This design comes from an exercise in tuning for small area on the open sky130 flow, not from production work. RTL that was checked went through simulation tests only; none was proved equivalent to the original. The series may have gaps, and a smaller design here may also do less where the tests do not look. Function not checked in runs 1 to 4, 12 and 16: the RTL went through the layout flow alone.

## design/flow/constraint.sdc

```tcl
create_clock -name core_clock -period 10.0 [get_ports {clk}]
set_input_delay 2.0000 -clock core_clock [delete_from_list [all_inputs] [get_ports {clk}]]
set_output_delay 2.0000 -clock core_clock [all_outputs]
set_load 0.01 [all_outputs]
```

## design/flow/config.mk

```make
export PLATFORM = sky130hd
export DESIGN_NAME = top
export DESIGN_NICKNAME = top
export VERILOG_FILES = /design/flow/design.v
export SDC_FILE = /design/flow/constraint.sdc
export NUM_CORES = 8
export LEC_CHECK = 0
export CAP_MARGIN = 20
export CORE_AREA = 10 10 1150 200
export DIE_AREA = 0 0 1160 210
export SLEW_MARGIN = 20
export SYNTH_HIERARCHICAL = 1
```

## design/flow/run.sh

```bash
#!/bin/bash
# synth_recipe.tcl (not shown) runs the flow's synth.tcl, then flattens the netlist and writes it again
# the make line also repeats each setting of config.mk as NAME=value (left out here)
make -C /OpenROAD-flow-scripts/flow DESIGN_CONFIG=/design/flow/config.mk WORK_HOME=/design/flow/orfs CLKGATE_MAP_FILE= SYNTH_SCRIPT=/design/flow/synth_recipe.tcl finish
```

## design/flow/design.v

```verilog
module buffer (
    input  logic             clk,
    input  logic             wen,
    input  logic [639:0]     din,
    output logic [3:0][143:0] dout
);
    always_ff @(posedge clk) begin
        for (int s = 0; s < 4; s++)
            if (wen) dout[s] <= din[s*160 +: 144];
    end
endmodule
module hadamard_product_unit (
    input  logic [71:0]  kernel,
    input  logic [143:0] patch,
    output logic [15:0]  dout
);
    for (genvar j = 0; j < 2; j++) begin : g_dp
        dot9 u_dp (.k(kernel), .p(patch[j*72 +: 72]), .y(dout[j*8 +: 8]));
    end
endmodule
module dot9 (
    input  logic [71:0] k,
    input  logic [71:0] p,
    output logic [7:0]  y
);
    logic pn1, pn2, pn3, pn4, pn5, pn6, pn7, pn8, pn9, pn10, pn11, pn12, pn13, pn14, pn15, pn16;
    logic pn17, pn18, pn19, pn20, pn21, pn22, pn23, pn24, pn25, pn26, pn27, pn28, pn29, pn30, pn31, pn32;
    logic pn33, pn34, pn35, pn36, pn37, pn38, pn39, pn40, pn41, pn42, pn43, pn44, pn45, pn46, pn47, pn48;
    logic pn49, pn50, pn51, pn52, pn53, pn54, pn55, pn56, pn57, pn58, pn59, pn60, pn61, pn62, pn63, pn64;
    logic pn65, pn66, pn67, pn68, pn69, pn70, pn71, pn72, pn73, pn74, pn75, pn76, pn77, pn78, pn79, pn80;
    logic pn81, pn82, pn83, pn84, pn85, pn86, pn87, pn88, pn89, pn90, pn91, pn92, pn93, pn94, pn95, pn96;
    logic pn97, pn98, pn99, pn100, pn101, pn102, pn103, pn104, pn105, pn106, pn107, pn108, pn109, pn110, pn111, pn112;
    logic pn113, pn114, pn115, pn116, pn117, pn118, pn119, pn120, pn121, pn122, pn123, pn124, pn125, pn126, pn127, pn128;
    logic pn129, pn130, pn131, pn132, pn133, pn134, pn135, pn136, pn137, pn138, pn139, pn140, pn141, pn142, pn143, pn144;
    logic pn145, pn146, pn147, pn148, pn149, pn150, pn151, pn152, pn153, pn154, pn155, pn156, pn157, pn158, pn159, pn160;
    logic pn161, pn162, pn163, pn164, pn165, pn166, pn167, pn168, pn169, pn170, pn171, pn172, pn173, pn174, pn175, pn176;
    logic pn177, pn178, pn179, pn180, pn181, pn182, pn183, pn184, pn185, pn186, pn187, pn188, pn189, pn190, pn191, pn192;
    logic pn193, pn194, pn195, pn196, pn197, pn198, pn199, pn200, pn201, pn202, pn203, pn204, pn205, pn206, pn207, pn208;
    logic pn209, pn210, pn211, pn212, pn213, pn214, pn215, pn216, pn217, pn218, pn219, pn220, pn221, pn222, pn223, pn224;
    logic pn225, pn226, pn227, pn228, pn229, pn230, pn231, pn232, pn233, pn234, pn235, pn236, pn237, pn238, pn239, pn240;
    logic pn241, pn242, pn243, pn244, pn245, pn246, pn247, pn248, pn249, pn250, pn251, pn252, pn253, pn254, pn255, pn256;
    logic pn257, pn258, pn259, pn260, pn261, pn262, pn263, pn264, pn265, pn266, pn267, pn268, pn269, pn270, pn271, pn272;
    logic pn273, pn274, pn275, pn276, pn277, pn278, pn279, pn280, pn281, pn282, pn283, pn284, pn285, pn286, pn287, pn288;
    logic pn289, pn290, pn291, pn292, pn293, pn294, pn295, pn296, pn297, pn298, pn299, pn300, pn301, pn302, pn303, pn304;
    logic pn305, pn306, pn307, pn308, pn309, pn310, pn311, pn312, pn313, pn314, pn315, pn316, pn317, pn318, pn319, pn320;
    logic pn321, pn322, pn323, pn324, s325, c326, s327, c328, s329, c330, s331, c332, s333, c334, s335, c336;
    logic s337, c338, s339, c340, s341, c342, s343, c344, s345, c346, s347, c348, s349, c350, s351, c352;
    logic s353, c354, s355, c356, s357, c358, s359, c360, s361, c362, s363, c364, s365, c366, s367, c368;
    logic s369, c370, s371, c372, s373, c374, s375, c376, s377, c378, s379, c380, s381, c382, s383, c384;
    logic s385, c386, s387, c388, s389, c390, s391, c392, s393, c394, s395, c396, s397, c398, s399, c400;
    logic s401, c402, s403, c404, s405, c406, s407, c408, s409, c410, s411, c412, s413, c414, s415, c416;
    logic s417, c418, s419, c420, s421, c422, s423, c424, s425, c426, s427, c428, s429, c430, s431, c432;
    logic s433, c434, s435, c436, s437, c438, s439, c440, s441, c442, s443, c444, s445, c446, s447, c448;
    logic s449, c450, s451, c452, s453, c454, s455, c456, s457, c458, s459, c460, s461, c462, s463, c464;
    logic s465, c466, s467, c468, s469, c470, s471, c472, s473, c474, s475, c476, s477, c478, s479, c480;
    logic s481, c482, s483, c484, s485, c486, s487, c488, s489, c490, s491, c492, s493, c494, s495, c496;
    logic s497, c498, s499, c500, s501, c502, s503, c504, s505, c506, s507, c508, s509, c510, s511, c512;
    logic s513, c514, s515, c516, s517, c518, s519, c520, s521, c522, s523, c524, s525, c526, s527, c528;
    logic s529, c530, s531, c532, s533, c534, s535, c536, s537, c538, s539, c540, s541, c542, s543, c544;
    logic s545, c546, s547, c548, s549, c550, s551, c552, s553, c554, s555, c556, s557, c558, s559, c560;
    logic s561, c562, s563, c564, s565, c566, s567, c568, s569, c570, s571, c572, s573, c574, s575, c576;
    logic s577, c578, s579, c580, s581, c582, s583, c584, s585, c586, s587, c588, s589, c590, s591, c592;
    logic s593, c594, s595, c596, s597, c598, s599, c600, s601, c602, s603, c604, s605, c606, s607, c608;
    logic s609, c610, s611, c612, s613, c614, s615, c616, s617, c618, s619, c620, s621, c622, s623, c624;
    logic s625, c626, s627, c628, s629, c630, s631, c632, s633, c634, s635, c636, s637, c638, s639, c640;
    logic s641, c642, s643, c644, s645, c646, s647, c648, s649, c650, s651, c652, s653, c654, s655, c656;
    logic s657, c658, s659, c660, s661, c662, s663, c664, s665, c666, s667, c668, s669, c670, s671, c672;
    logic s673, c674, s675, c676, s677, c678, s679, c680, s681, c682, s683, c684, s685, c686, s687, c688;
    logic s689, c690, s691, c692, s693, c694, s695, c696, s697, c698, s699, c700, s701, c702, s703, c704;
    logic s705, c706, s707, c708, s709, c710, s711, c712, s713, c714, s715, c716, x717, x718, x719, x720;
    logic x721, x722, x723, x724, x725, x726, x727, x728, x729, x730, x731, x732, x733, x734, x735, x736;
    logic x737, x738, x739, x740, x741, x742, x743, x744, x745, x746, x747, x748, x749, x750, x751, x752;
    logic x753, x754, x755, x756, x757, x758, x759, x760, x761, x762, x763, x764, x765, x766, x767, x768;
    logic x769, x770, x771, x772, x773, x774, x775, x776, x777, x778, x779, x780, x781, x782, x783, x784;
    logic x785, x786, x787, x788, x789, x790, x791, x792, x793, x794, x795, x796, x797, x798, x799, x800;
    logic x801, x802, x803, x804, x805, x806, x807, x808, x809, x810, x811, x812, x813, x814, x815, x816;
    logic x817, x818, x819, x820, x821, x822, x823, x824, x825, x826, x827, x828, x829, x830, x831, x832;
    logic x833, x834, x835, x836, x837, x838, x839, x840, x841;
    assign pn1 = ~(k[0] & p[0]);
    assign pn2 = ~(k[0] & p[1]);
    assign pn3 = ~(k[0] & p[2]);
    assign pn4 = ~(k[0] & p[3]);
    assign pn5 = ~(k[0] & p[4]);
    assign pn6 = ~(k[0] & p[5]);
    assign pn7 = ~(k[0] & p[6]);
    assign pn8 = ~(k[0] & p[7]);
    assign pn9 = ~(k[1] & p[0]);
    assign pn10 = ~(k[1] & p[1]);
    assign pn11 = ~(k[1] & p[2]);
    assign pn12 = ~(k[1] & p[3]);
    assign pn13 = ~(k[1] & p[4]);
    assign pn14 = ~(k[1] & p[5]);
    assign pn15 = ~(k[1] & p[6]);
    assign pn16 = ~(k[2] & p[0]);
    assign pn17 = ~(k[2] & p[1]);
    assign pn18 = ~(k[2] & p[2]);
    assign pn19 = ~(k[2] & p[3]);
    assign pn20 = ~(k[2] & p[4]);
    assign pn21 = ~(k[2] & p[5]);
    assign pn22 = ~(k[3] & p[0]);
    assign pn23 = ~(k[3] & p[1]);
    assign pn24 = ~(k[3] & p[2]);
    assign pn25 = ~(k[3] & p[3]);
    assign pn26 = ~(k[3] & p[4]);
    assign pn27 = ~(k[4] & p[0]);
    assign pn28 = ~(k[4] & p[1]);
    assign pn29 = ~(k[4] & p[2]);
    assign pn30 = ~(k[4] & p[3]);
    assign pn31 = ~(k[5] & p[0]);
    assign pn32 = ~(k[5] & p[1]);
    assign pn33 = ~(k[5] & p[2]);
    assign pn34 = ~(k[6] & p[0]);
    assign pn35 = ~(k[6] & p[1]);
    assign pn36 = ~(k[7] & p[0]);
    assign pn37 = ~(k[8] & p[8]);
    assign pn38 = ~(k[8] & p[9]);
    assign pn39 = ~(k[8] & p[10]);
    assign pn40 = ~(k[8] & p[11]);
    assign pn41 = ~(k[8] & p[12]);
    assign pn42 = ~(k[8] & p[13]);
    assign pn43 = ~(k[8] & p[14]);
    assign pn44 = ~(k[8] & p[15]);
    assign pn45 = ~(k[9] & p[8]);
    assign pn46 = ~(k[9] & p[9]);
    assign pn47 = ~(k[9] & p[10]);
    assign pn48 = ~(k[9] & p[11]);
    assign pn49 = ~(k[9] & p[12]);
    assign pn50 = ~(k[9] & p[13]);
    assign pn51 = ~(k[9] & p[14]);
    assign pn52 = ~(k[10] & p[8]);
    assign pn53 = ~(k[10] & p[9]);
    assign pn54 = ~(k[10] & p[10]);
    assign pn55 = ~(k[10] & p[11]);
    assign pn56 = ~(k[10] & p[12]);
    assign pn57 = ~(k[10] & p[13]);
    assign pn58 = ~(k[11] & p[8]);
    assign pn59 = ~(k[11] & p[9]);
    assign pn60 = ~(k[11] & p[10]);
    assign pn61 = ~(k[11] & p[11]);
    assign pn62 = ~(k[11] & p[12]);
    assign pn63 = ~(k[12] & p[8]);
    assign pn64 = ~(k[12] & p[9]);
    assign pn65 = ~(k[12] & p[10]);
    assign pn66 = ~(k[12] & p[11]);
    assign pn67 = ~(k[13] & p[8]);
    assign pn68 = ~(k[13] & p[9]);
    assign pn69 = ~(k[13] & p[10]);
    assign pn70 = ~(k[14] & p[8]);
    assign pn71 = ~(k[14] & p[9]);
    assign pn72 = ~(k[15] & p[8]);
    assign pn73 = ~(k[16] & p[16]);
    assign pn74 = ~(k[16] & p[17]);
    assign pn75 = ~(k[16] & p[18]);
    assign pn76 = ~(k[16] & p[19]);
    assign pn77 = ~(k[16] & p[20]);
    assign pn78 = ~(k[16] & p[21]);
    assign pn79 = ~(k[16] & p[22]);
    assign pn80 = ~(k[16] & p[23]);
    assign pn81 = ~(k[17] & p[16]);
    assign pn82 = ~(k[17] & p[17]);
    assign pn83 = ~(k[17] & p[18]);
    assign pn84 = ~(k[17] & p[19]);
    assign pn85 = ~(k[17] & p[20]);
    assign pn86 = ~(k[17] & p[21]);
    assign pn87 = ~(k[17] & p[22]);
    assign pn88 = ~(k[18] & p[16]);
    assign pn89 = ~(k[18] & p[17]);
    assign pn90 = ~(k[18] & p[18]);
    assign pn91 = ~(k[18] & p[19]);
    assign pn92 = ~(k[18] & p[20]);
    assign pn93 = ~(k[18] & p[21]);
    assign pn94 = ~(k[19] & p[16]);
    assign pn95 = ~(k[19] & p[17]);
    assign pn96 = ~(k[19] & p[18]);
    assign pn97 = ~(k[19] & p[19]);
    assign pn98 = ~(k[19] & p[20]);
    assign pn99 = ~(k[20] & p[16]);
    assign pn100 = ~(k[20] & p[17]);
    assign pn101 = ~(k[20] & p[18]);
    assign pn102 = ~(k[20] & p[19]);
    assign pn103 = ~(k[21] & p[16]);
    assign pn104 = ~(k[21] & p[17]);
    assign pn105 = ~(k[21] & p[18]);
    assign pn106 = ~(k[22] & p[16]);
    assign pn107 = ~(k[22] & p[17]);
    assign pn108 = ~(k[23] & p[16]);
    assign pn109 = ~(k[24] & p[24]);
    assign pn110 = ~(k[24] & p[25]);
    assign pn111 = ~(k[24] & p[26]);
    assign pn112 = ~(k[24] & p[27]);
    assign pn113 = ~(k[24] & p[28]);
    assign pn114 = ~(k[24] & p[29]);
    assign pn115 = ~(k[24] & p[30]);
    assign pn116 = ~(k[24] & p[31]);
    assign pn117 = ~(k[25] & p[24]);
    assign pn118 = ~(k[25] & p[25]);
    assign pn119 = ~(k[25] & p[26]);
    assign pn120 = ~(k[25] & p[27]);
    assign pn121 = ~(k[25] & p[28]);
    assign pn122 = ~(k[25] & p[29]);
    assign pn123 = ~(k[25] & p[30]);
    assign pn124 = ~(k[26] & p[24]);
    assign pn125 = ~(k[26] & p[25]);
    assign pn126 = ~(k[26] & p[26]);
    assign pn127 = ~(k[26] & p[27]);
    assign pn128 = ~(k[26] & p[28]);
    assign pn129 = ~(k[26] & p[29]);
    assign pn130 = ~(k[27] & p[24]);
    assign pn131 = ~(k[27] & p[25]);
    assign pn132 = ~(k[27] & p[26]);
    assign pn133 = ~(k[27] & p[27]);
    assign pn134 = ~(k[27] & p[28]);
    assign pn135 = ~(k[28] & p[24]);
    assign pn136 = ~(k[28] & p[25]);
    assign pn137 = ~(k[28] & p[26]);
    assign pn138 = ~(k[28] & p[27]);
    assign pn139 = ~(k[29] & p[24]);
    assign pn140 = ~(k[29] & p[25]);
    assign pn141 = ~(k[29] & p[26]);
    assign pn142 = ~(k[30] & p[24]);
    assign pn143 = ~(k[30] & p[25]);
    assign pn144 = ~(k[31] & p[24]);
    assign pn145 = ~(k[32] & p[32]);
    assign pn146 = ~(k[32] & p[33]);
    assign pn147 = ~(k[32] & p[34]);
    assign pn148 = ~(k[32] & p[35]);
    assign pn149 = ~(k[32] & p[36]);
    assign pn150 = ~(k[32] & p[37]);
    assign pn151 = ~(k[32] & p[38]);
    assign pn152 = ~(k[32] & p[39]);
    assign pn153 = ~(k[33] & p[32]);
    assign pn154 = ~(k[33] & p[33]);
    assign pn155 = ~(k[33] & p[34]);
    assign pn156 = ~(k[33] & p[35]);
    assign pn157 = ~(k[33] & p[36]);
    assign pn158 = ~(k[33] & p[37]);
    assign pn159 = ~(k[33] & p[38]);
    assign pn160 = ~(k[34] & p[32]);
    assign pn161 = ~(k[34] & p[33]);
    assign pn162 = ~(k[34] & p[34]);
    assign pn163 = ~(k[34] & p[35]);
    assign pn164 = ~(k[34] & p[36]);
    assign pn165 = ~(k[34] & p[37]);
    assign pn166 = ~(k[35] & p[32]);
    assign pn167 = ~(k[35] & p[33]);
    assign pn168 = ~(k[35] & p[34]);
    assign pn169 = ~(k[35] & p[35]);
    assign pn170 = ~(k[35] & p[36]);
    assign pn171 = ~(k[36] & p[32]);
    assign pn172 = ~(k[36] & p[33]);
    assign pn173 = ~(k[36] & p[34]);
    assign pn174 = ~(k[36] & p[35]);
    assign pn175 = ~(k[37] & p[32]);
    assign pn176 = ~(k[37] & p[33]);
    assign pn177 = ~(k[37] & p[34]);
    assign pn178 = ~(k[38] & p[32]);
    assign pn179 = ~(k[38] & p[33]);
    assign pn180 = ~(k[39] & p[32]);
    assign pn181 = ~(k[40] & p[40]);
    assign pn182 = ~(k[40] & p[41]);
    assign pn183 = ~(k[40] & p[42]);
    assign pn184 = ~(k[40] & p[43]);
    assign pn185 = ~(k[40] & p[44]);
    assign pn186 = ~(k[40] & p[45]);
    assign pn187 = ~(k[40] & p[46]);
    assign pn188 = ~(k[40] & p[47]);
    assign pn189 = ~(k[41] & p[40]);
    assign pn190 = ~(k[41] & p[41]);
    assign pn191 = ~(k[41] & p[42]);
    assign pn192 = ~(k[41] & p[43]);
    assign pn193 = ~(k[41] & p[44]);
    assign pn194 = ~(k[41] & p[45]);
    assign pn195 = ~(k[41] & p[46]);
    assign pn196 = ~(k[42] & p[40]);
    assign pn197 = ~(k[42] & p[41]);
    assign pn198 = ~(k[42] & p[42]);
    assign pn199 = ~(k[42] & p[43]);
    assign pn200 = ~(k[42] & p[44]);
    assign pn201 = ~(k[42] & p[45]);
    assign pn202 = ~(k[43] & p[40]);
    assign pn203 = ~(k[43] & p[41]);
    assign pn204 = ~(k[43] & p[42]);
    assign pn205 = ~(k[43] & p[43]);
    assign pn206 = ~(k[43] & p[44]);
    assign pn207 = ~(k[44] & p[40]);
    assign pn208 = ~(k[44] & p[41]);
    assign pn209 = ~(k[44] & p[42]);
    assign pn210 = ~(k[44] & p[43]);
    assign pn211 = ~(k[45] & p[40]);
    assign pn212 = ~(k[45] & p[41]);
    assign pn213 = ~(k[45] & p[42]);
    assign pn214 = ~(k[46] & p[40]);
    assign pn215 = ~(k[46] & p[41]);
    assign pn216 = ~(k[47] & p[40]);
    assign pn217 = ~(k[48] & p[48]);
    assign pn218 = ~(k[48] & p[49]);
    assign pn219 = ~(k[48] & p[50]);
    assign pn220 = ~(k[48] & p[51]);
    assign pn221 = ~(k[48] & p[52]);
    assign pn222 = ~(k[48] & p[53]);
    assign pn223 = ~(k[48] & p[54]);
    assign pn224 = ~(k[48] & p[55]);
    assign pn225 = ~(k[49] & p[48]);
    assign pn226 = ~(k[49] & p[49]);
    assign pn227 = ~(k[49] & p[50]);
    assign pn228 = ~(k[49] & p[51]);
    assign pn229 = ~(k[49] & p[52]);
    assign pn230 = ~(k[49] & p[53]);
    assign pn231 = ~(k[49] & p[54]);
    assign pn232 = ~(k[50] & p[48]);
    assign pn233 = ~(k[50] & p[49]);
    assign pn234 = ~(k[50] & p[50]);
    assign pn235 = ~(k[50] & p[51]);
    assign pn236 = ~(k[50] & p[52]);
    assign pn237 = ~(k[50] & p[53]);
    assign pn238 = ~(k[51] & p[48]);
    assign pn239 = ~(k[51] & p[49]);
    assign pn240 = ~(k[51] & p[50]);
    assign pn241 = ~(k[51] & p[51]);
    assign pn242 = ~(k[51] & p[52]);
    assign pn243 = ~(k[52] & p[48]);
    assign pn244 = ~(k[52] & p[49]);
    assign pn245 = ~(k[52] & p[50]);
    assign pn246 = ~(k[52] & p[51]);
    assign pn247 = ~(k[53] & p[48]);
    assign pn248 = ~(k[53] & p[49]);
    assign pn249 = ~(k[53] & p[50]);
    assign pn250 = ~(k[54] & p[48]);
    assign pn251 = ~(k[54] & p[49]);
    assign pn252 = ~(k[55] & p[48]);
    assign pn253 = ~(k[56] & p[56]);
    assign pn254 = ~(k[56] & p[57]);
    assign pn255 = ~(k[56] & p[58]);
    assign pn256 = ~(k[56] & p[59]);
    assign pn257 = ~(k[56] & p[60]);
    assign pn258 = ~(k[56] & p[61]);
    assign pn259 = ~(k[56] & p[62]);
    assign pn260 = ~(k[56] & p[63]);
    assign pn261 = ~(k[57] & p[56]);
    assign pn262 = ~(k[57] & p[57]);
    assign pn263 = ~(k[57] & p[58]);
    assign pn264 = ~(k[57] & p[59]);
    assign pn265 = ~(k[57] & p[60]);
    assign pn266 = ~(k[57] & p[61]);
    assign pn267 = ~(k[57] & p[62]);
    assign pn268 = ~(k[58] & p[56]);
    assign pn269 = ~(k[58] & p[57]);
    assign pn270 = ~(k[58] & p[58]);
    assign pn271 = ~(k[58] & p[59]);
    assign pn272 = ~(k[58] & p[60]);
    assign pn273 = ~(k[58] & p[61]);
    assign pn274 = ~(k[59] & p[56]);
    assign pn275 = ~(k[59] & p[57]);
    assign pn276 = ~(k[59] & p[58]);
    assign pn277 = ~(k[59] & p[59]);
    assign pn278 = ~(k[59] & p[60]);
    assign pn279 = ~(k[60] & p[56]);
    assign pn280 = ~(k[60] & p[57]);
    assign pn281 = ~(k[60] & p[58]);
    assign pn282 = ~(k[60] & p[59]);
    assign pn283 = ~(k[61] & p[56]);
    assign pn284 = ~(k[61] & p[57]);
    assign pn285 = ~(k[61] & p[58]);
    assign pn286 = ~(k[62] & p[56]);
    assign pn287 = ~(k[62] & p[57]);
    assign pn288 = ~(k[63] & p[56]);
    assign pn289 = ~(k[64] & p[64]);
    assign pn290 = ~(k[64] & p[65]);
    assign pn291 = ~(k[64] & p[66]);
    assign pn292 = ~(k[64] & p[67]);
    assign pn293 = ~(k[64] & p[68]);
    assign pn294 = ~(k[64] & p[69]);
    assign pn295 = ~(k[64] & p[70]);
    assign pn296 = ~(k[64] & p[71]);
    assign pn297 = ~(k[65] & p[64]);
    assign pn298 = ~(k[65] & p[65]);
    assign pn299 = ~(k[65] & p[66]);
    assign pn300 = ~(k[65] & p[67]);
    assign pn301 = ~(k[65] & p[68]);
    assign pn302 = ~(k[65] & p[69]);
    assign pn303 = ~(k[65] & p[70]);
    assign pn304 = ~(k[66] & p[64]);
    assign pn305 = ~(k[66] & p[65]);
    assign pn306 = ~(k[66] & p[66]);
    assign pn307 = ~(k[66] & p[67]);
    assign pn308 = ~(k[66] & p[68]);
    assign pn309 = ~(k[66] & p[69]);
    assign pn310 = ~(k[67] & p[64]);
    assign pn311 = ~(k[67] & p[65]);
    assign pn312 = ~(k[67] & p[66]);
    assign pn313 = ~(k[67] & p[67]);
    assign pn314 = ~(k[67] & p[68]);
    assign pn315 = ~(k[68] & p[64]);
    assign pn316 = ~(k[68] & p[65]);
    assign pn317 = ~(k[68] & p[66]);
    assign pn318 = ~(k[68] & p[67]);
    assign pn319 = ~(k[69] & p[64]);
    assign pn320 = ~(k[69] & p[65]);
    assign pn321 = ~(k[69] & p[66]);
    assign pn322 = ~(k[70] & p[64]);
    assign pn323 = ~(k[70] & p[65]);
    assign pn324 = ~(k[71] & p[64]);
    fa u_s325 (.a(pn1), .b(pn37), .c(pn73), .s(s325), .co(c326));
    fa u_s327 (.a(pn109), .b(pn145), .c(pn181), .s(s327), .co(c328));
    fa u_s329 (.a(pn217), .b(pn253), .c(pn289), .s(s329), .co(c330));
    fa u_s331 (.a(s325), .b(s327), .c(s329), .s(s331), .co(c332));
    fa u_s333 (.a(pn2), .b(pn9), .c(pn38), .s(s333), .co(c334));
    fa u_s335 (.a(pn45), .b(pn74), .c(pn81), .s(s335), .co(c336));
    fa u_s337 (.a(pn110), .b(pn117), .c(pn146), .s(s337), .co(c338));
    fa u_s339 (.a(pn153), .b(pn182), .c(pn189), .s(s339), .co(c340));
    fa u_s341 (.a(pn218), .b(pn225), .c(pn254), .s(s341), .co(c342));
    fa u_s343 (.a(pn261), .b(pn290), .c(pn297), .s(s343), .co(c344));
    fa u_s345 (.a(c326), .b(c328), .c(c330), .s(s345), .co(c346));
    fa u_s347 (.a(s333), .b(s335), .c(s337), .s(s347), .co(c348));
    fa u_s349 (.a(s339), .b(s341), .c(s343), .s(s349), .co(c350));
    fa u_s351 (.a(c332), .b(s345), .c(s347), .s(s351), .co(c352));
    assign s353 = ~(s349 ^ s351);
    assign c354 = s349 | s351;
    fa u_s355 (.a(pn3), .b(pn10), .c(pn16), .s(s355), .co(c356));
    fa u_s357 (.a(pn39), .b(pn46), .c(pn52), .s(s357), .co(c358));
    fa u_s359 (.a(pn75), .b(pn82), .c(pn88), .s(s359), .co(c360));
    fa u_s361 (.a(pn111), .b(pn118), .c(pn124), .s(s361), .co(c362));
    fa u_s363 (.a(pn147), .b(pn154), .c(pn160), .s(s363), .co(c364));
    fa u_s365 (.a(pn183), .b(pn190), .c(pn196), .s(s365), .co(c366));
    fa u_s367 (.a(pn219), .b(pn226), .c(pn232), .s(s367), .co(c368));
    fa u_s369 (.a(pn255), .b(pn262), .c(pn268), .s(s369), .co(c370));
    fa u_s371 (.a(pn291), .b(pn298), .c(pn304), .s(s371), .co(c372));
    fa u_s373 (.a(c334), .b(c336), .c(c338), .s(s373), .co(c374));
    fa u_s375 (.a(c340), .b(c342), .c(c344), .s(s375), .co(c376));
    fa u_s377 (.a(s355), .b(s357), .c(s359), .s(s377), .co(c378));
    fa u_s379 (.a(s361), .b(s363), .c(s365), .s(s379), .co(c380));
    fa u_s381 (.a(s367), .b(s369), .c(s371), .s(s381), .co(c382));
    fa u_s383 (.a(c346), .b(c348), .c(c350), .s(s383), .co(c384));
    fa u_s385 (.a(s373), .b(s375), .c(s377), .s(s385), .co(c386));
    fa u_s387 (.a(s379), .b(s381), .c(c352), .s(s387), .co(c388));
    fa u_s389 (.a(s383), .b(s385), .c(c354), .s(s389), .co(c390));
    assign s391 = ~(s387 ^ s389);
    assign c392 = s387 | s389;
    fa u_s393 (.a(pn4), .b(pn11), .c(pn17), .s(s393), .co(c394));
    fa u_s395 (.a(pn22), .b(pn40), .c(pn47), .s(s395), .co(c396));
    fa u_s397 (.a(pn53), .b(pn58), .c(pn76), .s(s397), .co(c398));
    fa u_s399 (.a(pn83), .b(pn89), .c(pn94), .s(s399), .co(c400));
    fa u_s401 (.a(pn112), .b(pn119), .c(pn125), .s(s401), .co(c402));
    fa u_s403 (.a(pn130), .b(pn148), .c(pn155), .s(s403), .co(c404));
    fa u_s405 (.a(pn161), .b(pn166), .c(pn184), .s(s405), .co(c406));
    fa u_s407 (.a(pn191), .b(pn197), .c(pn202), .s(s407), .co(c408));
    fa u_s409 (.a(pn220), .b(pn227), .c(pn233), .s(s409), .co(c410));
    fa u_s411 (.a(pn238), .b(pn256), .c(pn263), .s(s411), .co(c412));
    fa u_s413 (.a(pn269), .b(pn274), .c(pn292), .s(s413), .co(c414));
    fa u_s415 (.a(pn299), .b(pn305), .c(pn310), .s(s415), .co(c416));
    fa u_s417 (.a(c356), .b(c358), .c(c360), .s(s417), .co(c418));
    fa u_s419 (.a(c362), .b(c364), .c(c366), .s(s419), .co(c420));
    fa u_s421 (.a(c368), .b(c370), .c(c372), .s(s421), .co(c422));
    fa u_s423 (.a(s393), .b(s395), .c(s397), .s(s423), .co(c424));
    fa u_s425 (.a(s399), .b(s401), .c(s403), .s(s425), .co(c426));
    fa u_s427 (.a(s405), .b(s407), .c(s409), .s(s427), .co(c428));
    fa u_s429 (.a(s411), .b(s413), .c(s415), .s(s429), .co(c430));
    fa u_s431 (.a(c374), .b(c376), .c(c378), .s(s431), .co(c432));
    fa u_s433 (.a(c380), .b(c382), .c(s417), .s(s433), .co(c434));
    fa u_s435 (.a(s419), .b(s421), .c(s423), .s(s435), .co(c436));
    fa u_s437 (.a(s425), .b(s427), .c(s429), .s(s437), .co(c438));
    fa u_s439 (.a(c384), .b(c386), .c(s431), .s(s439), .co(c440));
    fa u_s441 (.a(s433), .b(s435), .c(s437), .s(s441), .co(c442));
    fa u_s443 (.a(c388), .b(s439), .c(s441), .s(s443), .co(c444));
    fa u_s445 (.a(c390), .b(s443), .c(c392), .s(s445), .co(c446));
    fa u_s447 (.a(pn5), .b(pn12), .c(pn18), .s(s447), .co(c448));
    fa u_s449 (.a(pn23), .b(pn27), .c(pn41), .s(s449), .co(c450));
    fa u_s451 (.a(pn48), .b(pn54), .c(pn59), .s(s451), .co(c452));
    fa u_s453 (.a(pn63), .b(pn77), .c(pn84), .s(s453), .co(c454));
    fa u_s455 (.a(pn90), .b(pn95), .c(pn99), .s(s455), .co(c456));
    fa u_s457 (.a(pn113), .b(pn120), .c(pn126), .s(s457), .co(c458));
    fa u_s459 (.a(pn131), .b(pn135), .c(pn149), .s(s459), .co(c460));
    fa u_s461 (.a(pn156), .b(pn162), .c(pn167), .s(s461), .co(c462));
    fa u_s463 (.a(pn171), .b(pn185), .c(pn192), .s(s463), .co(c464));
    fa u_s465 (.a(pn198), .b(pn203), .c(pn207), .s(s465), .co(c466));
    fa u_s467 (.a(pn221), .b(pn228), .c(pn234), .s(s467), .co(c468));
    fa u_s469 (.a(pn239), .b(pn243), .c(pn257), .s(s469), .co(c470));
    fa u_s471 (.a(pn264), .b(pn270), .c(pn275), .s(s471), .co(c472));
    fa u_s473 (.a(pn279), .b(pn293), .c(pn300), .s(s473), .co(c474));
    fa u_s475 (.a(pn306), .b(pn311), .c(pn315), .s(s475), .co(c476));
    fa u_s477 (.a(c394), .b(c396), .c(c398), .s(s477), .co(c478));
    fa u_s479 (.a(c400), .b(c402), .c(c404), .s(s479), .co(c480));
    fa u_s481 (.a(c406), .b(c408), .c(c410), .s(s481), .co(c482));
    fa u_s483 (.a(c412), .b(c414), .c(c416), .s(s483), .co(c484));
    fa u_s485 (.a(s447), .b(s449), .c(s451), .s(s485), .co(c486));
    fa u_s487 (.a(s453), .b(s455), .c(s457), .s(s487), .co(c488));
    fa u_s489 (.a(s459), .b(s461), .c(s463), .s(s489), .co(c490));
    fa u_s491 (.a(s465), .b(s467), .c(s469), .s(s491), .co(c492));
    fa u_s493 (.a(s471), .b(s473), .c(s475), .s(s493), .co(c494));
    fa u_s495 (.a(c418), .b(c420), .c(c422), .s(s495), .co(c496));
    fa u_s497 (.a(c424), .b(c426), .c(c428), .s(s497), .co(c498));
    fa u_s499 (.a(c430), .b(s477), .c(s479), .s(s499), .co(c500));
    fa u_s501 (.a(s481), .b(s483), .c(s485), .s(s501), .co(c502));
    fa u_s503 (.a(s487), .b(s489), .c(s491), .s(s503), .co(c504));
    fa u_s505 (.a(s493), .b(c432), .c(c434), .s(s505), .co(c506));
    fa u_s507 (.a(s495), .b(c436), .c(c438), .s(s507), .co(c508));
    fa u_s509 (.a(s497), .b(s499), .c(s501), .s(s509), .co(c510));
    fa u_s511 (.a(s503), .b(c440), .c(s505), .s(s511), .co(c512));
    fa u_s513 (.a(c442), .b(s507), .c(s509), .s(s513), .co(c514));
    fa u_s515 (.a(s511), .b(c444), .c(s513), .s(s515), .co(c516));
    assign s517 = ~(c446 ^ s515);
    assign c518 = c446 | s515;
    fa u_s519 (.a(pn6), .b(pn13), .c(pn19), .s(s519), .co(c520));
    fa u_s521 (.a(pn24), .b(pn28), .c(pn31), .s(s521), .co(c522));
    fa u_s523 (.a(pn42), .b(pn49), .c(pn55), .s(s523), .co(c524));
    fa u_s525 (.a(pn60), .b(pn64), .c(pn67), .s(s525), .co(c526));
    fa u_s527 (.a(pn78), .b(pn85), .c(pn91), .s(s527), .co(c528));
    fa u_s529 (.a(pn96), .b(pn100), .c(pn103), .s(s529), .co(c530));
    fa u_s531 (.a(pn114), .b(pn121), .c(pn127), .s(s531), .co(c532));
    fa u_s533 (.a(pn132), .b(pn136), .c(pn139), .s(s533), .co(c534));
    fa u_s535 (.a(pn150), .b(pn157), .c(pn163), .s(s535), .co(c536));
    fa u_s537 (.a(pn168), .b(pn172), .c(pn175), .s(s537), .co(c538));
    fa u_s539 (.a(pn186), .b(pn193), .c(pn199), .s(s539), .co(c540));
    fa u_s541 (.a(pn204), .b(pn208), .c(pn211), .s(s541), .co(c542));
    fa u_s543 (.a(pn222), .b(pn229), .c(pn235), .s(s543), .co(c544));
    fa u_s545 (.a(pn240), .b(pn244), .c(pn247), .s(s545), .co(c546));
    fa u_s547 (.a(pn258), .b(pn265), .c(pn271), .s(s547), .co(c548));
    fa u_s549 (.a(pn276), .b(pn280), .c(pn283), .s(s549), .co(c550));
    fa u_s551 (.a(pn294), .b(pn301), .c(pn307), .s(s551), .co(c552));
    fa u_s553 (.a(pn312), .b(pn316), .c(pn319), .s(s553), .co(c554));
    fa u_s555 (.a(c448), .b(c450), .c(c452), .s(s555), .co(c556));
    fa u_s557 (.a(c454), .b(c456), .c(c458), .s(s557), .co(c558));
    fa u_s559 (.a(c460), .b(c462), .c(c464), .s(s559), .co(c560));
    fa u_s561 (.a(c466), .b(c468), .c(c470), .s(s561), .co(c562));
    fa u_s563 (.a(c472), .b(c474), .c(c476), .s(s563), .co(c564));
    fa u_s565 (.a(s519), .b(s521), .c(s523), .s(s565), .co(c566));
    fa u_s567 (.a(s525), .b(s527), .c(s529), .s(s567), .co(c568));
    fa u_s569 (.a(s531), .b(s533), .c(s535), .s(s569), .co(c570));
    fa u_s571 (.a(s537), .b(s539), .c(s541), .s(s571), .co(c572));
    fa u_s573 (.a(s543), .b(s545), .c(s547), .s(s573), .co(c574));
    fa u_s575 (.a(s549), .b(s551), .c(s553), .s(s575), .co(c576));
    fa u_s577 (.a(c478), .b(c480), .c(c482), .s(s577), .co(c578));
    fa u_s579 (.a(c484), .b(c486), .c(c488), .s(s579), .co(c580));
    fa u_s581 (.a(c490), .b(c492), .c(c494), .s(s581), .co(c582));
    fa u_s583 (.a(s555), .b(s557), .c(s559), .s(s583), .co(c584));
    fa u_s585 (.a(s561), .b(s563), .c(s565), .s(s585), .co(c586));
    fa u_s587 (.a(s567), .b(s569), .c(s571), .s(s587), .co(c588));
    fa u_s589 (.a(s573), .b(s575), .c(c496), .s(s589), .co(c590));
    fa u_s591 (.a(c498), .b(c500), .c(s577), .s(s591), .co(c592));
    fa u_s593 (.a(c502), .b(c504), .c(s579), .s(s593), .co(c594));
    fa u_s595 (.a(s581), .b(s583), .c(s585), .s(s595), .co(c596));
    fa u_s597 (.a(s587), .b(c506), .c(s589), .s(s597), .co(c598));
    fa u_s599 (.a(c508), .b(s591), .c(c510), .s(s599), .co(c600));
    fa u_s601 (.a(s593), .b(s595), .c(c512), .s(s601), .co(c602));
    fa u_s603 (.a(s597), .b(c514), .c(s599), .s(s603), .co(c604));
    fa u_s605 (.a(s601), .b(c516), .c(s603), .s(s605), .co(c606));
    assign s607 = ~(c518 ^ s605);
    assign c608 = c518 | s605;
    fa u_s609 (.a(pn7), .b(pn14), .c(pn20), .s(s609), .co(c610));
    fa u_s611 (.a(pn25), .b(pn29), .c(pn32), .s(s611), .co(c612));
    fa u_s613 (.a(pn34), .b(pn43), .c(pn50), .s(s613), .co(c614));
    fa u_s615 (.a(pn56), .b(pn61), .c(pn65), .s(s615), .co(c616));
    fa u_s617 (.a(pn68), .b(pn70), .c(pn79), .s(s617), .co(c618));
    fa u_s619 (.a(pn86), .b(pn92), .c(pn97), .s(s619), .co(c620));
    fa u_s621 (.a(pn101), .b(pn104), .c(pn106), .s(s621), .co(c622));
    fa u_s623 (.a(pn115), .b(pn122), .c(pn128), .s(s623), .co(c624));
    fa u_s625 (.a(pn133), .b(pn137), .c(pn140), .s(s625), .co(c626));
    fa u_s627 (.a(pn142), .b(pn151), .c(pn158), .s(s627), .co(c628));
    fa u_s629 (.a(pn164), .b(pn169), .c(pn173), .s(s629), .co(c630));
    fa u_s631 (.a(pn176), .b(pn178), .c(pn187), .s(s631), .co(c632));
    fa u_s633 (.a(pn194), .b(pn200), .c(pn205), .s(s633), .co(c634));
    fa u_s635 (.a(pn209), .b(pn212), .c(pn214), .s(s635), .co(c636));
    fa u_s637 (.a(pn223), .b(pn230), .c(pn236), .s(s637), .co(c638));
    fa u_s639 (.a(pn241), .b(pn245), .c(pn248), .s(s639), .co(c640));
    fa u_s641 (.a(pn250), .b(pn259), .c(pn266), .s(s641), .co(c642));
    fa u_s643 (.a(pn272), .b(pn277), .c(pn281), .s(s643), .co(c644));
    fa u_s645 (.a(pn284), .b(pn286), .c(pn295), .s(s645), .co(c646));
    fa u_s647 (.a(pn302), .b(pn308), .c(pn313), .s(s647), .co(c648));
    fa u_s649 (.a(pn317), .b(pn320), .c(pn322), .s(s649), .co(c650));
    fa u_s651 (.a(c520), .b(c522), .c(c524), .s(s651), .co(c652));
    fa u_s653 (.a(c526), .b(c528), .c(c530), .s(s653), .co(c654));
    fa u_s655 (.a(c532), .b(c534), .c(c536), .s(s655), .co(c656));
    fa u_s657 (.a(c538), .b(c540), .c(c542), .s(s657), .co(c658));
    fa u_s659 (.a(c544), .b(c546), .c(c548), .s(s659), .co(c660));
    fa u_s661 (.a(c550), .b(c552), .c(c554), .s(s661), .co(c662));
    fa u_s663 (.a(s609), .b(s611), .c(s613), .s(s663), .co(c664));
    fa u_s665 (.a(s615), .b(s617), .c(s619), .s(s665), .co(c666));
    fa u_s667 (.a(s621), .b(s623), .c(s625), .s(s667), .co(c668));
    fa u_s669 (.a(s627), .b(s629), .c(s631), .s(s669), .co(c670));
    fa u_s671 (.a(s633), .b(s635), .c(s637), .s(s671), .co(c672));
    fa u_s673 (.a(s639), .b(s641), .c(s643), .s(s673), .co(c674));
    fa u_s675 (.a(s645), .b(s647), .c(s649), .s(s675), .co(c676));
    fa u_s677 (.a(c556), .b(c558), .c(c560), .s(s677), .co(c678));
    fa u_s679 (.a(c562), .b(c564), .c(c566), .s(s679), .co(c680));
    fa u_s681 (.a(c568), .b(c570), .c(c572), .s(s681), .co(c682));
    fa u_s683 (.a(c574), .b(c576), .c(s651), .s(s683), .co(c684));
    fa u_s685 (.a(s653), .b(s655), .c(s657), .s(s685), .co(c686));
    fa u_s687 (.a(s659), .b(s661), .c(s663), .s(s687), .co(c688));
    fa u_s689 (.a(s665), .b(s667), .c(s669), .s(s689), .co(c690));
    fa u_s691 (.a(s671), .b(s673), .c(s675), .s(s691), .co(c692));
    fa u_s693 (.a(c578), .b(c580), .c(c582), .s(s693), .co(c694));
    fa u_s695 (.a(c584), .b(s677), .c(c586), .s(s695), .co(c696));
    fa u_s697 (.a(c588), .b(s679), .c(s681), .s(s697), .co(c698));
    fa u_s699 (.a(s683), .b(s685), .c(s687), .s(s699), .co(c700));
    fa u_s701 (.a(s689), .b(s691), .c(c590), .s(s701), .co(c702));
    fa u_s703 (.a(c592), .b(c594), .c(s693), .s(s703), .co(c704));
    fa u_s705 (.a(c596), .b(s695), .c(s697), .s(s705), .co(c706));
    fa u_s707 (.a(s699), .b(c598), .c(s701), .s(s707), .co(c708));
    fa u_s709 (.a(c600), .b(s703), .c(s705), .s(s709), .co(c710));
    fa u_s711 (.a(c602), .b(s707), .c(c604), .s(s711), .co(c712));
    fa u_s713 (.a(s709), .b(c606), .c(s711), .s(s713), .co(c714));
    assign s715 = ~(c608 ^ s713);
    assign c716 = c608 | s713;
    assign x717 = pn8 ^ pn15;
    assign x718 = pn21 ^ pn26;
    assign x719 = pn30 ^ pn33;
    assign x720 = pn35 ^ pn36;
    assign x721 = pn44 ^ pn51;
    assign x722 = pn57 ^ pn62;
    assign x723 = pn66 ^ pn69;
    assign x724 = pn71 ^ pn72;
    assign x725 = pn80 ^ pn87;
    assign x726 = pn93 ^ pn98;
    assign x727 = pn102 ^ pn105;
    assign x728 = pn107 ^ pn108;
    assign x729 = pn116 ^ pn123;
    assign x730 = pn129 ^ pn134;
    assign x731 = pn138 ^ pn141;
    assign x732 = pn143 ^ pn144;
    assign x733 = pn152 ^ pn159;
    assign x734 = pn165 ^ pn170;
    assign x735 = pn174 ^ pn177;
    assign x736 = pn179 ^ pn180;
    assign x737 = pn188 ^ pn195;
    assign x738 = pn201 ^ pn206;
    assign x739 = pn210 ^ pn213;
    assign x740 = pn215 ^ pn216;
    assign x741 = pn224 ^ pn231;
    assign x742 = pn237 ^ pn242;
    assign x743 = pn246 ^ pn249;
    assign x744 = pn251 ^ pn252;
    assign x745 = pn260 ^ pn267;
    assign x746 = pn273 ^ pn278;
    assign x747 = pn282 ^ pn285;
    assign x748 = pn287 ^ pn288;
    assign x749 = pn296 ^ pn303;
    assign x750 = pn309 ^ pn314;
    assign x751 = pn318 ^ pn321;
    assign x752 = pn323 ^ pn324;
    assign x753 = x717 ^ x718;
    assign x754 = x719 ^ x720;
    assign x755 = x721 ^ x722;
    assign x756 = x723 ^ x724;
    assign x757 = x725 ^ x726;
    assign x758 = x727 ^ x728;
    assign x759 = x729 ^ x730;
    assign x760 = x731 ^ x732;
    assign x761 = x733 ^ x734;
    assign x762 = x735 ^ x736;
    assign x763 = x737 ^ x738;
    assign x764 = x739 ^ x740;
    assign x765 = x741 ^ x742;
    assign x766 = x743 ^ x744;
    assign x767 = x745 ^ x746;
    assign x768 = x747 ^ x748;
    assign x769 = x749 ^ x750;
    assign x770 = x751 ^ x752;
    assign x771 = c610 ^ c612;
    assign x772 = c614 ^ c616;
    assign x773 = c618 ^ c620;
    assign x774 = c622 ^ c624;
    assign x775 = c626 ^ c628;
    assign x776 = c630 ^ c632;
    assign x777 = c634 ^ c636;
    assign x778 = c638 ^ c640;
    assign x779 = c642 ^ c644;
    assign x780 = c646 ^ c648;
    assign x781 = c650 ^ x753;
    assign x782 = x754 ^ x755;
    assign x783 = x756 ^ x757;
    assign x784 = x758 ^ x759;
    assign x785 = x760 ^ x761;
    assign x786 = x762 ^ x763;
    assign x787 = x764 ^ x765;
    assign x788 = x766 ^ x767;
    assign x789 = x768 ^ x769;
    assign x790 = x770 ^ x771;
    assign x791 = x772 ^ x773;
    assign x792 = x774 ^ x775;
    assign x793 = x776 ^ x777;
    assign x794 = x778 ^ x779;
    assign x795 = x780 ^ c652;
    assign x796 = c654 ^ c656;
    assign x797 = c658 ^ c660;
    assign x798 = c662 ^ x781;
    assign x799 = x782 ^ x783;
    assign x800 = x784 ^ x785;
    assign x801 = x786 ^ x787;
    assign x802 = x788 ^ x789;
    assign x803 = c664 ^ c666;
    assign x804 = c668 ^ c670;
    assign x805 = c672 ^ c674;
    assign x806 = c676 ^ x790;
    assign x807 = x791 ^ x792;
    assign x808 = x793 ^ x794;
    assign x809 = x795 ^ x796;
    assign x810 = x797 ^ x798;
    assign x811 = x799 ^ x800;
    assign x812 = x801 ^ x802;
    assign x813 = x803 ^ x804;
    assign x814 = x805 ^ c678;
    assign x815 = c680 ^ c682;
    assign x816 = c684 ^ c686;
    assign x817 = x806 ^ x807;
    assign x818 = x808 ^ c688;
    assign x819 = c690 ^ c692;
    assign x820 = x809 ^ x810;
    assign x821 = x811 ^ x812;
    assign x822 = x813 ^ x814;
    assign x823 = x815 ^ x816;
    assign x824 = x817 ^ x818;
    assign x825 = x819 ^ c694;
    assign x826 = c696 ^ c698;
    assign x827 = x820 ^ x821;
    assign x828 = x822 ^ c700;
    assign x829 = x823 ^ c702;
    assign x830 = x824 ^ x825;
    assign x831 = x826 ^ x827;
    assign x832 = x828 ^ c704;
    assign x833 = c706 ^ x829;
    assign x834 = x830 ^ x831;
    assign x835 = c708 ^ x832;
    assign x836 = x833 ^ x834;
    assign x837 = c710 ^ x835;
    assign x838 = x836 ^ x837;
    assign x839 = c712 ^ x838;
    assign x840 = x839 ^ c714;
    assign x841 = x840 ^ c716;
    assign y[0] = ~s331;
    assign y[1] = ~s353;
    assign y[2] = ~s391;
    assign y[3] = ~s445;
    assign y[4] = ~s517;
    assign y[5] = ~s607;
    assign y[6] = ~s715;
    assign y[7] = x841;
endmodule
module fa (input logic a, input logic b, input logic c, output logic s, output logic co);
    assign s  = a ^ b ^ c;
    assign co = (a & b) | (c & (a ^ b));
endmodule
module for_output (
    input  logic          clk,
    input  logic          rst,
    input  logic [1:0]    op,
    input  logic          wr_reg,    
    input  logic          arr3,      
    input  logic          arr1,      
    input  logic [15:0]   lane0,     
    input  logic [15:0]   lane1,
    input  logic [15:0]   lane2,
    output logic [1279:0] dout
);
    localparam logic [1:0] WRITE = 2'd2;
    logic [3:0] index;       
    logic       dv;          
    logic       full;
    logic [2:0] res_index;
    logic [7:0] res_valid;
    logic [7:0] res_inval;   
    always_ff @(posedge clk or posedge rst) begin
        if (rst)
            full <= 1'b0;
        else if (op == WRITE)
            full <= 1'b0;
        else if (res_valid[7] && dv)
            full <= 1'b1;
    end
    logic [4:0] sum;
    assign sum = index + (arr3 ? 5'd3 : 5'd1);
    always_ff @(posedge clk or posedge rst) begin
        if (rst) begin
            index <= 4'd0;
            dv    <= 1'b0;
        end else if (op == WRITE) begin
            index <= 4'd0;
            dv    <= 1'b0;
        end else if (!full && (arr3 || arr1)) begin
            if (sum >= 5'd9) begin
                index <= 4'(sum - 5'd9);
                dv    <= 1'b1;
            end else begin
                index <= sum[3:0];
                dv    <= 1'b0;
            end
        end
    end
    always_ff @(posedge clk or posedge rst) begin
        if (rst)
            res_index <= 3'd0;
        else if (wr_reg)
            res_index <= 3'd0;
        else if (dv && res_index != 3'd7)
            res_index <= res_index + 3'd1;
    end
    always_ff @(posedge clk or posedge rst) begin
        if (rst) begin
            res_valid <= '0;
            res_inval <= '1;
        end else if (wr_reg) begin
            res_valid <= '0;
            res_inval <= '1;
        end else if (!full && (dv || index != 4'd0)) begin
            res_valid[res_index] <= 1'b1;
            res_inval[res_index] <= 1'b0;
        end
    end
    logic       acc_d;       
    logic       n3_d;        
    logic [3:0] i_d;         
    always_ff @(posedge clk or posedge rst) begin
        if (rst) begin
            acc_d <= 1'b0;
            n3_d  <= 1'b0;
            i_d   <= 4'd0;
        end else begin
            acc_d <= (arr3 || arr1) && (op != WRITE) && !full;
            n3_d  <= arr3;
            i_d   <= index;
        end
    end
    logic wr_now;
    assign wr_now = acc_d && !full && !wr_reg;
    logic [8:0][15:0] bus;
    logic [8:0]       to_cur;     
    logic [8:0]       to_next;    
    always_comb begin
        for (int e = 0; e < 9; e++) begin
            bus[e]     = '0;
            to_cur[e]  = 1'b0;
            to_next[e] = 1'b0;
            for (int k = 0; k < 3; k++) begin
                if ((k == 0 || n3_d) && (32'(i_d) + k == e)) begin
                    bus[e]    = (k == 0) ? lane0 : (k == 1) ? lane1 : lane2;
                    to_cur[e] = 1'b1;
                end
                if ((k == 0 || n3_d) && (32'(i_d) + k == e + 9)) begin
                    bus[e]     = (k == 0) ? lane0 : (k == 1) ? lane1 : lane2;
                    to_next[e] = 1'b1;
                end
            end
            if (e >= 32'(i_d) + (n3_d ? 3 : 1))
                to_cur[e] = 1'b1;    
        end
    end
    logic [7:0][8:0][15:0] rows_n;
    always_ff @(posedge clk) begin
        for (int r = 0; r < 8; r++)
            for (int e = 0; e < 9; e++)
                if (wr_now && ((to_cur[e] && r >= res_index) || (to_next[e] && r > res_index)))
                    rows_n[r][e] <= ~bus[e];
    end
    for (genvar r = 0; r < 8; r++) begin : g_row
        assign dout[r*160 +: 144]       = ~(rows_n[r] | {144{res_inval[r]}});
        assign dout[r*160 + 144 +: 16]  = 16'd0;
    end
endmodule
module top #(
    parameter DATA_WIDTH = 8,
    parameter BUFFER_SIZE = 2,
    parameter KERNEL_SIZE = 9,
    parameter NUM_OF_MUL = 2,
    parameter DATA_OF_SET = 20,
    parameter IN_NUM_OF_SET = 4,
    parameter OUT_NUM_OF_SET = 3
)(
    input  logic          clk,
    input  logic          rst,
    input  logic [639:0]  din,
    input  logic [71:0]   kernel,
    input  logic [1:0]    op,
    output logic [1279:0] dout,
    output logic          dout_valid
);
    localparam logic [1:0] READ  = 2'd1;
    localparam logic [1:0] WRITE = 2'd2;
    logic       rd_reg, wr_reg;    
    logic [5:0] cnt;               
    logic       wen;
    always_ff @(posedge clk or posedge rst) begin
        if (rst) begin
            rd_reg <= 1'b0;
            wr_reg <= 1'b0;
            cnt    <= 6'd0;
        end else begin
            rd_reg <= (op == READ);
            wr_reg <= (op == WRITE);
            if (cnt == 6'd32 || ((op == READ) && rd_reg))
                cnt <= 6'd0;
            else if ((op == READ) && !rd_reg)
                cnt <= cnt + 6'd1;
        end
    end
    assign wen        = (op == READ) && !rd_reg && (cnt == 6'd0);
    assign dout_valid = (op == WRITE) && !wr_reg;
    logic [4:1] ph;
    always_ff @(posedge clk or posedge rst) begin
        if (rst) ph <= '0;
        else     ph <= {ph[3:1], wen};
    end
    logic [3:0][143:0] set_q;
    buffer u_buf (.clk(clk), .wen(wen), .din(din), .dout(set_q));
    logic [71:0] kernel_d;
    always_ff @(posedge clk) kernel_d <= kernel;
    logic [15:0] x_res, y_res;
    hadamard_product_unit u_y (
        .kernel(kernel),
        .patch(ph[3] ? set_q[3] : set_q[0]),
        .dout(y_res)
    );
    hadamard_product_unit u_x (
        .kernel(ph[3] ? kernel_d : kernel),
        .patch(ph[3] ? set_q[2] : set_q[1]),
        .dout(x_res)
    );
    logic [15:0] ry, ry_d, rx, rx_d;
    always_ff @(posedge clk) begin
        ry   <= y_res;
        ry_d <= ry;
        rx   <= x_res;
        rx_d <= rx;
    end
    for_output u_out (
        .clk(clk),
        .rst(rst),
        .op(op),
        .wr_reg(wr_reg),
        .arr3(ph[3]),
        .arr1(ph[4]),
        .lane0(ry_d),
        .lane1(rx_d),
        .lane2(rx),
        .dout(dout)
    );
endmodule
```

### Clock wires, drivers and flops, run 1

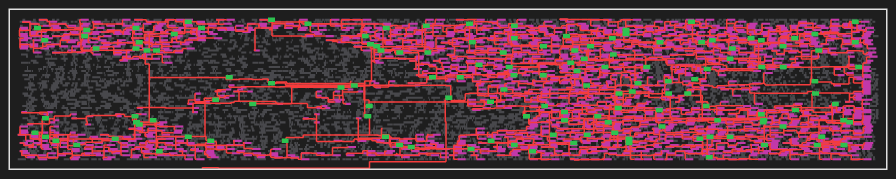
Key: green = clock-net drivers [count 140]; magenta = flip-flops [count 1900]; red = clock wires [length 26.7 mm]
Position of the flops: all over the die. There are 141 routed clock nets.
latest clock arrival within the worst-skew pair: 0.89 ns
worst-case clock skew: 0.101 ns

### Where the registers sit, run 1

Other sequential cells in the stronger grey, the rest of the logic in the fainter grey.
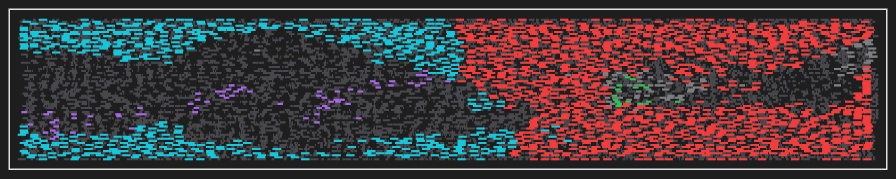
Key: green = `ry_d` [flops 16]; cyan = `u_buf.dout` [flops 576]; red = `u_out.rows_n` [flops 1152]; purple = `kernel_d` [flops 72]
Another 84 sequential cells are not coloured.
post-layout util: 58.4%
Sequential Area: 0.0556 mm2
Seq/total area: 44.5%

==> flow_summary.yaml, run 1 <==
outcome:
  outcome: "failed layout checks"
  check.faults: "capacitance limit, slew limit"
setup_path:
  reg2reg_to: "ry[7]$_DFF_P_"
  endpoint_kind: "flip-flop"
  cpMaxStageDelayCell: "clkdlybuf4s50_1"
  rr_startpoint: "ph[3]$_DFF_PP0_"
floorplan:
  start_util_pct: 44.8
  pin_count: 1997
  die_w_um: 1160
final_layout:
  clk_share_pct: 3.57
  largest_class: "flip-flops and latches"
  antenna_cells: 252
  multi_input_area_share_pct: 31.0
synthesis:
  post_synth.cell_area_avg_um2: 13.4
  synth_xor_area_share_pct: 4.76
  synth.area.top_cells: "edfxtp_1, fa_1, nand2_1, nor2_1, mux2_2"
  synth.most_common_cell: "edfxtp_1"
  ys_seq_area_share_pct: 57.9
  ys.flop_type: "edfxtp_1"
  netlist_area_mm2: 0.0959
sta:
  fin_crit_ns: 9.31
  drv_slew: 149
global_route:
  grt_max_degree: 178
  grt_overflow_total: 0
  track_usage_pct: 43.6
drt:
  wl_met2_um: 197000
clocking:
  htreeDepth: 4
run:
  cap_viol_max_count: 5
min_path:
  holdCritPathClass: "flip-flop to flip-flop"
### The metal 3 layer, run 1

Scale bar: 200 um.
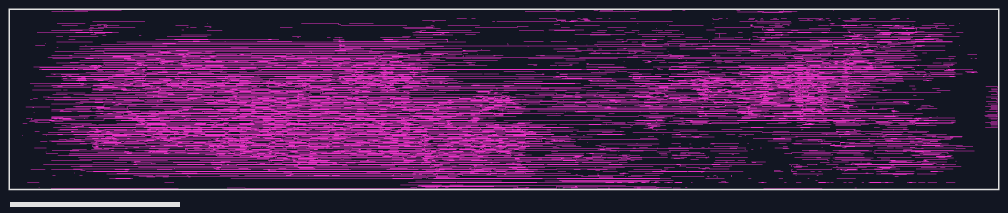
The layer carries 118 mm of wire. The wires run mostly horizontal. The longest straight run is 472 um. The layer holds 21% of the routed length. 1836 nets have wire on it.
Routed WL: 553000 um
met3 usage: 34.6%
total number of vias: 76700

## Run 2: files that changed since run 1, shown whole
removed: design/flow/run.sh
==> design/flow/design.v <==
module buffer (
    input  logic             clk,
    input  logic             wen,       
    input  logic             keep3,     
    input  logic [639:0]     din,
    output logic [3:0][143:0] dout,
    output logic [143:0]     set3_kept
);
    always_ff @(posedge clk) begin
        for (int s = 0; s < 4; s++)
            if (wen) dout[s] <= din[s*160 +: 144];
        if (keep3) set3_kept <= dout[3];
    end
endmodule
module hadamard_product_unit (
    input  logic [71:0] kernel,
    input  logic [71:0] p0,
    input  logic [71:0] p1,
    input  logic [71:0] p2,
    output logic [7:0]  y0,
    output logic [7:0]  y1,
    output logic [7:0]  y2
);
    logic [71:0] kernel3;
    times3 u_k3 (.k(kernel), .k3(kernel3));
    logic [2:0][71:0] p;
    logic [2:0][7:0]  y;
    assign p = {p2, p1, p0};
    assign {y2, y1, y0} = y;
    for (genvar j = 0; j < 3; j++) begin : g_dp
        logic [26:0] d1, d2, d3;
        r4dec u_dec (.p(p[j]), .d1(d1), .d2(d2), .d3(d3));
        dot9 u_dp (.k(kernel), .k3(kernel3), .p(p[j]),
                   .d1(d1), .d2(d2), .d3(d3), .y(y[j]));
    end
endmodule
module dot9 (
    input  logic [71:0] k,     
    input  logic [71:0] k3,    
    input  logic [71:0] p,     
    input  logic [26:0] d1,    
    input  logic [26:0] d2,    
    input  logic [26:0] d3,    
    output logic [7:0]  y
);
    logic pn1, pn2, pn3, pn4, pn5, pn6, pn7, pn8, pn9, pn10, pn11, pn12, pn13, pn14, pn15, pn16;
    logic pn17, pn18, pn19, pn20, pn21, pn22, pn23, pn24, pn25, pn26, pn27, pn28, pn29, pn30, pn31, pn32;
    logic pn33, pn34, pn35, pn36, pn37, pn38, pn39, pn40, pn41, pn42, pn43, pn44, pn45, pn46, pn47, pn48;
    logic pn49, pn50, pn51, pn52, pn53, pn54, pn55, pn56, pn57, pn58, pn59, pn60, pn61, pn62, pn63, pn64;
    logic pn65, pn66, pn67, pn68, pn69, pn70, pn71, pn72, pn73, pn74, pn75, pn76, pn77, pn78, pn79, pn80;
    logic pn81, pn82, pn83, pn84, pn85, pn86, pn87, pn88, pn89, pn90, pn91, pn92, pn93, pn94, pn95, pn96;
    logic pn97, pn98, pn99, pn100, pn101, pn102, pn103, pn104, pn105, pn106, pn107, pn108, pn109, pn110, pn111, pn112;
    logic pn113, pn114, pn115, pn116, pn117, pn118, pn119, pn120, pn121, pn122, pn123, pn124, pn125, pn126, pn127, pn128;
    logic pn129, pn130, pn131, pn132, pn133, pn134, pn135, pn136, pn137, pn138, pn139, pn140, pn141, pn142, pn143, pn144;
    logic pn145, pn146, pn147, pn148, pn149, pn150, pn151, pn152, pn153, pn154, pn155, pn156, pn157, pn158, pn159, pn160;
    logic pn161, pn162, pn163, pn164, pn165, pn166, pn167, pn168, pn169, pn170, pn171, pn172, pn173, pn174, pn175, pn176;
    logic pn177, pn178, pn179, pn180, pn181, pn182, pn183, pn184, pn185, pn186, pn187, pn188, pn189, s190, c191, s192;
    logic c193, s194, c195, s196, c197, s198, c199, s200, c201, s202, c203, s204, c205, s206, c207, s208;
    logic c209, s210, c211, s212, c213, s214, c215, s216, c217, s218, c219, s220, c221, s222, c223, s224;
    logic c225, s226, c227, s228, c229, s230, c231, s232, c233, s234, c235, s236, c237, s238, c239, s240;
    logic c241, s242, c243, s244, c245, s246, c247, s248, c249, s250, c251, s252, c253, s254, c255, s256;
    logic c257, s258, c259, s260, c261, s262, c263, s264, c265, s266, c267, s268, c269, s270, c271, s272;
    logic c273, s274, c275, s276, c277, s278, c279, s280, c281, s282, c283, s284, c285, s286, c287, s288;
    logic c289, s290, c291, s292, c293, s294, c295, s296, c297, s298, c299, s300, c301, s302, c303, s304;
    logic c305, s306, c307, s308, c309, s310, c311, s312, c313, s314, c315, s316, c317, s318, c319, s320;
    logic c321, s322, c323, s324, c325, s326, c327, s328, c329, s330, c331, s332, c333, s334, c335, s336;
    logic c337, s338, c339, s340, c341, s342, c343, s344, c345, s346, c347, s348, c349, s350, c351, s352;
    logic c353, s354, c355, s356, c357, s358, c359, s360, c361, s362, c363, s364, c365, s366, c367, s368;
    logic c369, s370, c371, s372, c373, s374, c375, s376, c377, s378, c379, s380, c381, s382, c383, s384;
    logic c385, s386, c387, s388, c389, s390, c391, s392, c393, s394, c395, s396, c397, s398, c399, s400;
    logic c401, s402, c403, s404, c405, s406, c407, s408, c409, s410, c411, s412, c413, x414, x415, x416;
    logic x417, x418, x419, x420, x421, x422, x423, x424, x425, x426, x427, x428, x429, x430, x431, x432;
    logic x433, x434, x435, x436, x437, x438, x439, x440, x441, x442, x443, x444, x445, x446, x447, x448;
    logic x449, x450, x451, x452, x453, x454, x455, x456, x457, x458, x459, x460, x461, x462, x463, x464;
    logic x465, x466, x467, x468, x469, x470, x471, x472, x473, x474, x475, x476, x477, x478, x479, x480;
    logic x481, x482, x483, x484, x485, x486, x487;
    assign pn1 = ~(k[0] & p[0]);
    assign pn2 = ~((d1[0] & k[1]) | (d2[0] & k[0]) | (d3[0] & k3[1]));
    assign pn3 = ~((d1[0] & k[2]) | (d2[0] & k[1]) | (d3[0] & k3[2]));
    assign pn4 = ~((d1[0] & k[3]) | (d2[0] & k[2]) | (d3[0] & k3[3]));
    assign pn5 = ~((d1[0] & k[4]) | (d2[0] & k[3]) | (d3[0] & k3[4]));
    assign pn6 = ~((d1[0] & k[5]) | (d2[0] & k[4]) | (d3[0] & k3[5]));
    assign pn7 = ~((d1[0] & k[6]) | (d2[0] & k[5]) | (d3[0] & k3[6]));
    assign pn8 = ~((d1[0] & k[7]) | (d2[0] & k[6]) | (d3[0] & k3[7]));
    assign pn9 = ~(k[0] & p[2]);
    assign pn10 = ~((d1[1] & k[1]) | (d2[1] & k[0]) | (d3[1] & k3[1]));
    assign pn11 = ~((d1[1] & k[2]) | (d2[1] & k[1]) | (d3[1] & k3[2]));
    assign pn12 = ~((d1[1] & k[3]) | (d2[1] & k[2]) | (d3[1] & k3[3]));
    assign pn13 = ~((d1[1] & k[4]) | (d2[1] & k[3]) | (d3[1] & k3[4]));
    assign pn14 = ~((d1[1] & k[5]) | (d2[1] & k[4]) | (d3[1] & k3[5]));
    assign pn15 = ~(k[0] & p[4]);
    assign pn16 = ~((d1[2] & k[1]) | (d2[2] & k[0]) | (d3[2] & k3[1]));
    assign pn17 = ~((d1[2] & k[2]) | (d2[2] & k[1]) | (d3[2] & k3[2]));
    assign pn18 = ~((d1[2] & k[3]) | (d2[2] & k[2]) | (d3[2] & k3[3]));
    assign pn19 = ~(k[0] & p[6]);
    assign pn20 = ~(k[1] & p[6]);
    assign pn21 = ~(k[0] & p[7]);
    assign pn22 = ~(k[8] & p[8]);
    assign pn23 = ~((d1[3] & k[9]) | (d2[3] & k[8]) | (d3[3] & k3[9]));
    assign pn24 = ~((d1[3] & k[10]) | (d2[3] & k[9]) | (d3[3] & k3[10]));
    assign pn25 = ~((d1[3] & k[11]) | (d2[3] & k[10]) | (d3[3] & k3[11]));
    assign pn26 = ~((d1[3] & k[12]) | (d2[3] & k[11]) | (d3[3] & k3[12]));
    assign pn27 = ~((d1[3] & k[13]) | (d2[3] & k[12]) | (d3[3] & k3[13]));
    assign pn28 = ~((d1[3] & k[14]) | (d2[3] & k[13]) | (d3[3] & k3[14]));
    assign pn29 = ~((d1[3] & k[15]) | (d2[3] & k[14]) | (d3[3] & k3[15]));
    assign pn30 = ~(k[8] & p[10]);
    assign pn31 = ~((d1[4] & k[9]) | (d2[4] & k[8]) | (d3[4] & k3[9]));
    assign pn32 = ~((d1[4] & k[10]) | (d2[4] & k[9]) | (d3[4] & k3[10]));
    assign pn33 = ~((d1[4] & k[11]) | (d2[4] & k[10]) | (d3[4] & k3[11]));
    assign pn34 = ~((d1[4] & k[12]) | (d2[4] & k[11]) | (d3[4] & k3[12]));
    assign pn35 = ~((d1[4] & k[13]) | (d2[4] & k[12]) | (d3[4] & k3[13]));
    assign pn36 = ~(k[8] & p[12]);
    assign pn37 = ~((d1[5] & k[9]) | (d2[5] & k[8]) | (d3[5] & k3[9]));
    assign pn38 = ~((d1[5] & k[10]) | (d2[5] & k[9]) | (d3[5] & k3[10]));
    assign pn39 = ~((d1[5] & k[11]) | (d2[5] & k[10]) | (d3[5] & k3[11]));
    assign pn40 = ~(k[8] & p[14]);
    assign pn41 = ~(k[9] & p[14]);
    assign pn42 = ~(k[8] & p[15]);
    assign pn43 = ~(k[16] & p[16]);
    assign pn44 = ~((d1[6] & k[17]) | (d2[6] & k[16]) | (d3[6] & k3[17]));
    assign pn45 = ~((d1[6] & k[18]) | (d2[6] & k[17]) | (d3[6] & k3[18]));
    assign pn46 = ~((d1[6] & k[19]) | (d2[6] & k[18]) | (d3[6] & k3[19]));
    assign pn47 = ~((d1[6] & k[20]) | (d2[6] & k[19]) | (d3[6] & k3[20]));
    assign pn48 = ~((d1[6] & k[21]) | (d2[6] & k[20]) | (d3[6] & k3[21]));
    assign pn49 = ~((d1[6] & k[22]) | (d2[6] & k[21]) | (d3[6] & k3[22]));
    assign pn50 = ~((d1[6] & k[23]) | (d2[6] & k[22]) | (d3[6] & k3[23]));
    assign pn51 = ~(k[16] & p[18]);
    assign pn52 = ~((d1[7] & k[17]) | (d2[7] & k[16]) | (d3[7] & k3[17]));
    assign pn53 = ~((d1[7] & k[18]) | (d2[7] & k[17]) | (d3[7] & k3[18]));
    assign pn54 = ~((d1[7] & k[19]) | (d2[7] & k[18]) | (d3[7] & k3[19]));
    assign pn55 = ~((d1[7] & k[20]) | (d2[7] & k[19]) | (d3[7] & k3[20]));
    assign pn56 = ~((d1[7] & k[21]) | (d2[7] & k[20]) | (d3[7] & k3[21]));
    assign pn57 = ~(k[16] & p[20]);
    assign pn58 = ~((d1[8] & k[17]) | (d2[8] & k[16]) | (d3[8] & k3[17]));
    assign pn59 = ~((d1[8] & k[18]) | (d2[8] & k[17]) | (d3[8] & k3[18]));
    assign pn60 = ~((d1[8] & k[19]) | (d2[8] & k[18]) | (d3[8] & k3[19]));
    assign pn61 = ~(k[16] & p[22]);
    assign pn62 = ~(k[17] & p[22]);
    assign pn63 = ~(k[16] & p[23]);
    assign pn64 = ~(k[24] & p[24]);
    assign pn65 = ~((d1[9] & k[25]) | (d2[9] & k[24]) | (d3[9] & k3[25]));
    assign pn66 = ~((d1[9] & k[26]) | (d2[9] & k[25]) | (d3[9] & k3[26]));
    assign pn67 = ~((d1[9] & k[27]) | (d2[9] & k[26]) | (d3[9] & k3[27]));
    assign pn68 = ~((d1[9] & k[28]) | (d2[9] & k[27]) | (d3[9] & k3[28]));
    assign pn69 = ~((d1[9] & k[29]) | (d2[9] & k[28]) | (d3[9] & k3[29]));
    assign pn70 = ~((d1[9] & k[30]) | (d2[9] & k[29]) | (d3[9] & k3[30]));
    assign pn71 = ~((d1[9] & k[31]) | (d2[9] & k[30]) | (d3[9] & k3[31]));
    assign pn72 = ~(k[24] & p[26]);
    assign pn73 = ~((d1[10] & k[25]) | (d2[10] & k[24]) | (d3[10] & k3[25]));
    assign pn74 = ~((d1[10] & k[26]) | (d2[10] & k[25]) | (d3[10] & k3[26]));
    assign pn75 = ~((d1[10] & k[27]) | (d2[10] & k[26]) | (d3[10] & k3[27]));
    assign pn76 = ~((d1[10] & k[28]) | (d2[10] & k[27]) | (d3[10] & k3[28]));
    assign pn77 = ~((d1[10] & k[29]) | (d2[10] & k[28]) | (d3[10] & k3[29]));
    assign pn78 = ~(k[24] & p[28]);
    assign pn79 = ~((d1[11] & k[25]) | (d2[11] & k[24]) | (d3[11] & k3[25]));
    assign pn80 = ~((d1[11] & k[26]) | (d2[11] & k[25]) | (d3[11] & k3[26]));
    assign pn81 = ~((d1[11] & k[27]) | (d2[11] & k[26]) | (d3[11] & k3[27]));
    assign pn82 = ~(k[24] & p[30]);
    assign pn83 = ~(k[25] & p[30]);
    assign pn84 = ~(k[24] & p[31]);
    assign pn85 = ~(k[32] & p[32]);
    assign pn86 = ~((d1[12] & k[33]) | (d2[12] & k[32]) | (d3[12] & k3[33]));
    assign pn87 = ~((d1[12] & k[34]) | (d2[12] & k[33]) | (d3[12] & k3[34]));
    assign pn88 = ~((d1[12] & k[35]) | (d2[12] & k[34]) | (d3[12] & k3[35]));
    assign pn89 = ~((d1[12] & k[36]) | (d2[12] & k[35]) | (d3[12] & k3[36]));
    assign pn90 = ~((d1[12] & k[37]) | (d2[12] & k[36]) | (d3[12] & k3[37]));
    assign pn91 = ~((d1[12] & k[38]) | (d2[12] & k[37]) | (d3[12] & k3[38]));
    assign pn92 = ~((d1[12] & k[39]) | (d2[12] & k[38]) | (d3[12] & k3[39]));
    assign pn93 = ~(k[32] & p[34]);
    assign pn94 = ~((d1[13] & k[33]) | (d2[13] & k[32]) | (d3[13] & k3[33]));
    assign pn95 = ~((d1[13] & k[34]) | (d2[13] & k[33]) | (d3[13] & k3[34]));
    assign pn96 = ~((d1[13] & k[35]) | (d2[13] & k[34]) | (d3[13] & k3[35]));
    assign pn97 = ~((d1[13] & k[36]) | (d2[13] & k[35]) | (d3[13] & k3[36]));
    assign pn98 = ~((d1[13] & k[37]) | (d2[13] & k[36]) | (d3[13] & k3[37]));
    assign pn99 = ~(k[32] & p[36]);
    assign pn100 = ~((d1[14] & k[33]) | (d2[14] & k[32]) | (d3[14] & k3[33]));
    assign pn101 = ~((d1[14] & k[34]) | (d2[14] & k[33]) | (d3[14] & k3[34]));
    assign pn102 = ~((d1[14] & k[35]) | (d2[14] & k[34]) | (d3[14] & k3[35]));
    assign pn103 = ~(k[32] & p[38]);
    assign pn104 = ~(k[33] & p[38]);
    assign pn105 = ~(k[32] & p[39]);
    assign pn106 = ~(k[40] & p[40]);
    assign pn107 = ~((d1[15] & k[41]) | (d2[15] & k[40]) | (d3[15] & k3[41]));
    assign pn108 = ~((d1[15] & k[42]) | (d2[15] & k[41]) | (d3[15] & k3[42]));
    assign pn109 = ~((d1[15] & k[43]) | (d2[15] & k[42]) | (d3[15] & k3[43]));
    assign pn110 = ~((d1[15] & k[44]) | (d2[15] & k[43]) | (d3[15] & k3[44]));
    assign pn111 = ~((d1[15] & k[45]) | (d2[15] & k[44]) | (d3[15] & k3[45]));
    assign pn112 = ~((d1[15] & k[46]) | (d2[15] & k[45]) | (d3[15] & k3[46]));
    assign pn113 = ~((d1[15] & k[47]) | (d2[15] & k[46]) | (d3[15] & k3[47]));
    assign pn114 = ~(k[40] & p[42]);
    assign pn115 = ~((d1[16] & k[41]) | (d2[16] & k[40]) | (d3[16] & k3[41]));
    assign pn116 = ~((d1[16] & k[42]) | (d2[16] & k[41]) | (d3[16] & k3[42]));
    assign pn117 = ~((d1[16] & k[43]) | (d2[16] & k[42]) | (d3[16] & k3[43]));
    assign pn118 = ~((d1[16] & k[44]) | (d2[16] & k[43]) | (d3[16] & k3[44]));
    assign pn119 = ~((d1[16] & k[45]) | (d2[16] & k[44]) | (d3[16] & k3[45]));
    assign pn120 = ~(k[40] & p[44]);
    assign pn121 = ~((d1[17] & k[41]) | (d2[17] & k[40]) | (d3[17] & k3[41]));
    assign pn122 = ~((d1[17] & k[42]) | (d2[17] & k[41]) | (d3[17] & k3[42]));
    assign pn123 = ~((d1[17] & k[43]) | (d2[17] & k[42]) | (d3[17] & k3[43]));
    assign pn124 = ~(k[40] & p[46]);
    assign pn125 = ~(k[41] & p[46]);
    assign pn126 = ~(k[40] & p[47]);
    assign pn127 = ~(k[48] & p[48]);
    assign pn128 = ~((d1[18] & k[49]) | (d2[18] & k[48]) | (d3[18] & k3[49]));
    assign pn129 = ~((d1[18] & k[50]) | (d2[18] & k[49]) | (d3[18] & k3[50]));
    assign pn130 = ~((d1[18] & k[51]) | (d2[18] & k[50]) | (d3[18] & k3[51]));
    assign pn131 = ~((d1[18] & k[52]) | (d2[18] & k[51]) | (d3[18] & k3[52]));
    assign pn132 = ~((d1[18] & k[53]) | (d2[18] & k[52]) | (d3[18] & k3[53]));
    assign pn133 = ~((d1[18] & k[54]) | (d2[18] & k[53]) | (d3[18] & k3[54]));
    assign pn134 = ~((d1[18] & k[55]) | (d2[18] & k[54]) | (d3[18] & k3[55]));
    assign pn135 = ~(k[48] & p[50]);
    assign pn136 = ~((d1[19] & k[49]) | (d2[19] & k[48]) | (d3[19] & k3[49]));
    assign pn137 = ~((d1[19] & k[50]) | (d2[19] & k[49]) | (d3[19] & k3[50]));
    assign pn138 = ~((d1[19] & k[51]) | (d2[19] & k[50]) | (d3[19] & k3[51]));
    assign pn139 = ~((d1[19] & k[52]) | (d2[19] & k[51]) | (d3[19] & k3[52]));
    assign pn140 = ~((d1[19] & k[53]) | (d2[19] & k[52]) | (d3[19] & k3[53]));
    assign pn141 = ~(k[48] & p[52]);
    assign pn142 = ~((d1[20] & k[49]) | (d2[20] & k[48]) | (d3[20] & k3[49]));
    assign pn143 = ~((d1[20] & k[50]) | (d2[20] & k[49]) | (d3[20] & k3[50]));
    assign pn144 = ~((d1[20] & k[51]) | (d2[20] & k[50]) | (d3[20] & k3[51]));
    assign pn145 = ~(k[48] & p[54]);
    assign pn146 = ~(k[49] & p[54]);
    assign pn147 = ~(k[48] & p[55]);
    assign pn148 = ~(k[56] & p[56]);
    assign pn149 = ~((d1[21] & k[57]) | (d2[21] & k[56]) | (d3[21] & k3[57]));
    assign pn150 = ~((d1[21] & k[58]) | (d2[21] & k[57]) | (d3[21] & k3[58]));
    assign pn151 = ~((d1[21] & k[59]) | (d2[21] & k[58]) | (d3[21] & k3[59]));
    assign pn152 = ~((d1[21] & k[60]) | (d2[21] & k[59]) | (d3[21] & k3[60]));
    assign pn153 = ~((d1[21] & k[61]) | (d2[21] & k[60]) | (d3[21] & k3[61]));
    assign pn154 = ~((d1[21] & k[62]) | (d2[21] & k[61]) | (d3[21] & k3[62]));
    assign pn155 = ~((d1[21] & k[63]) | (d2[21] & k[62]) | (d3[21] & k3[63]));
    assign pn156 = ~(k[56] & p[58]);
    assign pn157 = ~((d1[22] & k[57]) | (d2[22] & k[56]) | (d3[22] & k3[57]));
    assign pn158 = ~((d1[22] & k[58]) | (d2[22] & k[57]) | (d3[22] & k3[58]));
    assign pn159 = ~((d1[22] & k[59]) | (d2[22] & k[58]) | (d3[22] & k3[59]));
    assign pn160 = ~((d1[22] & k[60]) | (d2[22] & k[59]) | (d3[22] & k3[60]));
    assign pn161 = ~((d1[22] & k[61]) | (d2[22] & k[60]) | (d3[22] & k3[61]));
    assign pn162 = ~(k[56] & p[60]);
    assign pn163 = ~((d1[23] & k[57]) | (d2[23] & k[56]) | (d3[23] & k3[57]));
    assign pn164 = ~((d1[23] & k[58]) | (d2[23] & k[57]) | (d3[23] & k3[58]));
    assign pn165 = ~((d1[23] & k[59]) | (d2[23] & k[58]) | (d3[23] & k3[59]));
    assign pn166 = ~(k[56] & p[62]);
    assign pn167 = ~(k[57] & p[62]);
    assign pn168 = ~(k[56] & p[63]);
    assign pn169 = ~(k[64] & p[64]);
    assign pn170 = ~((d1[24] & k[65]) | (d2[24] & k[64]) | (d3[24] & k3[65]));
    assign pn171 = ~((d1[24] & k[66]) | (d2[24] & k[65]) | (d3[24] & k3[66]));
    assign pn172 = ~((d1[24] & k[67]) | (d2[24] & k[66]) | (d3[24] & k3[67]));
    assign pn173 = ~((d1[24] & k[68]) | (d2[24] & k[67]) | (d3[24] & k3[68]));
    assign pn174 = ~((d1[24] & k[69]) | (d2[24] & k[68]) | (d3[24] & k3[69]));
    assign pn175 = ~((d1[24] & k[70]) | (d2[24] & k[69]) | (d3[24] & k3[70]));
    assign pn176 = ~((d1[24] & k[71]) | (d2[24] & k[70]) | (d3[24] & k3[71]));
    assign pn177 = ~(k[64] & p[66]);
    assign pn178 = ~((d1[25] & k[65]) | (d2[25] & k[64]) | (d3[25] & k3[65]));
    assign pn179 = ~((d1[25] & k[66]) | (d2[25] & k[65]) | (d3[25] & k3[66]));
    assign pn180 = ~((d1[25] & k[67]) | (d2[25] & k[66]) | (d3[25] & k3[67]));
    assign pn181 = ~((d1[25] & k[68]) | (d2[25] & k[67]) | (d3[25] & k3[68]));
    assign pn182 = ~((d1[25] & k[69]) | (d2[25] & k[68]) | (d3[25] & k3[69]));
    assign pn183 = ~(k[64] & p[68]);
    assign pn184 = ~((d1[26] & k[65]) | (d2[26] & k[64]) | (d3[26] & k3[65]));
    assign pn185 = ~((d1[26] & k[66]) | (d2[26] & k[65]) | (d3[26] & k3[66]));
    assign pn186 = ~((d1[26] & k[67]) | (d2[26] & k[66]) | (d3[26] & k3[67]));
    assign pn187 = ~(k[64] & p[70]);
    assign pn188 = ~(k[65] & p[70]);
    assign pn189 = ~(k[64] & p[71]);
    fa u_s190 (.a(pn1), .b(pn22), .c(pn43), .s(s190), .co(c191));
    fa u_s192 (.a(pn64), .b(pn85), .c(pn106), .s(s192), .co(c193));
    fa u_s194 (.a(pn127), .b(pn148), .c(pn169), .s(s194), .co(c195));
    fa u_s196 (.a(s190), .b(s192), .c(s194), .s(s196), .co(c197));
    fa u_s198 (.a(pn2), .b(pn23), .c(pn44), .s(s198), .co(c199));
    fa u_s200 (.a(pn65), .b(pn86), .c(pn107), .s(s200), .co(c201));
    fa u_s202 (.a(pn128), .b(pn149), .c(pn170), .s(s202), .co(c203));
    fa u_s204 (.a(c191), .b(c193), .c(c195), .s(s204), .co(c205));
    fa u_s206 (.a(c197), .b(s198), .c(s200), .s(s206), .co(c207));
    fa u_s208 (.a(s202), .b(s204), .c(s206), .s(s208), .co(c209));
    fa u_s210 (.a(pn9), .b(pn30), .c(pn51), .s(s210), .co(c211));
    fa u_s212 (.a(pn72), .b(pn93), .c(pn114), .s(s212), .co(c213));
    fa u_s214 (.a(pn135), .b(pn156), .c(pn177), .s(s214), .co(c215));
    fa u_s216 (.a(s210), .b(s212), .c(s214), .s(s216), .co(c217));
    fa u_s218 (.a(pn3), .b(pn24), .c(pn45), .s(s218), .co(c219));
    fa u_s220 (.a(pn66), .b(pn87), .c(pn108), .s(s220), .co(c221));
    fa u_s222 (.a(pn129), .b(pn150), .c(pn171), .s(s222), .co(c223));
    fa u_s224 (.a(c199), .b(c201), .c(c203), .s(s224), .co(c225));
    fa u_s226 (.a(c205), .b(s216), .c(c207), .s(s226), .co(c227));
    fa u_s228 (.a(s218), .b(s220), .c(s222), .s(s228), .co(c229));
    fa u_s230 (.a(s224), .b(c209), .c(s226), .s(s230), .co(c231));
    assign s232 = ~(s228 ^ s230);
    assign c233 = s228 | s230;
    fa u_s234 (.a(pn10), .b(pn31), .c(pn52), .s(s234), .co(c235));
    fa u_s236 (.a(pn73), .b(pn94), .c(pn115), .s(s236), .co(c237));
    fa u_s238 (.a(pn136), .b(pn157), .c(pn178), .s(s238), .co(c239));
    fa u_s240 (.a(c211), .b(c213), .c(c215), .s(s240), .co(c241));
    fa u_s242 (.a(c217), .b(s234), .c(s236), .s(s242), .co(c243));
    fa u_s244 (.a(s238), .b(s240), .c(pn4), .s(s244), .co(c245));
    fa u_s246 (.a(pn25), .b(pn46), .c(pn67), .s(s246), .co(c247));
    fa u_s248 (.a(pn88), .b(pn109), .c(pn130), .s(s248), .co(c249));
    fa u_s250 (.a(pn151), .b(pn172), .c(c219), .s(s250), .co(c251));
    fa u_s252 (.a(c221), .b(c223), .c(c225), .s(s252), .co(c253));
    fa u_s254 (.a(s242), .b(c227), .c(c229), .s(s254), .co(c255));
    fa u_s256 (.a(s244), .b(s246), .c(s248), .s(s256), .co(c257));
    fa u_s258 (.a(s250), .b(s252), .c(c231), .s(s258), .co(c259));
    fa u_s260 (.a(s254), .b(s256), .c(c233), .s(s260), .co(c261));
    assign s262 = ~(s258 ^ s260);
    assign c263 = s258 | s260;
    fa u_s264 (.a(pn15), .b(pn36), .c(pn57), .s(s264), .co(c265));
    fa u_s266 (.a(pn78), .b(pn99), .c(pn120), .s(s266), .co(c267));
    fa u_s268 (.a(pn141), .b(pn162), .c(pn183), .s(s268), .co(c269));
    fa u_s270 (.a(s264), .b(s266), .c(s268), .s(s270), .co(c271));
    fa u_s272 (.a(pn11), .b(pn32), .c(pn53), .s(s272), .co(c273));
    fa u_s274 (.a(pn74), .b(pn95), .c(pn116), .s(s274), .co(c275));
    fa u_s276 (.a(pn137), .b(pn158), .c(pn179), .s(s276), .co(c277));
    fa u_s278 (.a(c235), .b(c237), .c(c239), .s(s278), .co(c279));
    fa u_s280 (.a(c241), .b(s270), .c(c243), .s(s280), .co(c281));
    fa u_s282 (.a(s272), .b(s274), .c(s276), .s(s282), .co(c283));
    fa u_s284 (.a(s278), .b(pn5), .c(pn26), .s(s284), .co(c285));
    fa u_s286 (.a(pn47), .b(pn68), .c(pn89), .s(s286), .co(c287));
    fa u_s288 (.a(pn110), .b(pn131), .c(pn152), .s(s288), .co(c289));
    fa u_s290 (.a(pn173), .b(c245), .c(c247), .s(s290), .co(c291));
    fa u_s292 (.a(c249), .b(c251), .c(c253), .s(s292), .co(c293));
    fa u_s294 (.a(s280), .b(s282), .c(c255), .s(s294), .co(c295));
    fa u_s296 (.a(c257), .b(s284), .c(s286), .s(s296), .co(c297));
    fa u_s298 (.a(s288), .b(s290), .c(s292), .s(s298), .co(c299));
    fa u_s300 (.a(c259), .b(s294), .c(s296), .s(s300), .co(c301));
    fa u_s302 (.a(s298), .b(c261), .c(s300), .s(s302), .co(c303));
    assign s304 = ~(c263 ^ s302);
    assign c305 = c263 | s302;
    fa u_s306 (.a(pn16), .b(pn37), .c(pn58), .s(s306), .co(c307));
    fa u_s308 (.a(pn79), .b(pn100), .c(pn121), .s(s308), .co(c309));
    fa u_s310 (.a(pn142), .b(pn163), .c(pn184), .s(s310), .co(c311));
    fa u_s312 (.a(c265), .b(c267), .c(c269), .s(s312), .co(c313));
    fa u_s314 (.a(c271), .b(s306), .c(s308), .s(s314), .co(c315));
    fa u_s316 (.a(s310), .b(s312), .c(pn12), .s(s316), .co(c317));
    fa u_s318 (.a(pn33), .b(pn54), .c(pn75), .s(s318), .co(c319));
    fa u_s320 (.a(pn96), .b(pn117), .c(pn138), .s(s320), .co(c321));
    fa u_s322 (.a(pn159), .b(pn180), .c(c273), .s(s322), .co(c323));
    fa u_s324 (.a(c275), .b(c277), .c(c279), .s(s324), .co(c325));
    fa u_s326 (.a(s314), .b(c281), .c(c283), .s(s326), .co(c327));
    fa u_s328 (.a(s316), .b(s318), .c(s320), .s(s328), .co(c329));
    fa u_s330 (.a(s322), .b(s324), .c(pn6), .s(s330), .co(c331));
    fa u_s332 (.a(pn27), .b(pn48), .c(pn69), .s(s332), .co(c333));
    fa u_s334 (.a(pn90), .b(pn111), .c(pn132), .s(s334), .co(c335));
    fa u_s336 (.a(pn153), .b(pn174), .c(c285), .s(s336), .co(c337));
    fa u_s338 (.a(c287), .b(c289), .c(c291), .s(s338), .co(c339));
    fa u_s340 (.a(c293), .b(s326), .c(s328), .s(s340), .co(c341));
    fa u_s342 (.a(c295), .b(c297), .c(c299), .s(s342), .co(c343));
    fa u_s344 (.a(s330), .b(s332), .c(s334), .s(s344), .co(c345));
    fa u_s346 (.a(s336), .b(s338), .c(s340), .s(s346), .co(c347));
    fa u_s348 (.a(c301), .b(s342), .c(s344), .s(s348), .co(c349));
    fa u_s350 (.a(s346), .b(c303), .c(s348), .s(s350), .co(c351));
    assign s352 = ~(c305 ^ s350);
    assign c353 = c305 | s350;
    fa u_s354 (.a(pn19), .b(pn40), .c(pn61), .s(s354), .co(c355));
    fa u_s356 (.a(pn82), .b(pn103), .c(pn124), .s(s356), .co(c357));
    fa u_s358 (.a(pn145), .b(pn166), .c(pn187), .s(s358), .co(c359));
    fa u_s360 (.a(s354), .b(s356), .c(s358), .s(s360), .co(c361));
    fa u_s362 (.a(pn17), .b(pn38), .c(pn59), .s(s362), .co(c363));
    fa u_s364 (.a(pn80), .b(pn101), .c(pn122), .s(s364), .co(c365));
    fa u_s366 (.a(pn143), .b(pn164), .c(pn185), .s(s366), .co(c367));
    fa u_s368 (.a(c307), .b(c309), .c(c311), .s(s368), .co(c369));
    fa u_s370 (.a(c313), .b(s360), .c(c315), .s(s370), .co(c371));
    fa u_s372 (.a(s362), .b(s364), .c(s366), .s(s372), .co(c373));
    fa u_s374 (.a(s368), .b(pn13), .c(pn34), .s(s374), .co(c375));
    fa u_s376 (.a(pn55), .b(pn76), .c(pn97), .s(s376), .co(c377));
    fa u_s378 (.a(pn118), .b(pn139), .c(pn160), .s(s378), .co(c379));
    fa u_s380 (.a(pn181), .b(c317), .c(c319), .s(s380), .co(c381));
    fa u_s382 (.a(c321), .b(c323), .c(c325), .s(s382), .co(c383));
    fa u_s384 (.a(s370), .b(s372), .c(c327), .s(s384), .co(c385));
    fa u_s386 (.a(c329), .b(s374), .c(s376), .s(s386), .co(c387));
    fa u_s388 (.a(s378), .b(s380), .c(s382), .s(s388), .co(c389));
    fa u_s390 (.a(c331), .b(c333), .c(c335), .s(s390), .co(c391));
    fa u_s392 (.a(c337), .b(c339), .c(pn7), .s(s392), .co(c393));
    fa u_s394 (.a(pn28), .b(pn49), .c(pn70), .s(s394), .co(c395));
    fa u_s396 (.a(pn91), .b(pn112), .c(pn133), .s(s396), .co(c397));
    fa u_s398 (.a(pn154), .b(pn175), .c(c341), .s(s398), .co(c399));
    fa u_s400 (.a(s384), .b(s386), .c(s388), .s(s400), .co(c401));
    fa u_s402 (.a(c343), .b(c345), .c(s390), .s(s402), .co(c403));
    fa u_s404 (.a(s392), .b(s394), .c(s396), .s(s404), .co(c405));
    fa u_s406 (.a(c347), .b(s398), .c(s400), .s(s406), .co(c407));
    fa u_s408 (.a(c349), .b(s402), .c(s404), .s(s408), .co(c409));
    fa u_s410 (.a(s406), .b(c351), .c(s408), .s(s410), .co(c411));
    assign s412 = ~(c353 ^ s410);
    assign c413 = c353 | s410;
    assign x414 = pn20 ^ pn21;
    assign x415 = pn41 ^ pn42;
    assign x416 = pn62 ^ pn63;
    assign x417 = pn83 ^ pn84;
    assign x418 = pn104 ^ pn105;
    assign x419 = pn125 ^ pn126;
    assign x420 = pn146 ^ pn147;
    assign x421 = pn167 ^ pn168;
    assign x422 = pn188 ^ pn189;
    assign x423 = x414 ^ x415;
    assign x424 = x416 ^ x417;
    assign x425 = x418 ^ x419;
    assign x426 = x420 ^ x421;
    assign x427 = x422 ^ c355;
    assign x428 = c357 ^ c359;
    assign x429 = x423 ^ x424;
    assign x430 = x425 ^ x426;
    assign x431 = x427 ^ x428;
    assign x432 = x429 ^ x430;
    assign x433 = c361 ^ x431;
    assign x434 = x432 ^ pn18;
    assign x435 = pn39 ^ pn60;
    assign x436 = pn81 ^ pn102;
    assign x437 = pn123 ^ pn144;
    assign x438 = pn165 ^ pn186;
    assign x439 = c363 ^ c365;
    assign x440 = c367 ^ c369;
    assign x441 = x433 ^ x434;
    assign x442 = x435 ^ x436;
    assign x443 = x437 ^ x438;
    assign x444 = x439 ^ x440;
    assign x445 = c371 ^ c373;
    assign x446 = x441 ^ x442;
    assign x447 = x443 ^ x444;
    assign x448 = pn14 ^ pn35;
    assign x449 = pn56 ^ pn77;
    assign x450 = pn98 ^ pn119;
    assign x451 = pn140 ^ pn161;
    assign x452 = pn182 ^ c375;
    assign x453 = c377 ^ c379;
    assign x454 = c381 ^ c383;
    assign x455 = x445 ^ x446;
    assign x456 = x447 ^ x448;
    assign x457 = x449 ^ x450;
    assign x458 = x451 ^ x452;
    assign x459 = x453 ^ x454;
    assign x460 = x455 ^ c385;
    assign x461 = c387 ^ c389;
    assign x462 = x456 ^ x457;
    assign x463 = x458 ^ x459;
    assign x464 = c391 ^ x460;
    assign x465 = x461 ^ pn8;
    assign x466 = pn29 ^ pn50;
    assign x467 = pn71 ^ pn92;
    assign x468 = pn113 ^ pn134;
    assign x469 = pn155 ^ pn176;
    assign x470 = c393 ^ c395;
    assign x471 = c397 ^ x462;
    assign x472 = x463 ^ c399;
    assign x473 = c401 ^ x464;
    assign x474 = x465 ^ x466;
    assign x475 = x467 ^ x468;
    assign x476 = x469 ^ x470;
    assign x477 = x471 ^ c403;
    assign x478 = x472 ^ c405;
    assign x479 = x473 ^ x474;
    assign x480 = x475 ^ x476;
    assign x481 = c407 ^ x477;
    assign x482 = x478 ^ x479;
    assign x483 = x480 ^ c409;
    assign x484 = x481 ^ x482;
    assign x485 = x483 ^ x484;
    assign x486 = c411 ^ x485;
    assign x487 = c413 ^ x486;
    assign y[0] = ~s196;
    assign y[1] = ~s208;
    assign y[2] = ~s232;
    assign y[3] = ~s262;
    assign y[4] = ~s304;
    assign y[5] = ~s352;
    assign y[6] = ~s412;
    assign y[7] = ~x487;
endmodule
module r4dec (
    input  logic [71:0] p,
    output logic [26:0] d1,
    output logic [26:0] d2,
    output logic [26:0] d3
);
    for (genvar m = 0; m < 9; m++) begin : g_m
        for (genvar i = 0; i < 3; i++) begin : g_d
            assign d1[m*3+i] = p[m*8+2*i] & ~p[m*8+2*i+1];
            assign d2[m*3+i] = ~p[m*8+2*i] & p[m*8+2*i+1];
            assign d3[m*3+i] = p[m*8+2*i] & p[m*8+2*i+1];
        end
    end
endmodule
module times3 (
    input  logic [71:0] k,
    output logic [71:0] k3
);
    for (genvar m = 0; m < 9; m++) begin : g_m
        logic [7:0] a, y;
        logic [7:1] c;
        assign a = k[m*8 +: 8];
        assign y[0] = a[0];
        assign y[1] = a[1] ^ a[0];
        assign c[1] = a[1] & a[0];
        for (genvar b = 2; b < 7; b++) begin : g_b
            fa u_fa (.a(a[b]), .b(a[b-1]), .c(c[b-1]), .s(y[b]), .co(c[b]));
        end
        assign y[7] = a[7] ^ a[6] ^ c[6];
        assign k3[m*8 +: 8] = y;
    end
endmodule
module fa (input logic a, input logic b, input logic c, output logic s, output logic co);
    assign s  = a ^ b ^ c;
    assign co = (a & b) | (c & (a ^ b));
endmodule
module for_output (
    input  logic          clk,
    input  logic          rst,
    input  logic [1:0]    op,
    input  logic          wr_reg,    
    input  logic          arr3,      
    input  logic          arr1,      
    input  logic [15:0]   lane0,     
    input  logic [15:0]   lane1,
    input  logic [15:0]   lane2,
    output logic [1279:0] dout
);
    localparam logic [1:0] WRITE = 2'd2;
    logic [3:0] index;       
    logic       dv;          
    logic       full;
    logic [2:0] res_index;
    logic [7:0] res_valid;
    logic [7:0] res_inval;   
    always_ff @(posedge clk or posedge rst) begin
        if (rst)
            full <= 1'b0;
        else if (op == WRITE)
            full <= 1'b0;
        else if (res_valid[7] && dv)
            full <= 1'b1;
    end
    logic [4:0] sum;
    assign sum = index + (arr3 ? 5'd3 : 5'd1);
    always_ff @(posedge clk or posedge rst) begin
        if (rst) begin
            index <= 4'd0;
            dv    <= 1'b0;
        end else if (op == WRITE) begin
            index <= 4'd0;
            dv    <= 1'b0;
        end else if (!full && (arr3 || arr1)) begin
            if (sum >= 5'd9) begin
                index <= 4'(sum - 5'd9);
                dv    <= 1'b1;
            end else begin
                index <= sum[3:0];
                dv    <= 1'b0;
            end
        end
    end
    always_ff @(posedge clk or posedge rst) begin
        if (rst)
            res_index <= 3'd0;
        else if (wr_reg)
            res_index <= 3'd0;
        else if (dv && res_index != 3'd7)
            res_index <= res_index + 3'd1;
    end
    always_ff @(posedge clk or posedge rst) begin
        if (rst) begin
            res_valid <= '0;
            res_inval <= '1;
        end else if (wr_reg) begin
            res_valid <= '0;
            res_inval <= '1;
        end else if (!full && (dv || index != 4'd0)) begin
            res_valid[res_index] <= 1'b1;
            res_inval[res_index] <= 1'b0;
        end
    end
    logic       acc_d;       
    logic       n3_d;        
    logic [3:0] i_d;         
    always_ff @(posedge clk or posedge rst) begin
        if (rst) begin
            acc_d <= 1'b0;
            n3_d  <= 1'b0;
            i_d   <= 4'd0;
        end else begin
            acc_d <= (arr3 || arr1) && (op != WRITE) && !full;
            n3_d  <= arr3;
            i_d   <= index;
        end
    end
    logic wr_now;
    assign wr_now = acc_d && !full && !wr_reg;
    logic [8:0][15:0] bus;
    logic [8:0]       to_cur;     
    logic [8:0]       to_next;    
    always_comb begin
        for (int e = 0; e < 9; e++) begin
            bus[e]     = '0;
            to_cur[e]  = 1'b0;
            to_next[e] = 1'b0;
            for (int k = 0; k < 3; k++) begin
                if ((k == 0 || n3_d) && (32'(i_d) + k == e)) begin
                    bus[e]    = (k == 0) ? lane0 : (k == 1) ? lane1 : lane2;
                    to_cur[e] = 1'b1;
                end
                if ((k == 0 || n3_d) && (32'(i_d) + k == e + 9)) begin
                    bus[e]     = (k == 0) ? lane0 : (k == 1) ? lane1 : lane2;
                    to_next[e] = 1'b1;
                end
            end
            if (e >= 32'(i_d) + (n3_d ? 3 : 1))
                to_cur[e] = 1'b1;    
        end
    end
    logic [7:0][8:0][15:0] rows_n;
    always_ff @(posedge clk) begin
        for (int r = 0; r < 8; r++)
            for (int e = 0; e < 9; e++)
                if (wr_now && ((to_cur[e] && r >= res_index) || (to_next[e] && r > res_index)))
                    rows_n[r][e] <= ~bus[e];
    end
    for (genvar r = 0; r < 8; r++) begin : g_row
        assign dout[r*160 +: 144]       = ~(rows_n[r] | {144{res_inval[r]}});
        assign dout[r*160 + 144 +: 16]  = 16'd0;
    end
endmodule
module top #(
    parameter DATA_WIDTH = 8,
    parameter BUFFER_SIZE = 2,
    parameter KERNEL_SIZE = 9,
    parameter NUM_OF_MUL = 2,
    parameter DATA_OF_SET = 20,
    parameter IN_NUM_OF_SET = 4,
    parameter OUT_NUM_OF_SET = 3
)(
    input  logic          clk,
    input  logic          rst,
    input  logic [639:0]  din,
    input  logic [71:0]   kernel,
    input  logic [1:0]    op,
    output logic [1279:0] dout,
    output logic          dout_valid
);
    localparam logic [1:0] READ  = 2'd1;
    localparam logic [1:0] WRITE = 2'd2;
    logic       rd_reg, wr_reg;    
    logic [5:0] cnt;               
    logic       wen;
    always_ff @(posedge clk or posedge rst) begin
        if (rst) begin
            rd_reg <= 1'b0;
            wr_reg <= 1'b0;
            cnt    <= 6'd0;
        end else begin
            rd_reg <= (op == READ);
            wr_reg <= (op == WRITE);
            if (cnt == 6'd32 || ((op == READ) && rd_reg))
                cnt <= 6'd0;
            else if ((op == READ) && !rd_reg)
                cnt <= cnt + 6'd1;
        end
    end
    assign wen        = (op == READ) && !rd_reg && (cnt == 6'd0);
    assign dout_valid = (op == WRITE) && !wr_reg;
    logic [4:1] ph;
    logic       ph2_n, ph4_n;    
    always_ff @(posedge clk or posedge rst) begin
        if (rst) begin
            ph    <= '0;
            ph2_n <= 1'b1;
            ph4_n <= 1'b1;
        end else begin
            ph    <= {ph[3:1], wen};
            ph2_n <= !ph[1];
            ph4_n <= !ph[3];
        end
    end
    logic [3:0][143:0] set_q;
    logic [143:0]      set3_q;
    buffer u_buf (.clk(clk), .wen(wen), .keep3(ph[3]), .din(din), .dout(set_q), .set3_kept(set3_q));
    logic [71:0] kernel_d;
    always_ff @(posedge clk) kernel_d <= kernel;
    logic [71:0] k_src;
    assign k_src = ({72{ph[2]}} & kernel) | ({72{ph2_n}} & kernel_d);
    logic [71:0] pu0, pu1, pu2;
    assign pu0 = ({72{ph[2]}} & set_q[0][71:0])   | ({72{ph[3]}} & set_q[1][143:72]) | ({72{ph[4]}} & set3_q[71:0]);
    assign pu1 = ({72{ph[2]}} & set_q[0][143:72]) | ({72{ph[3]}} & set_q[2][71:0])   | ({72{ph[4]}} & set3_q[143:72]);
    assign pu2 = ({72{ph[2]}} & set_q[1][71:0])   | ({72{ph2_n}} & set_q[2][143:72]);
    logic [7:0] u0, u1, u2;
    hadamard_product_unit u_dp (
        .kernel(k_src),
        .p0(pu0),
        .p1(pu1),
        .p2(pu2),
        .y0(u0),
        .y1(u1),
        .y2(u2)
    );
    logic [7:0] r0, r1, r2, r0_d, r1_d, r2_d;
    always_ff @(posedge clk) begin
        r0   <= u0;
        r1   <= u1;
        r2   <= u2;
        r0_d <= r0;
        r1_d <= r1;
        r2_d <= r2;
    end
    logic [15:0] lane0, lane1, lane2;
    assign lane0 = ({16{ph[4]}} & {r1_d, r0_d}) | ({16{ph4_n}} & {r1, r0});
    assign lane1 = {r0, r2_d};
    assign lane2 = {r2, r1};
    for_output u_out (
        .clk(clk),
        .rst(rst),
        .op(op),
        .wr_reg(wr_reg),
        .arr3(ph[3]),
        .arr1(ph[4]),
        .lane0(lane0),
        .lane1(lane1),
        .lane2(lane2),
        .dout(dout)
    );
endmodule
==> design/flow/flow/run.sh <==
#!/bin/bash
# The standard layout (standard.sh) with these placement settings changed:
#  - plain buf_1 cells as the port buffers (every port still gets one);
#  - pins may sit one routing track apart, so a smaller die holds them;
#  - clock tree: larger sink clusters, small clock buffers, no dummy loads;
#  - one tie cell for the constant outputs (as synthesis leaves it).
set -o pipefail
export BUFFER_PORTS_ARGS="-buffer_cell sky130_fd_sc_hd__buf_1"
export PLACE_PINS_ARGS="-min_distance 1 -min_distance_in_tracks"
export CTS_ARGS="-sink_clustering_enable -repair_clock_nets -dont_use_dummy_load -buf_list {sky130_fd_sc_hd__clkbuf_4 sky130_fd_sc_hd__clkbuf_8} -sink_clustering_size 16 -sink_clustering_max_diameter 50"
export SKIP_REPAIR_TIE_FANOUT=1
bash standard.sh > standard.log 2>&1
==> design/flow/standard.sh <==
#!/bin/bash
# synth_recipe.tcl (not shown) runs the flow's synth.tcl, then flattens the netlist and writes it again
# the make line also repeats each setting of config.mk as NAME=value (left out here)
make -C /OpenROAD-flow-scripts/flow DESIGN_CONFIG=/design/flow/config.mk WORK_HOME=/design/flow/orfs CLKGATE_MAP_FILE= SYNTH_SCRIPT=/design/flow/synth_recipe.tcl "${@:-finish}"
==> design/flow/config.mk <==
export PLATFORM = sky130hd
export DESIGN_NAME = top
export DESIGN_NICKNAME = top
export VERILOG_FILES = /design/flow/design.v
export SDC_FILE = /design/flow/constraint.sdc
export NUM_CORES = 8
export LEC_CHECK = 0
export CAP_MARGIN = 25
export CORE_AREA = 10 10 450 450
export DIE_AREA = 0 0 460 460
export PLACE_DENSITY = 0.65
export SLEW_MARGIN = 25
export SYNTH_HIERARCHICAL = 1
==> run 2 against run 1 <==
Against the previous run: the flow now stops in 5_1_grt; synthesized cell count down 13%; area after synthesis decreased by 5.3%.
==> flow_summary.yaml, run 2 <==
outcome:
  outcome: "did not finish"
  haltStage: "5_1_grt"
  stop_error: "[ERROR GRT-0116] Global routing finished with congestion. Check the congestion regions in the DRC Viewer."
synthesis:
  synthCells: 6191
  netlist_area_mm2: 0.0908
  yosys_warnings: 9
  post_synth.cell_area_avg_um2: 14.7
global_route:
  use_met2_pct: 59.4
  grt_pass1_vias: 70300
  grt_max_degree: 173
  track_usage_pct: 37.9
  grtUsageMet3_pct: 12.0
  grt.met1_usage_pct: 43.8
  grt_overflow_total: 30
  grt-busiest-layer: "met2"
  grt_pass1_wl_um: 555000
placed_design:
  place_hpwl_um: 304000
  dp_cells: 10400
  pre_cts_slack_ns: 0.435
  placement.io_buffers: 1804
  finalWeightedCongestion: 1.03
  placed_cell_area_mm2: 0.102
clocking:
  cts_resized: 0
  ctsHoldBuffers: 0
  htreeDepth: 4
  clock_sinks: 2030
  post_cts.repair.setup_buffers: 0
  cts-root-buf: "clkbuf_8"
  cts_buffer_depth: 3
  cts_buffers: 175
floorplan:
  rows: 161
  fp.dieH_um: 460
  pin_count: 1997
  start_util_pct: 47.2
  die_w_um: 460
==> run 3: changes to the inputs <==
--- a/design/flow/flow/run.sh
+++ b/design/flow/flow/run.sh
@@ -8,5 +8,5 @@
 export BUFFER_PORTS_ARGS="-buffer_cell sky130_fd_sc_hd__buf_1"
 export PLACE_PINS_ARGS="-min_distance 1 -min_distance_in_tracks"
-export CTS_ARGS="-sink_clustering_enable -repair_clock_nets -dont_use_dummy_load -buf_list {sky130_fd_sc_hd__clkbuf_4 sky130_fd_sc_hd__clkbuf_8} -sink_clustering_size 16 -sink_clustering_max_diameter 50"
+export CTS_ARGS="-sink_clustering_enable -repair_clock_nets -dont_use_dummy_load -buf_list {sky130_fd_sc_hd__clkbuf_4 sky130_fd_sc_hd__clkbuf_8} -sink_clustering_size 20 -sink_clustering_max_diameter 45"
 export SKIP_REPAIR_TIE_FANOUT=1
 bash standard.sh > standard.log 2>&1
--- a/design/flow/config.mk
+++ b/design/flow/config.mk
@@ -9,5 +9,5 @@
 export CORE_AREA = 10 10 450 450
 export DIE_AREA = 0 0 460 460
-export PLACE_DENSITY = 0.65
+export PLACE_DENSITY = 0.55
 export SLEW_MARGIN = 25
 export SYNTH_HIERARCHICAL = 1
### Cell placement, run 3

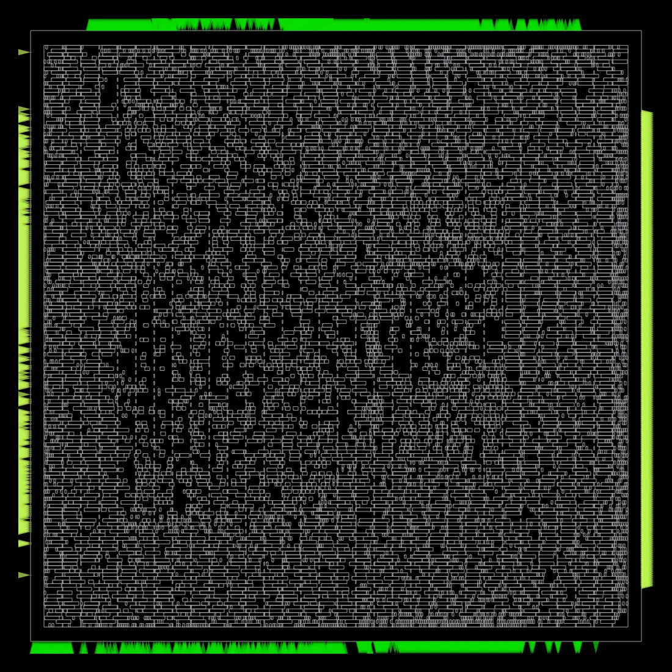
Seq/total area: 56.8%
FP Rows: 161
Tapcell Cnt: 2526
post-layout util: 54.5%

### Selected gate families, run 3

Scale bar: 100 um.
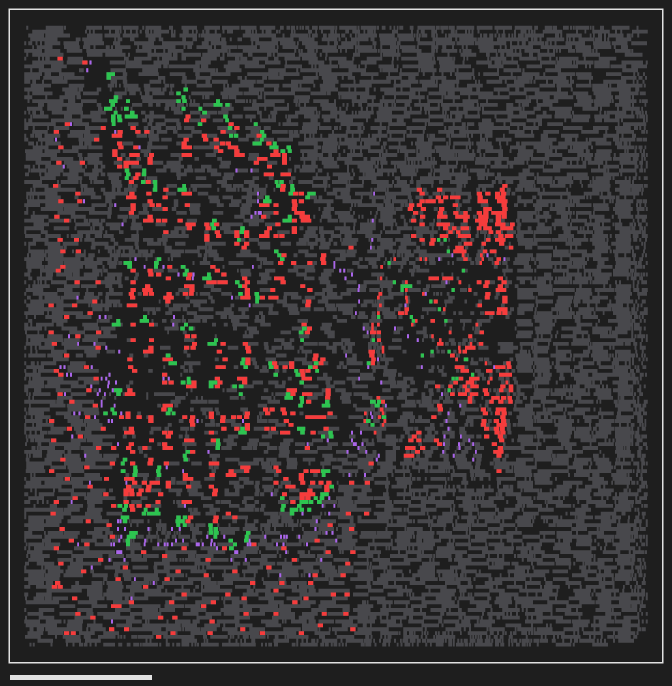
Key: purple = inv cells [cells 213]; red = aoi and oai cells [cells 820]; green = and/or cells [cells 275]

==> run 3 against run 2 <==
Against the previous run: now clean on timing, DRC and antenna; area after synthesis unchanged; synthesized cell count did not move.
==> flow_summary.yaml, run 3 <==
clocking:
  cts_buffers: 209
  clock_sinks: 2030
  insertion_delay_ns: 1.07
  cts_resized: 0
  post_cts.repair.setup_buffers: 0
  htreeDepth: 4
  cts_buffer_depth: 3
  cts-root-buf: "clkbuf_8"
  ctsHoldBuffers: 0
placed_design:
  placement.io_buffers: 1804
  dp_cells: 10400
  finalWeightedCongestion: 0.985
  place_hpwl_um: 307000
  placed_cell_area_mm2: 0.102
  pre_cts_slack_ns: 0.374
final_layout:
  multi_input_area_share_pct: 27.2
  clk_share_pct: 2.74
  ff_latch_area_mm2: 0.0596
  antenna_cells: 47
  largest_class: "flip-flops and latches"
  final_nets: 9246
global_route:
  track_usage_pct: 36.3
  grtUsageMet3_pct: 10.3
  use_met2_pct: 57.4
  grt_pass1_vias: 65200
  grt_max_degree: 185
  grt-busiest-layer: "met2"
  grt_pass1_wl_um: 534000
setup_path:
  startpoint_type: "flip-flop"
  rr_startpoint: "ph[2]$_DFF_PP0_"
  cp_cell_sequence: "buf_4 -> a22o_1 -> buf_4 -> nand2_1 -> fa_1 -> fa_1 -> fa_1 -> fa_1 -> fa_1 -> fa_1 -> fa_1 -> fa_1 -> fa_1 -> fa_1 -> inv_1 -> ha_1 -> xnor2_1 -> xnor2_1 -> xnor2_1 -> xnor2_1 -> xnor2_1 -> xnor3_1"
  cp_num_cells: 22
  reg2reg_to: "r0[7]$_DFF_P_"
  endpoint_kind: "flip-flop"
synthesis:
  yosys_warnings: 9
  netlist_area_mm2: 0.0908
  post_synth.cell_area_avg_um2: 14.7
  synthCells: 6191
drt:
  vias: 66900
  finalWirelength_um: 401000
  wl_met2_um: 185000
  drt-met1-wl_um: 141000
run:
  cap_viol_max_count: 0
min_path:
  holdCritPathClass: "flip-flop to flip-flop"
sta:
  drv_slew: 0
  skew_ns: 0.132
  fin_crit_ns: 8.92
outcome:
  outcome: "timing/DRC/antenna clean"
floorplan:
  die_w_um: 460
  fp.dieH_um: 460
  start_util_pct: 47.2
  pin_count: 1997
### Clock wires, drivers and flops, run 3

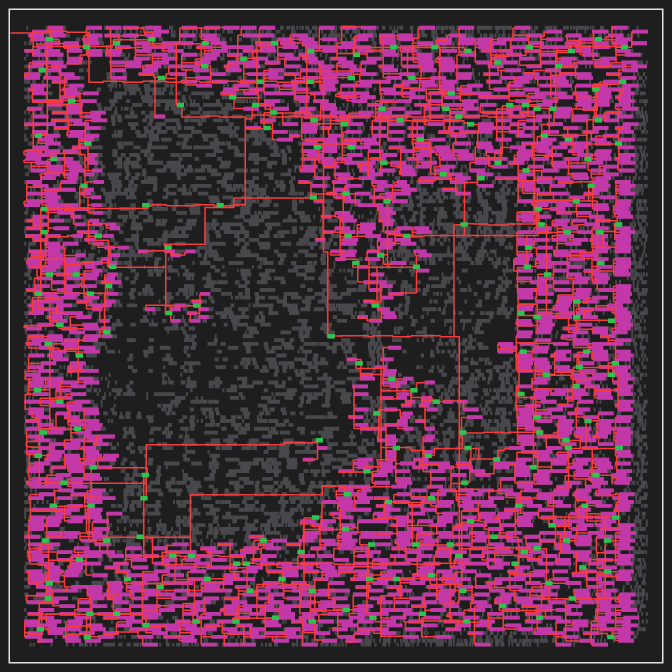
Key: magenta = flip-flops [count 2030]; red = clock wires [length 22.3 mm]; green = clock-net drivers [count 209]
Position of the flops: all over the die. There are 210 routed clock nets.

### Where the registers sit, run 3

Other sequential cells in the stronger grey, the rest of the logic in the fainter grey.
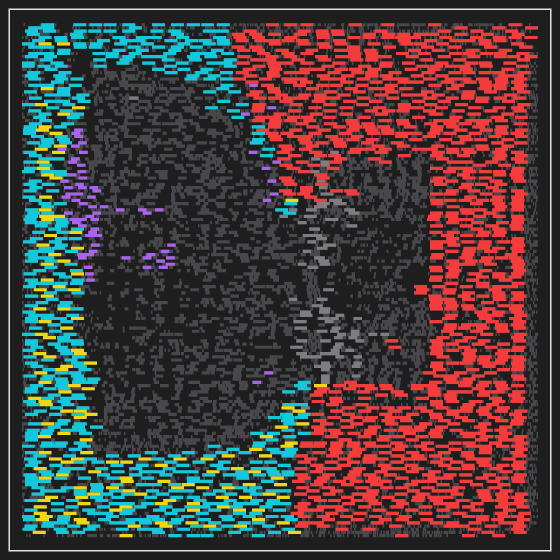

==> run 4: changes to the inputs <==
--- a/design/flow/config.mk
+++ b/design/flow/config.mk
@@ -7,7 +7,7 @@
 export LEC_CHECK = 0
 export CAP_MARGIN = 25
-export CORE_AREA = 10 10 450 450
-export DIE_AREA = 0 0 460 460
-export PLACE_DENSITY = 0.55
+export CORE_AREA = 10 10 470 470
+export DIE_AREA = 0 0 480 480
+export PLACE_DENSITY = 0.6
 export SLEW_MARGIN = 25
 export SYNTH_HIERARCHICAL = 1
### Where the registers sit, run 4

Other sequential cells in the stronger grey, the rest of the logic in the fainter grey.
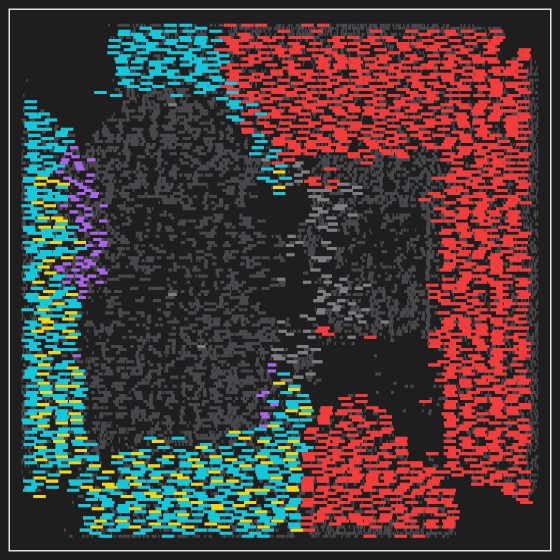
Key: purple = `kernel_d` [flops 72]; cyan = `u_buf.dout` [flops 576]; yellow = `u_buf.set3_kept` [flops 144]; red = `u_out.rows_n` [flops 1152]
Another 86 sequential cells are not coloured.

### Cell placement, run 4

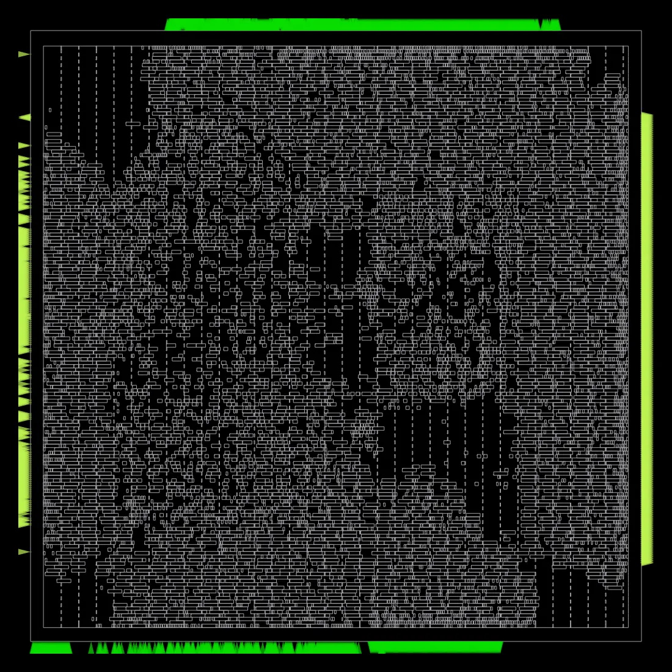
Core Box Area: 0.210 mm2
FP Rows: 168
Layout Cells excl Fill: 11000
Seq/total area: 56.5%

==> run 4 against run 3 <==
Against the previous run: count of clock-buffer cells in the layout is 8 higher; still clean; critical path depth decreased by 1; die area grew 8.9%; flip-flop and latch count is the same; area after synthesis unchanged; utilization is 4.3 points lower; via count is 2.1% higher; hold slack lost 0.054 ns; final cell count is 2.9% higher.
==> flow_summary.yaml, run 4 <==
global_route:
  track_usage_pct: 34.3
  grt_overflow_total: 0
  grt_pass1_vias: 68000
  use_met2_pct: 53.1
  grtUsageMet3_pct: 11.6
  grt_max_degree: 183
  grt_pass1_wl_um: 551000
placed_design:
  finalWeightedCongestion: 1.03
  placed_cell_area_mm2: 0.102
  pre_cts_slack_ns: 0.304
setup_path:
  cp_num_cells: 21
  startpoint_type: "flip-flop"
  cp_cell_sequence: "buf_4 -> a22o_1 -> ha_1 -> fa_1 -> a222oi_1 -> fa_1 -> fa_1 -> fa_1 -> fa_1 -> fa_1 -> fa_1 -> fa_1 -> fa_1 -> inv_1 -> ha_1 -> xnor2_1 -> xnor2_1 -> xnor2_1 -> xnor2_1 -> xnor2_1 -> xnor3_1"
  cpMaxStageDelayCell: "dfstp_4"
clocking:
  htreeDepth: 4
  insertion_delay_ns: 1.10
  cts_buffer_depth: 3
  cts_buffers: 217
  cts_resized: 0
  post_cts.repair.setup_buffers: 0
floorplan:
  die_w_um: 480
  pin_count: 1997
  start_util_pct: 43.2
drt:
  wl_met2_um: 188000
final_layout:
  clk_share_pct: 2.83
  largest_class: "flip-flops and latches"
  antenna_cells: 67
  ff_latch_area_mm2: 0.0596
sta:
  skew_ns: 0.164
  fin_crit_ns: 8.94
synthesis:
  netlist_area_mm2: 0.0908
  yosys_warnings: 9
outcome:
  outcome: "timing/DRC/antenna clean"
min_path:
  holdCritPathClass: "flip-flop to flip-flop"
### Selected gate families, run 4

Scale bar: 100 um.
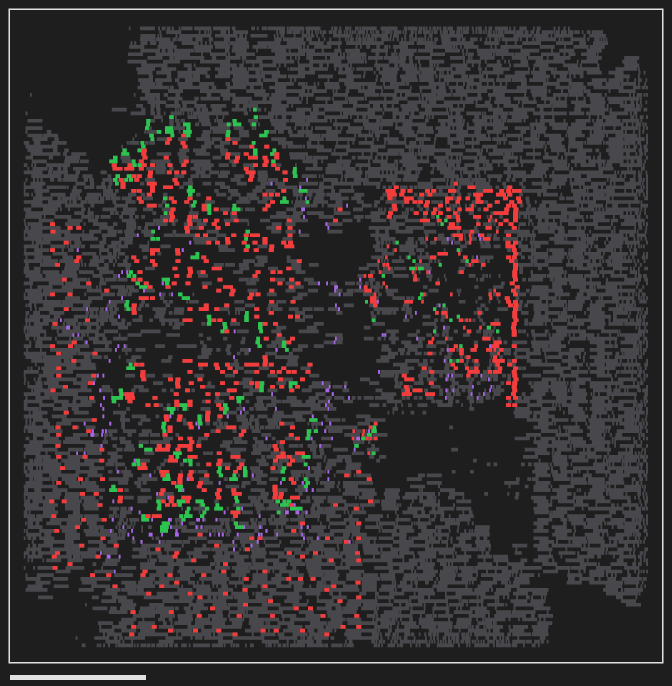
Key: red = aoi and oai cells [cells 820]; green = and/or cells [cells 275]; purple = inv cells [cells 213]
commonest non-fill, non-tap cell in the layout: edfxtp_1
multi-input gate share of total cell area: 27.0%

==> run 5: changes to the inputs <==
--- a/design/flow/design.v
+++ b/design/flow/design.v
@@ -15,7 +15,7 @@
 module hadamard_product_unit (
     input  logic [71:0] kernel,
-    input  logic [71:0] p0,
-    input  logic [71:0] p1,
-    input  logic [71:0] p2,
+    input  logic [71:0] p0_n,    
+    input  logic [71:0] p1_n,
+    input  logic [71:0] p2_n,
     output logic [7:0]  y0,
     output logic [7:0]  y1,
@@ -24,12 +24,12 @@
     logic [71:0] kernel3;
     times3 u_k3 (.k(kernel), .k3(kernel3));
-    logic [2:0][71:0] p;
+    logic [2:0][71:0] p_n;
     logic [2:0][7:0]  y;
-    assign p = {p2, p1, p0};
+    assign p_n = {p2_n, p1_n, p0_n};
     assign {y2, y1, y0} = y;
     for (genvar j = 0; j < 3; j++) begin : g_dp
         logic [26:0] d1, d2, d3;
-        r4dec u_dec (.p(p[j]), .d1(d1), .d2(d2), .d3(d3));
-        dot9 u_dp (.k(kernel), .k3(kernel3), .p(p[j]),
+        r4dec u_dec (.p_n(p_n[j]), .d1(d1), .d2(d2), .d3(d3));
+        dot9 u_dp (.k(kernel), .k3(kernel3), .p_n(p_n[j]),
                    .d1(d1), .d2(d2), .d3(d3), .y(y[j]));
     end
@@ -38,5 +38,5 @@
     input  logic [71:0] k,     
     input  logic [71:0] k3,    
-    input  logic [71:0] p,     
+    input  logic [71:0] p_n,    
     input  logic [26:0] d1,    
     input  logic [26:0] d2,    
@@ -75,5 +75,5 @@
     logic x465, x466, x467, x468, x469, x470, x471, x472, x473, x474, x475, x476, x477, x478, x479, x480;
     logic x481, x482, x483, x484, x485, x486, x487;
-    assign pn1 = ~(k[0] & p[0]);
+    assign pn1 = ~(k[0] & ~p_n[0]);
     assign pn2 = ~((d1[0] & k[1]) | (d2[0] & k[0]) | (d3[0] & k3[1]));
     assign pn3 = ~((d1[0] & k[2]) | (d2[0] & k[1]) | (d3[0] & k3[2]));
@@ -83,5 +83,5 @@
     assign pn7 = ~((d1[0] & k[6]) | (d2[0] & k[5]) | (d3[0] & k3[6]));
     assign pn8 = ~((d1[0] & k[7]) | (d2[0] & k[6]) | (d3[0] & k3[7]));
-    assign pn9 = ~(k[0] & p[2]);
+    assign pn9 = ~(k[0] & ~p_n[2]);
     assign pn10 = ~((d1[1] & k[1]) | (d2[1] & k[0]) | (d3[1] & k3[1]));
     assign pn11 = ~((d1[1] & k[2]) | (d2[1] & k[1]) | (d3[1] & k3[2]));
@@ -89,12 +89,12 @@
     assign pn13 = ~((d1[1] & k[4]) | (d2[1] & k[3]) | (d3[1] & k3[4]));
     assign pn14 = ~((d1[1] & k[5]) | (d2[1] & k[4]) | (d3[1] & k3[5]));
-    assign pn15 = ~(k[0] & p[4]);
+    assign pn15 = ~(k[0] & ~p_n[4]);
     assign pn16 = ~((d1[2] & k[1]) | (d2[2] & k[0]) | (d3[2] & k3[1]));
     assign pn17 = ~((d1[2] & k[2]) | (d2[2] & k[1]) | (d3[2] & k3[2]));
     assign pn18 = ~((d1[2] & k[3]) | (d2[2] & k[2]) | (d3[2] & k3[3]));
-    assign pn19 = ~(k[0] & p[6]);
-    assign pn20 = ~(k[1] & p[6]);
-    assign pn21 = ~(k[0] & p[7]);
-    assign pn22 = ~(k[8] & p[8]);
+    assign pn19 = ~(k[0] & ~p_n[6]);
+    assign pn20 = ~(k[1] & ~p_n[6]);
+    assign pn21 = ~(k[0] & ~p_n[7]);
+    assign pn22 = ~(k[8] & ~p_n[8]);
     assign pn23 = ~((d1[3] & k[9]) | (d2[3] & k[8]) | (d3[3] & k3[9]));
     assign pn24 = ~((d1[3] & k[10]) | (d2[3] & k[9]) | (d3[3] & k3[10]));
@@ -104,5 +104,5 @@
     assign pn28 = ~((d1[3] & k[14]) | (d2[3] & k[13]) | (d3[3] & k3[14]));
     assign pn29 = ~((d1[3] & k[15]) | (d2[3] & k[14]) | (d3[3] & k3[15]));
-    assign pn30 = ~(k[8] & p[10]);
+    assign pn30 = ~(k[8] & ~p_n[10]);
     assign pn31 = ~((d1[4] & k[9]) | (d2[4] & k[8]) | (d3[4] & k3[9]));
     assign pn32 = ~((d1[4] & k[10]) | (d2[4] & k[9]) | (d3[4] & k3[10]));
@@ -110,12 +110,12 @@
     assign pn34 = ~((d1[4] & k[12]) | (d2[4] & k[11]) | (d3[4] & k3[12]));
     assign pn35 = ~((d1[4] & k[13]) | (d2[4] & k[12]) | (d3[4] & k3[13]));
-    assign pn36 = ~(k[8] & p[12]);
+    assign pn36 = ~(k[8] & ~p_n[12]);
     assign pn37 = ~((d1[5] & k[9]) | (d2[5] & k[8]) | (d3[5] & k3[9]));
     assign pn38 = ~((d1[5] & k[10]) | (d2[5] & k[9]) | (d3[5] & k3[10]));
     assign pn39 = ~((d1[5] & k[11]) | (d2[5] & k[10]) | (d3[5] & k3[11]));
-    assign pn40 = ~(k[8] & p[14]);
-    assign pn41 = ~(k[9] & p[14]);
-    assign pn42 = ~(k[8] & p[15]);
-    assign pn43 = ~(k[16] & p[16]);
+    assign pn40 = ~(k[8] & ~p_n[14]);
+    assign pn41 = ~(k[9] & ~p_n[14]);
+    assign pn42 = ~(k[8] & ~p_n[15]);
+    assign pn43 = ~(k[16] & ~p_n[16]);
     assign pn44 = ~((d1[6] & k[17]) | (d2[6] & k[16]) | (d3[6] & k3[17]));
     assign pn45 = ~((d1[6] & k[18]) | (d2[6] & k[17]) | (d3[6] & k3[18]));
@@ -125,5 +125,5 @@
     assign pn49 = ~((d1[6] & k[22]) | (d2[6] & k[21]) | (d3[6] & k3[22]));
     assign pn50 = ~((d1[6] & k[23]) | (d2[6] & k[22]) | (d3[6] & k3[23]));
-    assign pn51 = ~(k[16] & p[18]);
+    assign pn51 = ~(k[16] & ~p_n[18]);
     assign pn52 = ~((d1[7] & k[17]) | (d2[7] & k[16]) | (d3[7] & k3[17]));
     assign pn53 = ~((d1[7] & k[18]) | (d2[7] & k[17]) | (d3[7] & k3[18]));
@@ -131,12 +131,12 @@
     assign pn55 = ~((d1[7] & k[20]) | (d2[7] & k[19]) | (d3[7] & k3[20]));
     assign pn56 = ~((d1[7] & k[21]) | (d2[7] & k[20]) | (d3[7] & k3[21]));
-    assign pn57 = ~(k[16] & p[20]);
+    assign pn57 = ~(k[16] & ~p_n[20]);
     assign pn58 = ~((d1[8] & k[17]) | (d2[8] & k[16]) | (d3[8] & k3[17]));
     assign pn59 = ~((d1[8] & k[18]) | (d2[8] & k[17]) | (d3[8] & k3[18]));
     assign pn60 = ~((d1[8] & k[19]) | (d2[8] & k[18]) | (d3[8] & k3[19]));
-    assign pn61 = ~(k[16] & p[22]);
-    assign pn62 = ~(k[17] & p[22]);
-    assign pn63 = ~(k[16] & p[23]);
-    assign pn64 = ~(k[24] & p[24]);
+    assign pn61 = ~(k[16] & ~p_n[22]);
+    assign pn62 = ~(k[17] & ~p_n[22]);
+    assign pn63 = ~(k[16] & ~p_n[23]);
+    assign pn64 = ~(k[24] & ~p_n[24]);
     assign pn65 = ~((d1[9] & k[25]) | (d2[9] & k[24]) | (d3[9] & k3[25]));
     assign pn66 = ~((d1[9] & k[26]) | (d2[9] & k[25]) | (d3[9] & k3[26]));
@@ -146,5 +146,5 @@
     assign pn70 = ~((d1[9] & k[30]) | (d2[9] & k[29]) | (d3[9] & k3[30]));
     assign pn71 = ~((d1[9] & k[31]) | (d2[9] & k[30]) | (d3[9] & k3[31]));
-    assign pn72 = ~(k[24] & p[26]);
+    assign pn72 = ~(k[24] & ~p_n[26]);
     assign pn73 = ~((d1[10] & k[25]) | (d2[10] & k[24]) | (d3[10] & k3[25]));
     assign pn74 = ~((d1[10] & k[26]) | (d2[10] & k[25]) | (d3[10] & k3[26]));
@@ -152,12 +152,12 @@
     assign pn76 = ~((d1[10] & k[28]) | (d2[10] & k[27]) | (d3[10] & k3[28]));
     assign pn77 = ~((d1[10] & k[29]) | (d2[10] & k[28]) | (d3[10] & k3[29]));
-    assign pn78 = ~(k[24] & p[28]);
+    assign pn78 = ~(k[24] & ~p_n[28]);
     assign pn79 = ~((d1[11] & k[25]) | (d2[11] & k[24]) | (d3[11] & k3[25]));
     assign pn80 = ~((d1[11] & k[26]) | (d2[11] & k[25]) | (d3[11] & k3[26]));
     assign pn81 = ~((d1[11] & k[27]) | (d2[11] & k[26]) | (d3[11] & k3[27]));
-    assign pn82 = ~(k[24] & p[30]);
-    assign pn83 = ~(k[25] & p[30]);
-    assign pn84 = ~(k[24] & p[31]);
-    assign pn85 = ~(k[32] & p[32]);
+    assign pn82 = ~(k[24] & ~p_n[30]);
+    assign pn83 = ~(k[25] & ~p_n[30]);
+    assign pn84 = ~(k[24] & ~p_n[31]);
+    assign pn85 = ~(k[32] & ~p_n[32]);
     assign pn86 = ~((d1[12] & k[33]) | (d2[12] & k[32]) | (d3[12] & k3[33]));
     assign pn87 = ~((d1[12] & k[34]) | (d2[12] & k[33]) | (d3[12] & k3[34]));
@@ -167,5 +167,5 @@
     assign pn91 = ~((d1[12] & k[38]) | (d2[12] & k[37]) | (d3[12] & k3[38]));
     assign pn92 = ~((d1[12] & k[39]) | (d2[12] & k[38]) | (d3[12] & k3[39]));
-    assign pn93 = ~(k[32] & p[34]);
+    assign pn93 = ~(k[32] & ~p_n[34]);
     assign pn94 = ~((d1[13] & k[33]) | (d2[13] & k[32]) | (d3[13] & k3[33]));
     assign pn95 = ~((d1[13] & k[34]) | (d2[13] & k[33]) | (d3[13] & k3[34]));
@@ -173,12 +173,12 @@
     assign pn97 = ~((d1[13] & k[36]) | (d2[13] & k[35]) | (d3[13] & k3[36]));
     assign pn98 = ~((d1[13] & k[37]) | (d2[13] & k[36]) | (d3[13] & k3[37]));
-    assign pn99 = ~(k[32] & p[36]);
+    assign pn99 = ~(k[32] & ~p_n[36]);
     assign pn100 = ~((d1[14] & k[33]) | (d2[14] & k[32]) | (d3[14] & k3[33]));
     assign pn101 = ~((d1[14] & k[34]) | (d2[14] & k[33]) | (d3[14] & k3[34]));
     assign pn102 = ~((d1[14] & k[35]) | (d2[14] & k[34]) | (d3[14] & k3[35]));
-    assign pn103 = ~(k[32] & p[38]);
-    assign pn104 = ~(k[33] & p[38]);
-    assign pn105 = ~(k[32] & p[39]);
-    assign pn106 = ~(k[40] & p[40]);
+    assign pn103 = ~(k[32] & ~p_n[38]);
+    assign pn104 = ~(k[33] & ~p_n[38]);
+    assign pn105 = ~(k[32] & ~p_n[39]);
+    assign pn106 = ~(k[40] & ~p_n[40]);
     assign pn107 = ~((d1[15] & k[41]) | (d2[15] & k[40]) | (d3[15] & k3[41]));
     assign pn108 = ~((d1[15] & k[42]) | (d2[15] & k[41]) | (d3[15] & k3[42]));
@@ -188,5 +188,5 @@
     assign pn112 = ~((d1[15] & k[46]) | (d2[15] & k[45]) | (d3[15] & k3[46]));
     assign pn113 = ~((d1[15] & k[47]) | (d2[15] & k[46]) | (d3[15] & k3[47]));
-    assign pn114 = ~(k[40] & p[42]);
+    assign pn114 = ~(k[40] & ~p_n[42]);
     assign pn115 = ~((d1[16] & k[41]) | (d2[16] & k[40]) | (d3[16] & k3[41]));
     assign pn116 = ~((d1[16] & k[42]) | (d2[16] & k[41]) | (d3[16] & k3[42]));
@@ -194,12 +194,12 @@
     assign pn118 = ~((d1[16] & k[44]) | (d2[16] & k[43]) | (d3[16] & k3[44]));
     assign pn119 = ~((d1[16] & k[45]) | (d2[16] & k[44]) | (d3[16] & k3[45]));
-    assign pn120 = ~(k[40] & p[44]);
+    assign pn120 = ~(k[40] & ~p_n[44]);
     assign pn121 = ~((d1[17] & k[41]) | (d2[17] & k[40]) | (d3[17] & k3[41]));
     assign pn122 = ~((d1[17] & k[42]) | (d2[17] & k[41]) | (d3[17] & k3[42]));
     assign pn123 = ~((d1[17] & k[43]) | (d2[17] & k[42]) | (d3[17] & k3[43]));
-    assign pn124 = ~(k[40] & p[46]);
-    assign pn125 = ~(k[41] & p[46]);
-    assign pn126 = ~(k[40] & p[47]);
-    assign pn127 = ~(k[48] & p[48]);
+    assign pn124 = ~(k[40] & ~p_n[46]);
+    assign pn125 = ~(k[41] & ~p_n[46]);
+    assign pn126 = ~(k[40] & ~p_n[47]);
+    assign pn127 = ~(k[48] & ~p_n[48]);
     assign pn128 = ~((d1[18] & k[49]) | (d2[18] & k[48]) | (d3[18] & k3[49]));
     assign pn129 = ~((d1[18] & k[50]) | (d2[18] & k[49]) | (d3[18] & k3[50]));
@@ -209,5 +209,5 @@
     assign pn133 = ~((d1[18] & k[54]) | (d2[18] & k[53]) | (d3[18] & k3[54]));
     assign pn134 = ~((d1[18] & k[55]) | (d2[18] & k[54]) | (d3[18] & k3[55]));
-    assign pn135 = ~(k[48] & p[50]);
+    assign pn135 = ~(k[48] & ~p_n[50]);
     assign pn136 = ~((d1[19] & k[49]) | (d2[19] & k[48]) | (d3[19] & k3[49]));
     assign pn137 = ~((d1[19] & k[50]) | (d2[19] & k[49]) | (d3[19] & k3[50]));
@@ -215,12 +215,12 @@
     assign pn139 = ~((d1[19] & k[52]) | (d2[19] & k[51]) | (d3[19] & k3[52]));
     assign pn140 = ~((d1[19] & k[53]) | (d2[19] & k[52]) | (d3[19] & k3[53]));
-    assign pn141 = ~(k[48] & p[52]);
+    assign pn141 = ~(k[48] & ~p_n[52]);
     assign pn142 = ~((d1[20] & k[49]) | (d2[20] & k[48]) | (d3[20] & k3[49]));
     assign pn143 = ~((d1[20] & k[50]) | (d2[20] & k[49]) | (d3[20] & k3[50]));
     assign pn144 = ~((d1[20] & k[51]) | (d2[20] & k[50]) | (d3[20] & k3[51]));
-    assign pn145 = ~(k[48] & p[54]);
-    assign pn146 = ~(k[49] & p[54]);
-    assign pn147 = ~(k[48] & p[55]);
-    assign pn148 = ~(k[56] & p[56]);
+    assign pn145 = ~(k[48] & ~p_n[54]);
+    assign pn146 = ~(k[49] & ~p_n[54]);
+    assign pn147 = ~(k[48] & ~p_n[55]);
+    assign pn148 = ~(k[56] & ~p_n[56]);
     assign pn149 = ~((d1[21] & k[57]) | (d2[21] & k[56]) | (d3[21] & k3[57]));
     assign pn150 = ~((d1[21] & k[58]) | (d2[21] & k[57]) | (d3[21] & k3[58]));
@@ -230,5 +230,5 @@
     assign pn154 = ~((d1[21] & k[62]) | (d2[21] & k[61]) | (d3[21] & k3[62]));
     assign pn155 = ~((d1[21] & k[63]) | (d2[21] & k[62]) | (d3[21] & k3[63]));
-    assign pn156 = ~(k[56] & p[58]);
+    assign pn156 = ~(k[56] & ~p_n[58]);
     assign pn157 = ~((d1[22] & k[57]) | (d2[22] & k[56]) | (d3[22] & k3[57]));
     assign pn158 = ~((d1[22] & k[58]) | (d2[22] & k[57]) | (d3[22] & k3[58]));
@@ -236,12 +236,12 @@
     assign pn160 = ~((d1[22] & k[60]) | (d2[22] & k[59]) | (d3[22] & k3[60]));
     assign pn161 = ~((d1[22] & k[61]) | (d2[22] & k[60]) | (d3[22] & k3[61]));
-    assign pn162 = ~(k[56] & p[60]);
+    assign pn162 = ~(k[56] & ~p_n[60]);
     assign pn163 = ~((d1[23] & k[57]) | (d2[23] & k[56]) | (d3[23] & k3[57]));
     assign pn164 = ~((d1[23] & k[58]) | (d2[23] & k[57]) | (d3[23] & k3[58]));
     assign pn165 = ~((d1[23] & k[59]) | (d2[23] & k[58]) | (d3[23] & k3[59]));
-    assign pn166 = ~(k[56] & p[62]);
-    assign pn167 = ~(k[57] & p[62]);
-    assign pn168 = ~(k[56] & p[63]);
-    assign pn169 = ~(k[64] & p[64]);
+    assign pn166 = ~(k[56] & ~p_n[62]);
+    assign pn167 = ~(k[57] & ~p_n[62]);
+    assign pn168 = ~(k[56] & ~p_n[63]);
+    assign pn169 = ~(k[64] & ~p_n[64]);
     assign pn170 = ~((d1[24] & k[65]) | (d2[24] & k[64]) | (d3[24] & k3[65]));
     assign pn171 = ~((d1[24] & k[66]) | (d2[24] & k[65]) | (d3[24] & k3[66]));
@@ -251,5 +251,5 @@
     assign pn175 = ~((d1[24] & k[70]) | (d2[24] & k[69]) | (d3[24] & k3[70]));
     assign pn176 = ~((d1[24] & k[71]) | (d2[24] & k[70]) | (d3[24] & k3[71]));
-    assign pn177 = ~(k[64] & p[66]);
+    assign pn177 = ~(k[64] & ~p_n[66]);
     assign pn178 = ~((d1[25] & k[65]) | (d2[25] & k[64]) | (d3[25] & k3[65]));
     assign pn179 = ~((d1[25] & k[66]) | (d2[25] & k[65]) | (d3[25] & k3[66]));
@@ -257,11 +257,11 @@
     assign pn181 = ~((d1[25] & k[68]) | (d2[25] & k[67]) | (d3[25] & k3[68]));
     assign pn182 = ~((d1[25] & k[69]) | (d2[25] & k[68]) | (d3[25] & k3[69]));
-    assign pn183 = ~(k[64] & p[68]);
+    assign pn183 = ~(k[64] & ~p_n[68]);
     assign pn184 = ~((d1[26] & k[65]) | (d2[26] & k[64]) | (d3[26] & k3[65]));
     assign pn185 = ~((d1[26] & k[66]) | (d2[26] & k[65]) | (d3[26] & k3[66]));
     assign pn186 = ~((d1[26] & k[67]) | (d2[26] & k[66]) | (d3[26] & k3[67]));
-    assign pn187 = ~(k[64] & p[70]);
-    assign pn188 = ~(k[65] & p[70]);
-    assign pn189 = ~(k[64] & p[71]);
+    assign pn187 = ~(k[64] & ~p_n[70]);
+    assign pn188 = ~(k[65] & ~p_n[70]);
+    assign pn189 = ~(k[64] & ~p_n[71]);
     fa u_s190 (.a(pn1), .b(pn22), .c(pn43), .s(s190), .co(c191));
     fa u_s192 (.a(pn64), .b(pn85), .c(pn106), .s(s192), .co(c193));
@@ -465,5 +465,5 @@
 endmodule
 module r4dec (
-    input  logic [71:0] p,
+    input  logic [71:0] p_n,
     output logic [26:0] d1,
     output logic [26:0] d2,
@@ -472,7 +472,7 @@
     for (genvar m = 0; m < 9; m++) begin : g_m
         for (genvar i = 0; i < 3; i++) begin : g_d
-            assign d1[m*3+i] = p[m*8+2*i] & ~p[m*8+2*i+1];
-            assign d2[m*3+i] = ~p[m*8+2*i] & p[m*8+2*i+1];
-            assign d3[m*3+i] = p[m*8+2*i] & p[m*8+2*i+1];
+            assign d1[m*3+i] = ~p_n[m*8+2*i] & p_n[m*8+2*i+1];
+            assign d2[m*3+i] = p_n[m*8+2*i] & ~p_n[m*8+2*i+1];
+            assign d3[m*3+i] = ~(p_n[m*8+2*i] | p_n[m*8+2*i+1]);
         end
     end
@@ -674,14 +674,14 @@
     logic [71:0] k_src;
     assign k_src = ({72{ph[2]}} & kernel) | ({72{ph2_n}} & kernel_d);
-    logic [71:0] pu0, pu1, pu2;
-    assign pu0 = ({72{ph[2]}} & set_q[0][71:0])   | ({72{ph[3]}} & set_q[1][143:72]) | ({72{ph[4]}} & set3_q[71:0]);
-    assign pu1 = ({72{ph[2]}} & set_q[0][143:72]) | ({72{ph[3]}} & set_q[2][71:0])   | ({72{ph[4]}} & set3_q[143:72]);
-    assign pu2 = ({72{ph[2]}} & set_q[1][71:0])   | ({72{ph2_n}} & set_q[2][143:72]);
+    logic [71:0] pu0_n, pu1_n, pu2_n;
+    assign pu0_n = ~(({72{ph[2]}} & set_q[0][71:0])   | ({72{ph[3]}} & set_q[1][143:72]) | ({72{ph[4]}} & set3_q[71:0]));
+    assign pu1_n = ~(({72{ph[2]}} & set_q[0][143:72]) | ({72{ph[3]}} & set_q[2][71:0])   | ({72{ph[4]}} & set3_q[143:72]));
+    assign pu2_n = ~(({72{ph[2]}} & set_q[1][71:0])   | ({72{ph2_n}} & set_q[2][143:72]));
     logic [7:0] u0, u1, u2;
     hadamard_product_unit u_dp (
         .kernel(k_src),
-        .p0(pu0),
-        .p1(pu1),
-        .p2(pu2),
+        .p0_n(pu0_n),
+        .p1_n(pu1_n),
+        .p2_n(pu2_n),
         .y0(u0),
         .y1(u1),
--- a/design/flow/flow/run.sh
+++ b/design/flow/flow/run.sh
@@ -8,5 +8,5 @@
 export BUFFER_PORTS_ARGS="-buffer_cell sky130_fd_sc_hd__buf_1"
 export PLACE_PINS_ARGS="-min_distance 1 -min_distance_in_tracks"
-export CTS_ARGS="-sink_clustering_enable -repair_clock_nets -dont_use_dummy_load -buf_list {sky130_fd_sc_hd__clkbuf_4 sky130_fd_sc_hd__clkbuf_8} -sink_clustering_size 20 -sink_clustering_max_diameter 45"
+export CTS_ARGS="-sink_clustering_enable -repair_clock_nets -dont_use_dummy_load -buf_list {sky130_fd_sc_hd__clkbuf_16} -sink_clustering_size 30 -sink_clustering_max_diameter 70"
 export SKIP_REPAIR_TIE_FANOUT=1
 bash standard.sh > standard.log 2>&1
--- a/design/flow/config.mk
+++ b/design/flow/config.mk
@@ -7,7 +7,7 @@
 export LEC_CHECK = 0
 export CAP_MARGIN = 25
-export CORE_AREA = 10 10 470 470
-export DIE_AREA = 0 0 480 480
-export PLACE_DENSITY = 0.6
+export CORE_AREA = 10 10 450 450
+export DIE_AREA = 0 0 460 460
+export PLACE_DENSITY = 0.55
 export SLEW_MARGIN = 25
 export SYNTH_HIERARCHICAL = 1
==> run 5 against run 4 <==
Against the previous run: the run now fails in 5_1_grt; synthesized cell count fell by 1.5%; area after synthesis is 0.41% lower.
==> flow_summary.yaml, run 5 <==
synthesis:
  post_synth.cell_area_avg_um2: 14.8
  synthCells: 6101
  yosys_warnings: 9
floorplan:
  pin_count: 1997
  die_w_um: 460
  rows: 161
  fp.dieH_um: 460
  start_util_pct: 47.0
placed_design:
  finalWeightedCongestion: 1.01
  pre_cts_slack_ns: 0.370
  placed_cell_area_mm2: 0.101
  place_hpwl_um: 304000
  dp_cells: 10300
  placement.io_buffers: 1804
outcome:
  stop_error: "[ERROR GRT-0116] Global routing finished with congestion. Check the congestion regions in the DRC Viewer."
  haltStage: "5_1_grt"
  outcome: "did not finish"
clocking:
  cts_buffer_depth: 3
  cts-root-buf: "clkbuf_16"
  post_cts.repair.setup_buffers: 0
  cts_buffers: 109
  cts_resized: 0
  clock_sinks: 2030
  ctsHoldBuffers: 0
  htreeDepth: 3
global_route:
  grt.met1_usage_pct: 44.1
  grt_pass1_vias: 70100
  grt_max_degree: 193
  grt_pass1_wl_um: 555000
  grt-busiest-layer: "met2"
  use_met2_pct: 58.9
==> run 6: changes to the inputs <==
--- a/design/flow/flow/run.sh
+++ b/design/flow/flow/run.sh
@@ -8,5 +8,5 @@
 export BUFFER_PORTS_ARGS="-buffer_cell sky130_fd_sc_hd__buf_1"
 export PLACE_PINS_ARGS="-min_distance 1 -min_distance_in_tracks"
-export CTS_ARGS="-sink_clustering_enable -repair_clock_nets -dont_use_dummy_load -buf_list {sky130_fd_sc_hd__clkbuf_16} -sink_clustering_size 30 -sink_clustering_max_diameter 70"
+export CTS_ARGS="-sink_clustering_enable -repair_clock_nets -dont_use_dummy_load -buf_list {sky130_fd_sc_hd__clkbuf_4 sky130_fd_sc_hd__clkbuf_8} -sink_clustering_size 20 -sink_clustering_max_diameter 45"
 export SKIP_REPAIR_TIE_FANOUT=1
 bash standard.sh > standard.log 2>&1
==> run 6 against run 5 <==
Against the previous run: the flow again stops in 5_1_grt; area after synthesis unchanged; synthesized cell count stayed put.
==> flow_summary.yaml, run 6 <==
global_route:
  grt_pass1_vias: 70900
  grtUsageMet3_pct: 12.7
  grt_max_degree: 193
  track_usage_pct: 38.1
  grt_overflow_total: 7
  grt_pass1_wl_um: 558000
  use_met2_pct: 59.1
  grt-busiest-layer: "met2"
  grt.met1_usage_pct: 44.1
clocking:
  post_cts.repair.setup_buffers: 0
  clock_sinks: 2030
  cts_resized: 0
  cts_buffers: 207
  cts-root-buf: "clkbuf_8"
  htreeDepth: 4
  ctsHoldBuffers: 0
  cts_buffer_depth: 3
placed_design:
  placed_cell_area_mm2: 0.101
  dp_cells: 10300
  placement.io_buffers: 1804
  pre_cts_slack_ns: 0.370
  place_hpwl_um: 304000
  finalWeightedCongestion: 1.01
floorplan:
  start_util_pct: 47.0
  fp.dieH_um: 460
  rows: 161
  pin_count: 1997
  die_w_um: 460
synthesis:
  synthCells: 6101
  netlist_area_mm2: 0.0904
  yosys_warnings: 9
  post_synth.cell_area_avg_um2: 14.8
outcome:
  outcome: "did not finish"
  haltStage: "5_1_grt"
  stop_error: "[ERROR GRT-0116] Global routing finished with congestion. Check the congestion regions in the DRC Viewer."
==> run 7: changes to the inputs <==
--- a/design/flow/config.mk
+++ b/design/flow/config.mk
@@ -7,6 +7,6 @@
 export LEC_CHECK = 0
 export CAP_MARGIN = 25
-export CORE_AREA = 10 10 450 450
-export DIE_AREA = 0 0 460 460
+export CORE_AREA = 10 10 550 550
+export DIE_AREA = 0 0 560 560
 export PLACE_DENSITY = 0.55
 export SLEW_MARGIN = 25
### The metal 3 layer, run 7

Scale bar: 200 um.
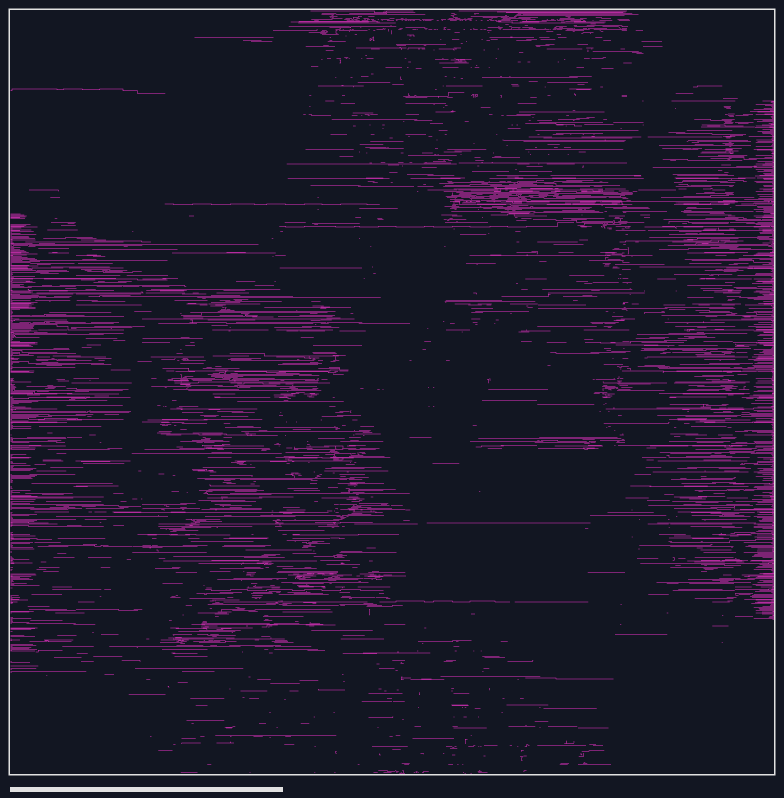
2380 nets have wire on it. The wires run mostly horizontal. The longest straight run is 182 um. The layer holds 11% of the routed length. The layer carries 50.2 mm of wire.
met3 usage: 8.24%
total number of vias: 68600
Routed WL: 439000 um

### Where the registers sit, run 7

Other sequential cells in the stronger grey, the rest of the logic in the fainter grey.
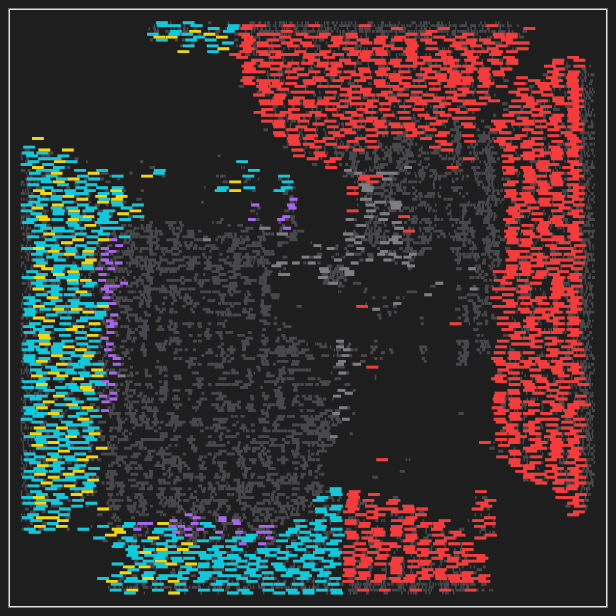
Key: purple = `kernel_d` [flops 72]; yellow = `u_buf.set3_kept` [flops 144, where a vertical strip on the left]; cyan = `u_buf.dout` [flops 576]; red = `u_out.rows_n` [flops 1152]
Seq/total area: 55.2%
Sequential Area: 0.0596 mm2

### Cell placement, run 7

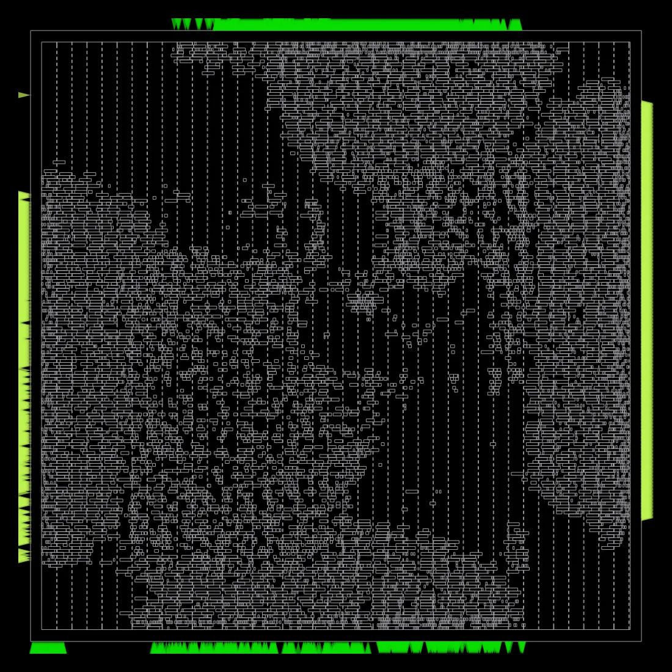
Tapcell Cnt: 3900
Core Box Area: 0.291 mm2
Seq cells: 2030
Layout Cells excl Fill: 12100

==> run 7 against run 6 <==
Against the previous run: the run now finishes clean; synthesized cell count unchanged; area after synthesis unchanged.
==> flow_summary.yaml, run 7 <==
synthesis:
  yosys_warnings: 9
setup_path:
  rr_startpoint: "ph[3]$_DFF_PP0_"
  cp_num_cells: 23
  cpMaxStageDelayCell: "a222oi_1"
  startpoint_type: "flip-flop"
  cp_cell_sequence: "buf_12 -> a222oi_1 -> buf_4 -> and2b_2 -> a222oi_1 -> fa_1 -> fa_1 -> fa_1 -> fa_1 -> fa_1 -> fa_1 -> fa_1 -> fa_1 -> fa_1 -> inv_1 -> ha_1 -> xnor2_1 -> buf_4 -> xnor2_1 -> xnor2_1 -> xnor2_1 -> xnor2_1 -> xnor3_1"
  reg2reg_to: "r1[7]$_DFF_P_"
placed_design:
  pre_cts_slack_ns: 0.282
  placed_cell_area_mm2: 0.104
  place_hpwl_um: 326000
  placement.io_buffers: 1804
  finalWeightedCongestion: 1.00
clocking:
  cts-root-buf: "clkbuf_8"
  htreeDepth: 4
  clock_sinks: 2030
  insertion_delay_ns: 1.14
  cts_buffers: 244
  post_cts.repair.setup_buffers: 0
global_route:
  grt_pass1_wl_um: 581000
  grt.met1_usage_pct: 32.6
  grt_pass1_vias: 68200
final_layout:
  final_nets: 9277
  largest_class: "flip-flops and latches"
  antenna_cells: 51
  final_common_cell: "edfxtp_1"
run:
  cap_viol_max_count: 0
sta:
  drv_slew: 0
  fin_crit_ns: 9.21
  skew_ns: 0.218
outcome:
  outcome: "timing/DRC/antenna clean"
floorplan:
  fp.dieH_um: 560
  start_util_pct: 31.1
  rows: 198
  die_w_um: 560
min_path:
  holdCritPathClass: "flip-flop to flip-flop"
### Clock wires, drivers and flops, run 7

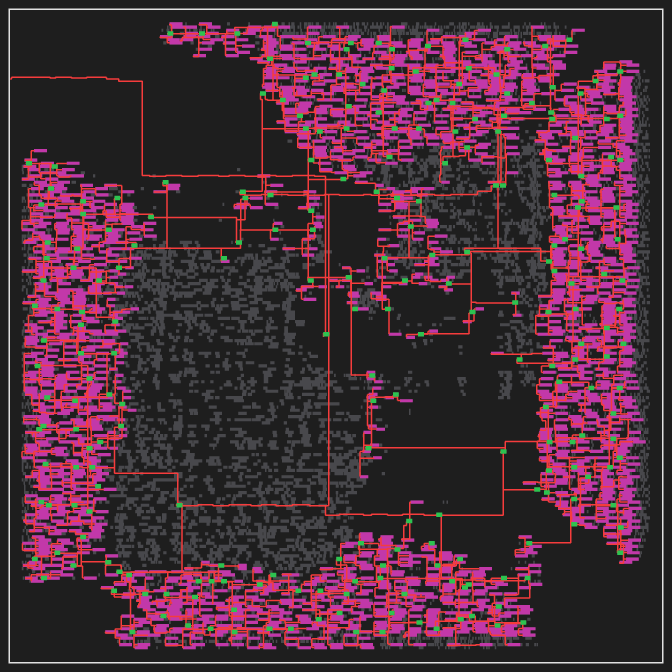

==> run 8: changes to the inputs <==
--- a/design/flow/config.mk
+++ b/design/flow/config.mk
@@ -7,6 +7,6 @@
 export LEC_CHECK = 0
 export CAP_MARGIN = 25
-export CORE_AREA = 10 10 550 550
-export DIE_AREA = 0 0 560 560
+export CORE_AREA = 10 10 510 510
+export DIE_AREA = 0 0 520 520
 export PLACE_DENSITY = 0.55
 export SLEW_MARGIN = 25
### Clock wires, drivers and flops, run 8

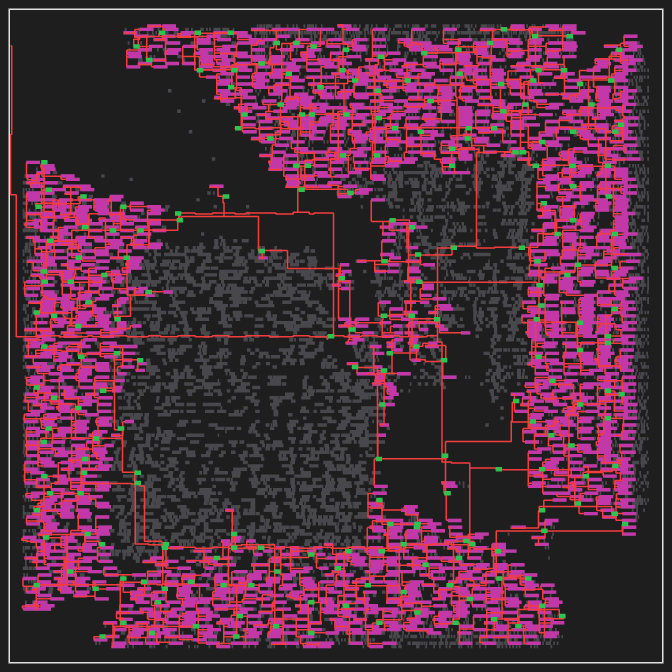
Key: magenta = flip-flops [count 2030]; green = clock-net drivers [count 229]; red = clock wires [length 23.0 mm]
Position of the flops: all over the die.

### The metal 3 layer, run 8

Scale bar: 200 um.
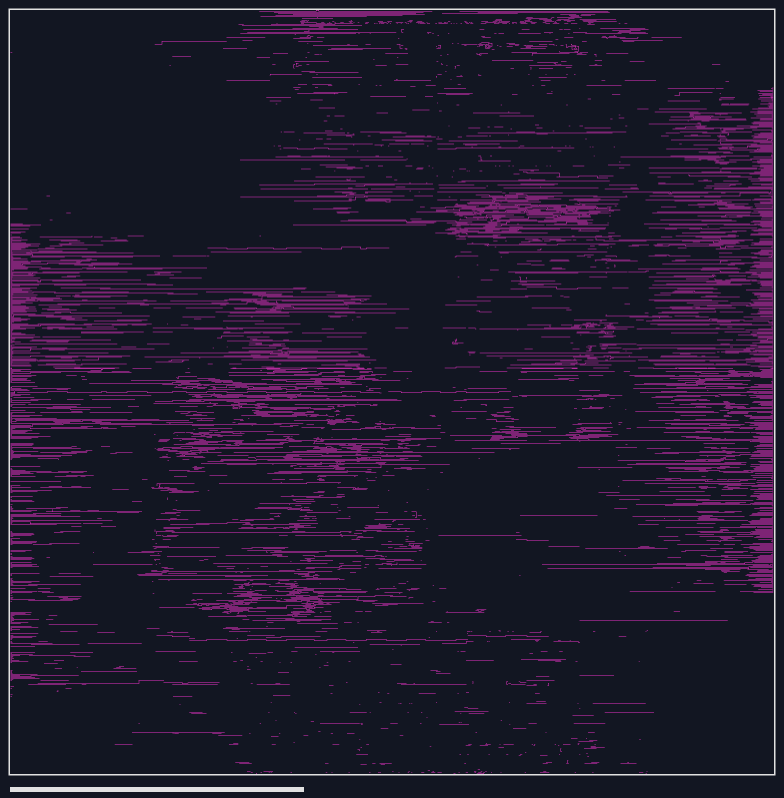
The wires run mostly horizontal. The longest straight run is 177 um.

### Where the registers sit, run 8

Other sequential cells in the stronger grey, the rest of the logic in the fainter grey.
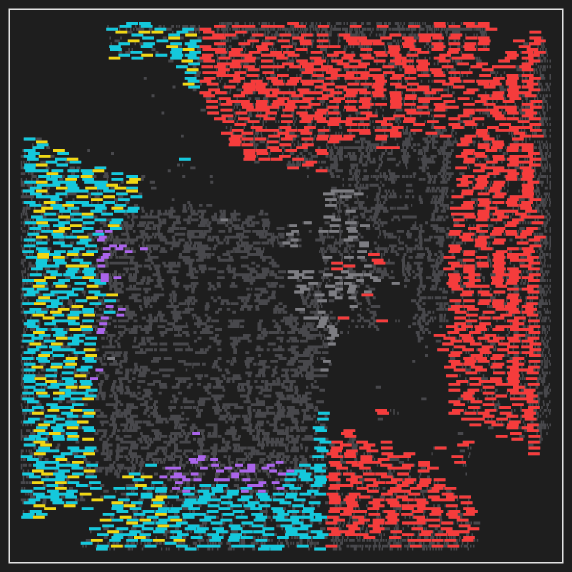
Key: yellow = `u_buf.set3_kept` [flops 144, where a vertical strip on the left]; red = `u_out.rows_n` [flops 1152]; cyan = `u_buf.dout` [flops 576]; purple = `kernel_d` [flops 72]

==> run 8 against run 7 <==
Against the previous run: still clean; final cell count down 5.3%; setup slack worse by 0.094 ns; flip-flop and latch count unchanged; utilization up 5.6 points; maximum frequency down 1.0%; critical path type unchanged.
==> flow_summary.yaml, run 8 <==
final_layout:
  antenna_cells: 48
  multi_input_area_share_pct: 27.4
  final_nets: 9205
  clk_share_pct: 2.97
floorplan:
  core_area_mm2: 0.249
global_route:
  grt.met1_usage_pct: 35.2
  use_met2_pct: 45.4
  grt_max_degree: 174
placed_design:
  finalWeightedCongestion: 1.01
  placement.io_buffers: 1804
  pre_cts_slack_ns: 0.325
drt:
  wl_met2_um: 189000
  finalWirelength_um: 422000
clocking:
  ctsHoldBuffers: 0
  cts_buffer_depth: 3
  clock_sinks: 2030
  htreeDepth: 4
  cts_resized: 0
setup_path:
  rr_startpoint: "ph[3]$_DFF_PP0_"
  cp_num_cells: 23
min_path:
  holdCritPathClass: "flip-flop to flip-flop"
synthesis:
  synthCells: 6101
  yosys_warnings: 9
sta:
  skew_ns: 0.238
  fin_crit_ns: 9.31
outcome:
  outcome: "timing/DRC/antenna clean"
### Cell placement, run 8

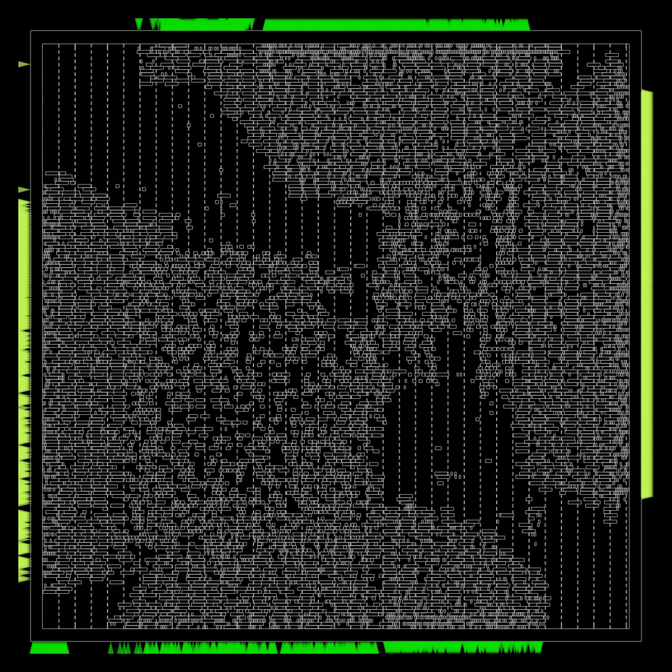

==> run 9: changes to the inputs <==
--- a/design/flow/flow/run.sh
+++ b/design/flow/flow/run.sh
@@ -4,5 +4,6 @@
 #  - pins may sit one routing track apart, so a smaller die holds them;
 #  - clock tree: larger sink clusters, small clock buffers, no dummy loads;
-#  - one tie cell for the constant outputs (as synthesis leaves it).
+#  - one tie cell for the constant outputs (as synthesis leaves it);
+#  - global routing may use 90% of each layer's tracks (the platform allows 80%).
 set -o pipefail
 export BUFFER_PORTS_ARGS="-buffer_cell sky130_fd_sc_hd__buf_1"
@@ -10,3 +11,4 @@
 export CTS_ARGS="-sink_clustering_enable -repair_clock_nets -dont_use_dummy_load -buf_list {sky130_fd_sc_hd__clkbuf_4 sky130_fd_sc_hd__clkbuf_8} -sink_clustering_size 20 -sink_clustering_max_diameter 45"
 export SKIP_REPAIR_TIE_FANOUT=1
+export FASTROUTE_TCL="$(pwd)/flow/fastroute.tcl"
 bash standard.sh > standard.log 2>&1
==> design/flow/flow/fastroute.tcl (new file) <==
# The platform's global-routing setup (platforms/sky130hd/fastroute.tcl) with
# the layer capacity adjustment lowered from 0.2 to 0.1.
set_global_routing_layer_adjustment $::env(MIN_ROUTING_LAYER)-$::env(MAX_ROUTING_LAYER) 0.1

set_routing_layers -clock $::env(MIN_CLK_ROUTING_LAYER)-$::env(MAX_ROUTING_LAYER)
set_routing_layers -signal $::env(MIN_ROUTING_LAYER)-$::env(MAX_ROUTING_LAYER)
--- a/design/flow/config.mk
+++ b/design/flow/config.mk
@@ -7,6 +7,6 @@
 export LEC_CHECK = 0
 export CAP_MARGIN = 25
-export CORE_AREA = 10 10 510 510
-export DIE_AREA = 0 0 520 520
+export CORE_AREA = 10 10 450 450
+export DIE_AREA = 0 0 460 460
 export PLACE_DENSITY = 0.55
 export SLEW_MARGIN = 25
### Cell placement, run 9

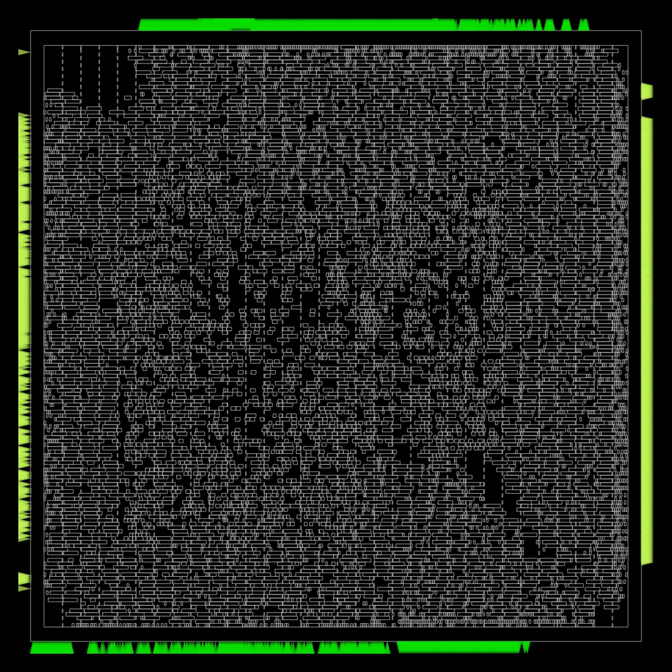
# fillers: 16400
FP Rows: 161
Seq/total area: 57.1%
post-layout util: 54.2%
Core Box Area: 0.193 mm2

### Clock wires, drivers and flops, run 9

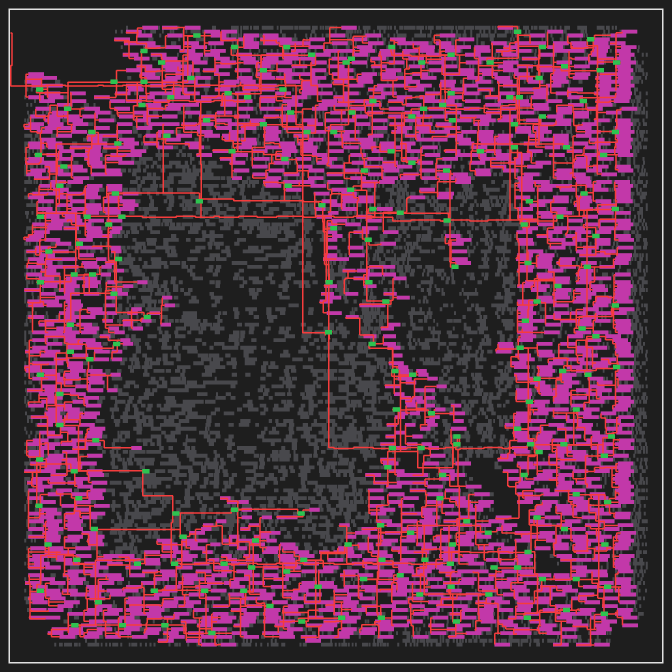
Key: red = clock wires [length 22.1 mm]; green = clock-net drivers [count 201]; magenta = flip-flops [count 2030]
There are 202 routed clock nets. Position of the flops: all over the die.
worst-case clock skew: 0.152 ns
latest clock arrival within the worst-skew pair: 1.08 ns

==> run 9 against run 8 <==
Against the previous run: hold slack better by 0.038 ns; maximum frequency increased by 2.7%; via count is 1.0% lower; utilization rose by 11 points; area after synthesis unchanged; clock skew shrank 0.086 ns; setup slack better by 0.24 ns; critical path type unchanged.
==> flow_summary.yaml, run 9 <==
placed_design:
  place_hpwl_um: 296000
  dp_cells: 10300
  pre_cts_slack_ns: 0.305
  finalWeightedCongestion: 0.980
  placement.io_buffers: 1804
setup_path:
  reg2reg_to: "r1[7]$_DFF_P_"
  cpMaxStageDelayCell: "a222oi_1"
  endpoint_kind: "flip-flop"
  rr_startpoint: "ph[2]$_DFF_PP0_"
  startpoint_type: "flip-flop"
  cp_num_cells: 21
  cp_cell_sequence: "buf_12 -> a222oi_1 -> nor2_1 -> a222oi_1 -> fa_1 -> fa_1 -> fa_1 -> fa_1 -> fa_1 -> fa_1 -> fa_1 -> fa_1 -> fa_1 -> inv_1 -> ha_1 -> xnor2_1 -> xnor2_1 -> xnor2_1 -> xnor2_1 -> xnor2_1 -> xnor3_1"
synthesis:
  synthCells: 6101
  post_synth.cell_area_avg_um2: 14.8
  netlist_area_mm2: 0.0904
final_layout:
  final_nets: 9127
  largest_class: "flip-flops and latches"
  final_common_cell: "edfxtp_1"
  clk_share_pct: 2.65
  antenna_cells: 59
  multi_input_area_share_pct: 27.7
clocking:
  cts_buffers: 201
  clock_sinks: 2030
  cts_buffer_depth: 3
  htreeDepth: 4
  cts_resized: 0
  post_cts.repair.setup_buffers: 0
  ctsHoldBuffers: 0
min_path:
  holdCritPathClass: "flip-flop to flip-flop"
global_route:
  grt_max_degree: 198
  grtUsageMet3_pct: 9.00
  grt-busiest-layer: "met2"
  use_met2_pct: 51.6
  grt_pass1_wl_um: 532000
  grt_pass1_vias: 65600
  grt.met1_usage_pct: 38.5
floorplan:
  start_util_pct: 47.0
  pin_count: 1997
  nWellTaps: 2526
  die_w_um: 460
outcome:
  outcome: "timing/DRC/antenna clean"
sta:
  fin_crit_ns: 9.07
drt:
  wl_met2_um: 182000
  finalWirelength_um: 399000
  vias: 67400
  drt-met1-wl_um: 137000
run:
  cap_viol_max_count: 0
### Where the registers sit, run 9

Other sequential cells in the stronger grey, the rest of the logic in the fainter grey.
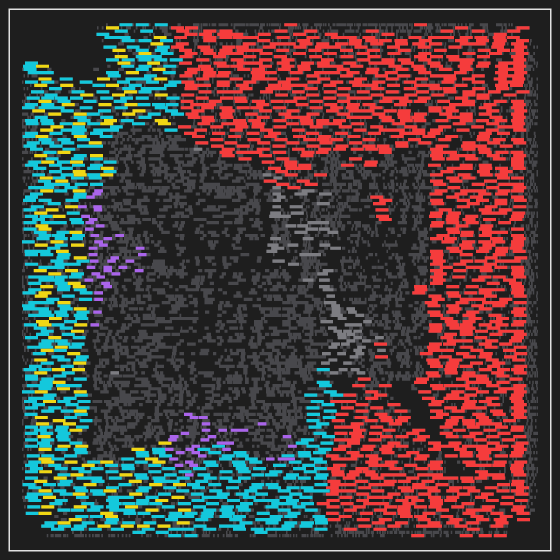
Key: red = `u_out.rows_n` [flops 1152]; purple = `kernel_d` [flops 72]; yellow = `u_buf.set3_kept` [flops 144, where a vertical strip on the left]; cyan = `u_buf.dout` [flops 576]
Another 86 sequential cells are not coloured.
Sequential Area: 0.0596 mm2

### Selected gate families, run 9

Scale bar: 100 um.
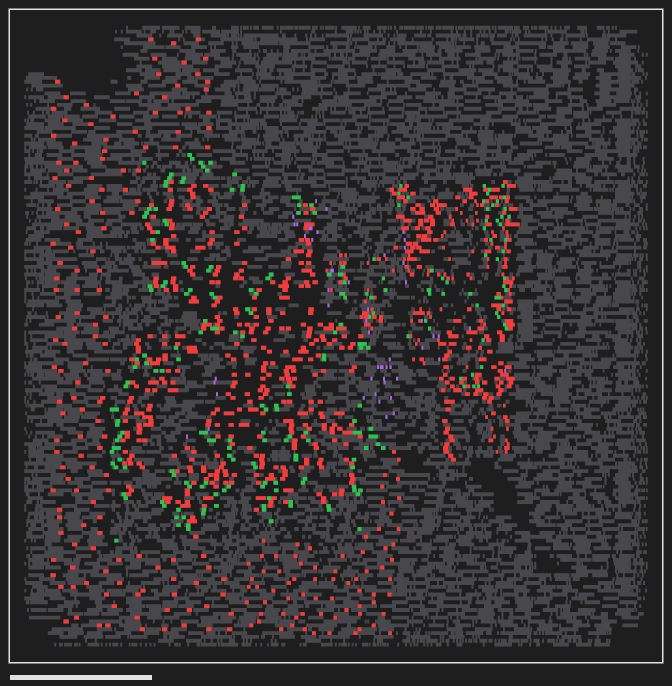

==> run 10: changes to the inputs <==
--- a/design/flow/config.mk
+++ b/design/flow/config.mk
@@ -7,7 +7,7 @@
 export LEC_CHECK = 0
 export CAP_MARGIN = 25
-export CORE_AREA = 10 10 450 450
-export DIE_AREA = 0 0 460 460
-export PLACE_DENSITY = 0.55
+export CORE_AREA = 10 10 430 430
+export DIE_AREA = 0 0 440 440
+export PLACE_DENSITY = 0.6
 export SLEW_MARGIN = 25
 export SYNTH_HIERARCHICAL = 1
### Selected gate families, run 10

Scale bar: 100 um.
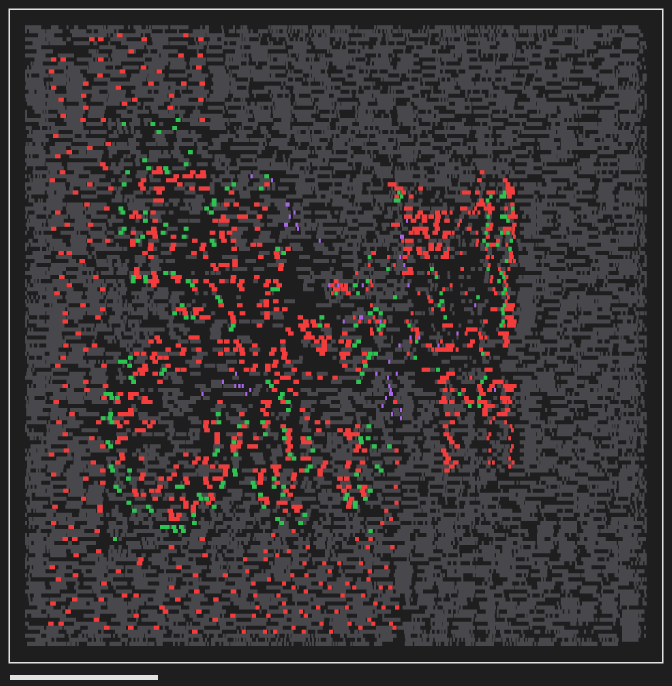
Key: green = and/or cells [cells 231]; red = aoi and oai cells [cells 892]; purple = inv cells [cells 52, where middle]
multi-input gate share of total cell area: 27.9%
Layout Cells excl Fill: 10400

### Clock wires, drivers and flops, run 10

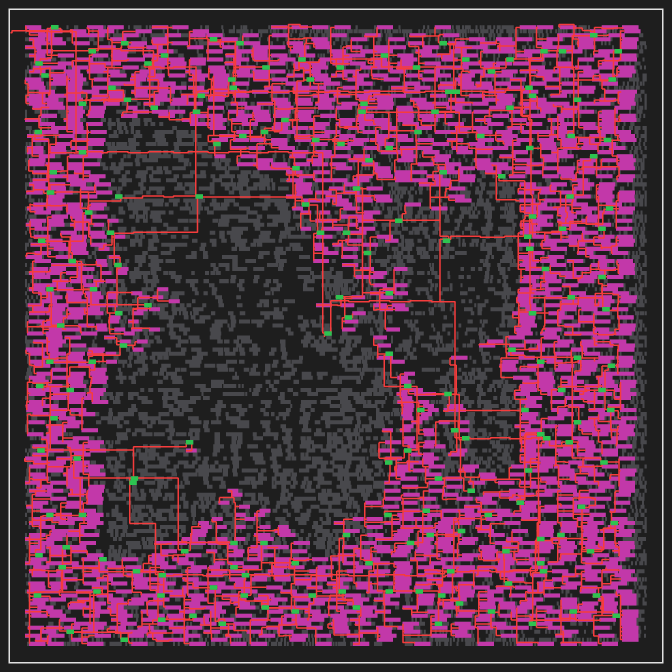
Key: green = clock-net drivers [count 190]; magenta = flip-flops [count 2030]; red = clock wires [length 21.3 mm]
There are 191 routed clock nets.
worst-case clock skew: 0.143 ns
latest clock arrival within the worst-skew pair: 1.06 ns

### Cell placement, run 10

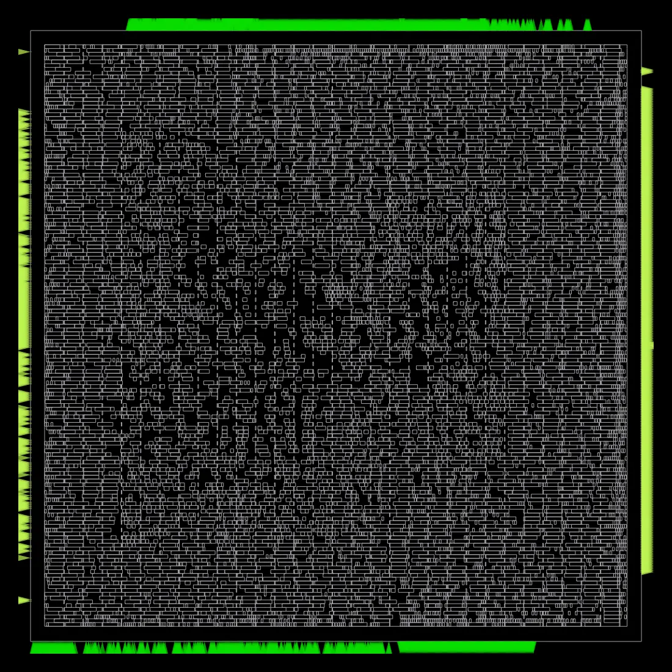
Seq/total area: 57.4%
# fillers: 14400
post-layout util: 59.2%

==> run 10 against run 9 <==
Against the previous run: maximum frequency grew 1.3%; clock skew shrank 0.0092 ns; setup slack gained 0.12 ns; global-route usage grew 2.5 points; final cell count shrank 2.0%; count of clock-buffer cells in the layout shrank 11; wire length shrank 1.3%; die area shrank 8.5%; highest routed layer unchanged; still clean.
==> flow_summary.yaml, run 10 <==
setup_path:
  cpMaxStageDelayCell: "dfrtp_4"
  cp_cell_sequence: "buf_4 -> a22o_1 -> buf_4 -> ha_1 -> buf_4 -> a222oi_1 -> fa_1 -> fa_1 -> fa_1 -> fa_1 -> fa_1 -> fa_1 -> fa_1 -> fa_1 -> inv_1 -> ha_1 -> xnor2_1 -> xnor2_1 -> xnor2_1 -> xnor2_1 -> xnor2_1 -> xnor3_1"
  endpoint_kind: "flip-flop"
  cp_num_cells: 22
  rr_startpoint: "ph[2]$_DFF_PP0_"
outcome:
  outcome: "timing/DRC/antenna clean"
final_layout:
  nFlopsAndLatches: 2030
  final_common_cell: "edfxtp_1"
  final_nets: 9112
  antenna_cells: 53
drt:
  drt-met1-wl_um: 131000
  wl_met2_um: 178000
  finalWirelength_um: 393000
  vias: 67800
clocking:
  cts_buffers: 190
  htreeDepth: 4
  cts_buffer_depth: 3
  cts-root-buf: "clkbuf_8"
  cts_resized: 0
  clock_sinks: 2030
synthesis:
  post_synth.cell_area_avg_um2: 14.8
  synthCells: 6101
floorplan:
  rows: 154
  die_w_um: 440
  fp.dieH_um: 440
  start_util_pct: 51.5
sta:
  drv_slew: 0
  fin_crit_ns: 8.95
placed_design:
  placed_cell_area_mm2: 0.101
  placement.io_buffers: 1804
  finalWeightedCongestion: 0.994
  place_hpwl_um: 291000
global_route:
  grt.met1_usage_pct: 41.0
  grt-busiest-layer: "met2"
  use_met2_pct: 55.4
  grtUsageMet3_pct: 10.3
  grt_overflow_total: 0
run:
  cap_viol_max_count: 0
### Where the registers sit, run 10

Other sequential cells in the stronger grey, the rest of the logic in the fainter grey.
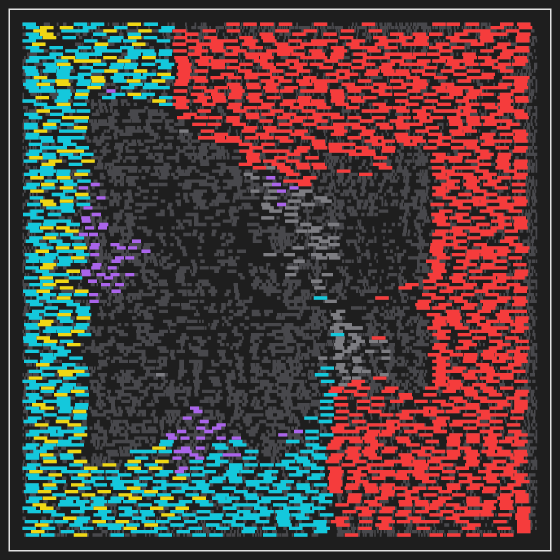

==> run 11: changes to the inputs <==
--- a/design/flow/flow/run.sh
+++ b/design/flow/flow/run.sh
@@ -9,5 +9,5 @@
 export BUFFER_PORTS_ARGS="-buffer_cell sky130_fd_sc_hd__buf_1"
 export PLACE_PINS_ARGS="-min_distance 1 -min_distance_in_tracks"
-export CTS_ARGS="-sink_clustering_enable -repair_clock_nets -dont_use_dummy_load -buf_list {sky130_fd_sc_hd__clkbuf_4 sky130_fd_sc_hd__clkbuf_8} -sink_clustering_size 20 -sink_clustering_max_diameter 45"
+export CTS_ARGS="-sink_clustering_enable -repair_clock_nets -dont_use_dummy_load -buf_list {sky130_fd_sc_hd__clkbuf_16} -sink_clustering_size 30 -sink_clustering_max_diameter 60"
 export SKIP_REPAIR_TIE_FANOUT=1
 export FASTROUTE_TCL="$(pwd)/flow/fastroute.tcl"
--- a/design/flow/config.mk
+++ b/design/flow/config.mk
@@ -7,7 +7,7 @@
 export LEC_CHECK = 0
 export CAP_MARGIN = 25
-export CORE_AREA = 10 10 430 430
-export DIE_AREA = 0 0 440 440
-export PLACE_DENSITY = 0.6
+export CORE_AREA = 10 10 450 450
+export DIE_AREA = 0 0 460 460
+export PLACE_DENSITY = 0.55
 export SLEW_MARGIN = 25
 export SYNTH_HIERARCHICAL = 1
### Where the registers sit, run 11

Other sequential cells in the stronger grey, the rest of the logic in the fainter grey.
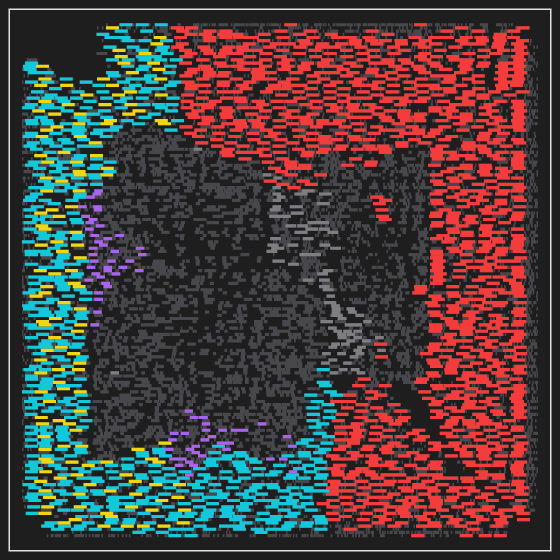
Key: purple = `kernel_d` [flops 72]; cyan = `u_buf.dout` [flops 576]; yellow = `u_buf.set3_kept` [flops 144, where a vertical strip on the left]; red = `u_out.rows_n` [flops 1152]
Another 86 sequential cells are not coloured.

### The metal 3 layer, run 11

Scale bar: 100 um.
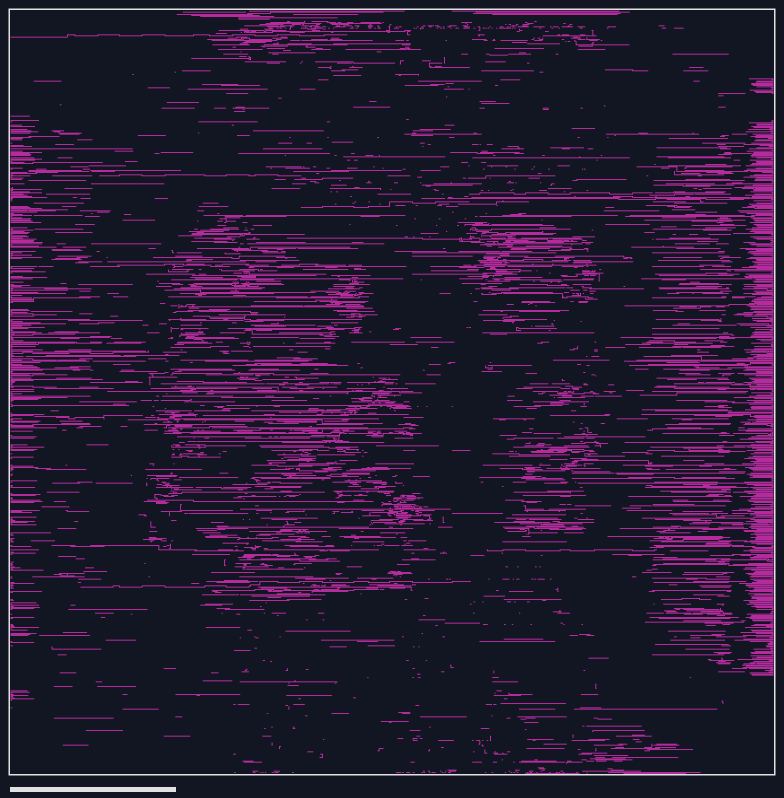
The layer carries 45.7 mm of wire. 2282 nets have wire on it.

### Selected gate families, run 11

Scale bar: 100 um.
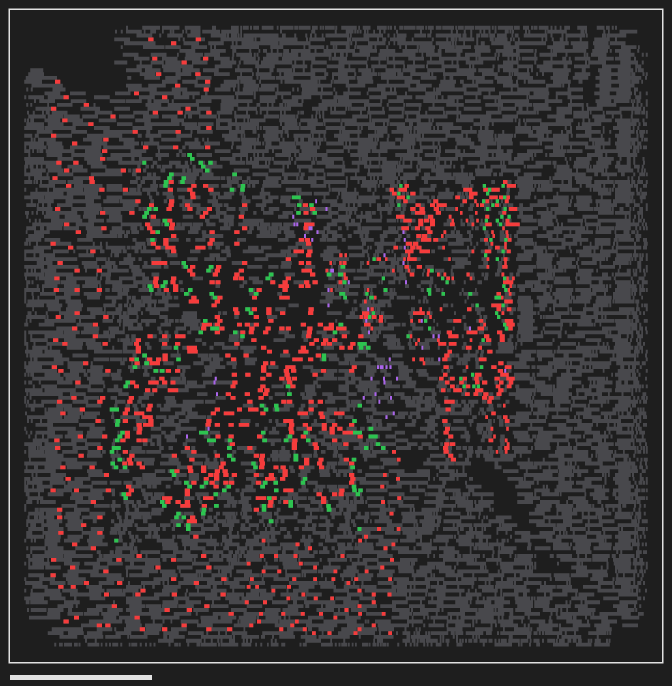
Key: green = and/or cells [cells 231]; purple = inv cells [cells 52, where middle]; red = aoi and oai cells [cells 892]
multi-input gate share of total cell area: 27.6%
Layout Cells excl Fill: 10500

==> run 11 against run 10 <==
Against the previous run: final area up 0.95%; register-to-register slack worse by 0.18 ns; critical endpoint is now r1[7]$_DFF_P_; synthesized cell count unchanged; via count down 0.36%; maximum frequency down 2.0%; wire length up 1.1%; largest cell class unchanged; global-route usage down 2.6 points; flip-flop and latch count unchanged.
==> flow_summary.yaml, run 11 <==
final_layout:
  fillers: 16300
  final_nets: 9059
  sh_seq_area_pct: 56.8
  clk_share_pct: 3.15
drt:
  drt-met1-wl_um: 137000
  wl_met2_um: 182000
synthesis:
  post_synth.cell_area_avg_um2: 14.8
  netlist_area_mm2: 0.0904
  synthCells: 6101
setup_path:
  rr_startpoint: "ph[2]$_DFF_PP0_"
  startpoint_type: "flip-flop"
placed_design:
  placed_cell_area_mm2: 0.101
  place_hpwl_um: 296000
  pre_cts_slack_ns: 0.305
global_route:
  use_met2_pct: 51.3
clocking:
  insertion_delay_ns: 0.83
  cts_resized: 0
  cts-root-buf: "clkbuf_16"
outcome:
  outcome: "timing/DRC/antenna clean"
floorplan:
  rows: 161
  core_area_mm2: 0.193
  die_w_um: 460
sta:
  fin_crit_ns: 9.13
min_path:
  holdCritPathClass: "flip-flop to flip-flop"
### Clock wires, drivers and flops, run 11

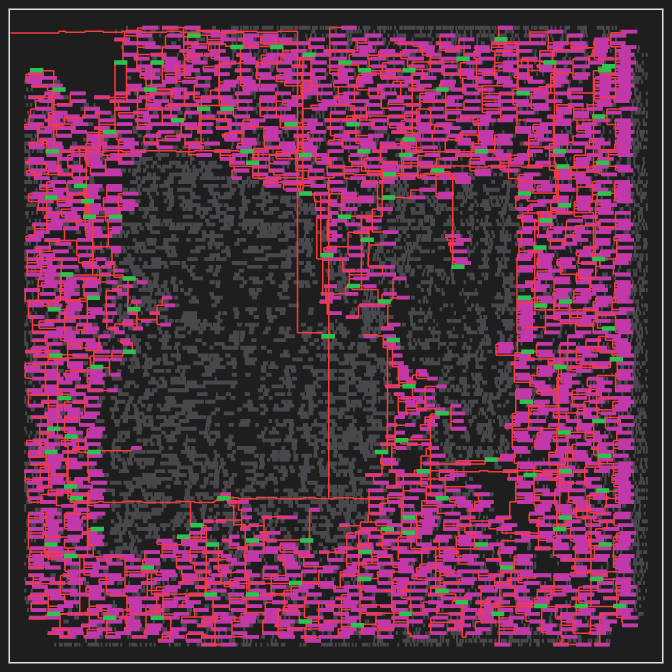

==> run 12: changes to the inputs <==
--- a/design/flow/design.v
+++ b/design/flow/design.v
@@ -517,5 +517,4 @@
     logic       full;
     logic [2:0] res_index;
-    logic [7:0] res_valid;
     logic [7:0] res_inval;   
     always_ff @(posedge clk or posedge rst) begin
@@ -524,5 +523,5 @@
         else if (op == WRITE)
             full <= 1'b0;
-        else if (res_valid[7] && dv)
+        else if (!res_inval[7] && dv)
             full <= 1'b1;
     end
@@ -555,26 +554,21 @@
     end
     always_ff @(posedge clk or posedge rst) begin
-        if (rst) begin
-            res_valid <= '0;
+        if (rst)
             res_inval <= '1;
-        end else if (wr_reg) begin
-            res_valid <= '0;
+        else if (wr_reg)
             res_inval <= '1;
-        end else if (!full && (dv || index != 4'd0)) begin
-            res_valid[res_index] <= 1'b1;
+        else if (!full && (dv || index != 4'd0))
             res_inval[res_index] <= 1'b0;
-        end
     end
     logic       acc_d;       
-    logic       n3_d;        
+    logic       n3_d;
     logic [3:0] i_d;         
+    assign n3_d = arr1;
     always_ff @(posedge clk or posedge rst) begin
         if (rst) begin
             acc_d <= 1'b0;
-            n3_d  <= 1'b0;
             i_d   <= 4'd0;
         end else begin
             acc_d <= (arr3 || arr1) && (op != WRITE) && !full;
-            n3_d  <= arr3;
             i_d   <= index;
         end
--- a/design/flow/flow/run.sh
+++ b/design/flow/flow/run.sh
@@ -9,5 +9,5 @@
 export BUFFER_PORTS_ARGS="-buffer_cell sky130_fd_sc_hd__buf_1"
 export PLACE_PINS_ARGS="-min_distance 1 -min_distance_in_tracks"
-export CTS_ARGS="-sink_clustering_enable -repair_clock_nets -dont_use_dummy_load -buf_list {sky130_fd_sc_hd__clkbuf_16} -sink_clustering_size 30 -sink_clustering_max_diameter 60"
+export CTS_ARGS="-sink_clustering_enable -repair_clock_nets -dont_use_dummy_load -buf_list {sky130_fd_sc_hd__clkbuf_4 sky130_fd_sc_hd__clkbuf_8} -sink_clustering_size 20 -sink_clustering_max_diameter 45"
 export SKIP_REPAIR_TIE_FANOUT=1
 export FASTROUTE_TCL="$(pwd)/flow/fastroute.tcl"
--- a/design/flow/config.mk
+++ b/design/flow/config.mk
@@ -9,4 +9,5 @@
 export CORE_AREA = 10 10 450 450
 export DIE_AREA = 0 0 460 460
+export GPL_TIMING_DRIVEN = 0
 export PLACE_DENSITY = 0.55
 export SLEW_MARGIN = 25
### Clock wires, drivers and flops, run 12

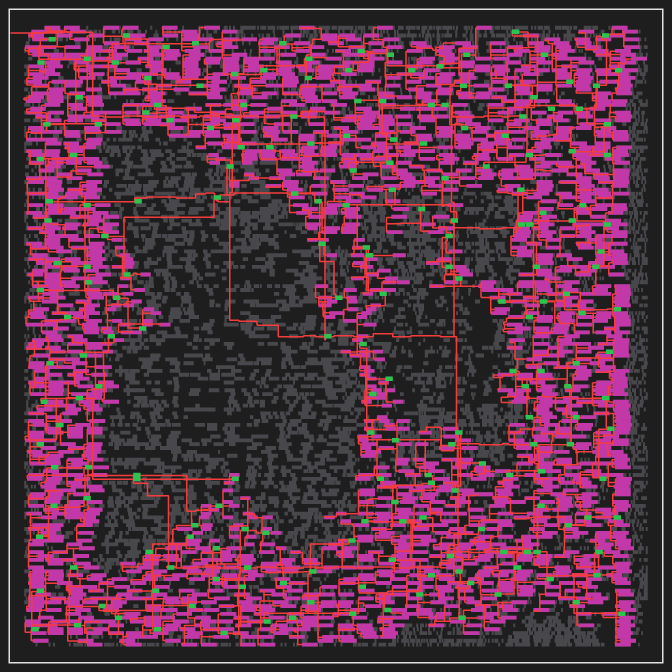
Key: green = clock-net drivers [count 209]; red = clock wires [length 22.1 mm]; magenta = flip-flops [count 2028]
Position of the flops: all over the die.
worst-case clock skew: 0.126 ns
latest clock arrival within the worst-skew pair: 1.07 ns

### Cell placement, run 12

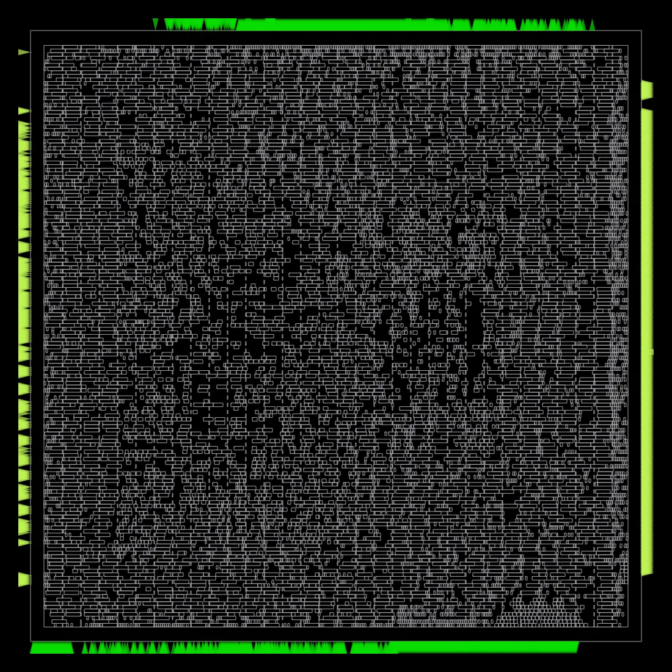
post-layout util: 56.0%
Seq cells: 2028

### Selected gate families, run 12

Scale bar: 100 um.
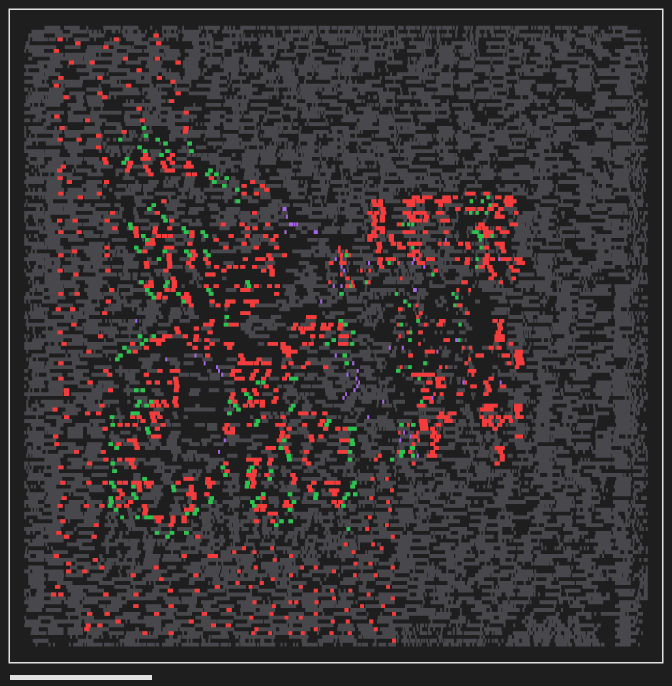
Key: red = aoi and oai cells [cells 895]; purple = inv cells [cells 56, where middle]; green = and/or cells [cells 215]

==> run 12 against run 11 <==
Against the previous run: now fails the layout checks on setup timing; global-route usage is 1.7 points higher; non-clock buffer count is 447 higher; final cell count increased by 4.7%; utilization increased by 1.5 points; critical path depth unchanged; register-to-register slack got worse by 0.91 ns; via count up 2.7%; synthesized cell count down 0.64%; critical endpoint unchanged.
==> flow_summary.yaml, run 12 <==
setup_path:
  cp_num_cells: 21
  cpMaxStageDelayCell: "dfstp_2"
  cp_cell_sequence: "clkbuf_2 -> a22o_2 -> ha_1 -> a222oi_1 -> fa_1 -> fa_1 -> fa_1 -> fa_1 -> fa_1 -> fa_1 -> fa_1 -> fa_1 -> fa_1 -> inv_1 -> ha_1 -> xnor2_1 -> xnor2_1 -> xnor2_1 -> xnor2_1 -> xnor2_1 -> xnor3_1"
clocking:
  cts_buffers: 209
  ctsHoldBuffers: 0
  cts_buffer_depth: 3
  clock_sinks: 2028
  cts-root-buf: "clkbuf_8"
synthesis:
  synthCells: 6062
  netlist_area_mm2: 0.0903
sta:
  setup_viol: 1
  setup_ws_ns: -0.0342
final_layout:
  multi_input_area_share_pct: 27.1
  clk_share_pct: 2.67
  largest_class: "flip-flops and latches"
  fillers: 16100
drt:
  finalWirelength_um: 418000
  vias: 69400
  wl_met2_um: 192000
global_route:
  grtUsageMet3_pct: 9.65
  track_usage_pct: 33.8
  grt_max_degree: 129
  grt_pass1_wl_um: 552000
  grt-busiest-layer: "met2"
min_path:
  holdCritPathClass: "flip-flop to flip-flop"
outcome:
  outcome: "failed layout checks"
  check.faults: "setup timing"
placed_design:
  placed_cell_area_mm2: 0.105
  placement.io_buffers: 1804
### The metal 3 layer, run 12

Scale bar: 100 um.
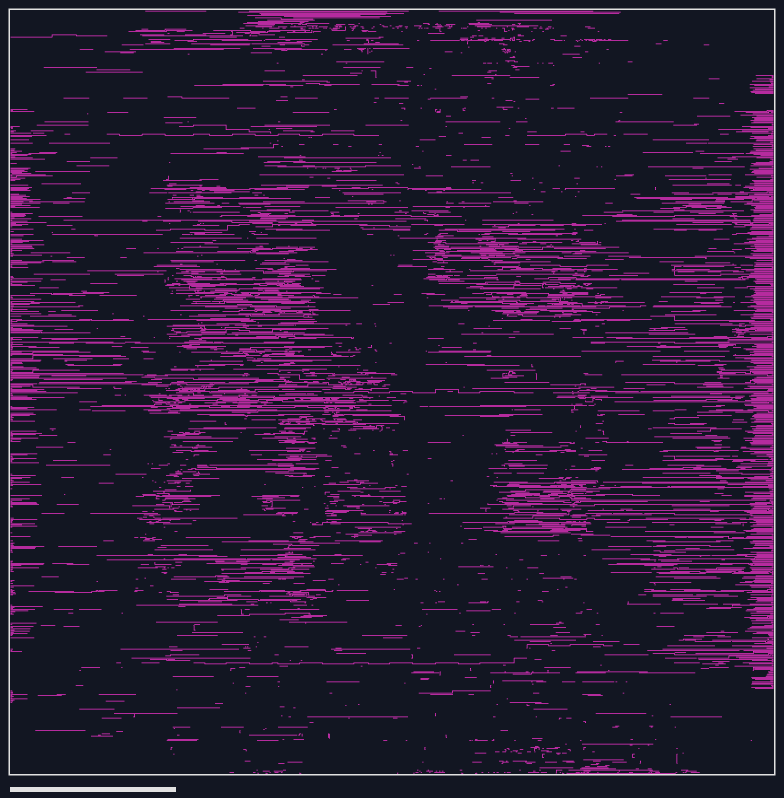

==> run 13: changes to the inputs <==
--- a/design/flow/design.v
+++ b/design/flow/design.v
@@ -1,14 +1,13 @@
 module buffer (
-    input  logic             clk,
-    input  logic             wen,       
-    input  logic             keep3,     
-    input  logic [639:0]     din,
+    input  logic              clk,
+    input  logic              wen,       
+    input  logic [639:0]      din,
     output logic [3:0][143:0] dout,
-    output logic [143:0]     set3_kept
+    output logic [143:0]      set3_kept  
 );
     always_ff @(posedge clk) begin
         for (int s = 0; s < 4; s++)
             if (wen) dout[s] <= din[s*160 +: 144];
-        if (keep3) set3_kept <= dout[3];
+        set3_kept <= dout[3];
     end
 endmodule
@@ -663,5 +662,5 @@
     logic [3:0][143:0] set_q;
     logic [143:0]      set3_q;
-    buffer u_buf (.clk(clk), .wen(wen), .keep3(ph[3]), .din(din), .dout(set_q), .set3_kept(set3_q));
+    buffer u_buf (.clk(clk), .wen(wen), .din(din), .dout(set_q), .set3_kept(set3_q));
     logic [71:0] kernel_d;
     always_ff @(posedge clk) kernel_d <= kernel;
--- a/design/flow/flow/run.sh
+++ b/design/flow/flow/run.sh
@@ -9,5 +9,5 @@
 export BUFFER_PORTS_ARGS="-buffer_cell sky130_fd_sc_hd__buf_1"
 export PLACE_PINS_ARGS="-min_distance 1 -min_distance_in_tracks"
-export CTS_ARGS="-sink_clustering_enable -repair_clock_nets -dont_use_dummy_load -buf_list {sky130_fd_sc_hd__clkbuf_4 sky130_fd_sc_hd__clkbuf_8} -sink_clustering_size 20 -sink_clustering_max_diameter 45"
+export CTS_ARGS="-sink_clustering_enable -repair_clock_nets -dont_use_dummy_load -buf_list {sky130_fd_sc_hd__clkbuf_4 sky130_fd_sc_hd__clkbuf_8} -sink_clustering_size 18 -sink_clustering_max_diameter 45"
 export SKIP_REPAIR_TIE_FANOUT=1
 export FASTROUTE_TCL="$(pwd)/flow/fastroute.tcl"
==> design/flow/config.mk (replaced) <==
export PLATFORM = sky130hd
export DESIGN_NAME = top
export DESIGN_NICKNAME = top
export VERILOG_FILES = /design/flow/design.v
export SDC_FILE = /design/flow/constraint.sdc
export NUM_CORES = 8
export LEC_CHECK = 0
export CAP_MARGIN = 25
export CORE_AREA = 10 10 430 430
export DIE_AREA = 0 0 440 440
export PLACE_DENSITY = 0.6
export SLEW_MARGIN = 25
export SYNTH_HIERARCHICAL = 1
### The metal 3 layer, run 13

Scale bar: 100 um.
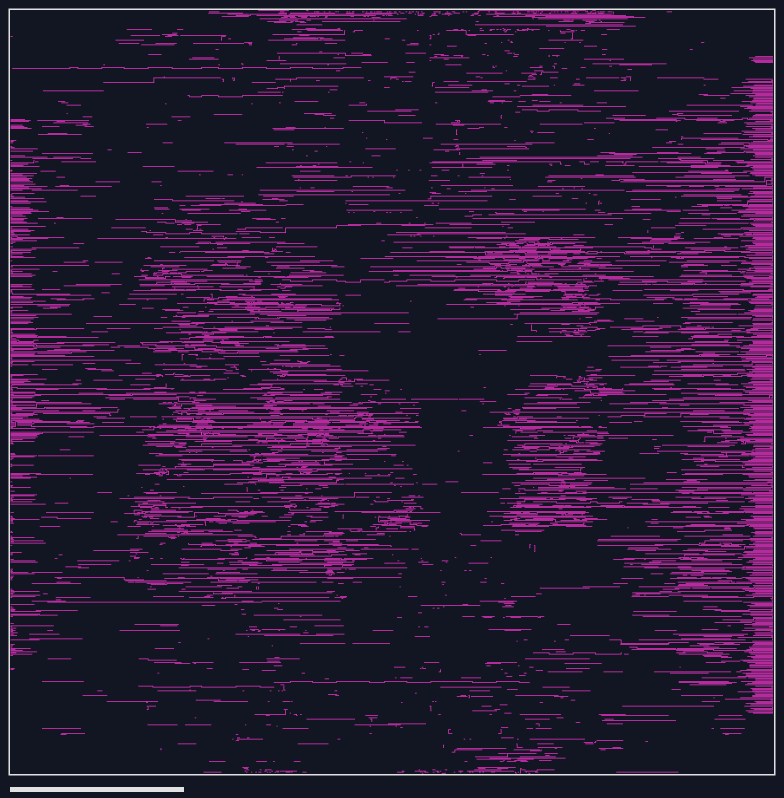
The layer holds 13% of the routed length. The longest straight run is 163 um. The layer carries 52.5 mm of wire. The wires run mostly horizontal. 2400 nets have wire on it.

### Cell placement, run 13

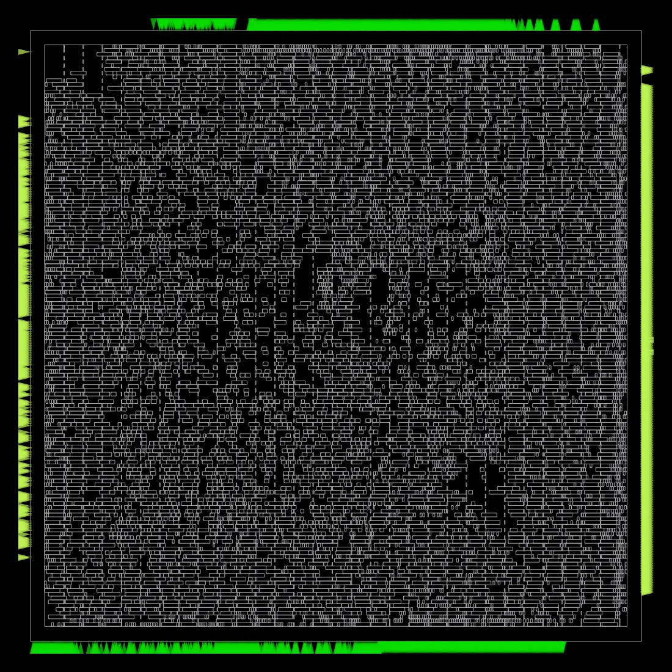
Layout Cells excl Fill: 10400
Seq/total area: 56.8%
post-layout util: 58.3%
Tapcell Cnt: 2340

### Clock wires, drivers and flops, run 13

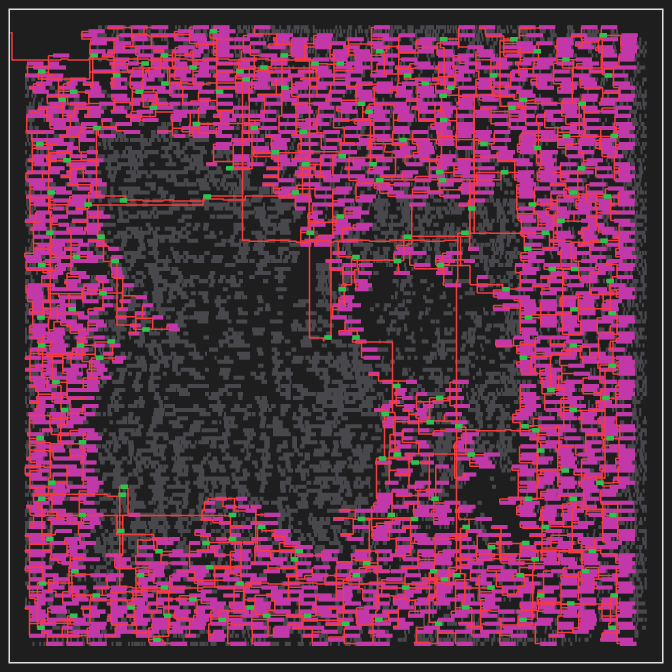
Key: magenta = flip-flops [count 2028]; green = clock-net drivers [count 189]; red = clock wires [length 21.3 mm]
Position of the flops: all over the die. There are 190 routed clock nets.
worst-case clock skew: 0.155 ns

==> run 13 against run 12 <==
Against the previous run: now clean on timing, DRC and antenna; area after synthesis fell by 1.6%; critical path depth increased by 1; synthesized cell count unchanged; via count decreased by 2.4%; final area shrank 4.9%; utilization is 2.3 points higher; setup slack better by 1.0 ns; largest cell class unchanged.
==> flow_summary.yaml, run 13 <==
global_route:
  use_met2_pct: 55.3
  grt.met1_usage_pct: 41.5
  grt_pass1_vias: 64700
  grt_max_degree: 178
  grt-busiest-layer: "met2"
synthesis:
  post_synth.cell_area_avg_um2: 14.6
  netlist_area_mm2: 0.0888
  synthCells: 6062
  yosys_warnings: 9
run:
  cap_viol_max_count: 0
final_layout:
  final_common_cell: "buf_1"
  ff_latch_area_mm2: 0.0581
  largest_class: "flip-flops and latches"
  antenna_cells: 57
  final_nets: 9096
  nFlopsAndLatches: 2028
setup_path:
  cp_cell_sequence: "buf_12 -> a22o_1 -> ha_1 -> a222oi_1 -> fa_1 -> fa_1 -> fa_1 -> fa_1 -> fa_1 -> fa_1 -> fa_1 -> fa_1 -> fa_1 -> inv_1 -> ha_1 -> xnor2_1 -> xnor2_1 -> buf_4 -> xnor2_1 -> xnor2_1 -> xnor2_1 -> xnor3_1"
  cpMaxStageDelayCell: "dfrtp_4"
  endpoint_kind: "flip-flop"
  cp_num_cells: 22
  reg2reg_to: "r0[7]$_DFF_P_"
outcome:
  outcome: "timing/DRC/antenna clean"
sta:
  setup_ws_ns: 0.972
  setup_viol: 0
  fin_crit_ns: 9.03
  drv_slew: 0
placed_design:
  dp_cells: 10100
  placement.io_buffers: 1804
  placed_cell_area_mm2: 0.0995
  pre_cts_slack_ns: 0.364
clocking:
  cts_resized: 0
  cts_buffer_depth: 3
  post_cts.repair.setup_buffers: 0
  clock_sinks: 2028
  cts_buffers: 189
  htreeDepth: 4
  cts-root-buf: "clkbuf_8"
drt:
  drt-met1-wl_um: 130000
  wl_met2_um: 177000
floorplan:
  rows: 154
  start_util_pct: 50.5
  pin_count: 1997
  core_area_mm2: 0.176
min_path:
  holdCritPathClass: "flip-flop to flip-flop"
### Selected gate families, run 13

Scale bar: 100 um.
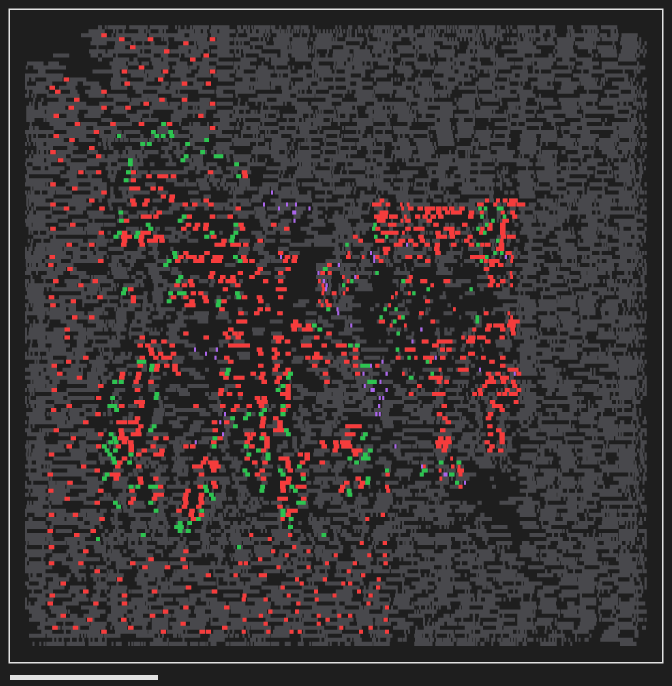

==> run 14: changes to the inputs <==
==> design/flow/flow/run.sh (replaced) <==
#!/bin/bash
# The standard layout (standard.sh) with these placement settings changed:
#  - plain buf_1 cells as the port buffers (every port still gets one);
#  - pins may sit one routing track apart, so a smaller die holds them, and
#    the eight result rows' pins for the same bit sit together;
#  - clock tree: larger sink clusters, small clock buffers, no dummy loads;
#  - one tie cell for the constant outputs (as synthesis leaves it);
#  - global routing may use 90% of each layer's tracks (the platform allows 80%).
set -o pipefail
export BUFFER_PORTS_ARGS="-buffer_cell sky130_fd_sc_hd__buf_1"
groups=""
for e in $(seq 0 143); do
  g=""
  for r in $(seq 0 7); do g="$g dout[$((r * 160 + e))]"; done
  groups="$groups -group_pins {$g }"
done
export PLACE_PINS_ARGS="-min_distance 1 -min_distance_in_tracks$groups"
export CTS_ARGS="-sink_clustering_enable -repair_clock_nets -dont_use_dummy_load -buf_list {sky130_fd_sc_hd__clkbuf_4 sky130_fd_sc_hd__clkbuf_8} -sink_clustering_size 18 -sink_clustering_max_diameter 45"
export SKIP_REPAIR_TIE_FANOUT=1
export FASTROUTE_TCL="$(pwd)/flow/fastroute.tcl"
bash standard.sh > standard.log 2>&1
### Selected gate families, run 14

Scale bar: 100 um.
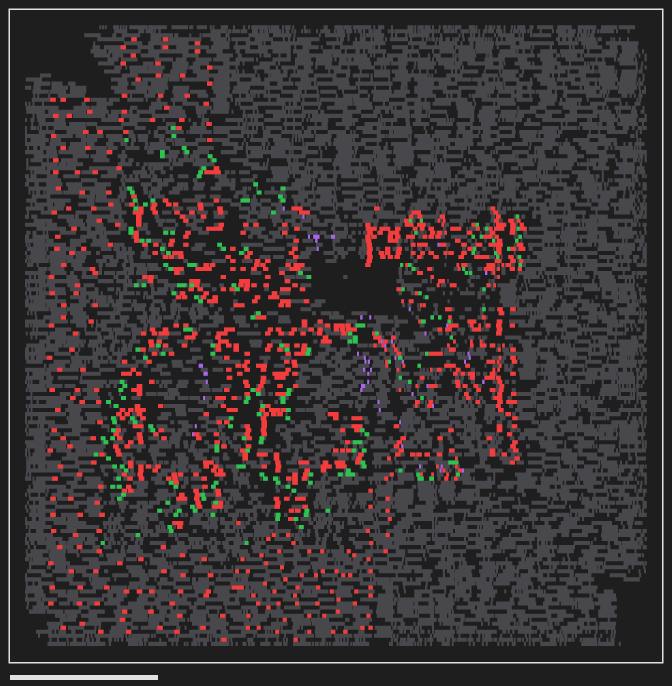
Key: red = aoi and oai cells [cells 895]; green = and/or cells [cells 218]; purple = inv cells [cells 56]

### Cell placement, run 14

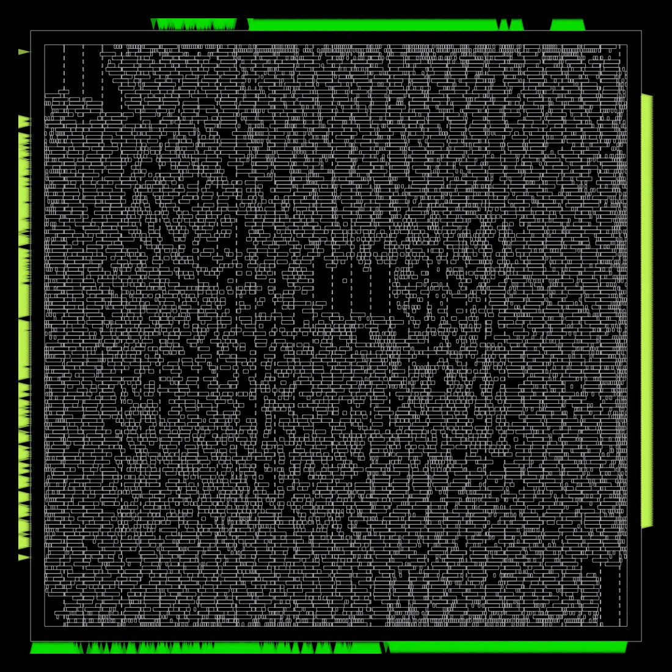
# fillers: 14400
post-layout util: 58.2%
Layout Cells excl Fill: 10400

### Where the registers sit, run 14

Other sequential cells in the stronger grey, the rest of the logic in the fainter grey.
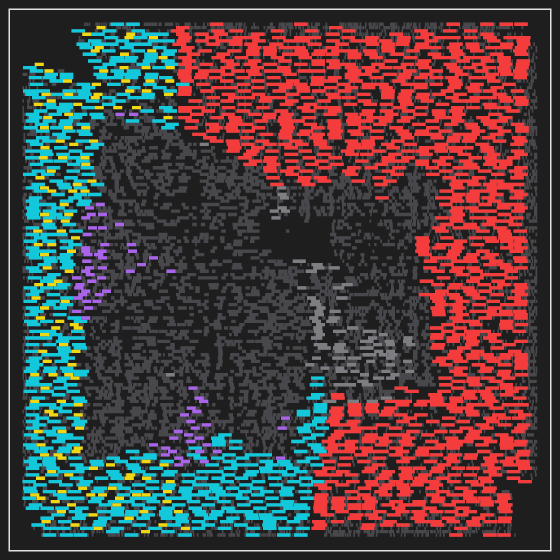
Key: purple = `kernel_d` [flops 72, where left middle]; yellow = `u_buf.set3_kept` [flops 144, where a vertical strip on the left]; red = `u_out.rows_n` [flops 1152]; cyan = `u_buf.dout` [flops 576]

==> run 14 against run 13 <==
Against the previous run: via count is essentially flat; first-iteration DRC count fell by 1.6%; register-to-register slack gained 0.08 ns; setup slack improved by 0.081 ns; area after synthesis is the same; flip-flop and latch count is the same; die area is the same.
==> flow_summary.yaml, run 14 <==
outcome:
  outcome: "timing/DRC/antenna clean"
final_layout:
  nFlopsAndLatches: 2028
  antenna_cells: 56
  clk_share_pct: 2.55
  sh_seq_area_pct: 56.9
  final_common_cell: "buf_1"
  final_nets: 9093
  ff_latch_area_mm2: 0.0581
  largest_class: "flip-flops and latches"
  multi_input_area_share_pct: 28.0
setup_path:
  cp_cell_sequence: "buf_4 -> a222oi_1 -> buf_4 -> and2b_2 -> a222oi_1 -> fa_1 -> fa_1 -> fa_1 -> fa_1 -> fa_1 -> fa_1 -> fa_1 -> fa_1 -> fa_1 -> inv_1 -> ha_1 -> xnor2_1 -> xnor2_1 -> xnor2_1 -> xnor2_1 -> xnor2_1 -> xnor3_1"
  endpoint_kind: "flip-flop"
  startpoint_type: "flip-flop"
  cp_num_cells: 22
  reg2reg_to: "r1[7]$_DFF_P_"
sta:
  skew_ns: 0.121
  drv_slew: 0
  setup_ws_ns: 1.05
  fin_crit_ns: 8.95
  setup_viol: 0
global_route:
  grt-busiest-layer: "met2"
  grt_pass1_vias: 65200
  track_usage_pct: 34.3
  grtUsageMet3_pct: 10.3
  grt_overflow_total: 0
  grt_max_degree: 154
drt:
  wl_met2_um: 177000
  finalWirelength_um: 390000
placed_design:
  dp_cells: 10100
  finalWeightedCongestion: 0.974
  pre_cts_slack_ns: 0.407
  placement.io_buffers: 1804
  placed_cell_area_mm2: 0.0992
  place_hpwl_um: 284000
clocking:
  insertion_delay_ns: 1.05
  htreeDepth: 4
  cts_buffers: 189
  clock_sinks: 2028
  cts_resized: 0
min_path:
  holdCritPathClass: "flip-flop to flip-flop"
synthesis:
  synthCells: 6062
  yosys_warnings: 9
  post_synth.cell_area_avg_um2: 14.6
floorplan:
  core_area_mm2: 0.176
  start_util_pct: 50.5
  die_w_um: 440
run:
  cap_viol_max_count: 0
### The metal 3 layer, run 14

Scale bar: 100 um.
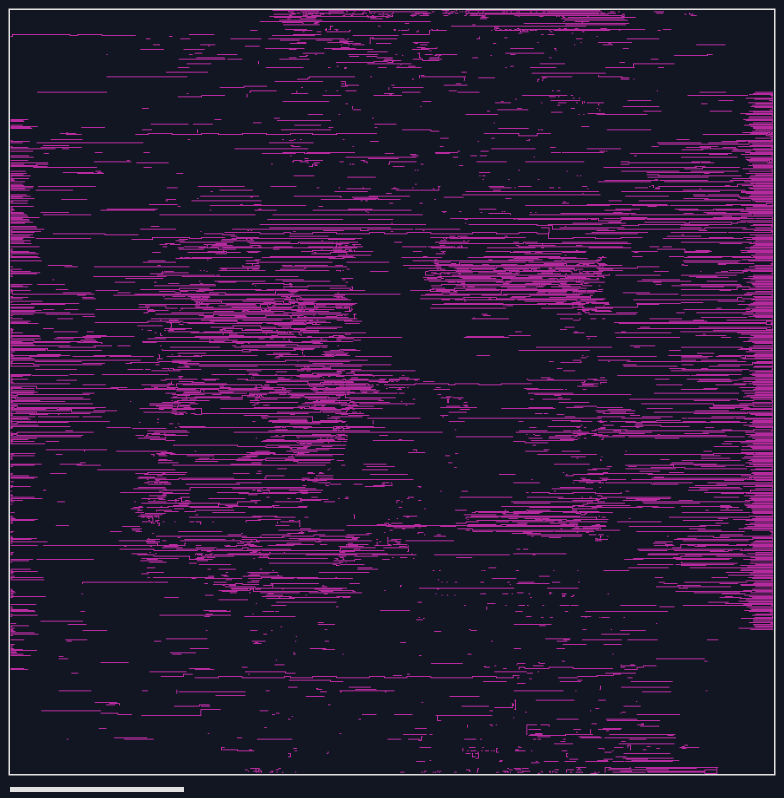

==> run 15: changes to the inputs <==
--- a/design/flow/flow/run.sh
+++ b/design/flow/flow/run.sh
@@ -16,5 +16,5 @@
 done
 export PLACE_PINS_ARGS="-min_distance 1 -min_distance_in_tracks$groups"
-export CTS_ARGS="-sink_clustering_enable -repair_clock_nets -dont_use_dummy_load -buf_list {sky130_fd_sc_hd__clkbuf_4 sky130_fd_sc_hd__clkbuf_8} -sink_clustering_size 18 -sink_clustering_max_diameter 45"
+export CTS_ARGS="-sink_clustering_enable -repair_clock_nets -dont_use_dummy_load -buf_list {sky130_fd_sc_hd__clkbuf_4 sky130_fd_sc_hd__clkbuf_8} -sink_clustering_size 20 -sink_clustering_max_diameter 50"
 export SKIP_REPAIR_TIE_FANOUT=1
 export FASTROUTE_TCL="$(pwd)/flow/fastroute.tcl"
--- a/design/flow/config.mk
+++ b/design/flow/config.mk
@@ -7,7 +7,7 @@
 export LEC_CHECK = 0
 export CAP_MARGIN = 25
-export CORE_AREA = 10 10 430 430
-export DIE_AREA = 0 0 440 440
-export PLACE_DENSITY = 0.6
+export CORE_AREA = 10 10 410 410
+export DIE_AREA = 0 0 420 420
+export PLACE_DENSITY = 0.65
 export SLEW_MARGIN = 25
 export SYNTH_HIERARCHICAL = 1
### The metal 3 layer, run 15

Scale bar: 100 um.
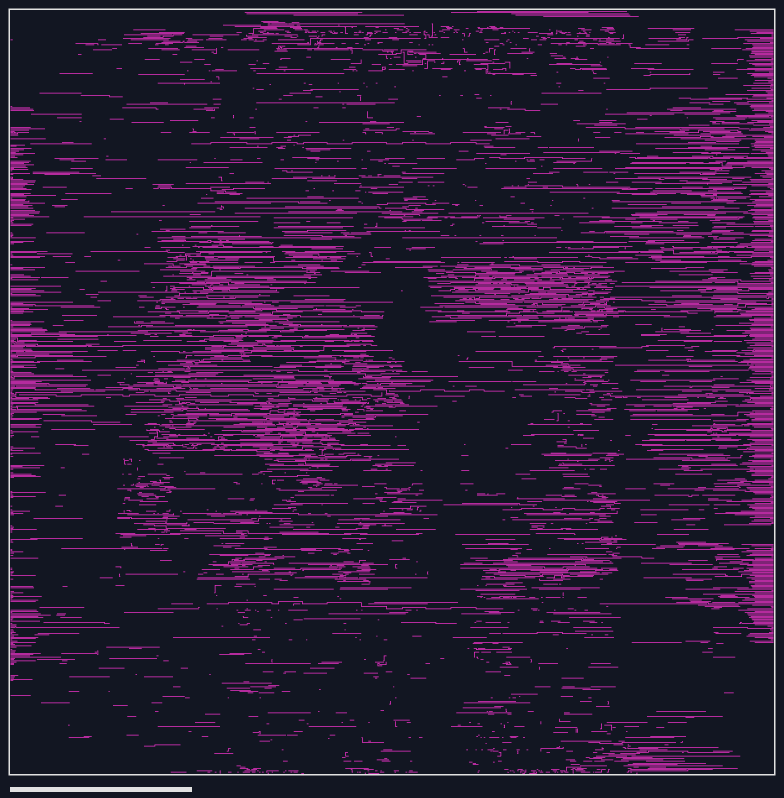
The wires run mostly horizontal. The layer carries 50.1 mm of wire. The longest straight run is 119 um. 2476 nets have wire on it. The layer holds 13% of the routed length.
Routed WL: 383000 um
total number of vias: 68600
met3 usage: 10.2%

### Selected gate families, run 15

Scale bar: 100 um.
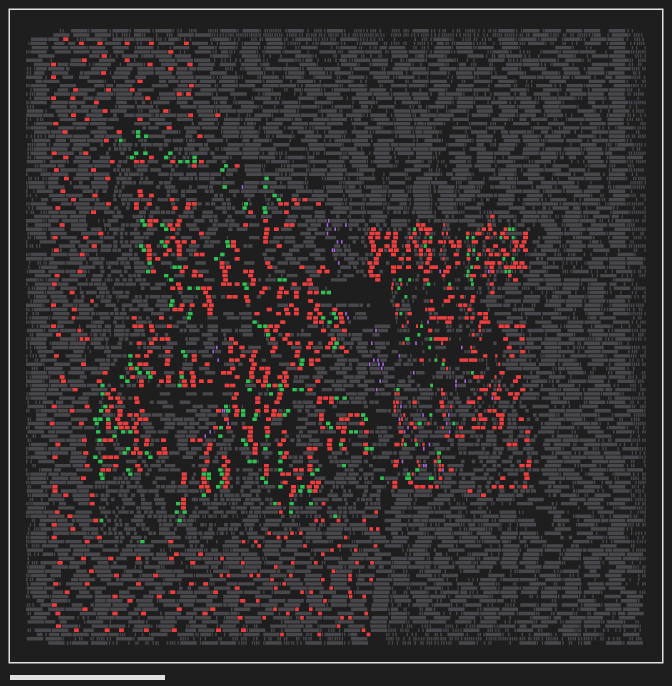
Key: red = aoi and oai cells [cells 895]; green = and/or cells [cells 218]; purple = inv cells [cells 56]
Layout Cells excl Fill: 10100
multi-input gate share of total cell area: 28.3%

### Clock wires, drivers and flops, run 15

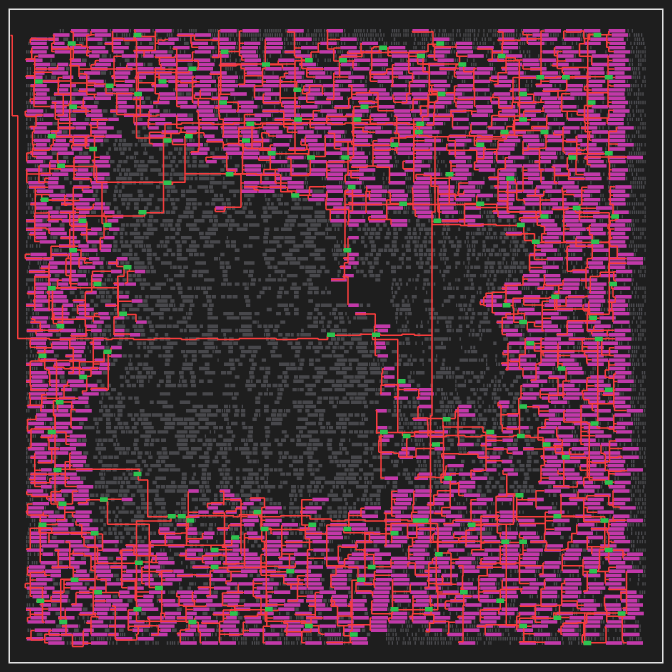
Key: red = clock wires [length 19700 um]; green = clock-net drivers [count 154]; magenta = flip-flops [count 2028]
There are 155 routed clock nets.

==> run 15 against run 14 <==
Against the previous run: still clean on timing, DRC and antenna; hold slack worse by 0.030 ns; via count increased by 1.1%; final cell count decreased by 2.8%; synthesized cell count stayed put; critical path depth stayed put; clock skew rose by 0.051 ns; wire length shrank 1.6%; largest cell class unchanged.
==> flow_summary.yaml, run 15 <==
clocking:
  insertion_delay_ns: 0.97
  cts_buffer_depth: 3
  cts-root-buf: "clkbuf_8"
  post_cts.repair.setup_buffers: 0
  ctsHoldBuffers: 0
  htreeDepth: 4
  clock_sinks: 2028
  cts_resized: 0
placed_design:
  placed_cell_area_mm2: 0.0988
  dp_cells: 9801
  place_hpwl_um: 281000
  pre_cts_slack_ns: 0.422
  finalWeightedCongestion: 0.998
  placement.io_buffers: 1804
sta:
  fin_crit_ns: 9.14
  setup_viol: 0
  drv_slew: 0
  skew_ns: 0.172
global_route:
  track_usage_pct: 37.1
  grt_pass1_vias: 65200
  grt_overflow_total: 0
  grt_max_degree: 194
  grt_pass1_wl_um: 511000
  grt-busiest-layer: "met2"
  grt.met1_usage_pct: 44.4
  use_met2_pct: 59.1
final_layout:
  multi_input_gates: 3522
  sh_seq_area_pct: 57.3
  syn_to_final_growth_pct: 14.2
  fillers: 12200
  fin_util_pct: 63.9
  nFlopsAndLatches: 2028
  antenna_cells: 71
  final_common_cell: "buf_1"
  final_nets: 9056
  ff_latch_area_mm2: 0.0581
  clk_share_pct: 2.09
setup_path:
  cp_cell_sequence: "buf_4 -> a222oi_1 -> buf_4 -> and2b_2 -> a222oi_1 -> fa_1 -> fa_1 -> fa_1 -> fa_1 -> fa_1 -> fa_1 -> fa_1 -> fa_1 -> fa_1 -> inv_1 -> ha_1 -> xnor2_1 -> xnor2_1 -> xnor2_1 -> xnor2_1 -> xnor2_1 -> xnor3_1"
  cpMaxStageDelayCell: "a222oi_1"
  cp_num_cells: 22
  endpoint_kind: "flip-flop"
  reg2reg_to: "r0[7]$_DFF_P_"
  rr_startpoint: "ph[2]$_DFF_PP0_"
floorplan:
  start_util_pct: 55.9
  die_w_um: 420
  fp.dieH_um: 420
  nWellTaps: 2072
  rows: 146
synthesis:
  post_synth.cell_area_avg_um2: 14.6
  synthCells: 6062
outcome:
  outcome: "timing/DRC/antenna clean"
run:
  cap_viol_max_count: 0
drt:
  drt-met1-wl_um: 124000
  drt-wirelength-per-cell_um: 38.1
min_path:
  holdCritPathClass: "flip-flop to flip-flop"
### Where the registers sit, run 15

Other sequential cells in the stronger grey, the rest of the logic in the fainter grey.
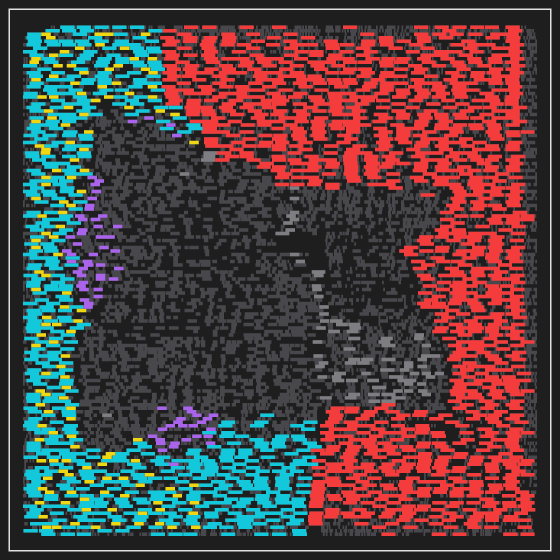

==> run 16: changes to the inputs <==
--- a/design/flow/design.v
+++ b/design/flow/design.v
@@ -17,4 +17,7 @@
     input  logic [71:0] p1_n,
     input  logic [71:0] p2_n,
+    input  logic [2:0][26:0] d1,    
+    input  logic [2:0][26:0] d2,
+    input  logic [2:0][26:0] d3,
     output logic [7:0]  y0,
     output logic [7:0]  y1,
@@ -28,8 +31,6 @@
     assign {y2, y1, y0} = y;
     for (genvar j = 0; j < 3; j++) begin : g_dp
-        logic [26:0] d1, d2, d3;
-        r4dec u_dec (.p_n(p_n[j]), .d1(d1), .d2(d2), .d3(d3));
         dot9 u_dp (.k(kernel), .k3(kernel3), .p_n(p_n[j]),
-                   .d1(d1), .d2(d2), .d3(d3), .y(y[j]));
+                   .d1(d1[j]), .d2(d2[j]), .d3(d3[j]), .y(y[j]));
     end
 endmodule
@@ -463,18 +464,4 @@
     assign y[7] = ~x487;
 endmodule
-module r4dec (
-    input  logic [71:0] p_n,
-    output logic [26:0] d1,
-    output logic [26:0] d2,
-    output logic [26:0] d3
-);
-    for (genvar m = 0; m < 9; m++) begin : g_m
-        for (genvar i = 0; i < 3; i++) begin : g_d
-            assign d1[m*3+i] = ~p_n[m*8+2*i] & p_n[m*8+2*i+1];
-            assign d2[m*3+i] = p_n[m*8+2*i] & ~p_n[m*8+2*i+1];
-            assign d3[m*3+i] = ~(p_n[m*8+2*i] | p_n[m*8+2*i+1]);
-        end
-    end
-endmodule
 module times3 (
     input  logic [71:0] k,
@@ -671,4 +658,16 @@
     assign pu1_n = ~(({72{ph[2]}} & set_q[0][143:72]) | ({72{ph[3]}} & set_q[2][71:0])   | ({72{ph[4]}} & set3_q[143:72]));
     assign pu2_n = ~(({72{ph[2]}} & set_q[1][71:0])   | ({72{ph2_n}} & set_q[2][143:72]));
+    logic [2:0][26:0] d1, d2, d3;
+    logic [2:0][71:0] pu_n;
+    assign pu_n = {pu2_n, pu1_n, pu0_n};
+    for (genvar j = 0; j < 3; j++) begin : g_dec
+        for (genvar m = 0; m < 9; m++) begin : g_m
+            for (genvar i = 0; i < 3; i++) begin : g_i
+                assign d1[j][m*3+i] = ~pu_n[j][m*8+2*i] & pu_n[j][m*8+2*i+1];
+                assign d2[j][m*3+i] = pu_n[j][m*8+2*i] & ~pu_n[j][m*8+2*i+1];
+                assign d3[j][m*3+i] = ~(pu_n[j][m*8+2*i] | pu_n[j][m*8+2*i+1]);
+            end
+        end
+    end
     logic [7:0] u0, u1, u2;
     hadamard_product_unit u_dp (
@@ -677,4 +676,7 @@
         .p1_n(pu1_n),
         .p2_n(pu2_n),
+        .d1(d1),
+        .d2(d2),
+        .d3(d3),
         .y0(u0),
         .y1(u1),
--- a/design/flow/flow/run.sh
+++ b/design/flow/flow/run.sh
@@ -16,5 +16,5 @@
 done
 export PLACE_PINS_ARGS="-min_distance 1 -min_distance_in_tracks$groups"
-export CTS_ARGS="-sink_clustering_enable -repair_clock_nets -dont_use_dummy_load -buf_list {sky130_fd_sc_hd__clkbuf_4 sky130_fd_sc_hd__clkbuf_8} -sink_clustering_size 20 -sink_clustering_max_diameter 50"
+export CTS_ARGS="-sink_clustering_enable -repair_clock_nets -dont_use_dummy_load -buf_list {sky130_fd_sc_hd__clkbuf_4 sky130_fd_sc_hd__clkbuf_8} -sink_clustering_size 18 -sink_clustering_max_diameter 45"
 export SKIP_REPAIR_TIE_FANOUT=1
 export FASTROUTE_TCL="$(pwd)/flow/fastroute.tcl"
--- a/design/flow/config.mk
+++ b/design/flow/config.mk
@@ -7,7 +7,7 @@
 export LEC_CHECK = 0
 export CAP_MARGIN = 25
-export CORE_AREA = 10 10 410 410
-export DIE_AREA = 0 0 420 420
-export PLACE_DENSITY = 0.65
+export CORE_AREA = 10 10 430 430
+export DIE_AREA = 0 0 440 440
+export PLACE_DENSITY = 0.6
 export SLEW_MARGIN = 25
 export SYNTH_HIERARCHICAL = 1
### Where the registers sit, run 16

Other sequential cells in the stronger grey, the rest of the logic in the fainter grey.
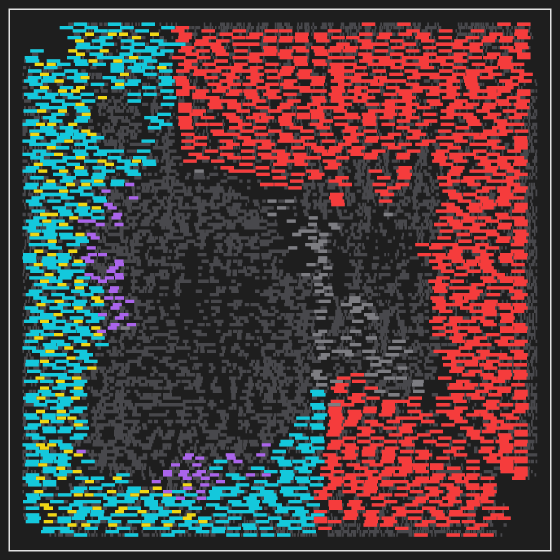
Key: yellow = `u_buf.set3_kept` [flops 144, where a vertical strip on the left]; cyan = `u_buf.dout` [flops 576]; red = `u_out.rows_n` [flops 1152]; purple = `kernel_d` [flops 72]
Another 84 sequential cells are not coloured.
Sequential Area: 0.0581 mm2
post-layout util: 58.0%
Seq/total area: 57.0%

### Clock wires, drivers and flops, run 16

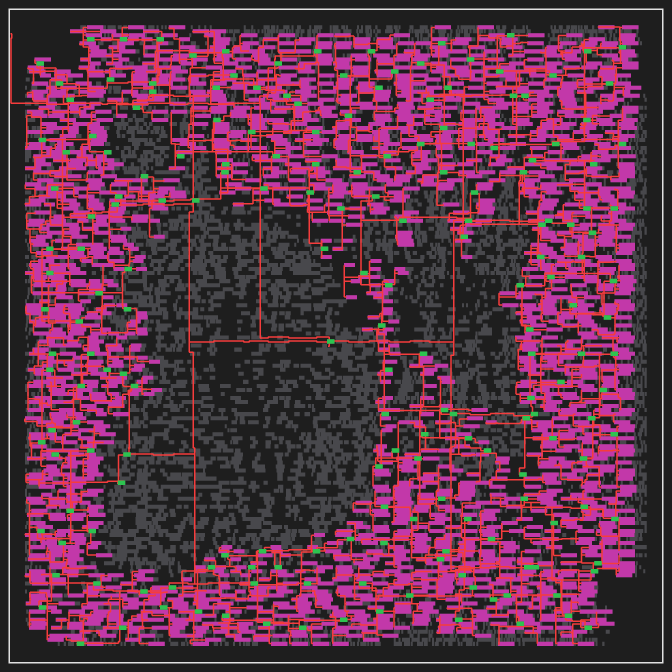
Key: green = clock-net drivers [count 196]; magenta = flip-flops [count 2028]; red = clock wires [length 21.3 mm]
Position of the flops: all over the die. There are 197 routed clock nets.
worst-case clock skew: 0.148 ns

==> run 16 against run 15 <==
Against the previous run: sequential share of layout area is 0.27 points lower; first-iteration DRC count is 11% lower; die area is 9.8% higher; hold slack hardly changed; area after synthesis is 0.46% lower; count of clock-buffer cells in the layout is 42 higher; critical endpoint is now r1[7]$_DFF_P_.
==> flow_summary.yaml, run 16 <==
global_route:
  use_met2_pct: 53.8
  grt.met1_usage_pct: 40.7
  grt_overflow_total: 0
  grt-busiest-layer: "met2"
  track_usage_pct: 34.6
  grt_pass1_vias: 65000
  grtUsageMet3_pct: 10.4
  grt_pass1_wl_um: 521000
  grt_max_degree: 165
final_layout:
  fin_cells: 10300
  clk_share_pct: 2.65
  nFlopsAndLatches: 2028
  syn_to_final_growth_pct: 15.3
  antenna_cells: 30
  multi_input_area_share_pct: 27.6
  final_common_cell: "buf_1"
floorplan:
  pin_count: 1997
  nWellTaps: 2340
  fp.dieH_um: 440
  start_util_pct: 50.3
  die_w_um: 440
  core_area_mm2: 0.176
setup_path:
  startpoint_type: "flip-flop"
  rr_startpoint: "ph[2]$_DFF_PP0_"
  cp_num_cells: 23
  endpoint_kind: "flip-flop"
  cpMaxStageDelayCell: "a222oi_1"
  reg2reg_to: "r1[7]$_DFF_P_"
clocking:
  htreeDepth: 4
  post_cts.repair.setup_buffers: 0
  ctsHoldBuffers: 0
  cts_buffer_depth: 3
  cts_resized: 0
  cts-root-buf: "clkbuf_8"
  clock_sinks: 2028
drt:
  wl_met2_um: 174000
  drt-met1-wl_um: 129000
  finalWirelength_um: 392000
  drt-wirelength-per-cell_um: 37.9
placed_design:
  place_hpwl_um: 286000
  placed_cell_area_mm2: 0.0988
  dp_cells: 10100
  pre_cts_slack_ns: 0.412
synthesis:
  netlist_area_mm2: 0.0884
  yosys_warnings: 9
  synthCells: 6048
sta:
  fin_crit_ns: 9.21
  setup_viol: 0
outcome:
  outcome: "timing/DRC/antenna clean"
### Cell placement, run 16

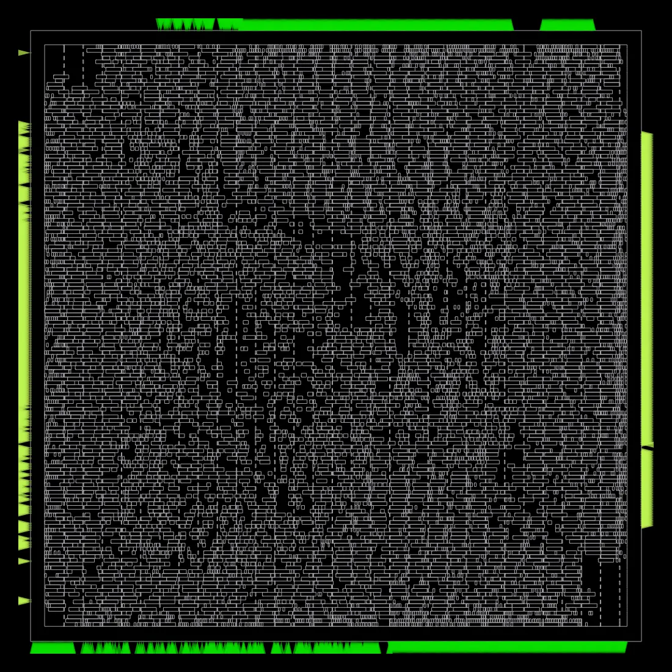
# fillers: 14400
FP Rows: 154

### The metal 3 layer, run 16

Scale bar: 100 um.
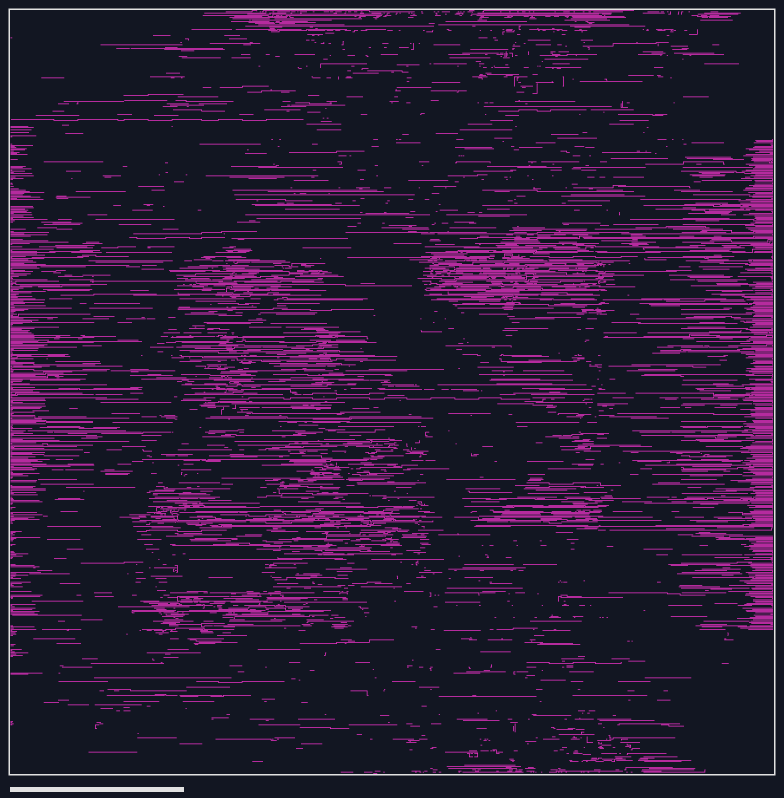

==> run 17: changes to the inputs <==
--- a/design/flow/design.v
+++ b/design/flow/design.v
@@ -635,14 +635,12 @@
     assign dout_valid = (op == WRITE) && !wr_reg;
     logic [4:1] ph;
-    logic       ph2_n, ph4_n;    
+    logic       ph2_n;     
     always_ff @(posedge clk or posedge rst) begin
         if (rst) begin
             ph    <= '0;
             ph2_n <= 1'b1;
-            ph4_n <= 1'b1;
         end else begin
             ph    <= {ph[3:1], wen};
             ph2_n <= !ph[1];
-            ph4_n <= !ph[3];
         end
     end
@@ -655,7 +653,7 @@
     assign k_src = ({72{ph[2]}} & kernel) | ({72{ph2_n}} & kernel_d);
     logic [71:0] pu0_n, pu1_n, pu2_n;
-    assign pu0_n = ~(({72{ph[2]}} & set_q[0][71:0])   | ({72{ph[3]}} & set_q[1][143:72]) | ({72{ph[4]}} & set3_q[71:0]));
-    assign pu1_n = ~(({72{ph[2]}} & set_q[0][143:72]) | ({72{ph[3]}} & set_q[2][71:0])   | ({72{ph[4]}} & set3_q[143:72]));
-    assign pu2_n = ~(({72{ph[2]}} & set_q[1][71:0])   | ({72{ph2_n}} & set_q[2][143:72]));
+    assign pu0_n = ~(({72{ph[2]}} & set_q[2][71:0])   | ({72{ph[3]}} & set_q[0][71:0])   | ({72{ph[4]}} & set3_q[71:0]));
+    assign pu1_n = ~(({72{ph[2]}} & set_q[2][143:72]) | ({72{ph[3]}} & set_q[0][143:72]) | ({72{ph[4]}} & set3_q[143:72]));
+    assign pu2_n = ~(({72{ph[2]}} & set_q[1][71:0])   | ({72{ph2_n}} & set_q[1][143:72]));
     logic [2:0][26:0] d1, d2, d3;
     logic [2:0][71:0] pu_n;
@@ -693,7 +691,7 @@
     end
     logic [15:0] lane0, lane1, lane2;
-    assign lane0 = ({16{ph[4]}} & {r1_d, r0_d}) | ({16{ph4_n}} & {r1, r0});
-    assign lane1 = {r0, r2_d};
-    assign lane2 = {r2, r1};
+    assign lane0 = {r1, r0};
+    assign lane1 = {r2, r2_d};
+    assign lane2 = {r1_d, r0_d};
     for_output u_out (
         .clk(clk),
--- a/design/flow/config.mk
+++ b/design/flow/config.mk
@@ -7,7 +7,7 @@
 export LEC_CHECK = 0
 export CAP_MARGIN = 25
-export CORE_AREA = 10 10 430 430
-export DIE_AREA = 0 0 440 440
-export PLACE_DENSITY = 0.6
+export CORE_AREA = 10 10 395 395
+export DIE_AREA = 0 0 405 405
+export PLACE_DENSITY = 0.7
 export SLEW_MARGIN = 25
 export SYNTH_HIERARCHICAL = 1
### The metal 3 layer, run 17

Scale bar: 100 um.
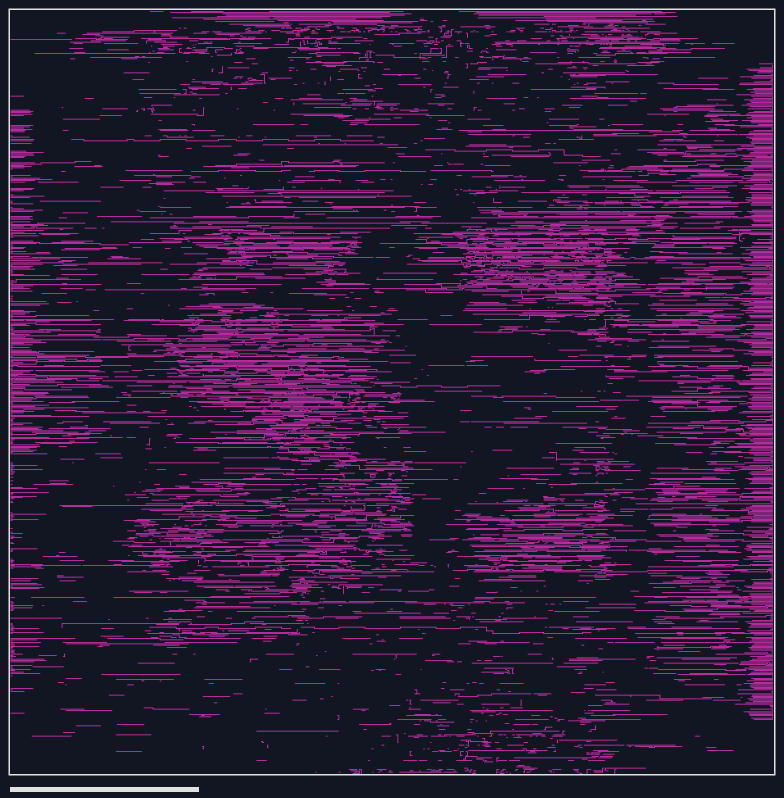
The wires run mostly horizontal. The longest straight run is 133 um. The layer holds 15% of the routed length. The layer carries 56.7 mm of wire. 2702 nets have wire on it.

### Clock wires, drivers and flops, run 17

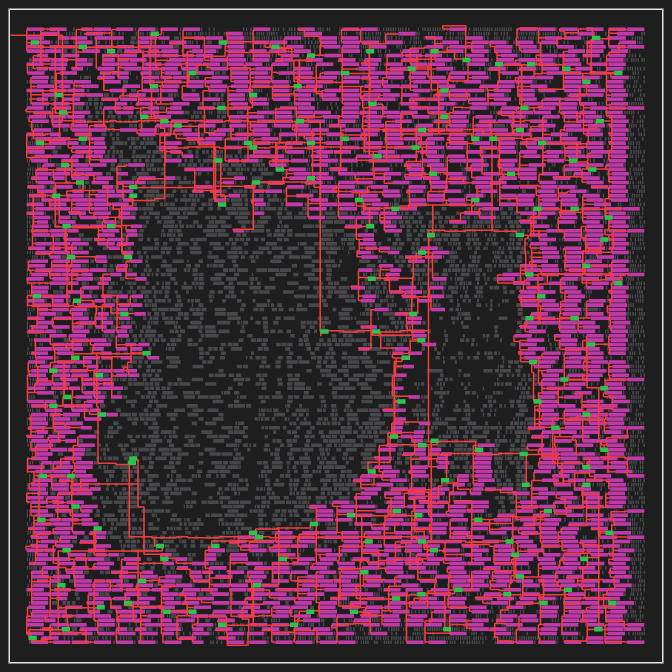
Key: green = clock-net drivers [count 168]; magenta = flip-flops [count 2027]; red = clock wires [length 19100 um]
There are 169 routed clock nets.
latest clock arrival within the worst-skew pair: 1.00 ns
worst-case clock skew: 0.160 ns

### Selected gate families, run 17

Scale bar: 100 um.
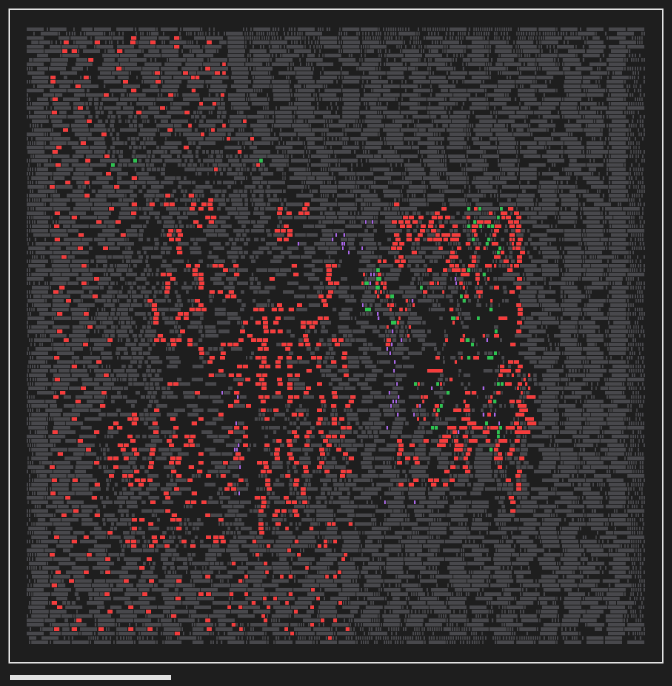
Key: green = and/or cells [cells 53]; red = aoi and oai cells [cells 902]; purple = inv cells [cells 54]
Layout Cells excl Fill: 9870
multi-input gate share of total cell area: 27.9%
commonest non-fill, non-tap cell in the layout: buf_1

==> run 17 against run 16 <==
Against the previous run: still clean on timing, DRC and antenna; global-route usage up 4.5 points; final cell count down 4.6%; non-clock buffer count down 45; critical path type unchanged; critical endpoint unchanged.
==> flow_summary.yaml, run 17 <==
outcome:
  outcome: "timing/DRC/antenna clean"
sta:
  drv_slew: 0
  fin_crit_ns: 9.10
  setup_viol: 0
floorplan:
  rows: 141
  fp.dieH_um: 405
  start_util_pct: 59.8
  die_w_um: 405
  nWellTaps: 1930
placed_design:
  place_hpwl_um: 270000
  dp_cells: 9594
  pre_cts_slack_ns: 0.282
  finalWeightedCongestion: 1.03
  placed_cell_area_mm2: 0.0979
run:
  cap_viol_max_count: 0
final_layout:
  antenna_cells: 53
  ff_latch_area_mm2: 0.0581
  nFlopsAndLatches: 2027
  clk_share_pct: 2.29
  sh_seq_area_pct: 57.7
  fin_util_pct: 68.3
  final_nets: 9015
  multi_input_gates: 3494
  fillers: 10500
  largest_class: "flip-flops and latches"
clocking:
  clock_sinks: 2027
  htreeDepth: 4
  cts_resized: 0
  cts_buffer_depth: 3
  cts-root-buf: "clkbuf_8"
setup_path:
  cp_cell_sequence: "buf_4 -> a222oi_1 -> nor2_1 -> a222oi_1 -> fa_1 -> fa_1 -> fa_1 -> fa_1 -> fa_1 -> fa_1 -> fa_1 -> fa_1 -> fa_1 -> inv_1 -> ha_1 -> xnor2_1 -> xnor2_1 -> xnor2_1 -> xnor2_1 -> xnor2_1 -> xnor3_1"
  cpMaxStageDelayCell: "a222oi_1"
  endpoint_kind: "flip-flop"
  rr_startpoint: "ph[3]$_DFF_PP0_"
  startpoint_type: "flip-flop"
min_path:
  holdCritPathClass: "flip-flop to flip-flop"
global_route:
  grt_max_degree: 192
  grt_pass1_vias: 64800
  grt.met1_usage_pct: 47.2
  grt_pass1_wl_um: 500000
  grtUsageMet3_pct: 13.2
  grt_overflow_total: 0
  track_usage_pct: 39.1
  use_met2_pct: 59.0
  grt-busiest-layer: "met2"
drt:
  wl_met2_um: 162000
  drt-wirelength-per-cell_um: 38.0
synthesis:
  post_synth.cell_area_avg_um2: 14.6
  yosys_warnings: 9
==> run 18: changes to the inputs <==
--- a/design/flow/config.mk
+++ b/design/flow/config.mk
@@ -6,8 +6,8 @@
 export NUM_CORES = 8
 export LEC_CHECK = 0
-export CAP_MARGIN = 25
+export CAP_MARGIN = 20
 export CORE_AREA = 10 10 395 395
 export DIE_AREA = 0 0 405 405
 export PLACE_DENSITY = 0.7
-export SLEW_MARGIN = 25
+export SLEW_MARGIN = 20
 export SYNTH_HIERARCHICAL = 1
==> run 18 against run 17 <==
Against the previous run: synthesized cell count unchanged; the flow now stops in 5_2_route; area after synthesis stayed put; global-route usage hardly changed.
==> flow_summary.yaml, run 18 <==
clocking:
  post_cts.repair.setup_buffers: 0
  ctsHoldBuffers: 0
  cts-root-buf: "clkbuf_8"
  cts_resized: 0
  htreeDepth: 4
  clock_sinks: 2027
  cts_buffer_depth: 3
synthesis:
  post_synth.cell_area_avg_um2: 14.6
  synthCells: 6025
  netlist_area_mm2: 0.0882
  yosys_warnings: 9
placed_design:
  finalWeightedCongestion: 1.03
  placement.io_buffers: 1804
  place_hpwl_um: 270000
  dp_cells: 9584
  placed_cell_area_mm2: 0.0977
global_route:
  grt.met1_usage_pct: 46.9
  grt_max_degree: 192
  grt_overflow_total: 0
  track_usage_pct: 39.1
outcome:
  stop_error: "[ERROR DRT-1231] Pin _3144_/B does not have access point"
  outcome: "did not finish"
  haltStage: "5_2_route"
floorplan:
  fp.dieH_um: 405
  pin_count: 1997
  start_util_pct: 59.8
  rows: 141
==> run 19: changes to the inputs <==
--- a/design/flow/config.mk
+++ b/design/flow/config.mk
@@ -7,7 +7,7 @@
 export LEC_CHECK = 0
 export CAP_MARGIN = 20
-export CORE_AREA = 10 10 395 395
-export DIE_AREA = 0 0 405 405
-export PLACE_DENSITY = 0.7
+export CORE_AREA = 10 10 410 410
+export DIE_AREA = 0 0 420 420
+export PLACE_DENSITY = 0.65
 export SLEW_MARGIN = 20
 export SYNTH_HIERARCHICAL = 1
### The metal 3 layer, run 19

Scale bar: 100 um.
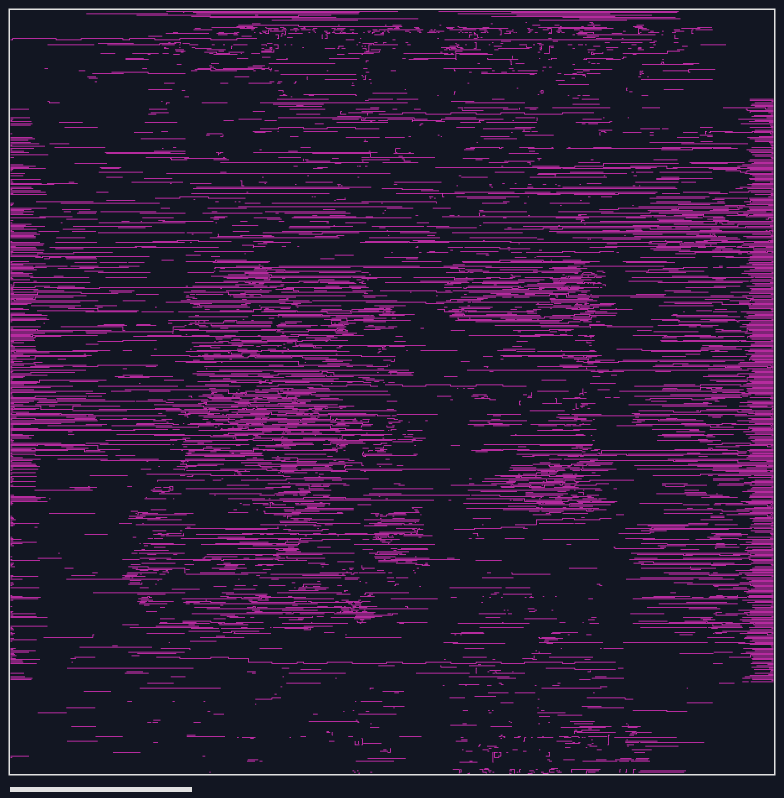
2520 nets have wire on it. The layer holds 14% of the routed length. The longest straight run is 132 um. The wires run mostly horizontal. The layer carries 53.0 mm of wire.

### Cell placement, run 19

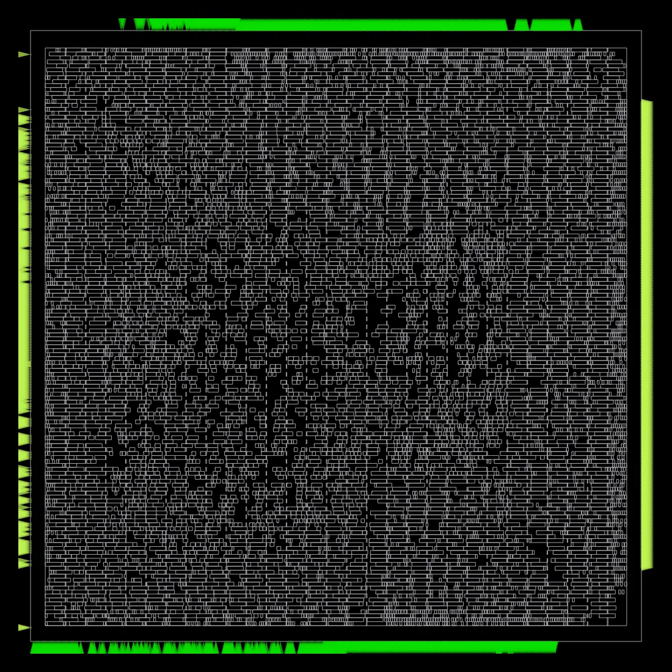
post-layout util: 63.6%
Seq/total area: 57.6%

### Clock wires, drivers and flops, run 19

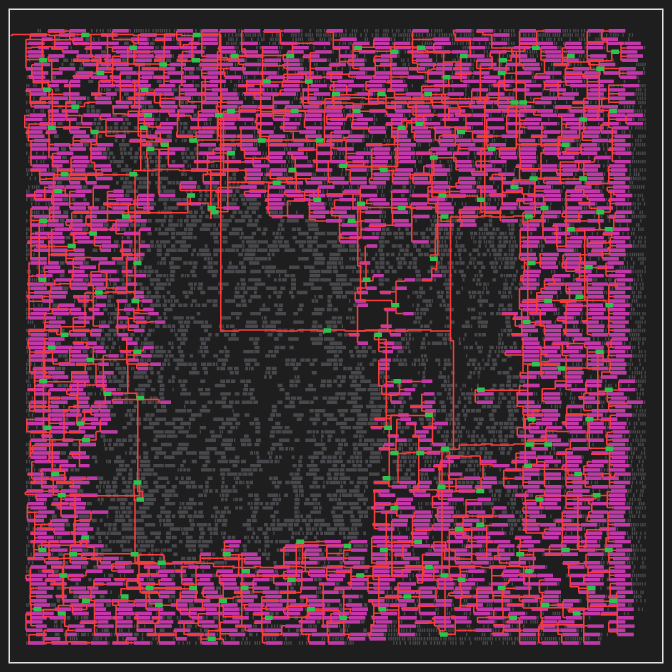
Key: red = clock wires [length 20.2 mm]; magenta = flip-flops [count 2027]; green = clock-net drivers [count 179]
There are 180 routed clock nets.
latest clock arrival within the worst-skew pair: 1.02 ns
worst-case clock skew: 0.141 ns

==> run 19 against run 18 <==
Against the previous run: now clean on timing, DRC and antenna; area after synthesis unchanged; synthesized cell count did not move; global-route usage is 2.4 points lower.
==> flow_summary.yaml, run 19 <==
placed_design:
  place_hpwl_um: 274000
  pre_cts_slack_ns: 0.460
  finalWeightedCongestion: 0.998
  dp_cells: 9772
  placed_cell_area_mm2: 0.0981
run:
  cap_viol_max_count: 0
clocking:
  ctsHoldBuffers: 0
  cts-root-buf: "clkbuf_8"
  clock_sinks: 2027
  cts_buffer_depth: 3
  cts_resized: 0
  htreeDepth: 4
outcome:
  outcome: "timing/DRC/antenna clean"
global_route:
  grt_overflow_total: 0
  grt-busiest-layer: "met2"
  use_met2_pct: 56.9
  grt_pass1_vias: 63900
  grt.met1_usage_pct: 44.4
  grt_max_degree: 156
drt:
  drt-met1-wl_um: 124000
  vias: 67700
  wl_met2_um: 168000
  drt-wirelength-per-cell_um: 37.7
setup_path:
  rr_startpoint: "ph[2]$_DFF_PP0_"
  cpMaxStageDelayCell: "dfrtp_4"
floorplan:
  pin_count: 1997
  start_util_pct: 55.6
  fp.dieH_um: 420
  nWellTaps: 2072
  core_area_mm2: 0.159
  rows: 146
final_layout:
  fillers: 12100
  nFlopsAndLatches: 2027
  largest_class: "flip-flops and latches"
  ff_latch_area_mm2: 0.0581
  antenna_cells: 36
  final_nets: 9047
  syn_to_final_growth_pct: 14.4
synthesis:
  yosys_warnings: 9
  post_synth.cell_area_avg_um2: 14.6
min_path:
  holdCritPathClass: "flip-flop to flip-flop"
sta:
  fin_crit_ns: 8.99
### Where the registers sit, run 19

Other sequential cells in the stronger grey, the rest of the logic in the fainter grey.
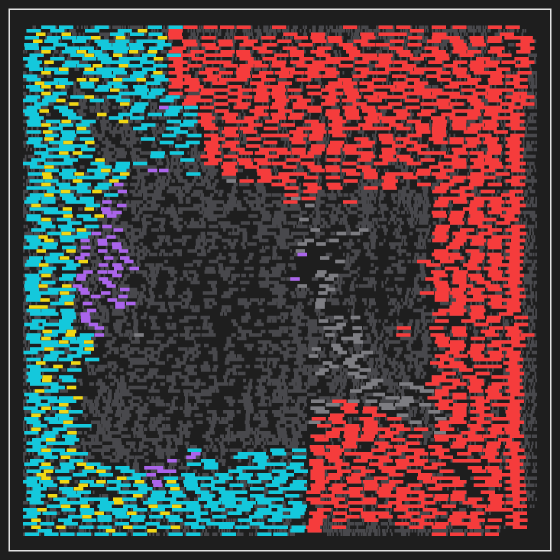

==> run 20: changes to the inputs <==
--- a/design/flow/config.mk
+++ b/design/flow/config.mk
@@ -6,8 +6,8 @@
 export NUM_CORES = 8
 export LEC_CHECK = 0
-export CAP_MARGIN = 20
+export CAP_MARGIN = 25
 export CORE_AREA = 10 10 410 410
 export DIE_AREA = 0 0 420 420
 export PLACE_DENSITY = 0.65
-export SLEW_MARGIN = 20
+export SLEW_MARGIN = 25
 export SYNTH_HIERARCHICAL = 1
### Where the registers sit, run 20

Other sequential cells in the stronger grey, the rest of the logic in the fainter grey.
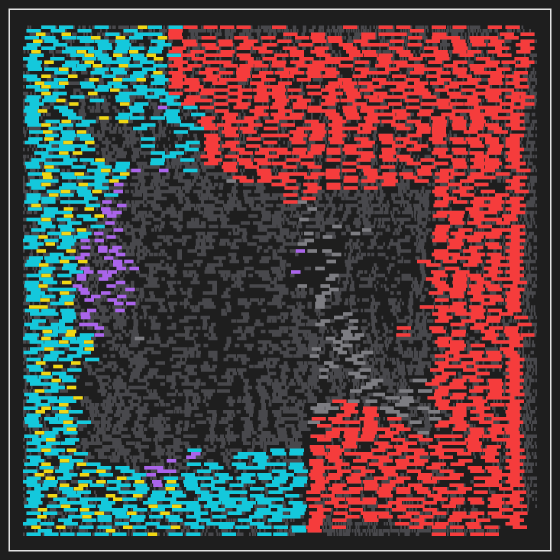
Key: yellow = `u_buf.set3_kept` [flops 144, where a vertical strip on the left]; purple = `kernel_d` [flops 72]; red = `u_out.rows_n` [flops 1152]; cyan = `u_buf.dout` [flops 576]
Another 83 sequential cells are not coloured.
Sequential Area: 0.0581 mm2
post-layout util: 63.7%
Seq/total area: 57.4%

### Selected gate families, run 20

Scale bar: 100 um.
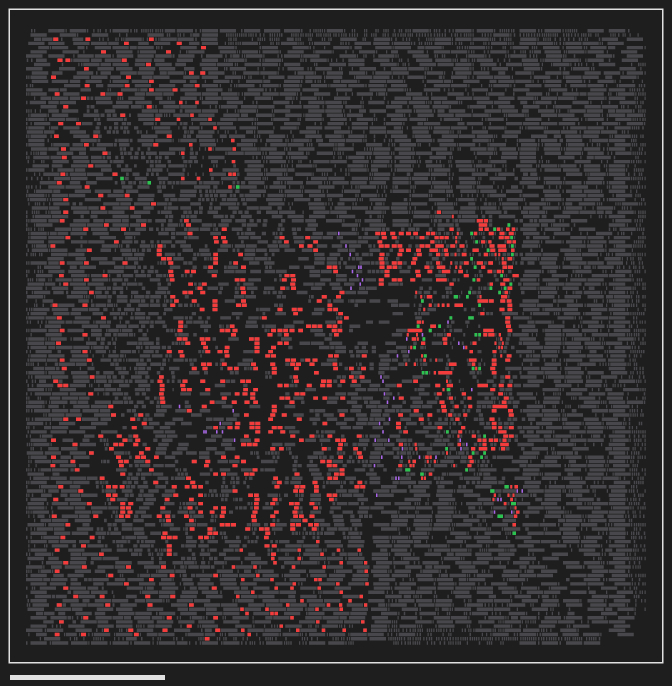
Key: green = and/or cells [cells 53]; purple = inv cells [cells 54]; red = aoi and oai cells [cells 902]

### Clock wires, drivers and flops, run 20

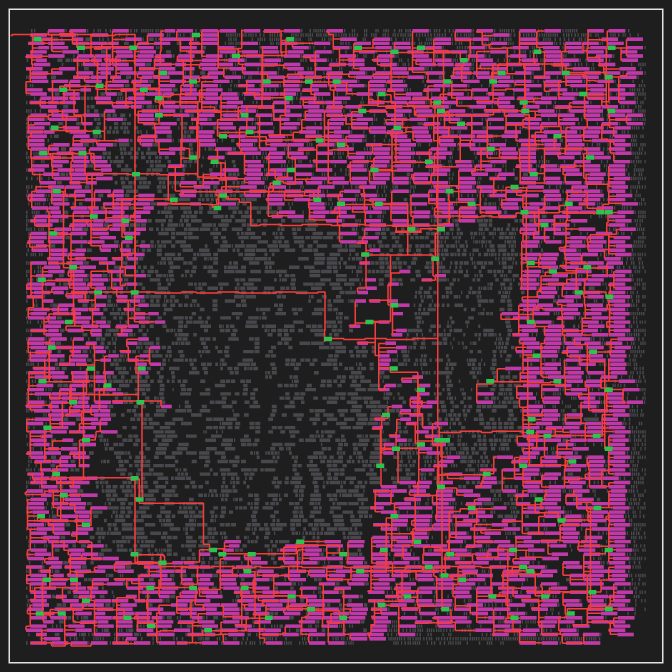
Key: green = clock-net drivers [count 180]; red = clock wires [length 20.2 mm]; magenta = flip-flops [count 2027]
Position of the flops: all over the die.

==> run 20 against run 19 <==
Against the previous run: still clean; area after synthesis unchanged; hold slack better by 0.012 ns; critical path depth stayed put; register-to-register slack hardly changed; wire length is essentially flat; first-iteration DRC count is 2.2% higher; global-route usage shrank 0.070 points; flip-flop and latch count is the same.
==> flow_summary.yaml, run 20 <==
synthesis:
  yosys_warnings: 9
  post_synth.cell_area_avg_um2: 14.6
  netlist_area_mm2: 0.0882
floorplan:
  nWellTaps: 2072
  core_area_mm2: 0.159
  pin_count: 1997
  rows: 146
  die_w_um: 420
clocking:
  ctsHoldBuffers: 0
  post_cts.repair.setup_buffers: 0
  cts-root-buf: "clkbuf_8"
  htreeDepth: 4
  cts_resized: 0
  clock_sinks: 2027
  cts_buffers: 180
final_layout:
  nFlopsAndLatches: 2027
  clk_share_pct: 2.45
  multi_input_area_share_pct: 27.7
  multi_input_gates: 3494
  antenna_cells: 42
  fin_cells: 10000
  final_nets: 9062
  largest_class: "flip-flops and latches"
global_route:
  grtUsageMet3_pct: 11.6
  grt_overflow_total: 0
  track_usage_pct: 36.6
  grt_pass1_wl_um: 503000
  use_met2_pct: 56.6
  grt_max_degree: 156
  grt_pass1_vias: 64200
  grt-busiest-layer: "met2"
sta:
  fin_crit_ns: 9.01
  skew_ns: 0.142
  setup_viol: 0
setup_path:
  rr_startpoint: "ph[2]$_DFF_PP0_"
  reg2reg_to: "r0[7]$_DFF_P_"
  cpMaxStageDelayCell: "dfrtp_4"
  cp_num_cells: 23
drt:
  wl_met2_um: 167000
  vias: 67900
  finalWirelength_um: 379000
placed_design:
  pre_cts_slack_ns: 0.451
  place_hpwl_um: 274000
  placed_cell_area_mm2: 0.0983
  placement.io_buffers: 1804
  finalWeightedCongestion: 0.998
  dp_cells: 9792
outcome:
  outcome: "timing/DRC/antenna clean"
min_path:
  holdCritPathClass: "flip-flop to flip-flop"

==> notes/layouts.md <==
Pictures saved along the way, in no particular order.

Where the registers sit.
Other sequential cells in the stronger grey, the rest of the logic in the fainter grey.
shot_01.png
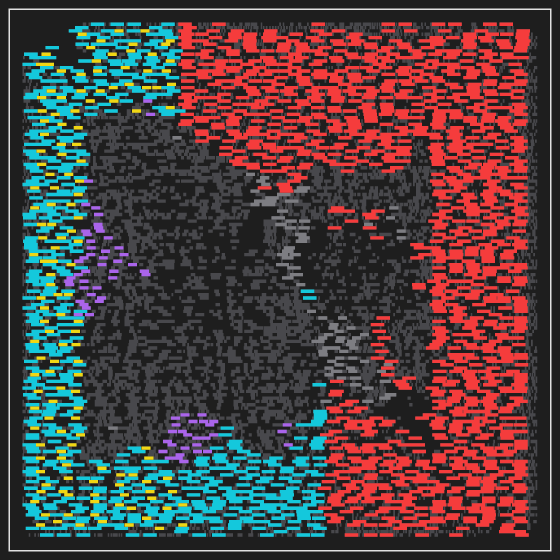
shot_02.png
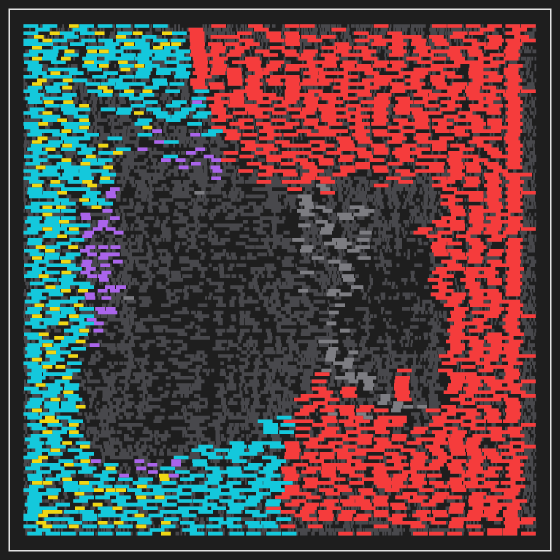
run 17 -> shot_02.png
run 13 -> shot_01.png

Key to shot_02.png:
Key: purple = `kernel_d` [flops 72]; red = `u_out.rows_n` [flops 1152]; yellow = `u_buf.set3_kept` [flops 144, where a vertical strip on the left]; cyan = `u_buf.dout` [flops 576]
Another 83 sequential cells are not coloured.


==> screenshots <==
Cell placement.
image #1
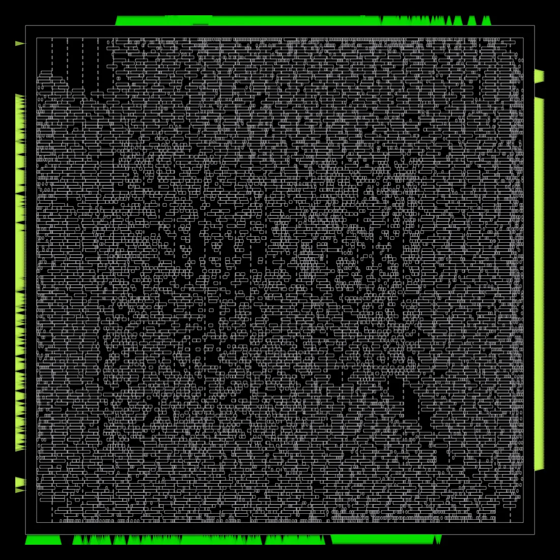
image #2
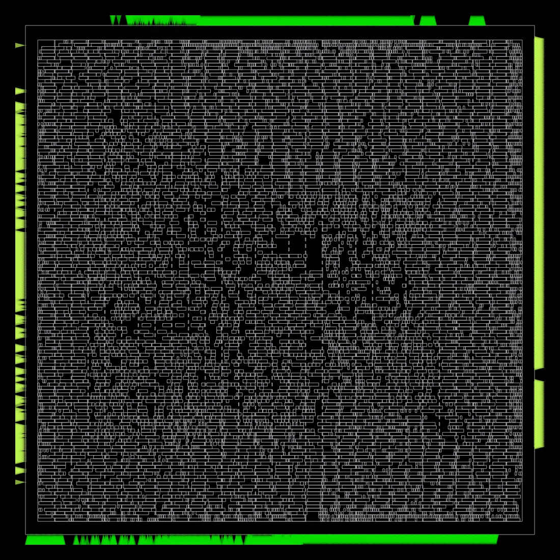
Image #2 is run 15.
Image #1 is run 11.

## separate check: timing with driven ports
In the flow no input, the clock included, has a driving cell. The finished layouts below were timed again as built, in two steps. Step 1 assumes that a clkbuf_16 drives the clock port and a buf_2 every other input. Step 2 times the ports against the registers' clock, not the clock port: input delays grow and output delays shrink by t, the midpoint of the rising clock arrivals with the driver on. a / b / c = ideal ports / drivers / drivers and shift; a / b = the first two.
run | shift t [ns] | setup slack, ns | worst data-port slew with drivers (ns) | pins driven straight from the clock port
run 1 | 0.940 | 0.691 / 0.740 / -0.200 | 0.46 | 1
run 3 | 1.093 | 1.082 / 1.082 / 0.192 | 0.25 | 1
run 4 | 1.099 | 1.058 / 1.058 / 0.039 | 0.25 | 1
run 7 | 1.101 | 0.787 / 0.787 / 0.051 | 0.28 | 1
run 8 | 1.095 | 0.693 / 0.693 / 0.073 | 0.22 | 1
run 9 | 1.077 | 0.934 / 0.934 / 0.149 | 0.27 | 1
run 10 | 1.071 | 1.052 / 1.052 / 0.012 | 0.29 | 1
run 11 | 0.882 | 0.872 / 0.872 / 0.114 | 0.26 | 1
run 12 | 1.095 | -0.034 / -0.034 / -0.705 | 0.25 | 1
run 13 | 1.068 | 0.972 / 0.972 / 0.070 | 0.25 | 1
run 14 | 1.073 | 1.053 / 1.053 / 0.056 | 0.14 | 1
run 15 | 0.979 | 0.855 / 0.855 / 0.074 | 0.26 | 1
run 16 | 1.091 | 0.786 / 0.786 / 0.095 | 0.17 | 1
run 17 | 1.005 | 0.897 / 0.897 / -0.054 | 0.25 | 1
run 19 | 1.046 | 1.006 / 1.006 / 0.197 | 0.28 | 1
run 20 | 1.038 | 0.991 / 0.991 / 0.131 | 0.29 | 1
The setup slack of run 10, which loses most, moves by 0.000 ns with the drivers and by -1.040 ns with both steps.
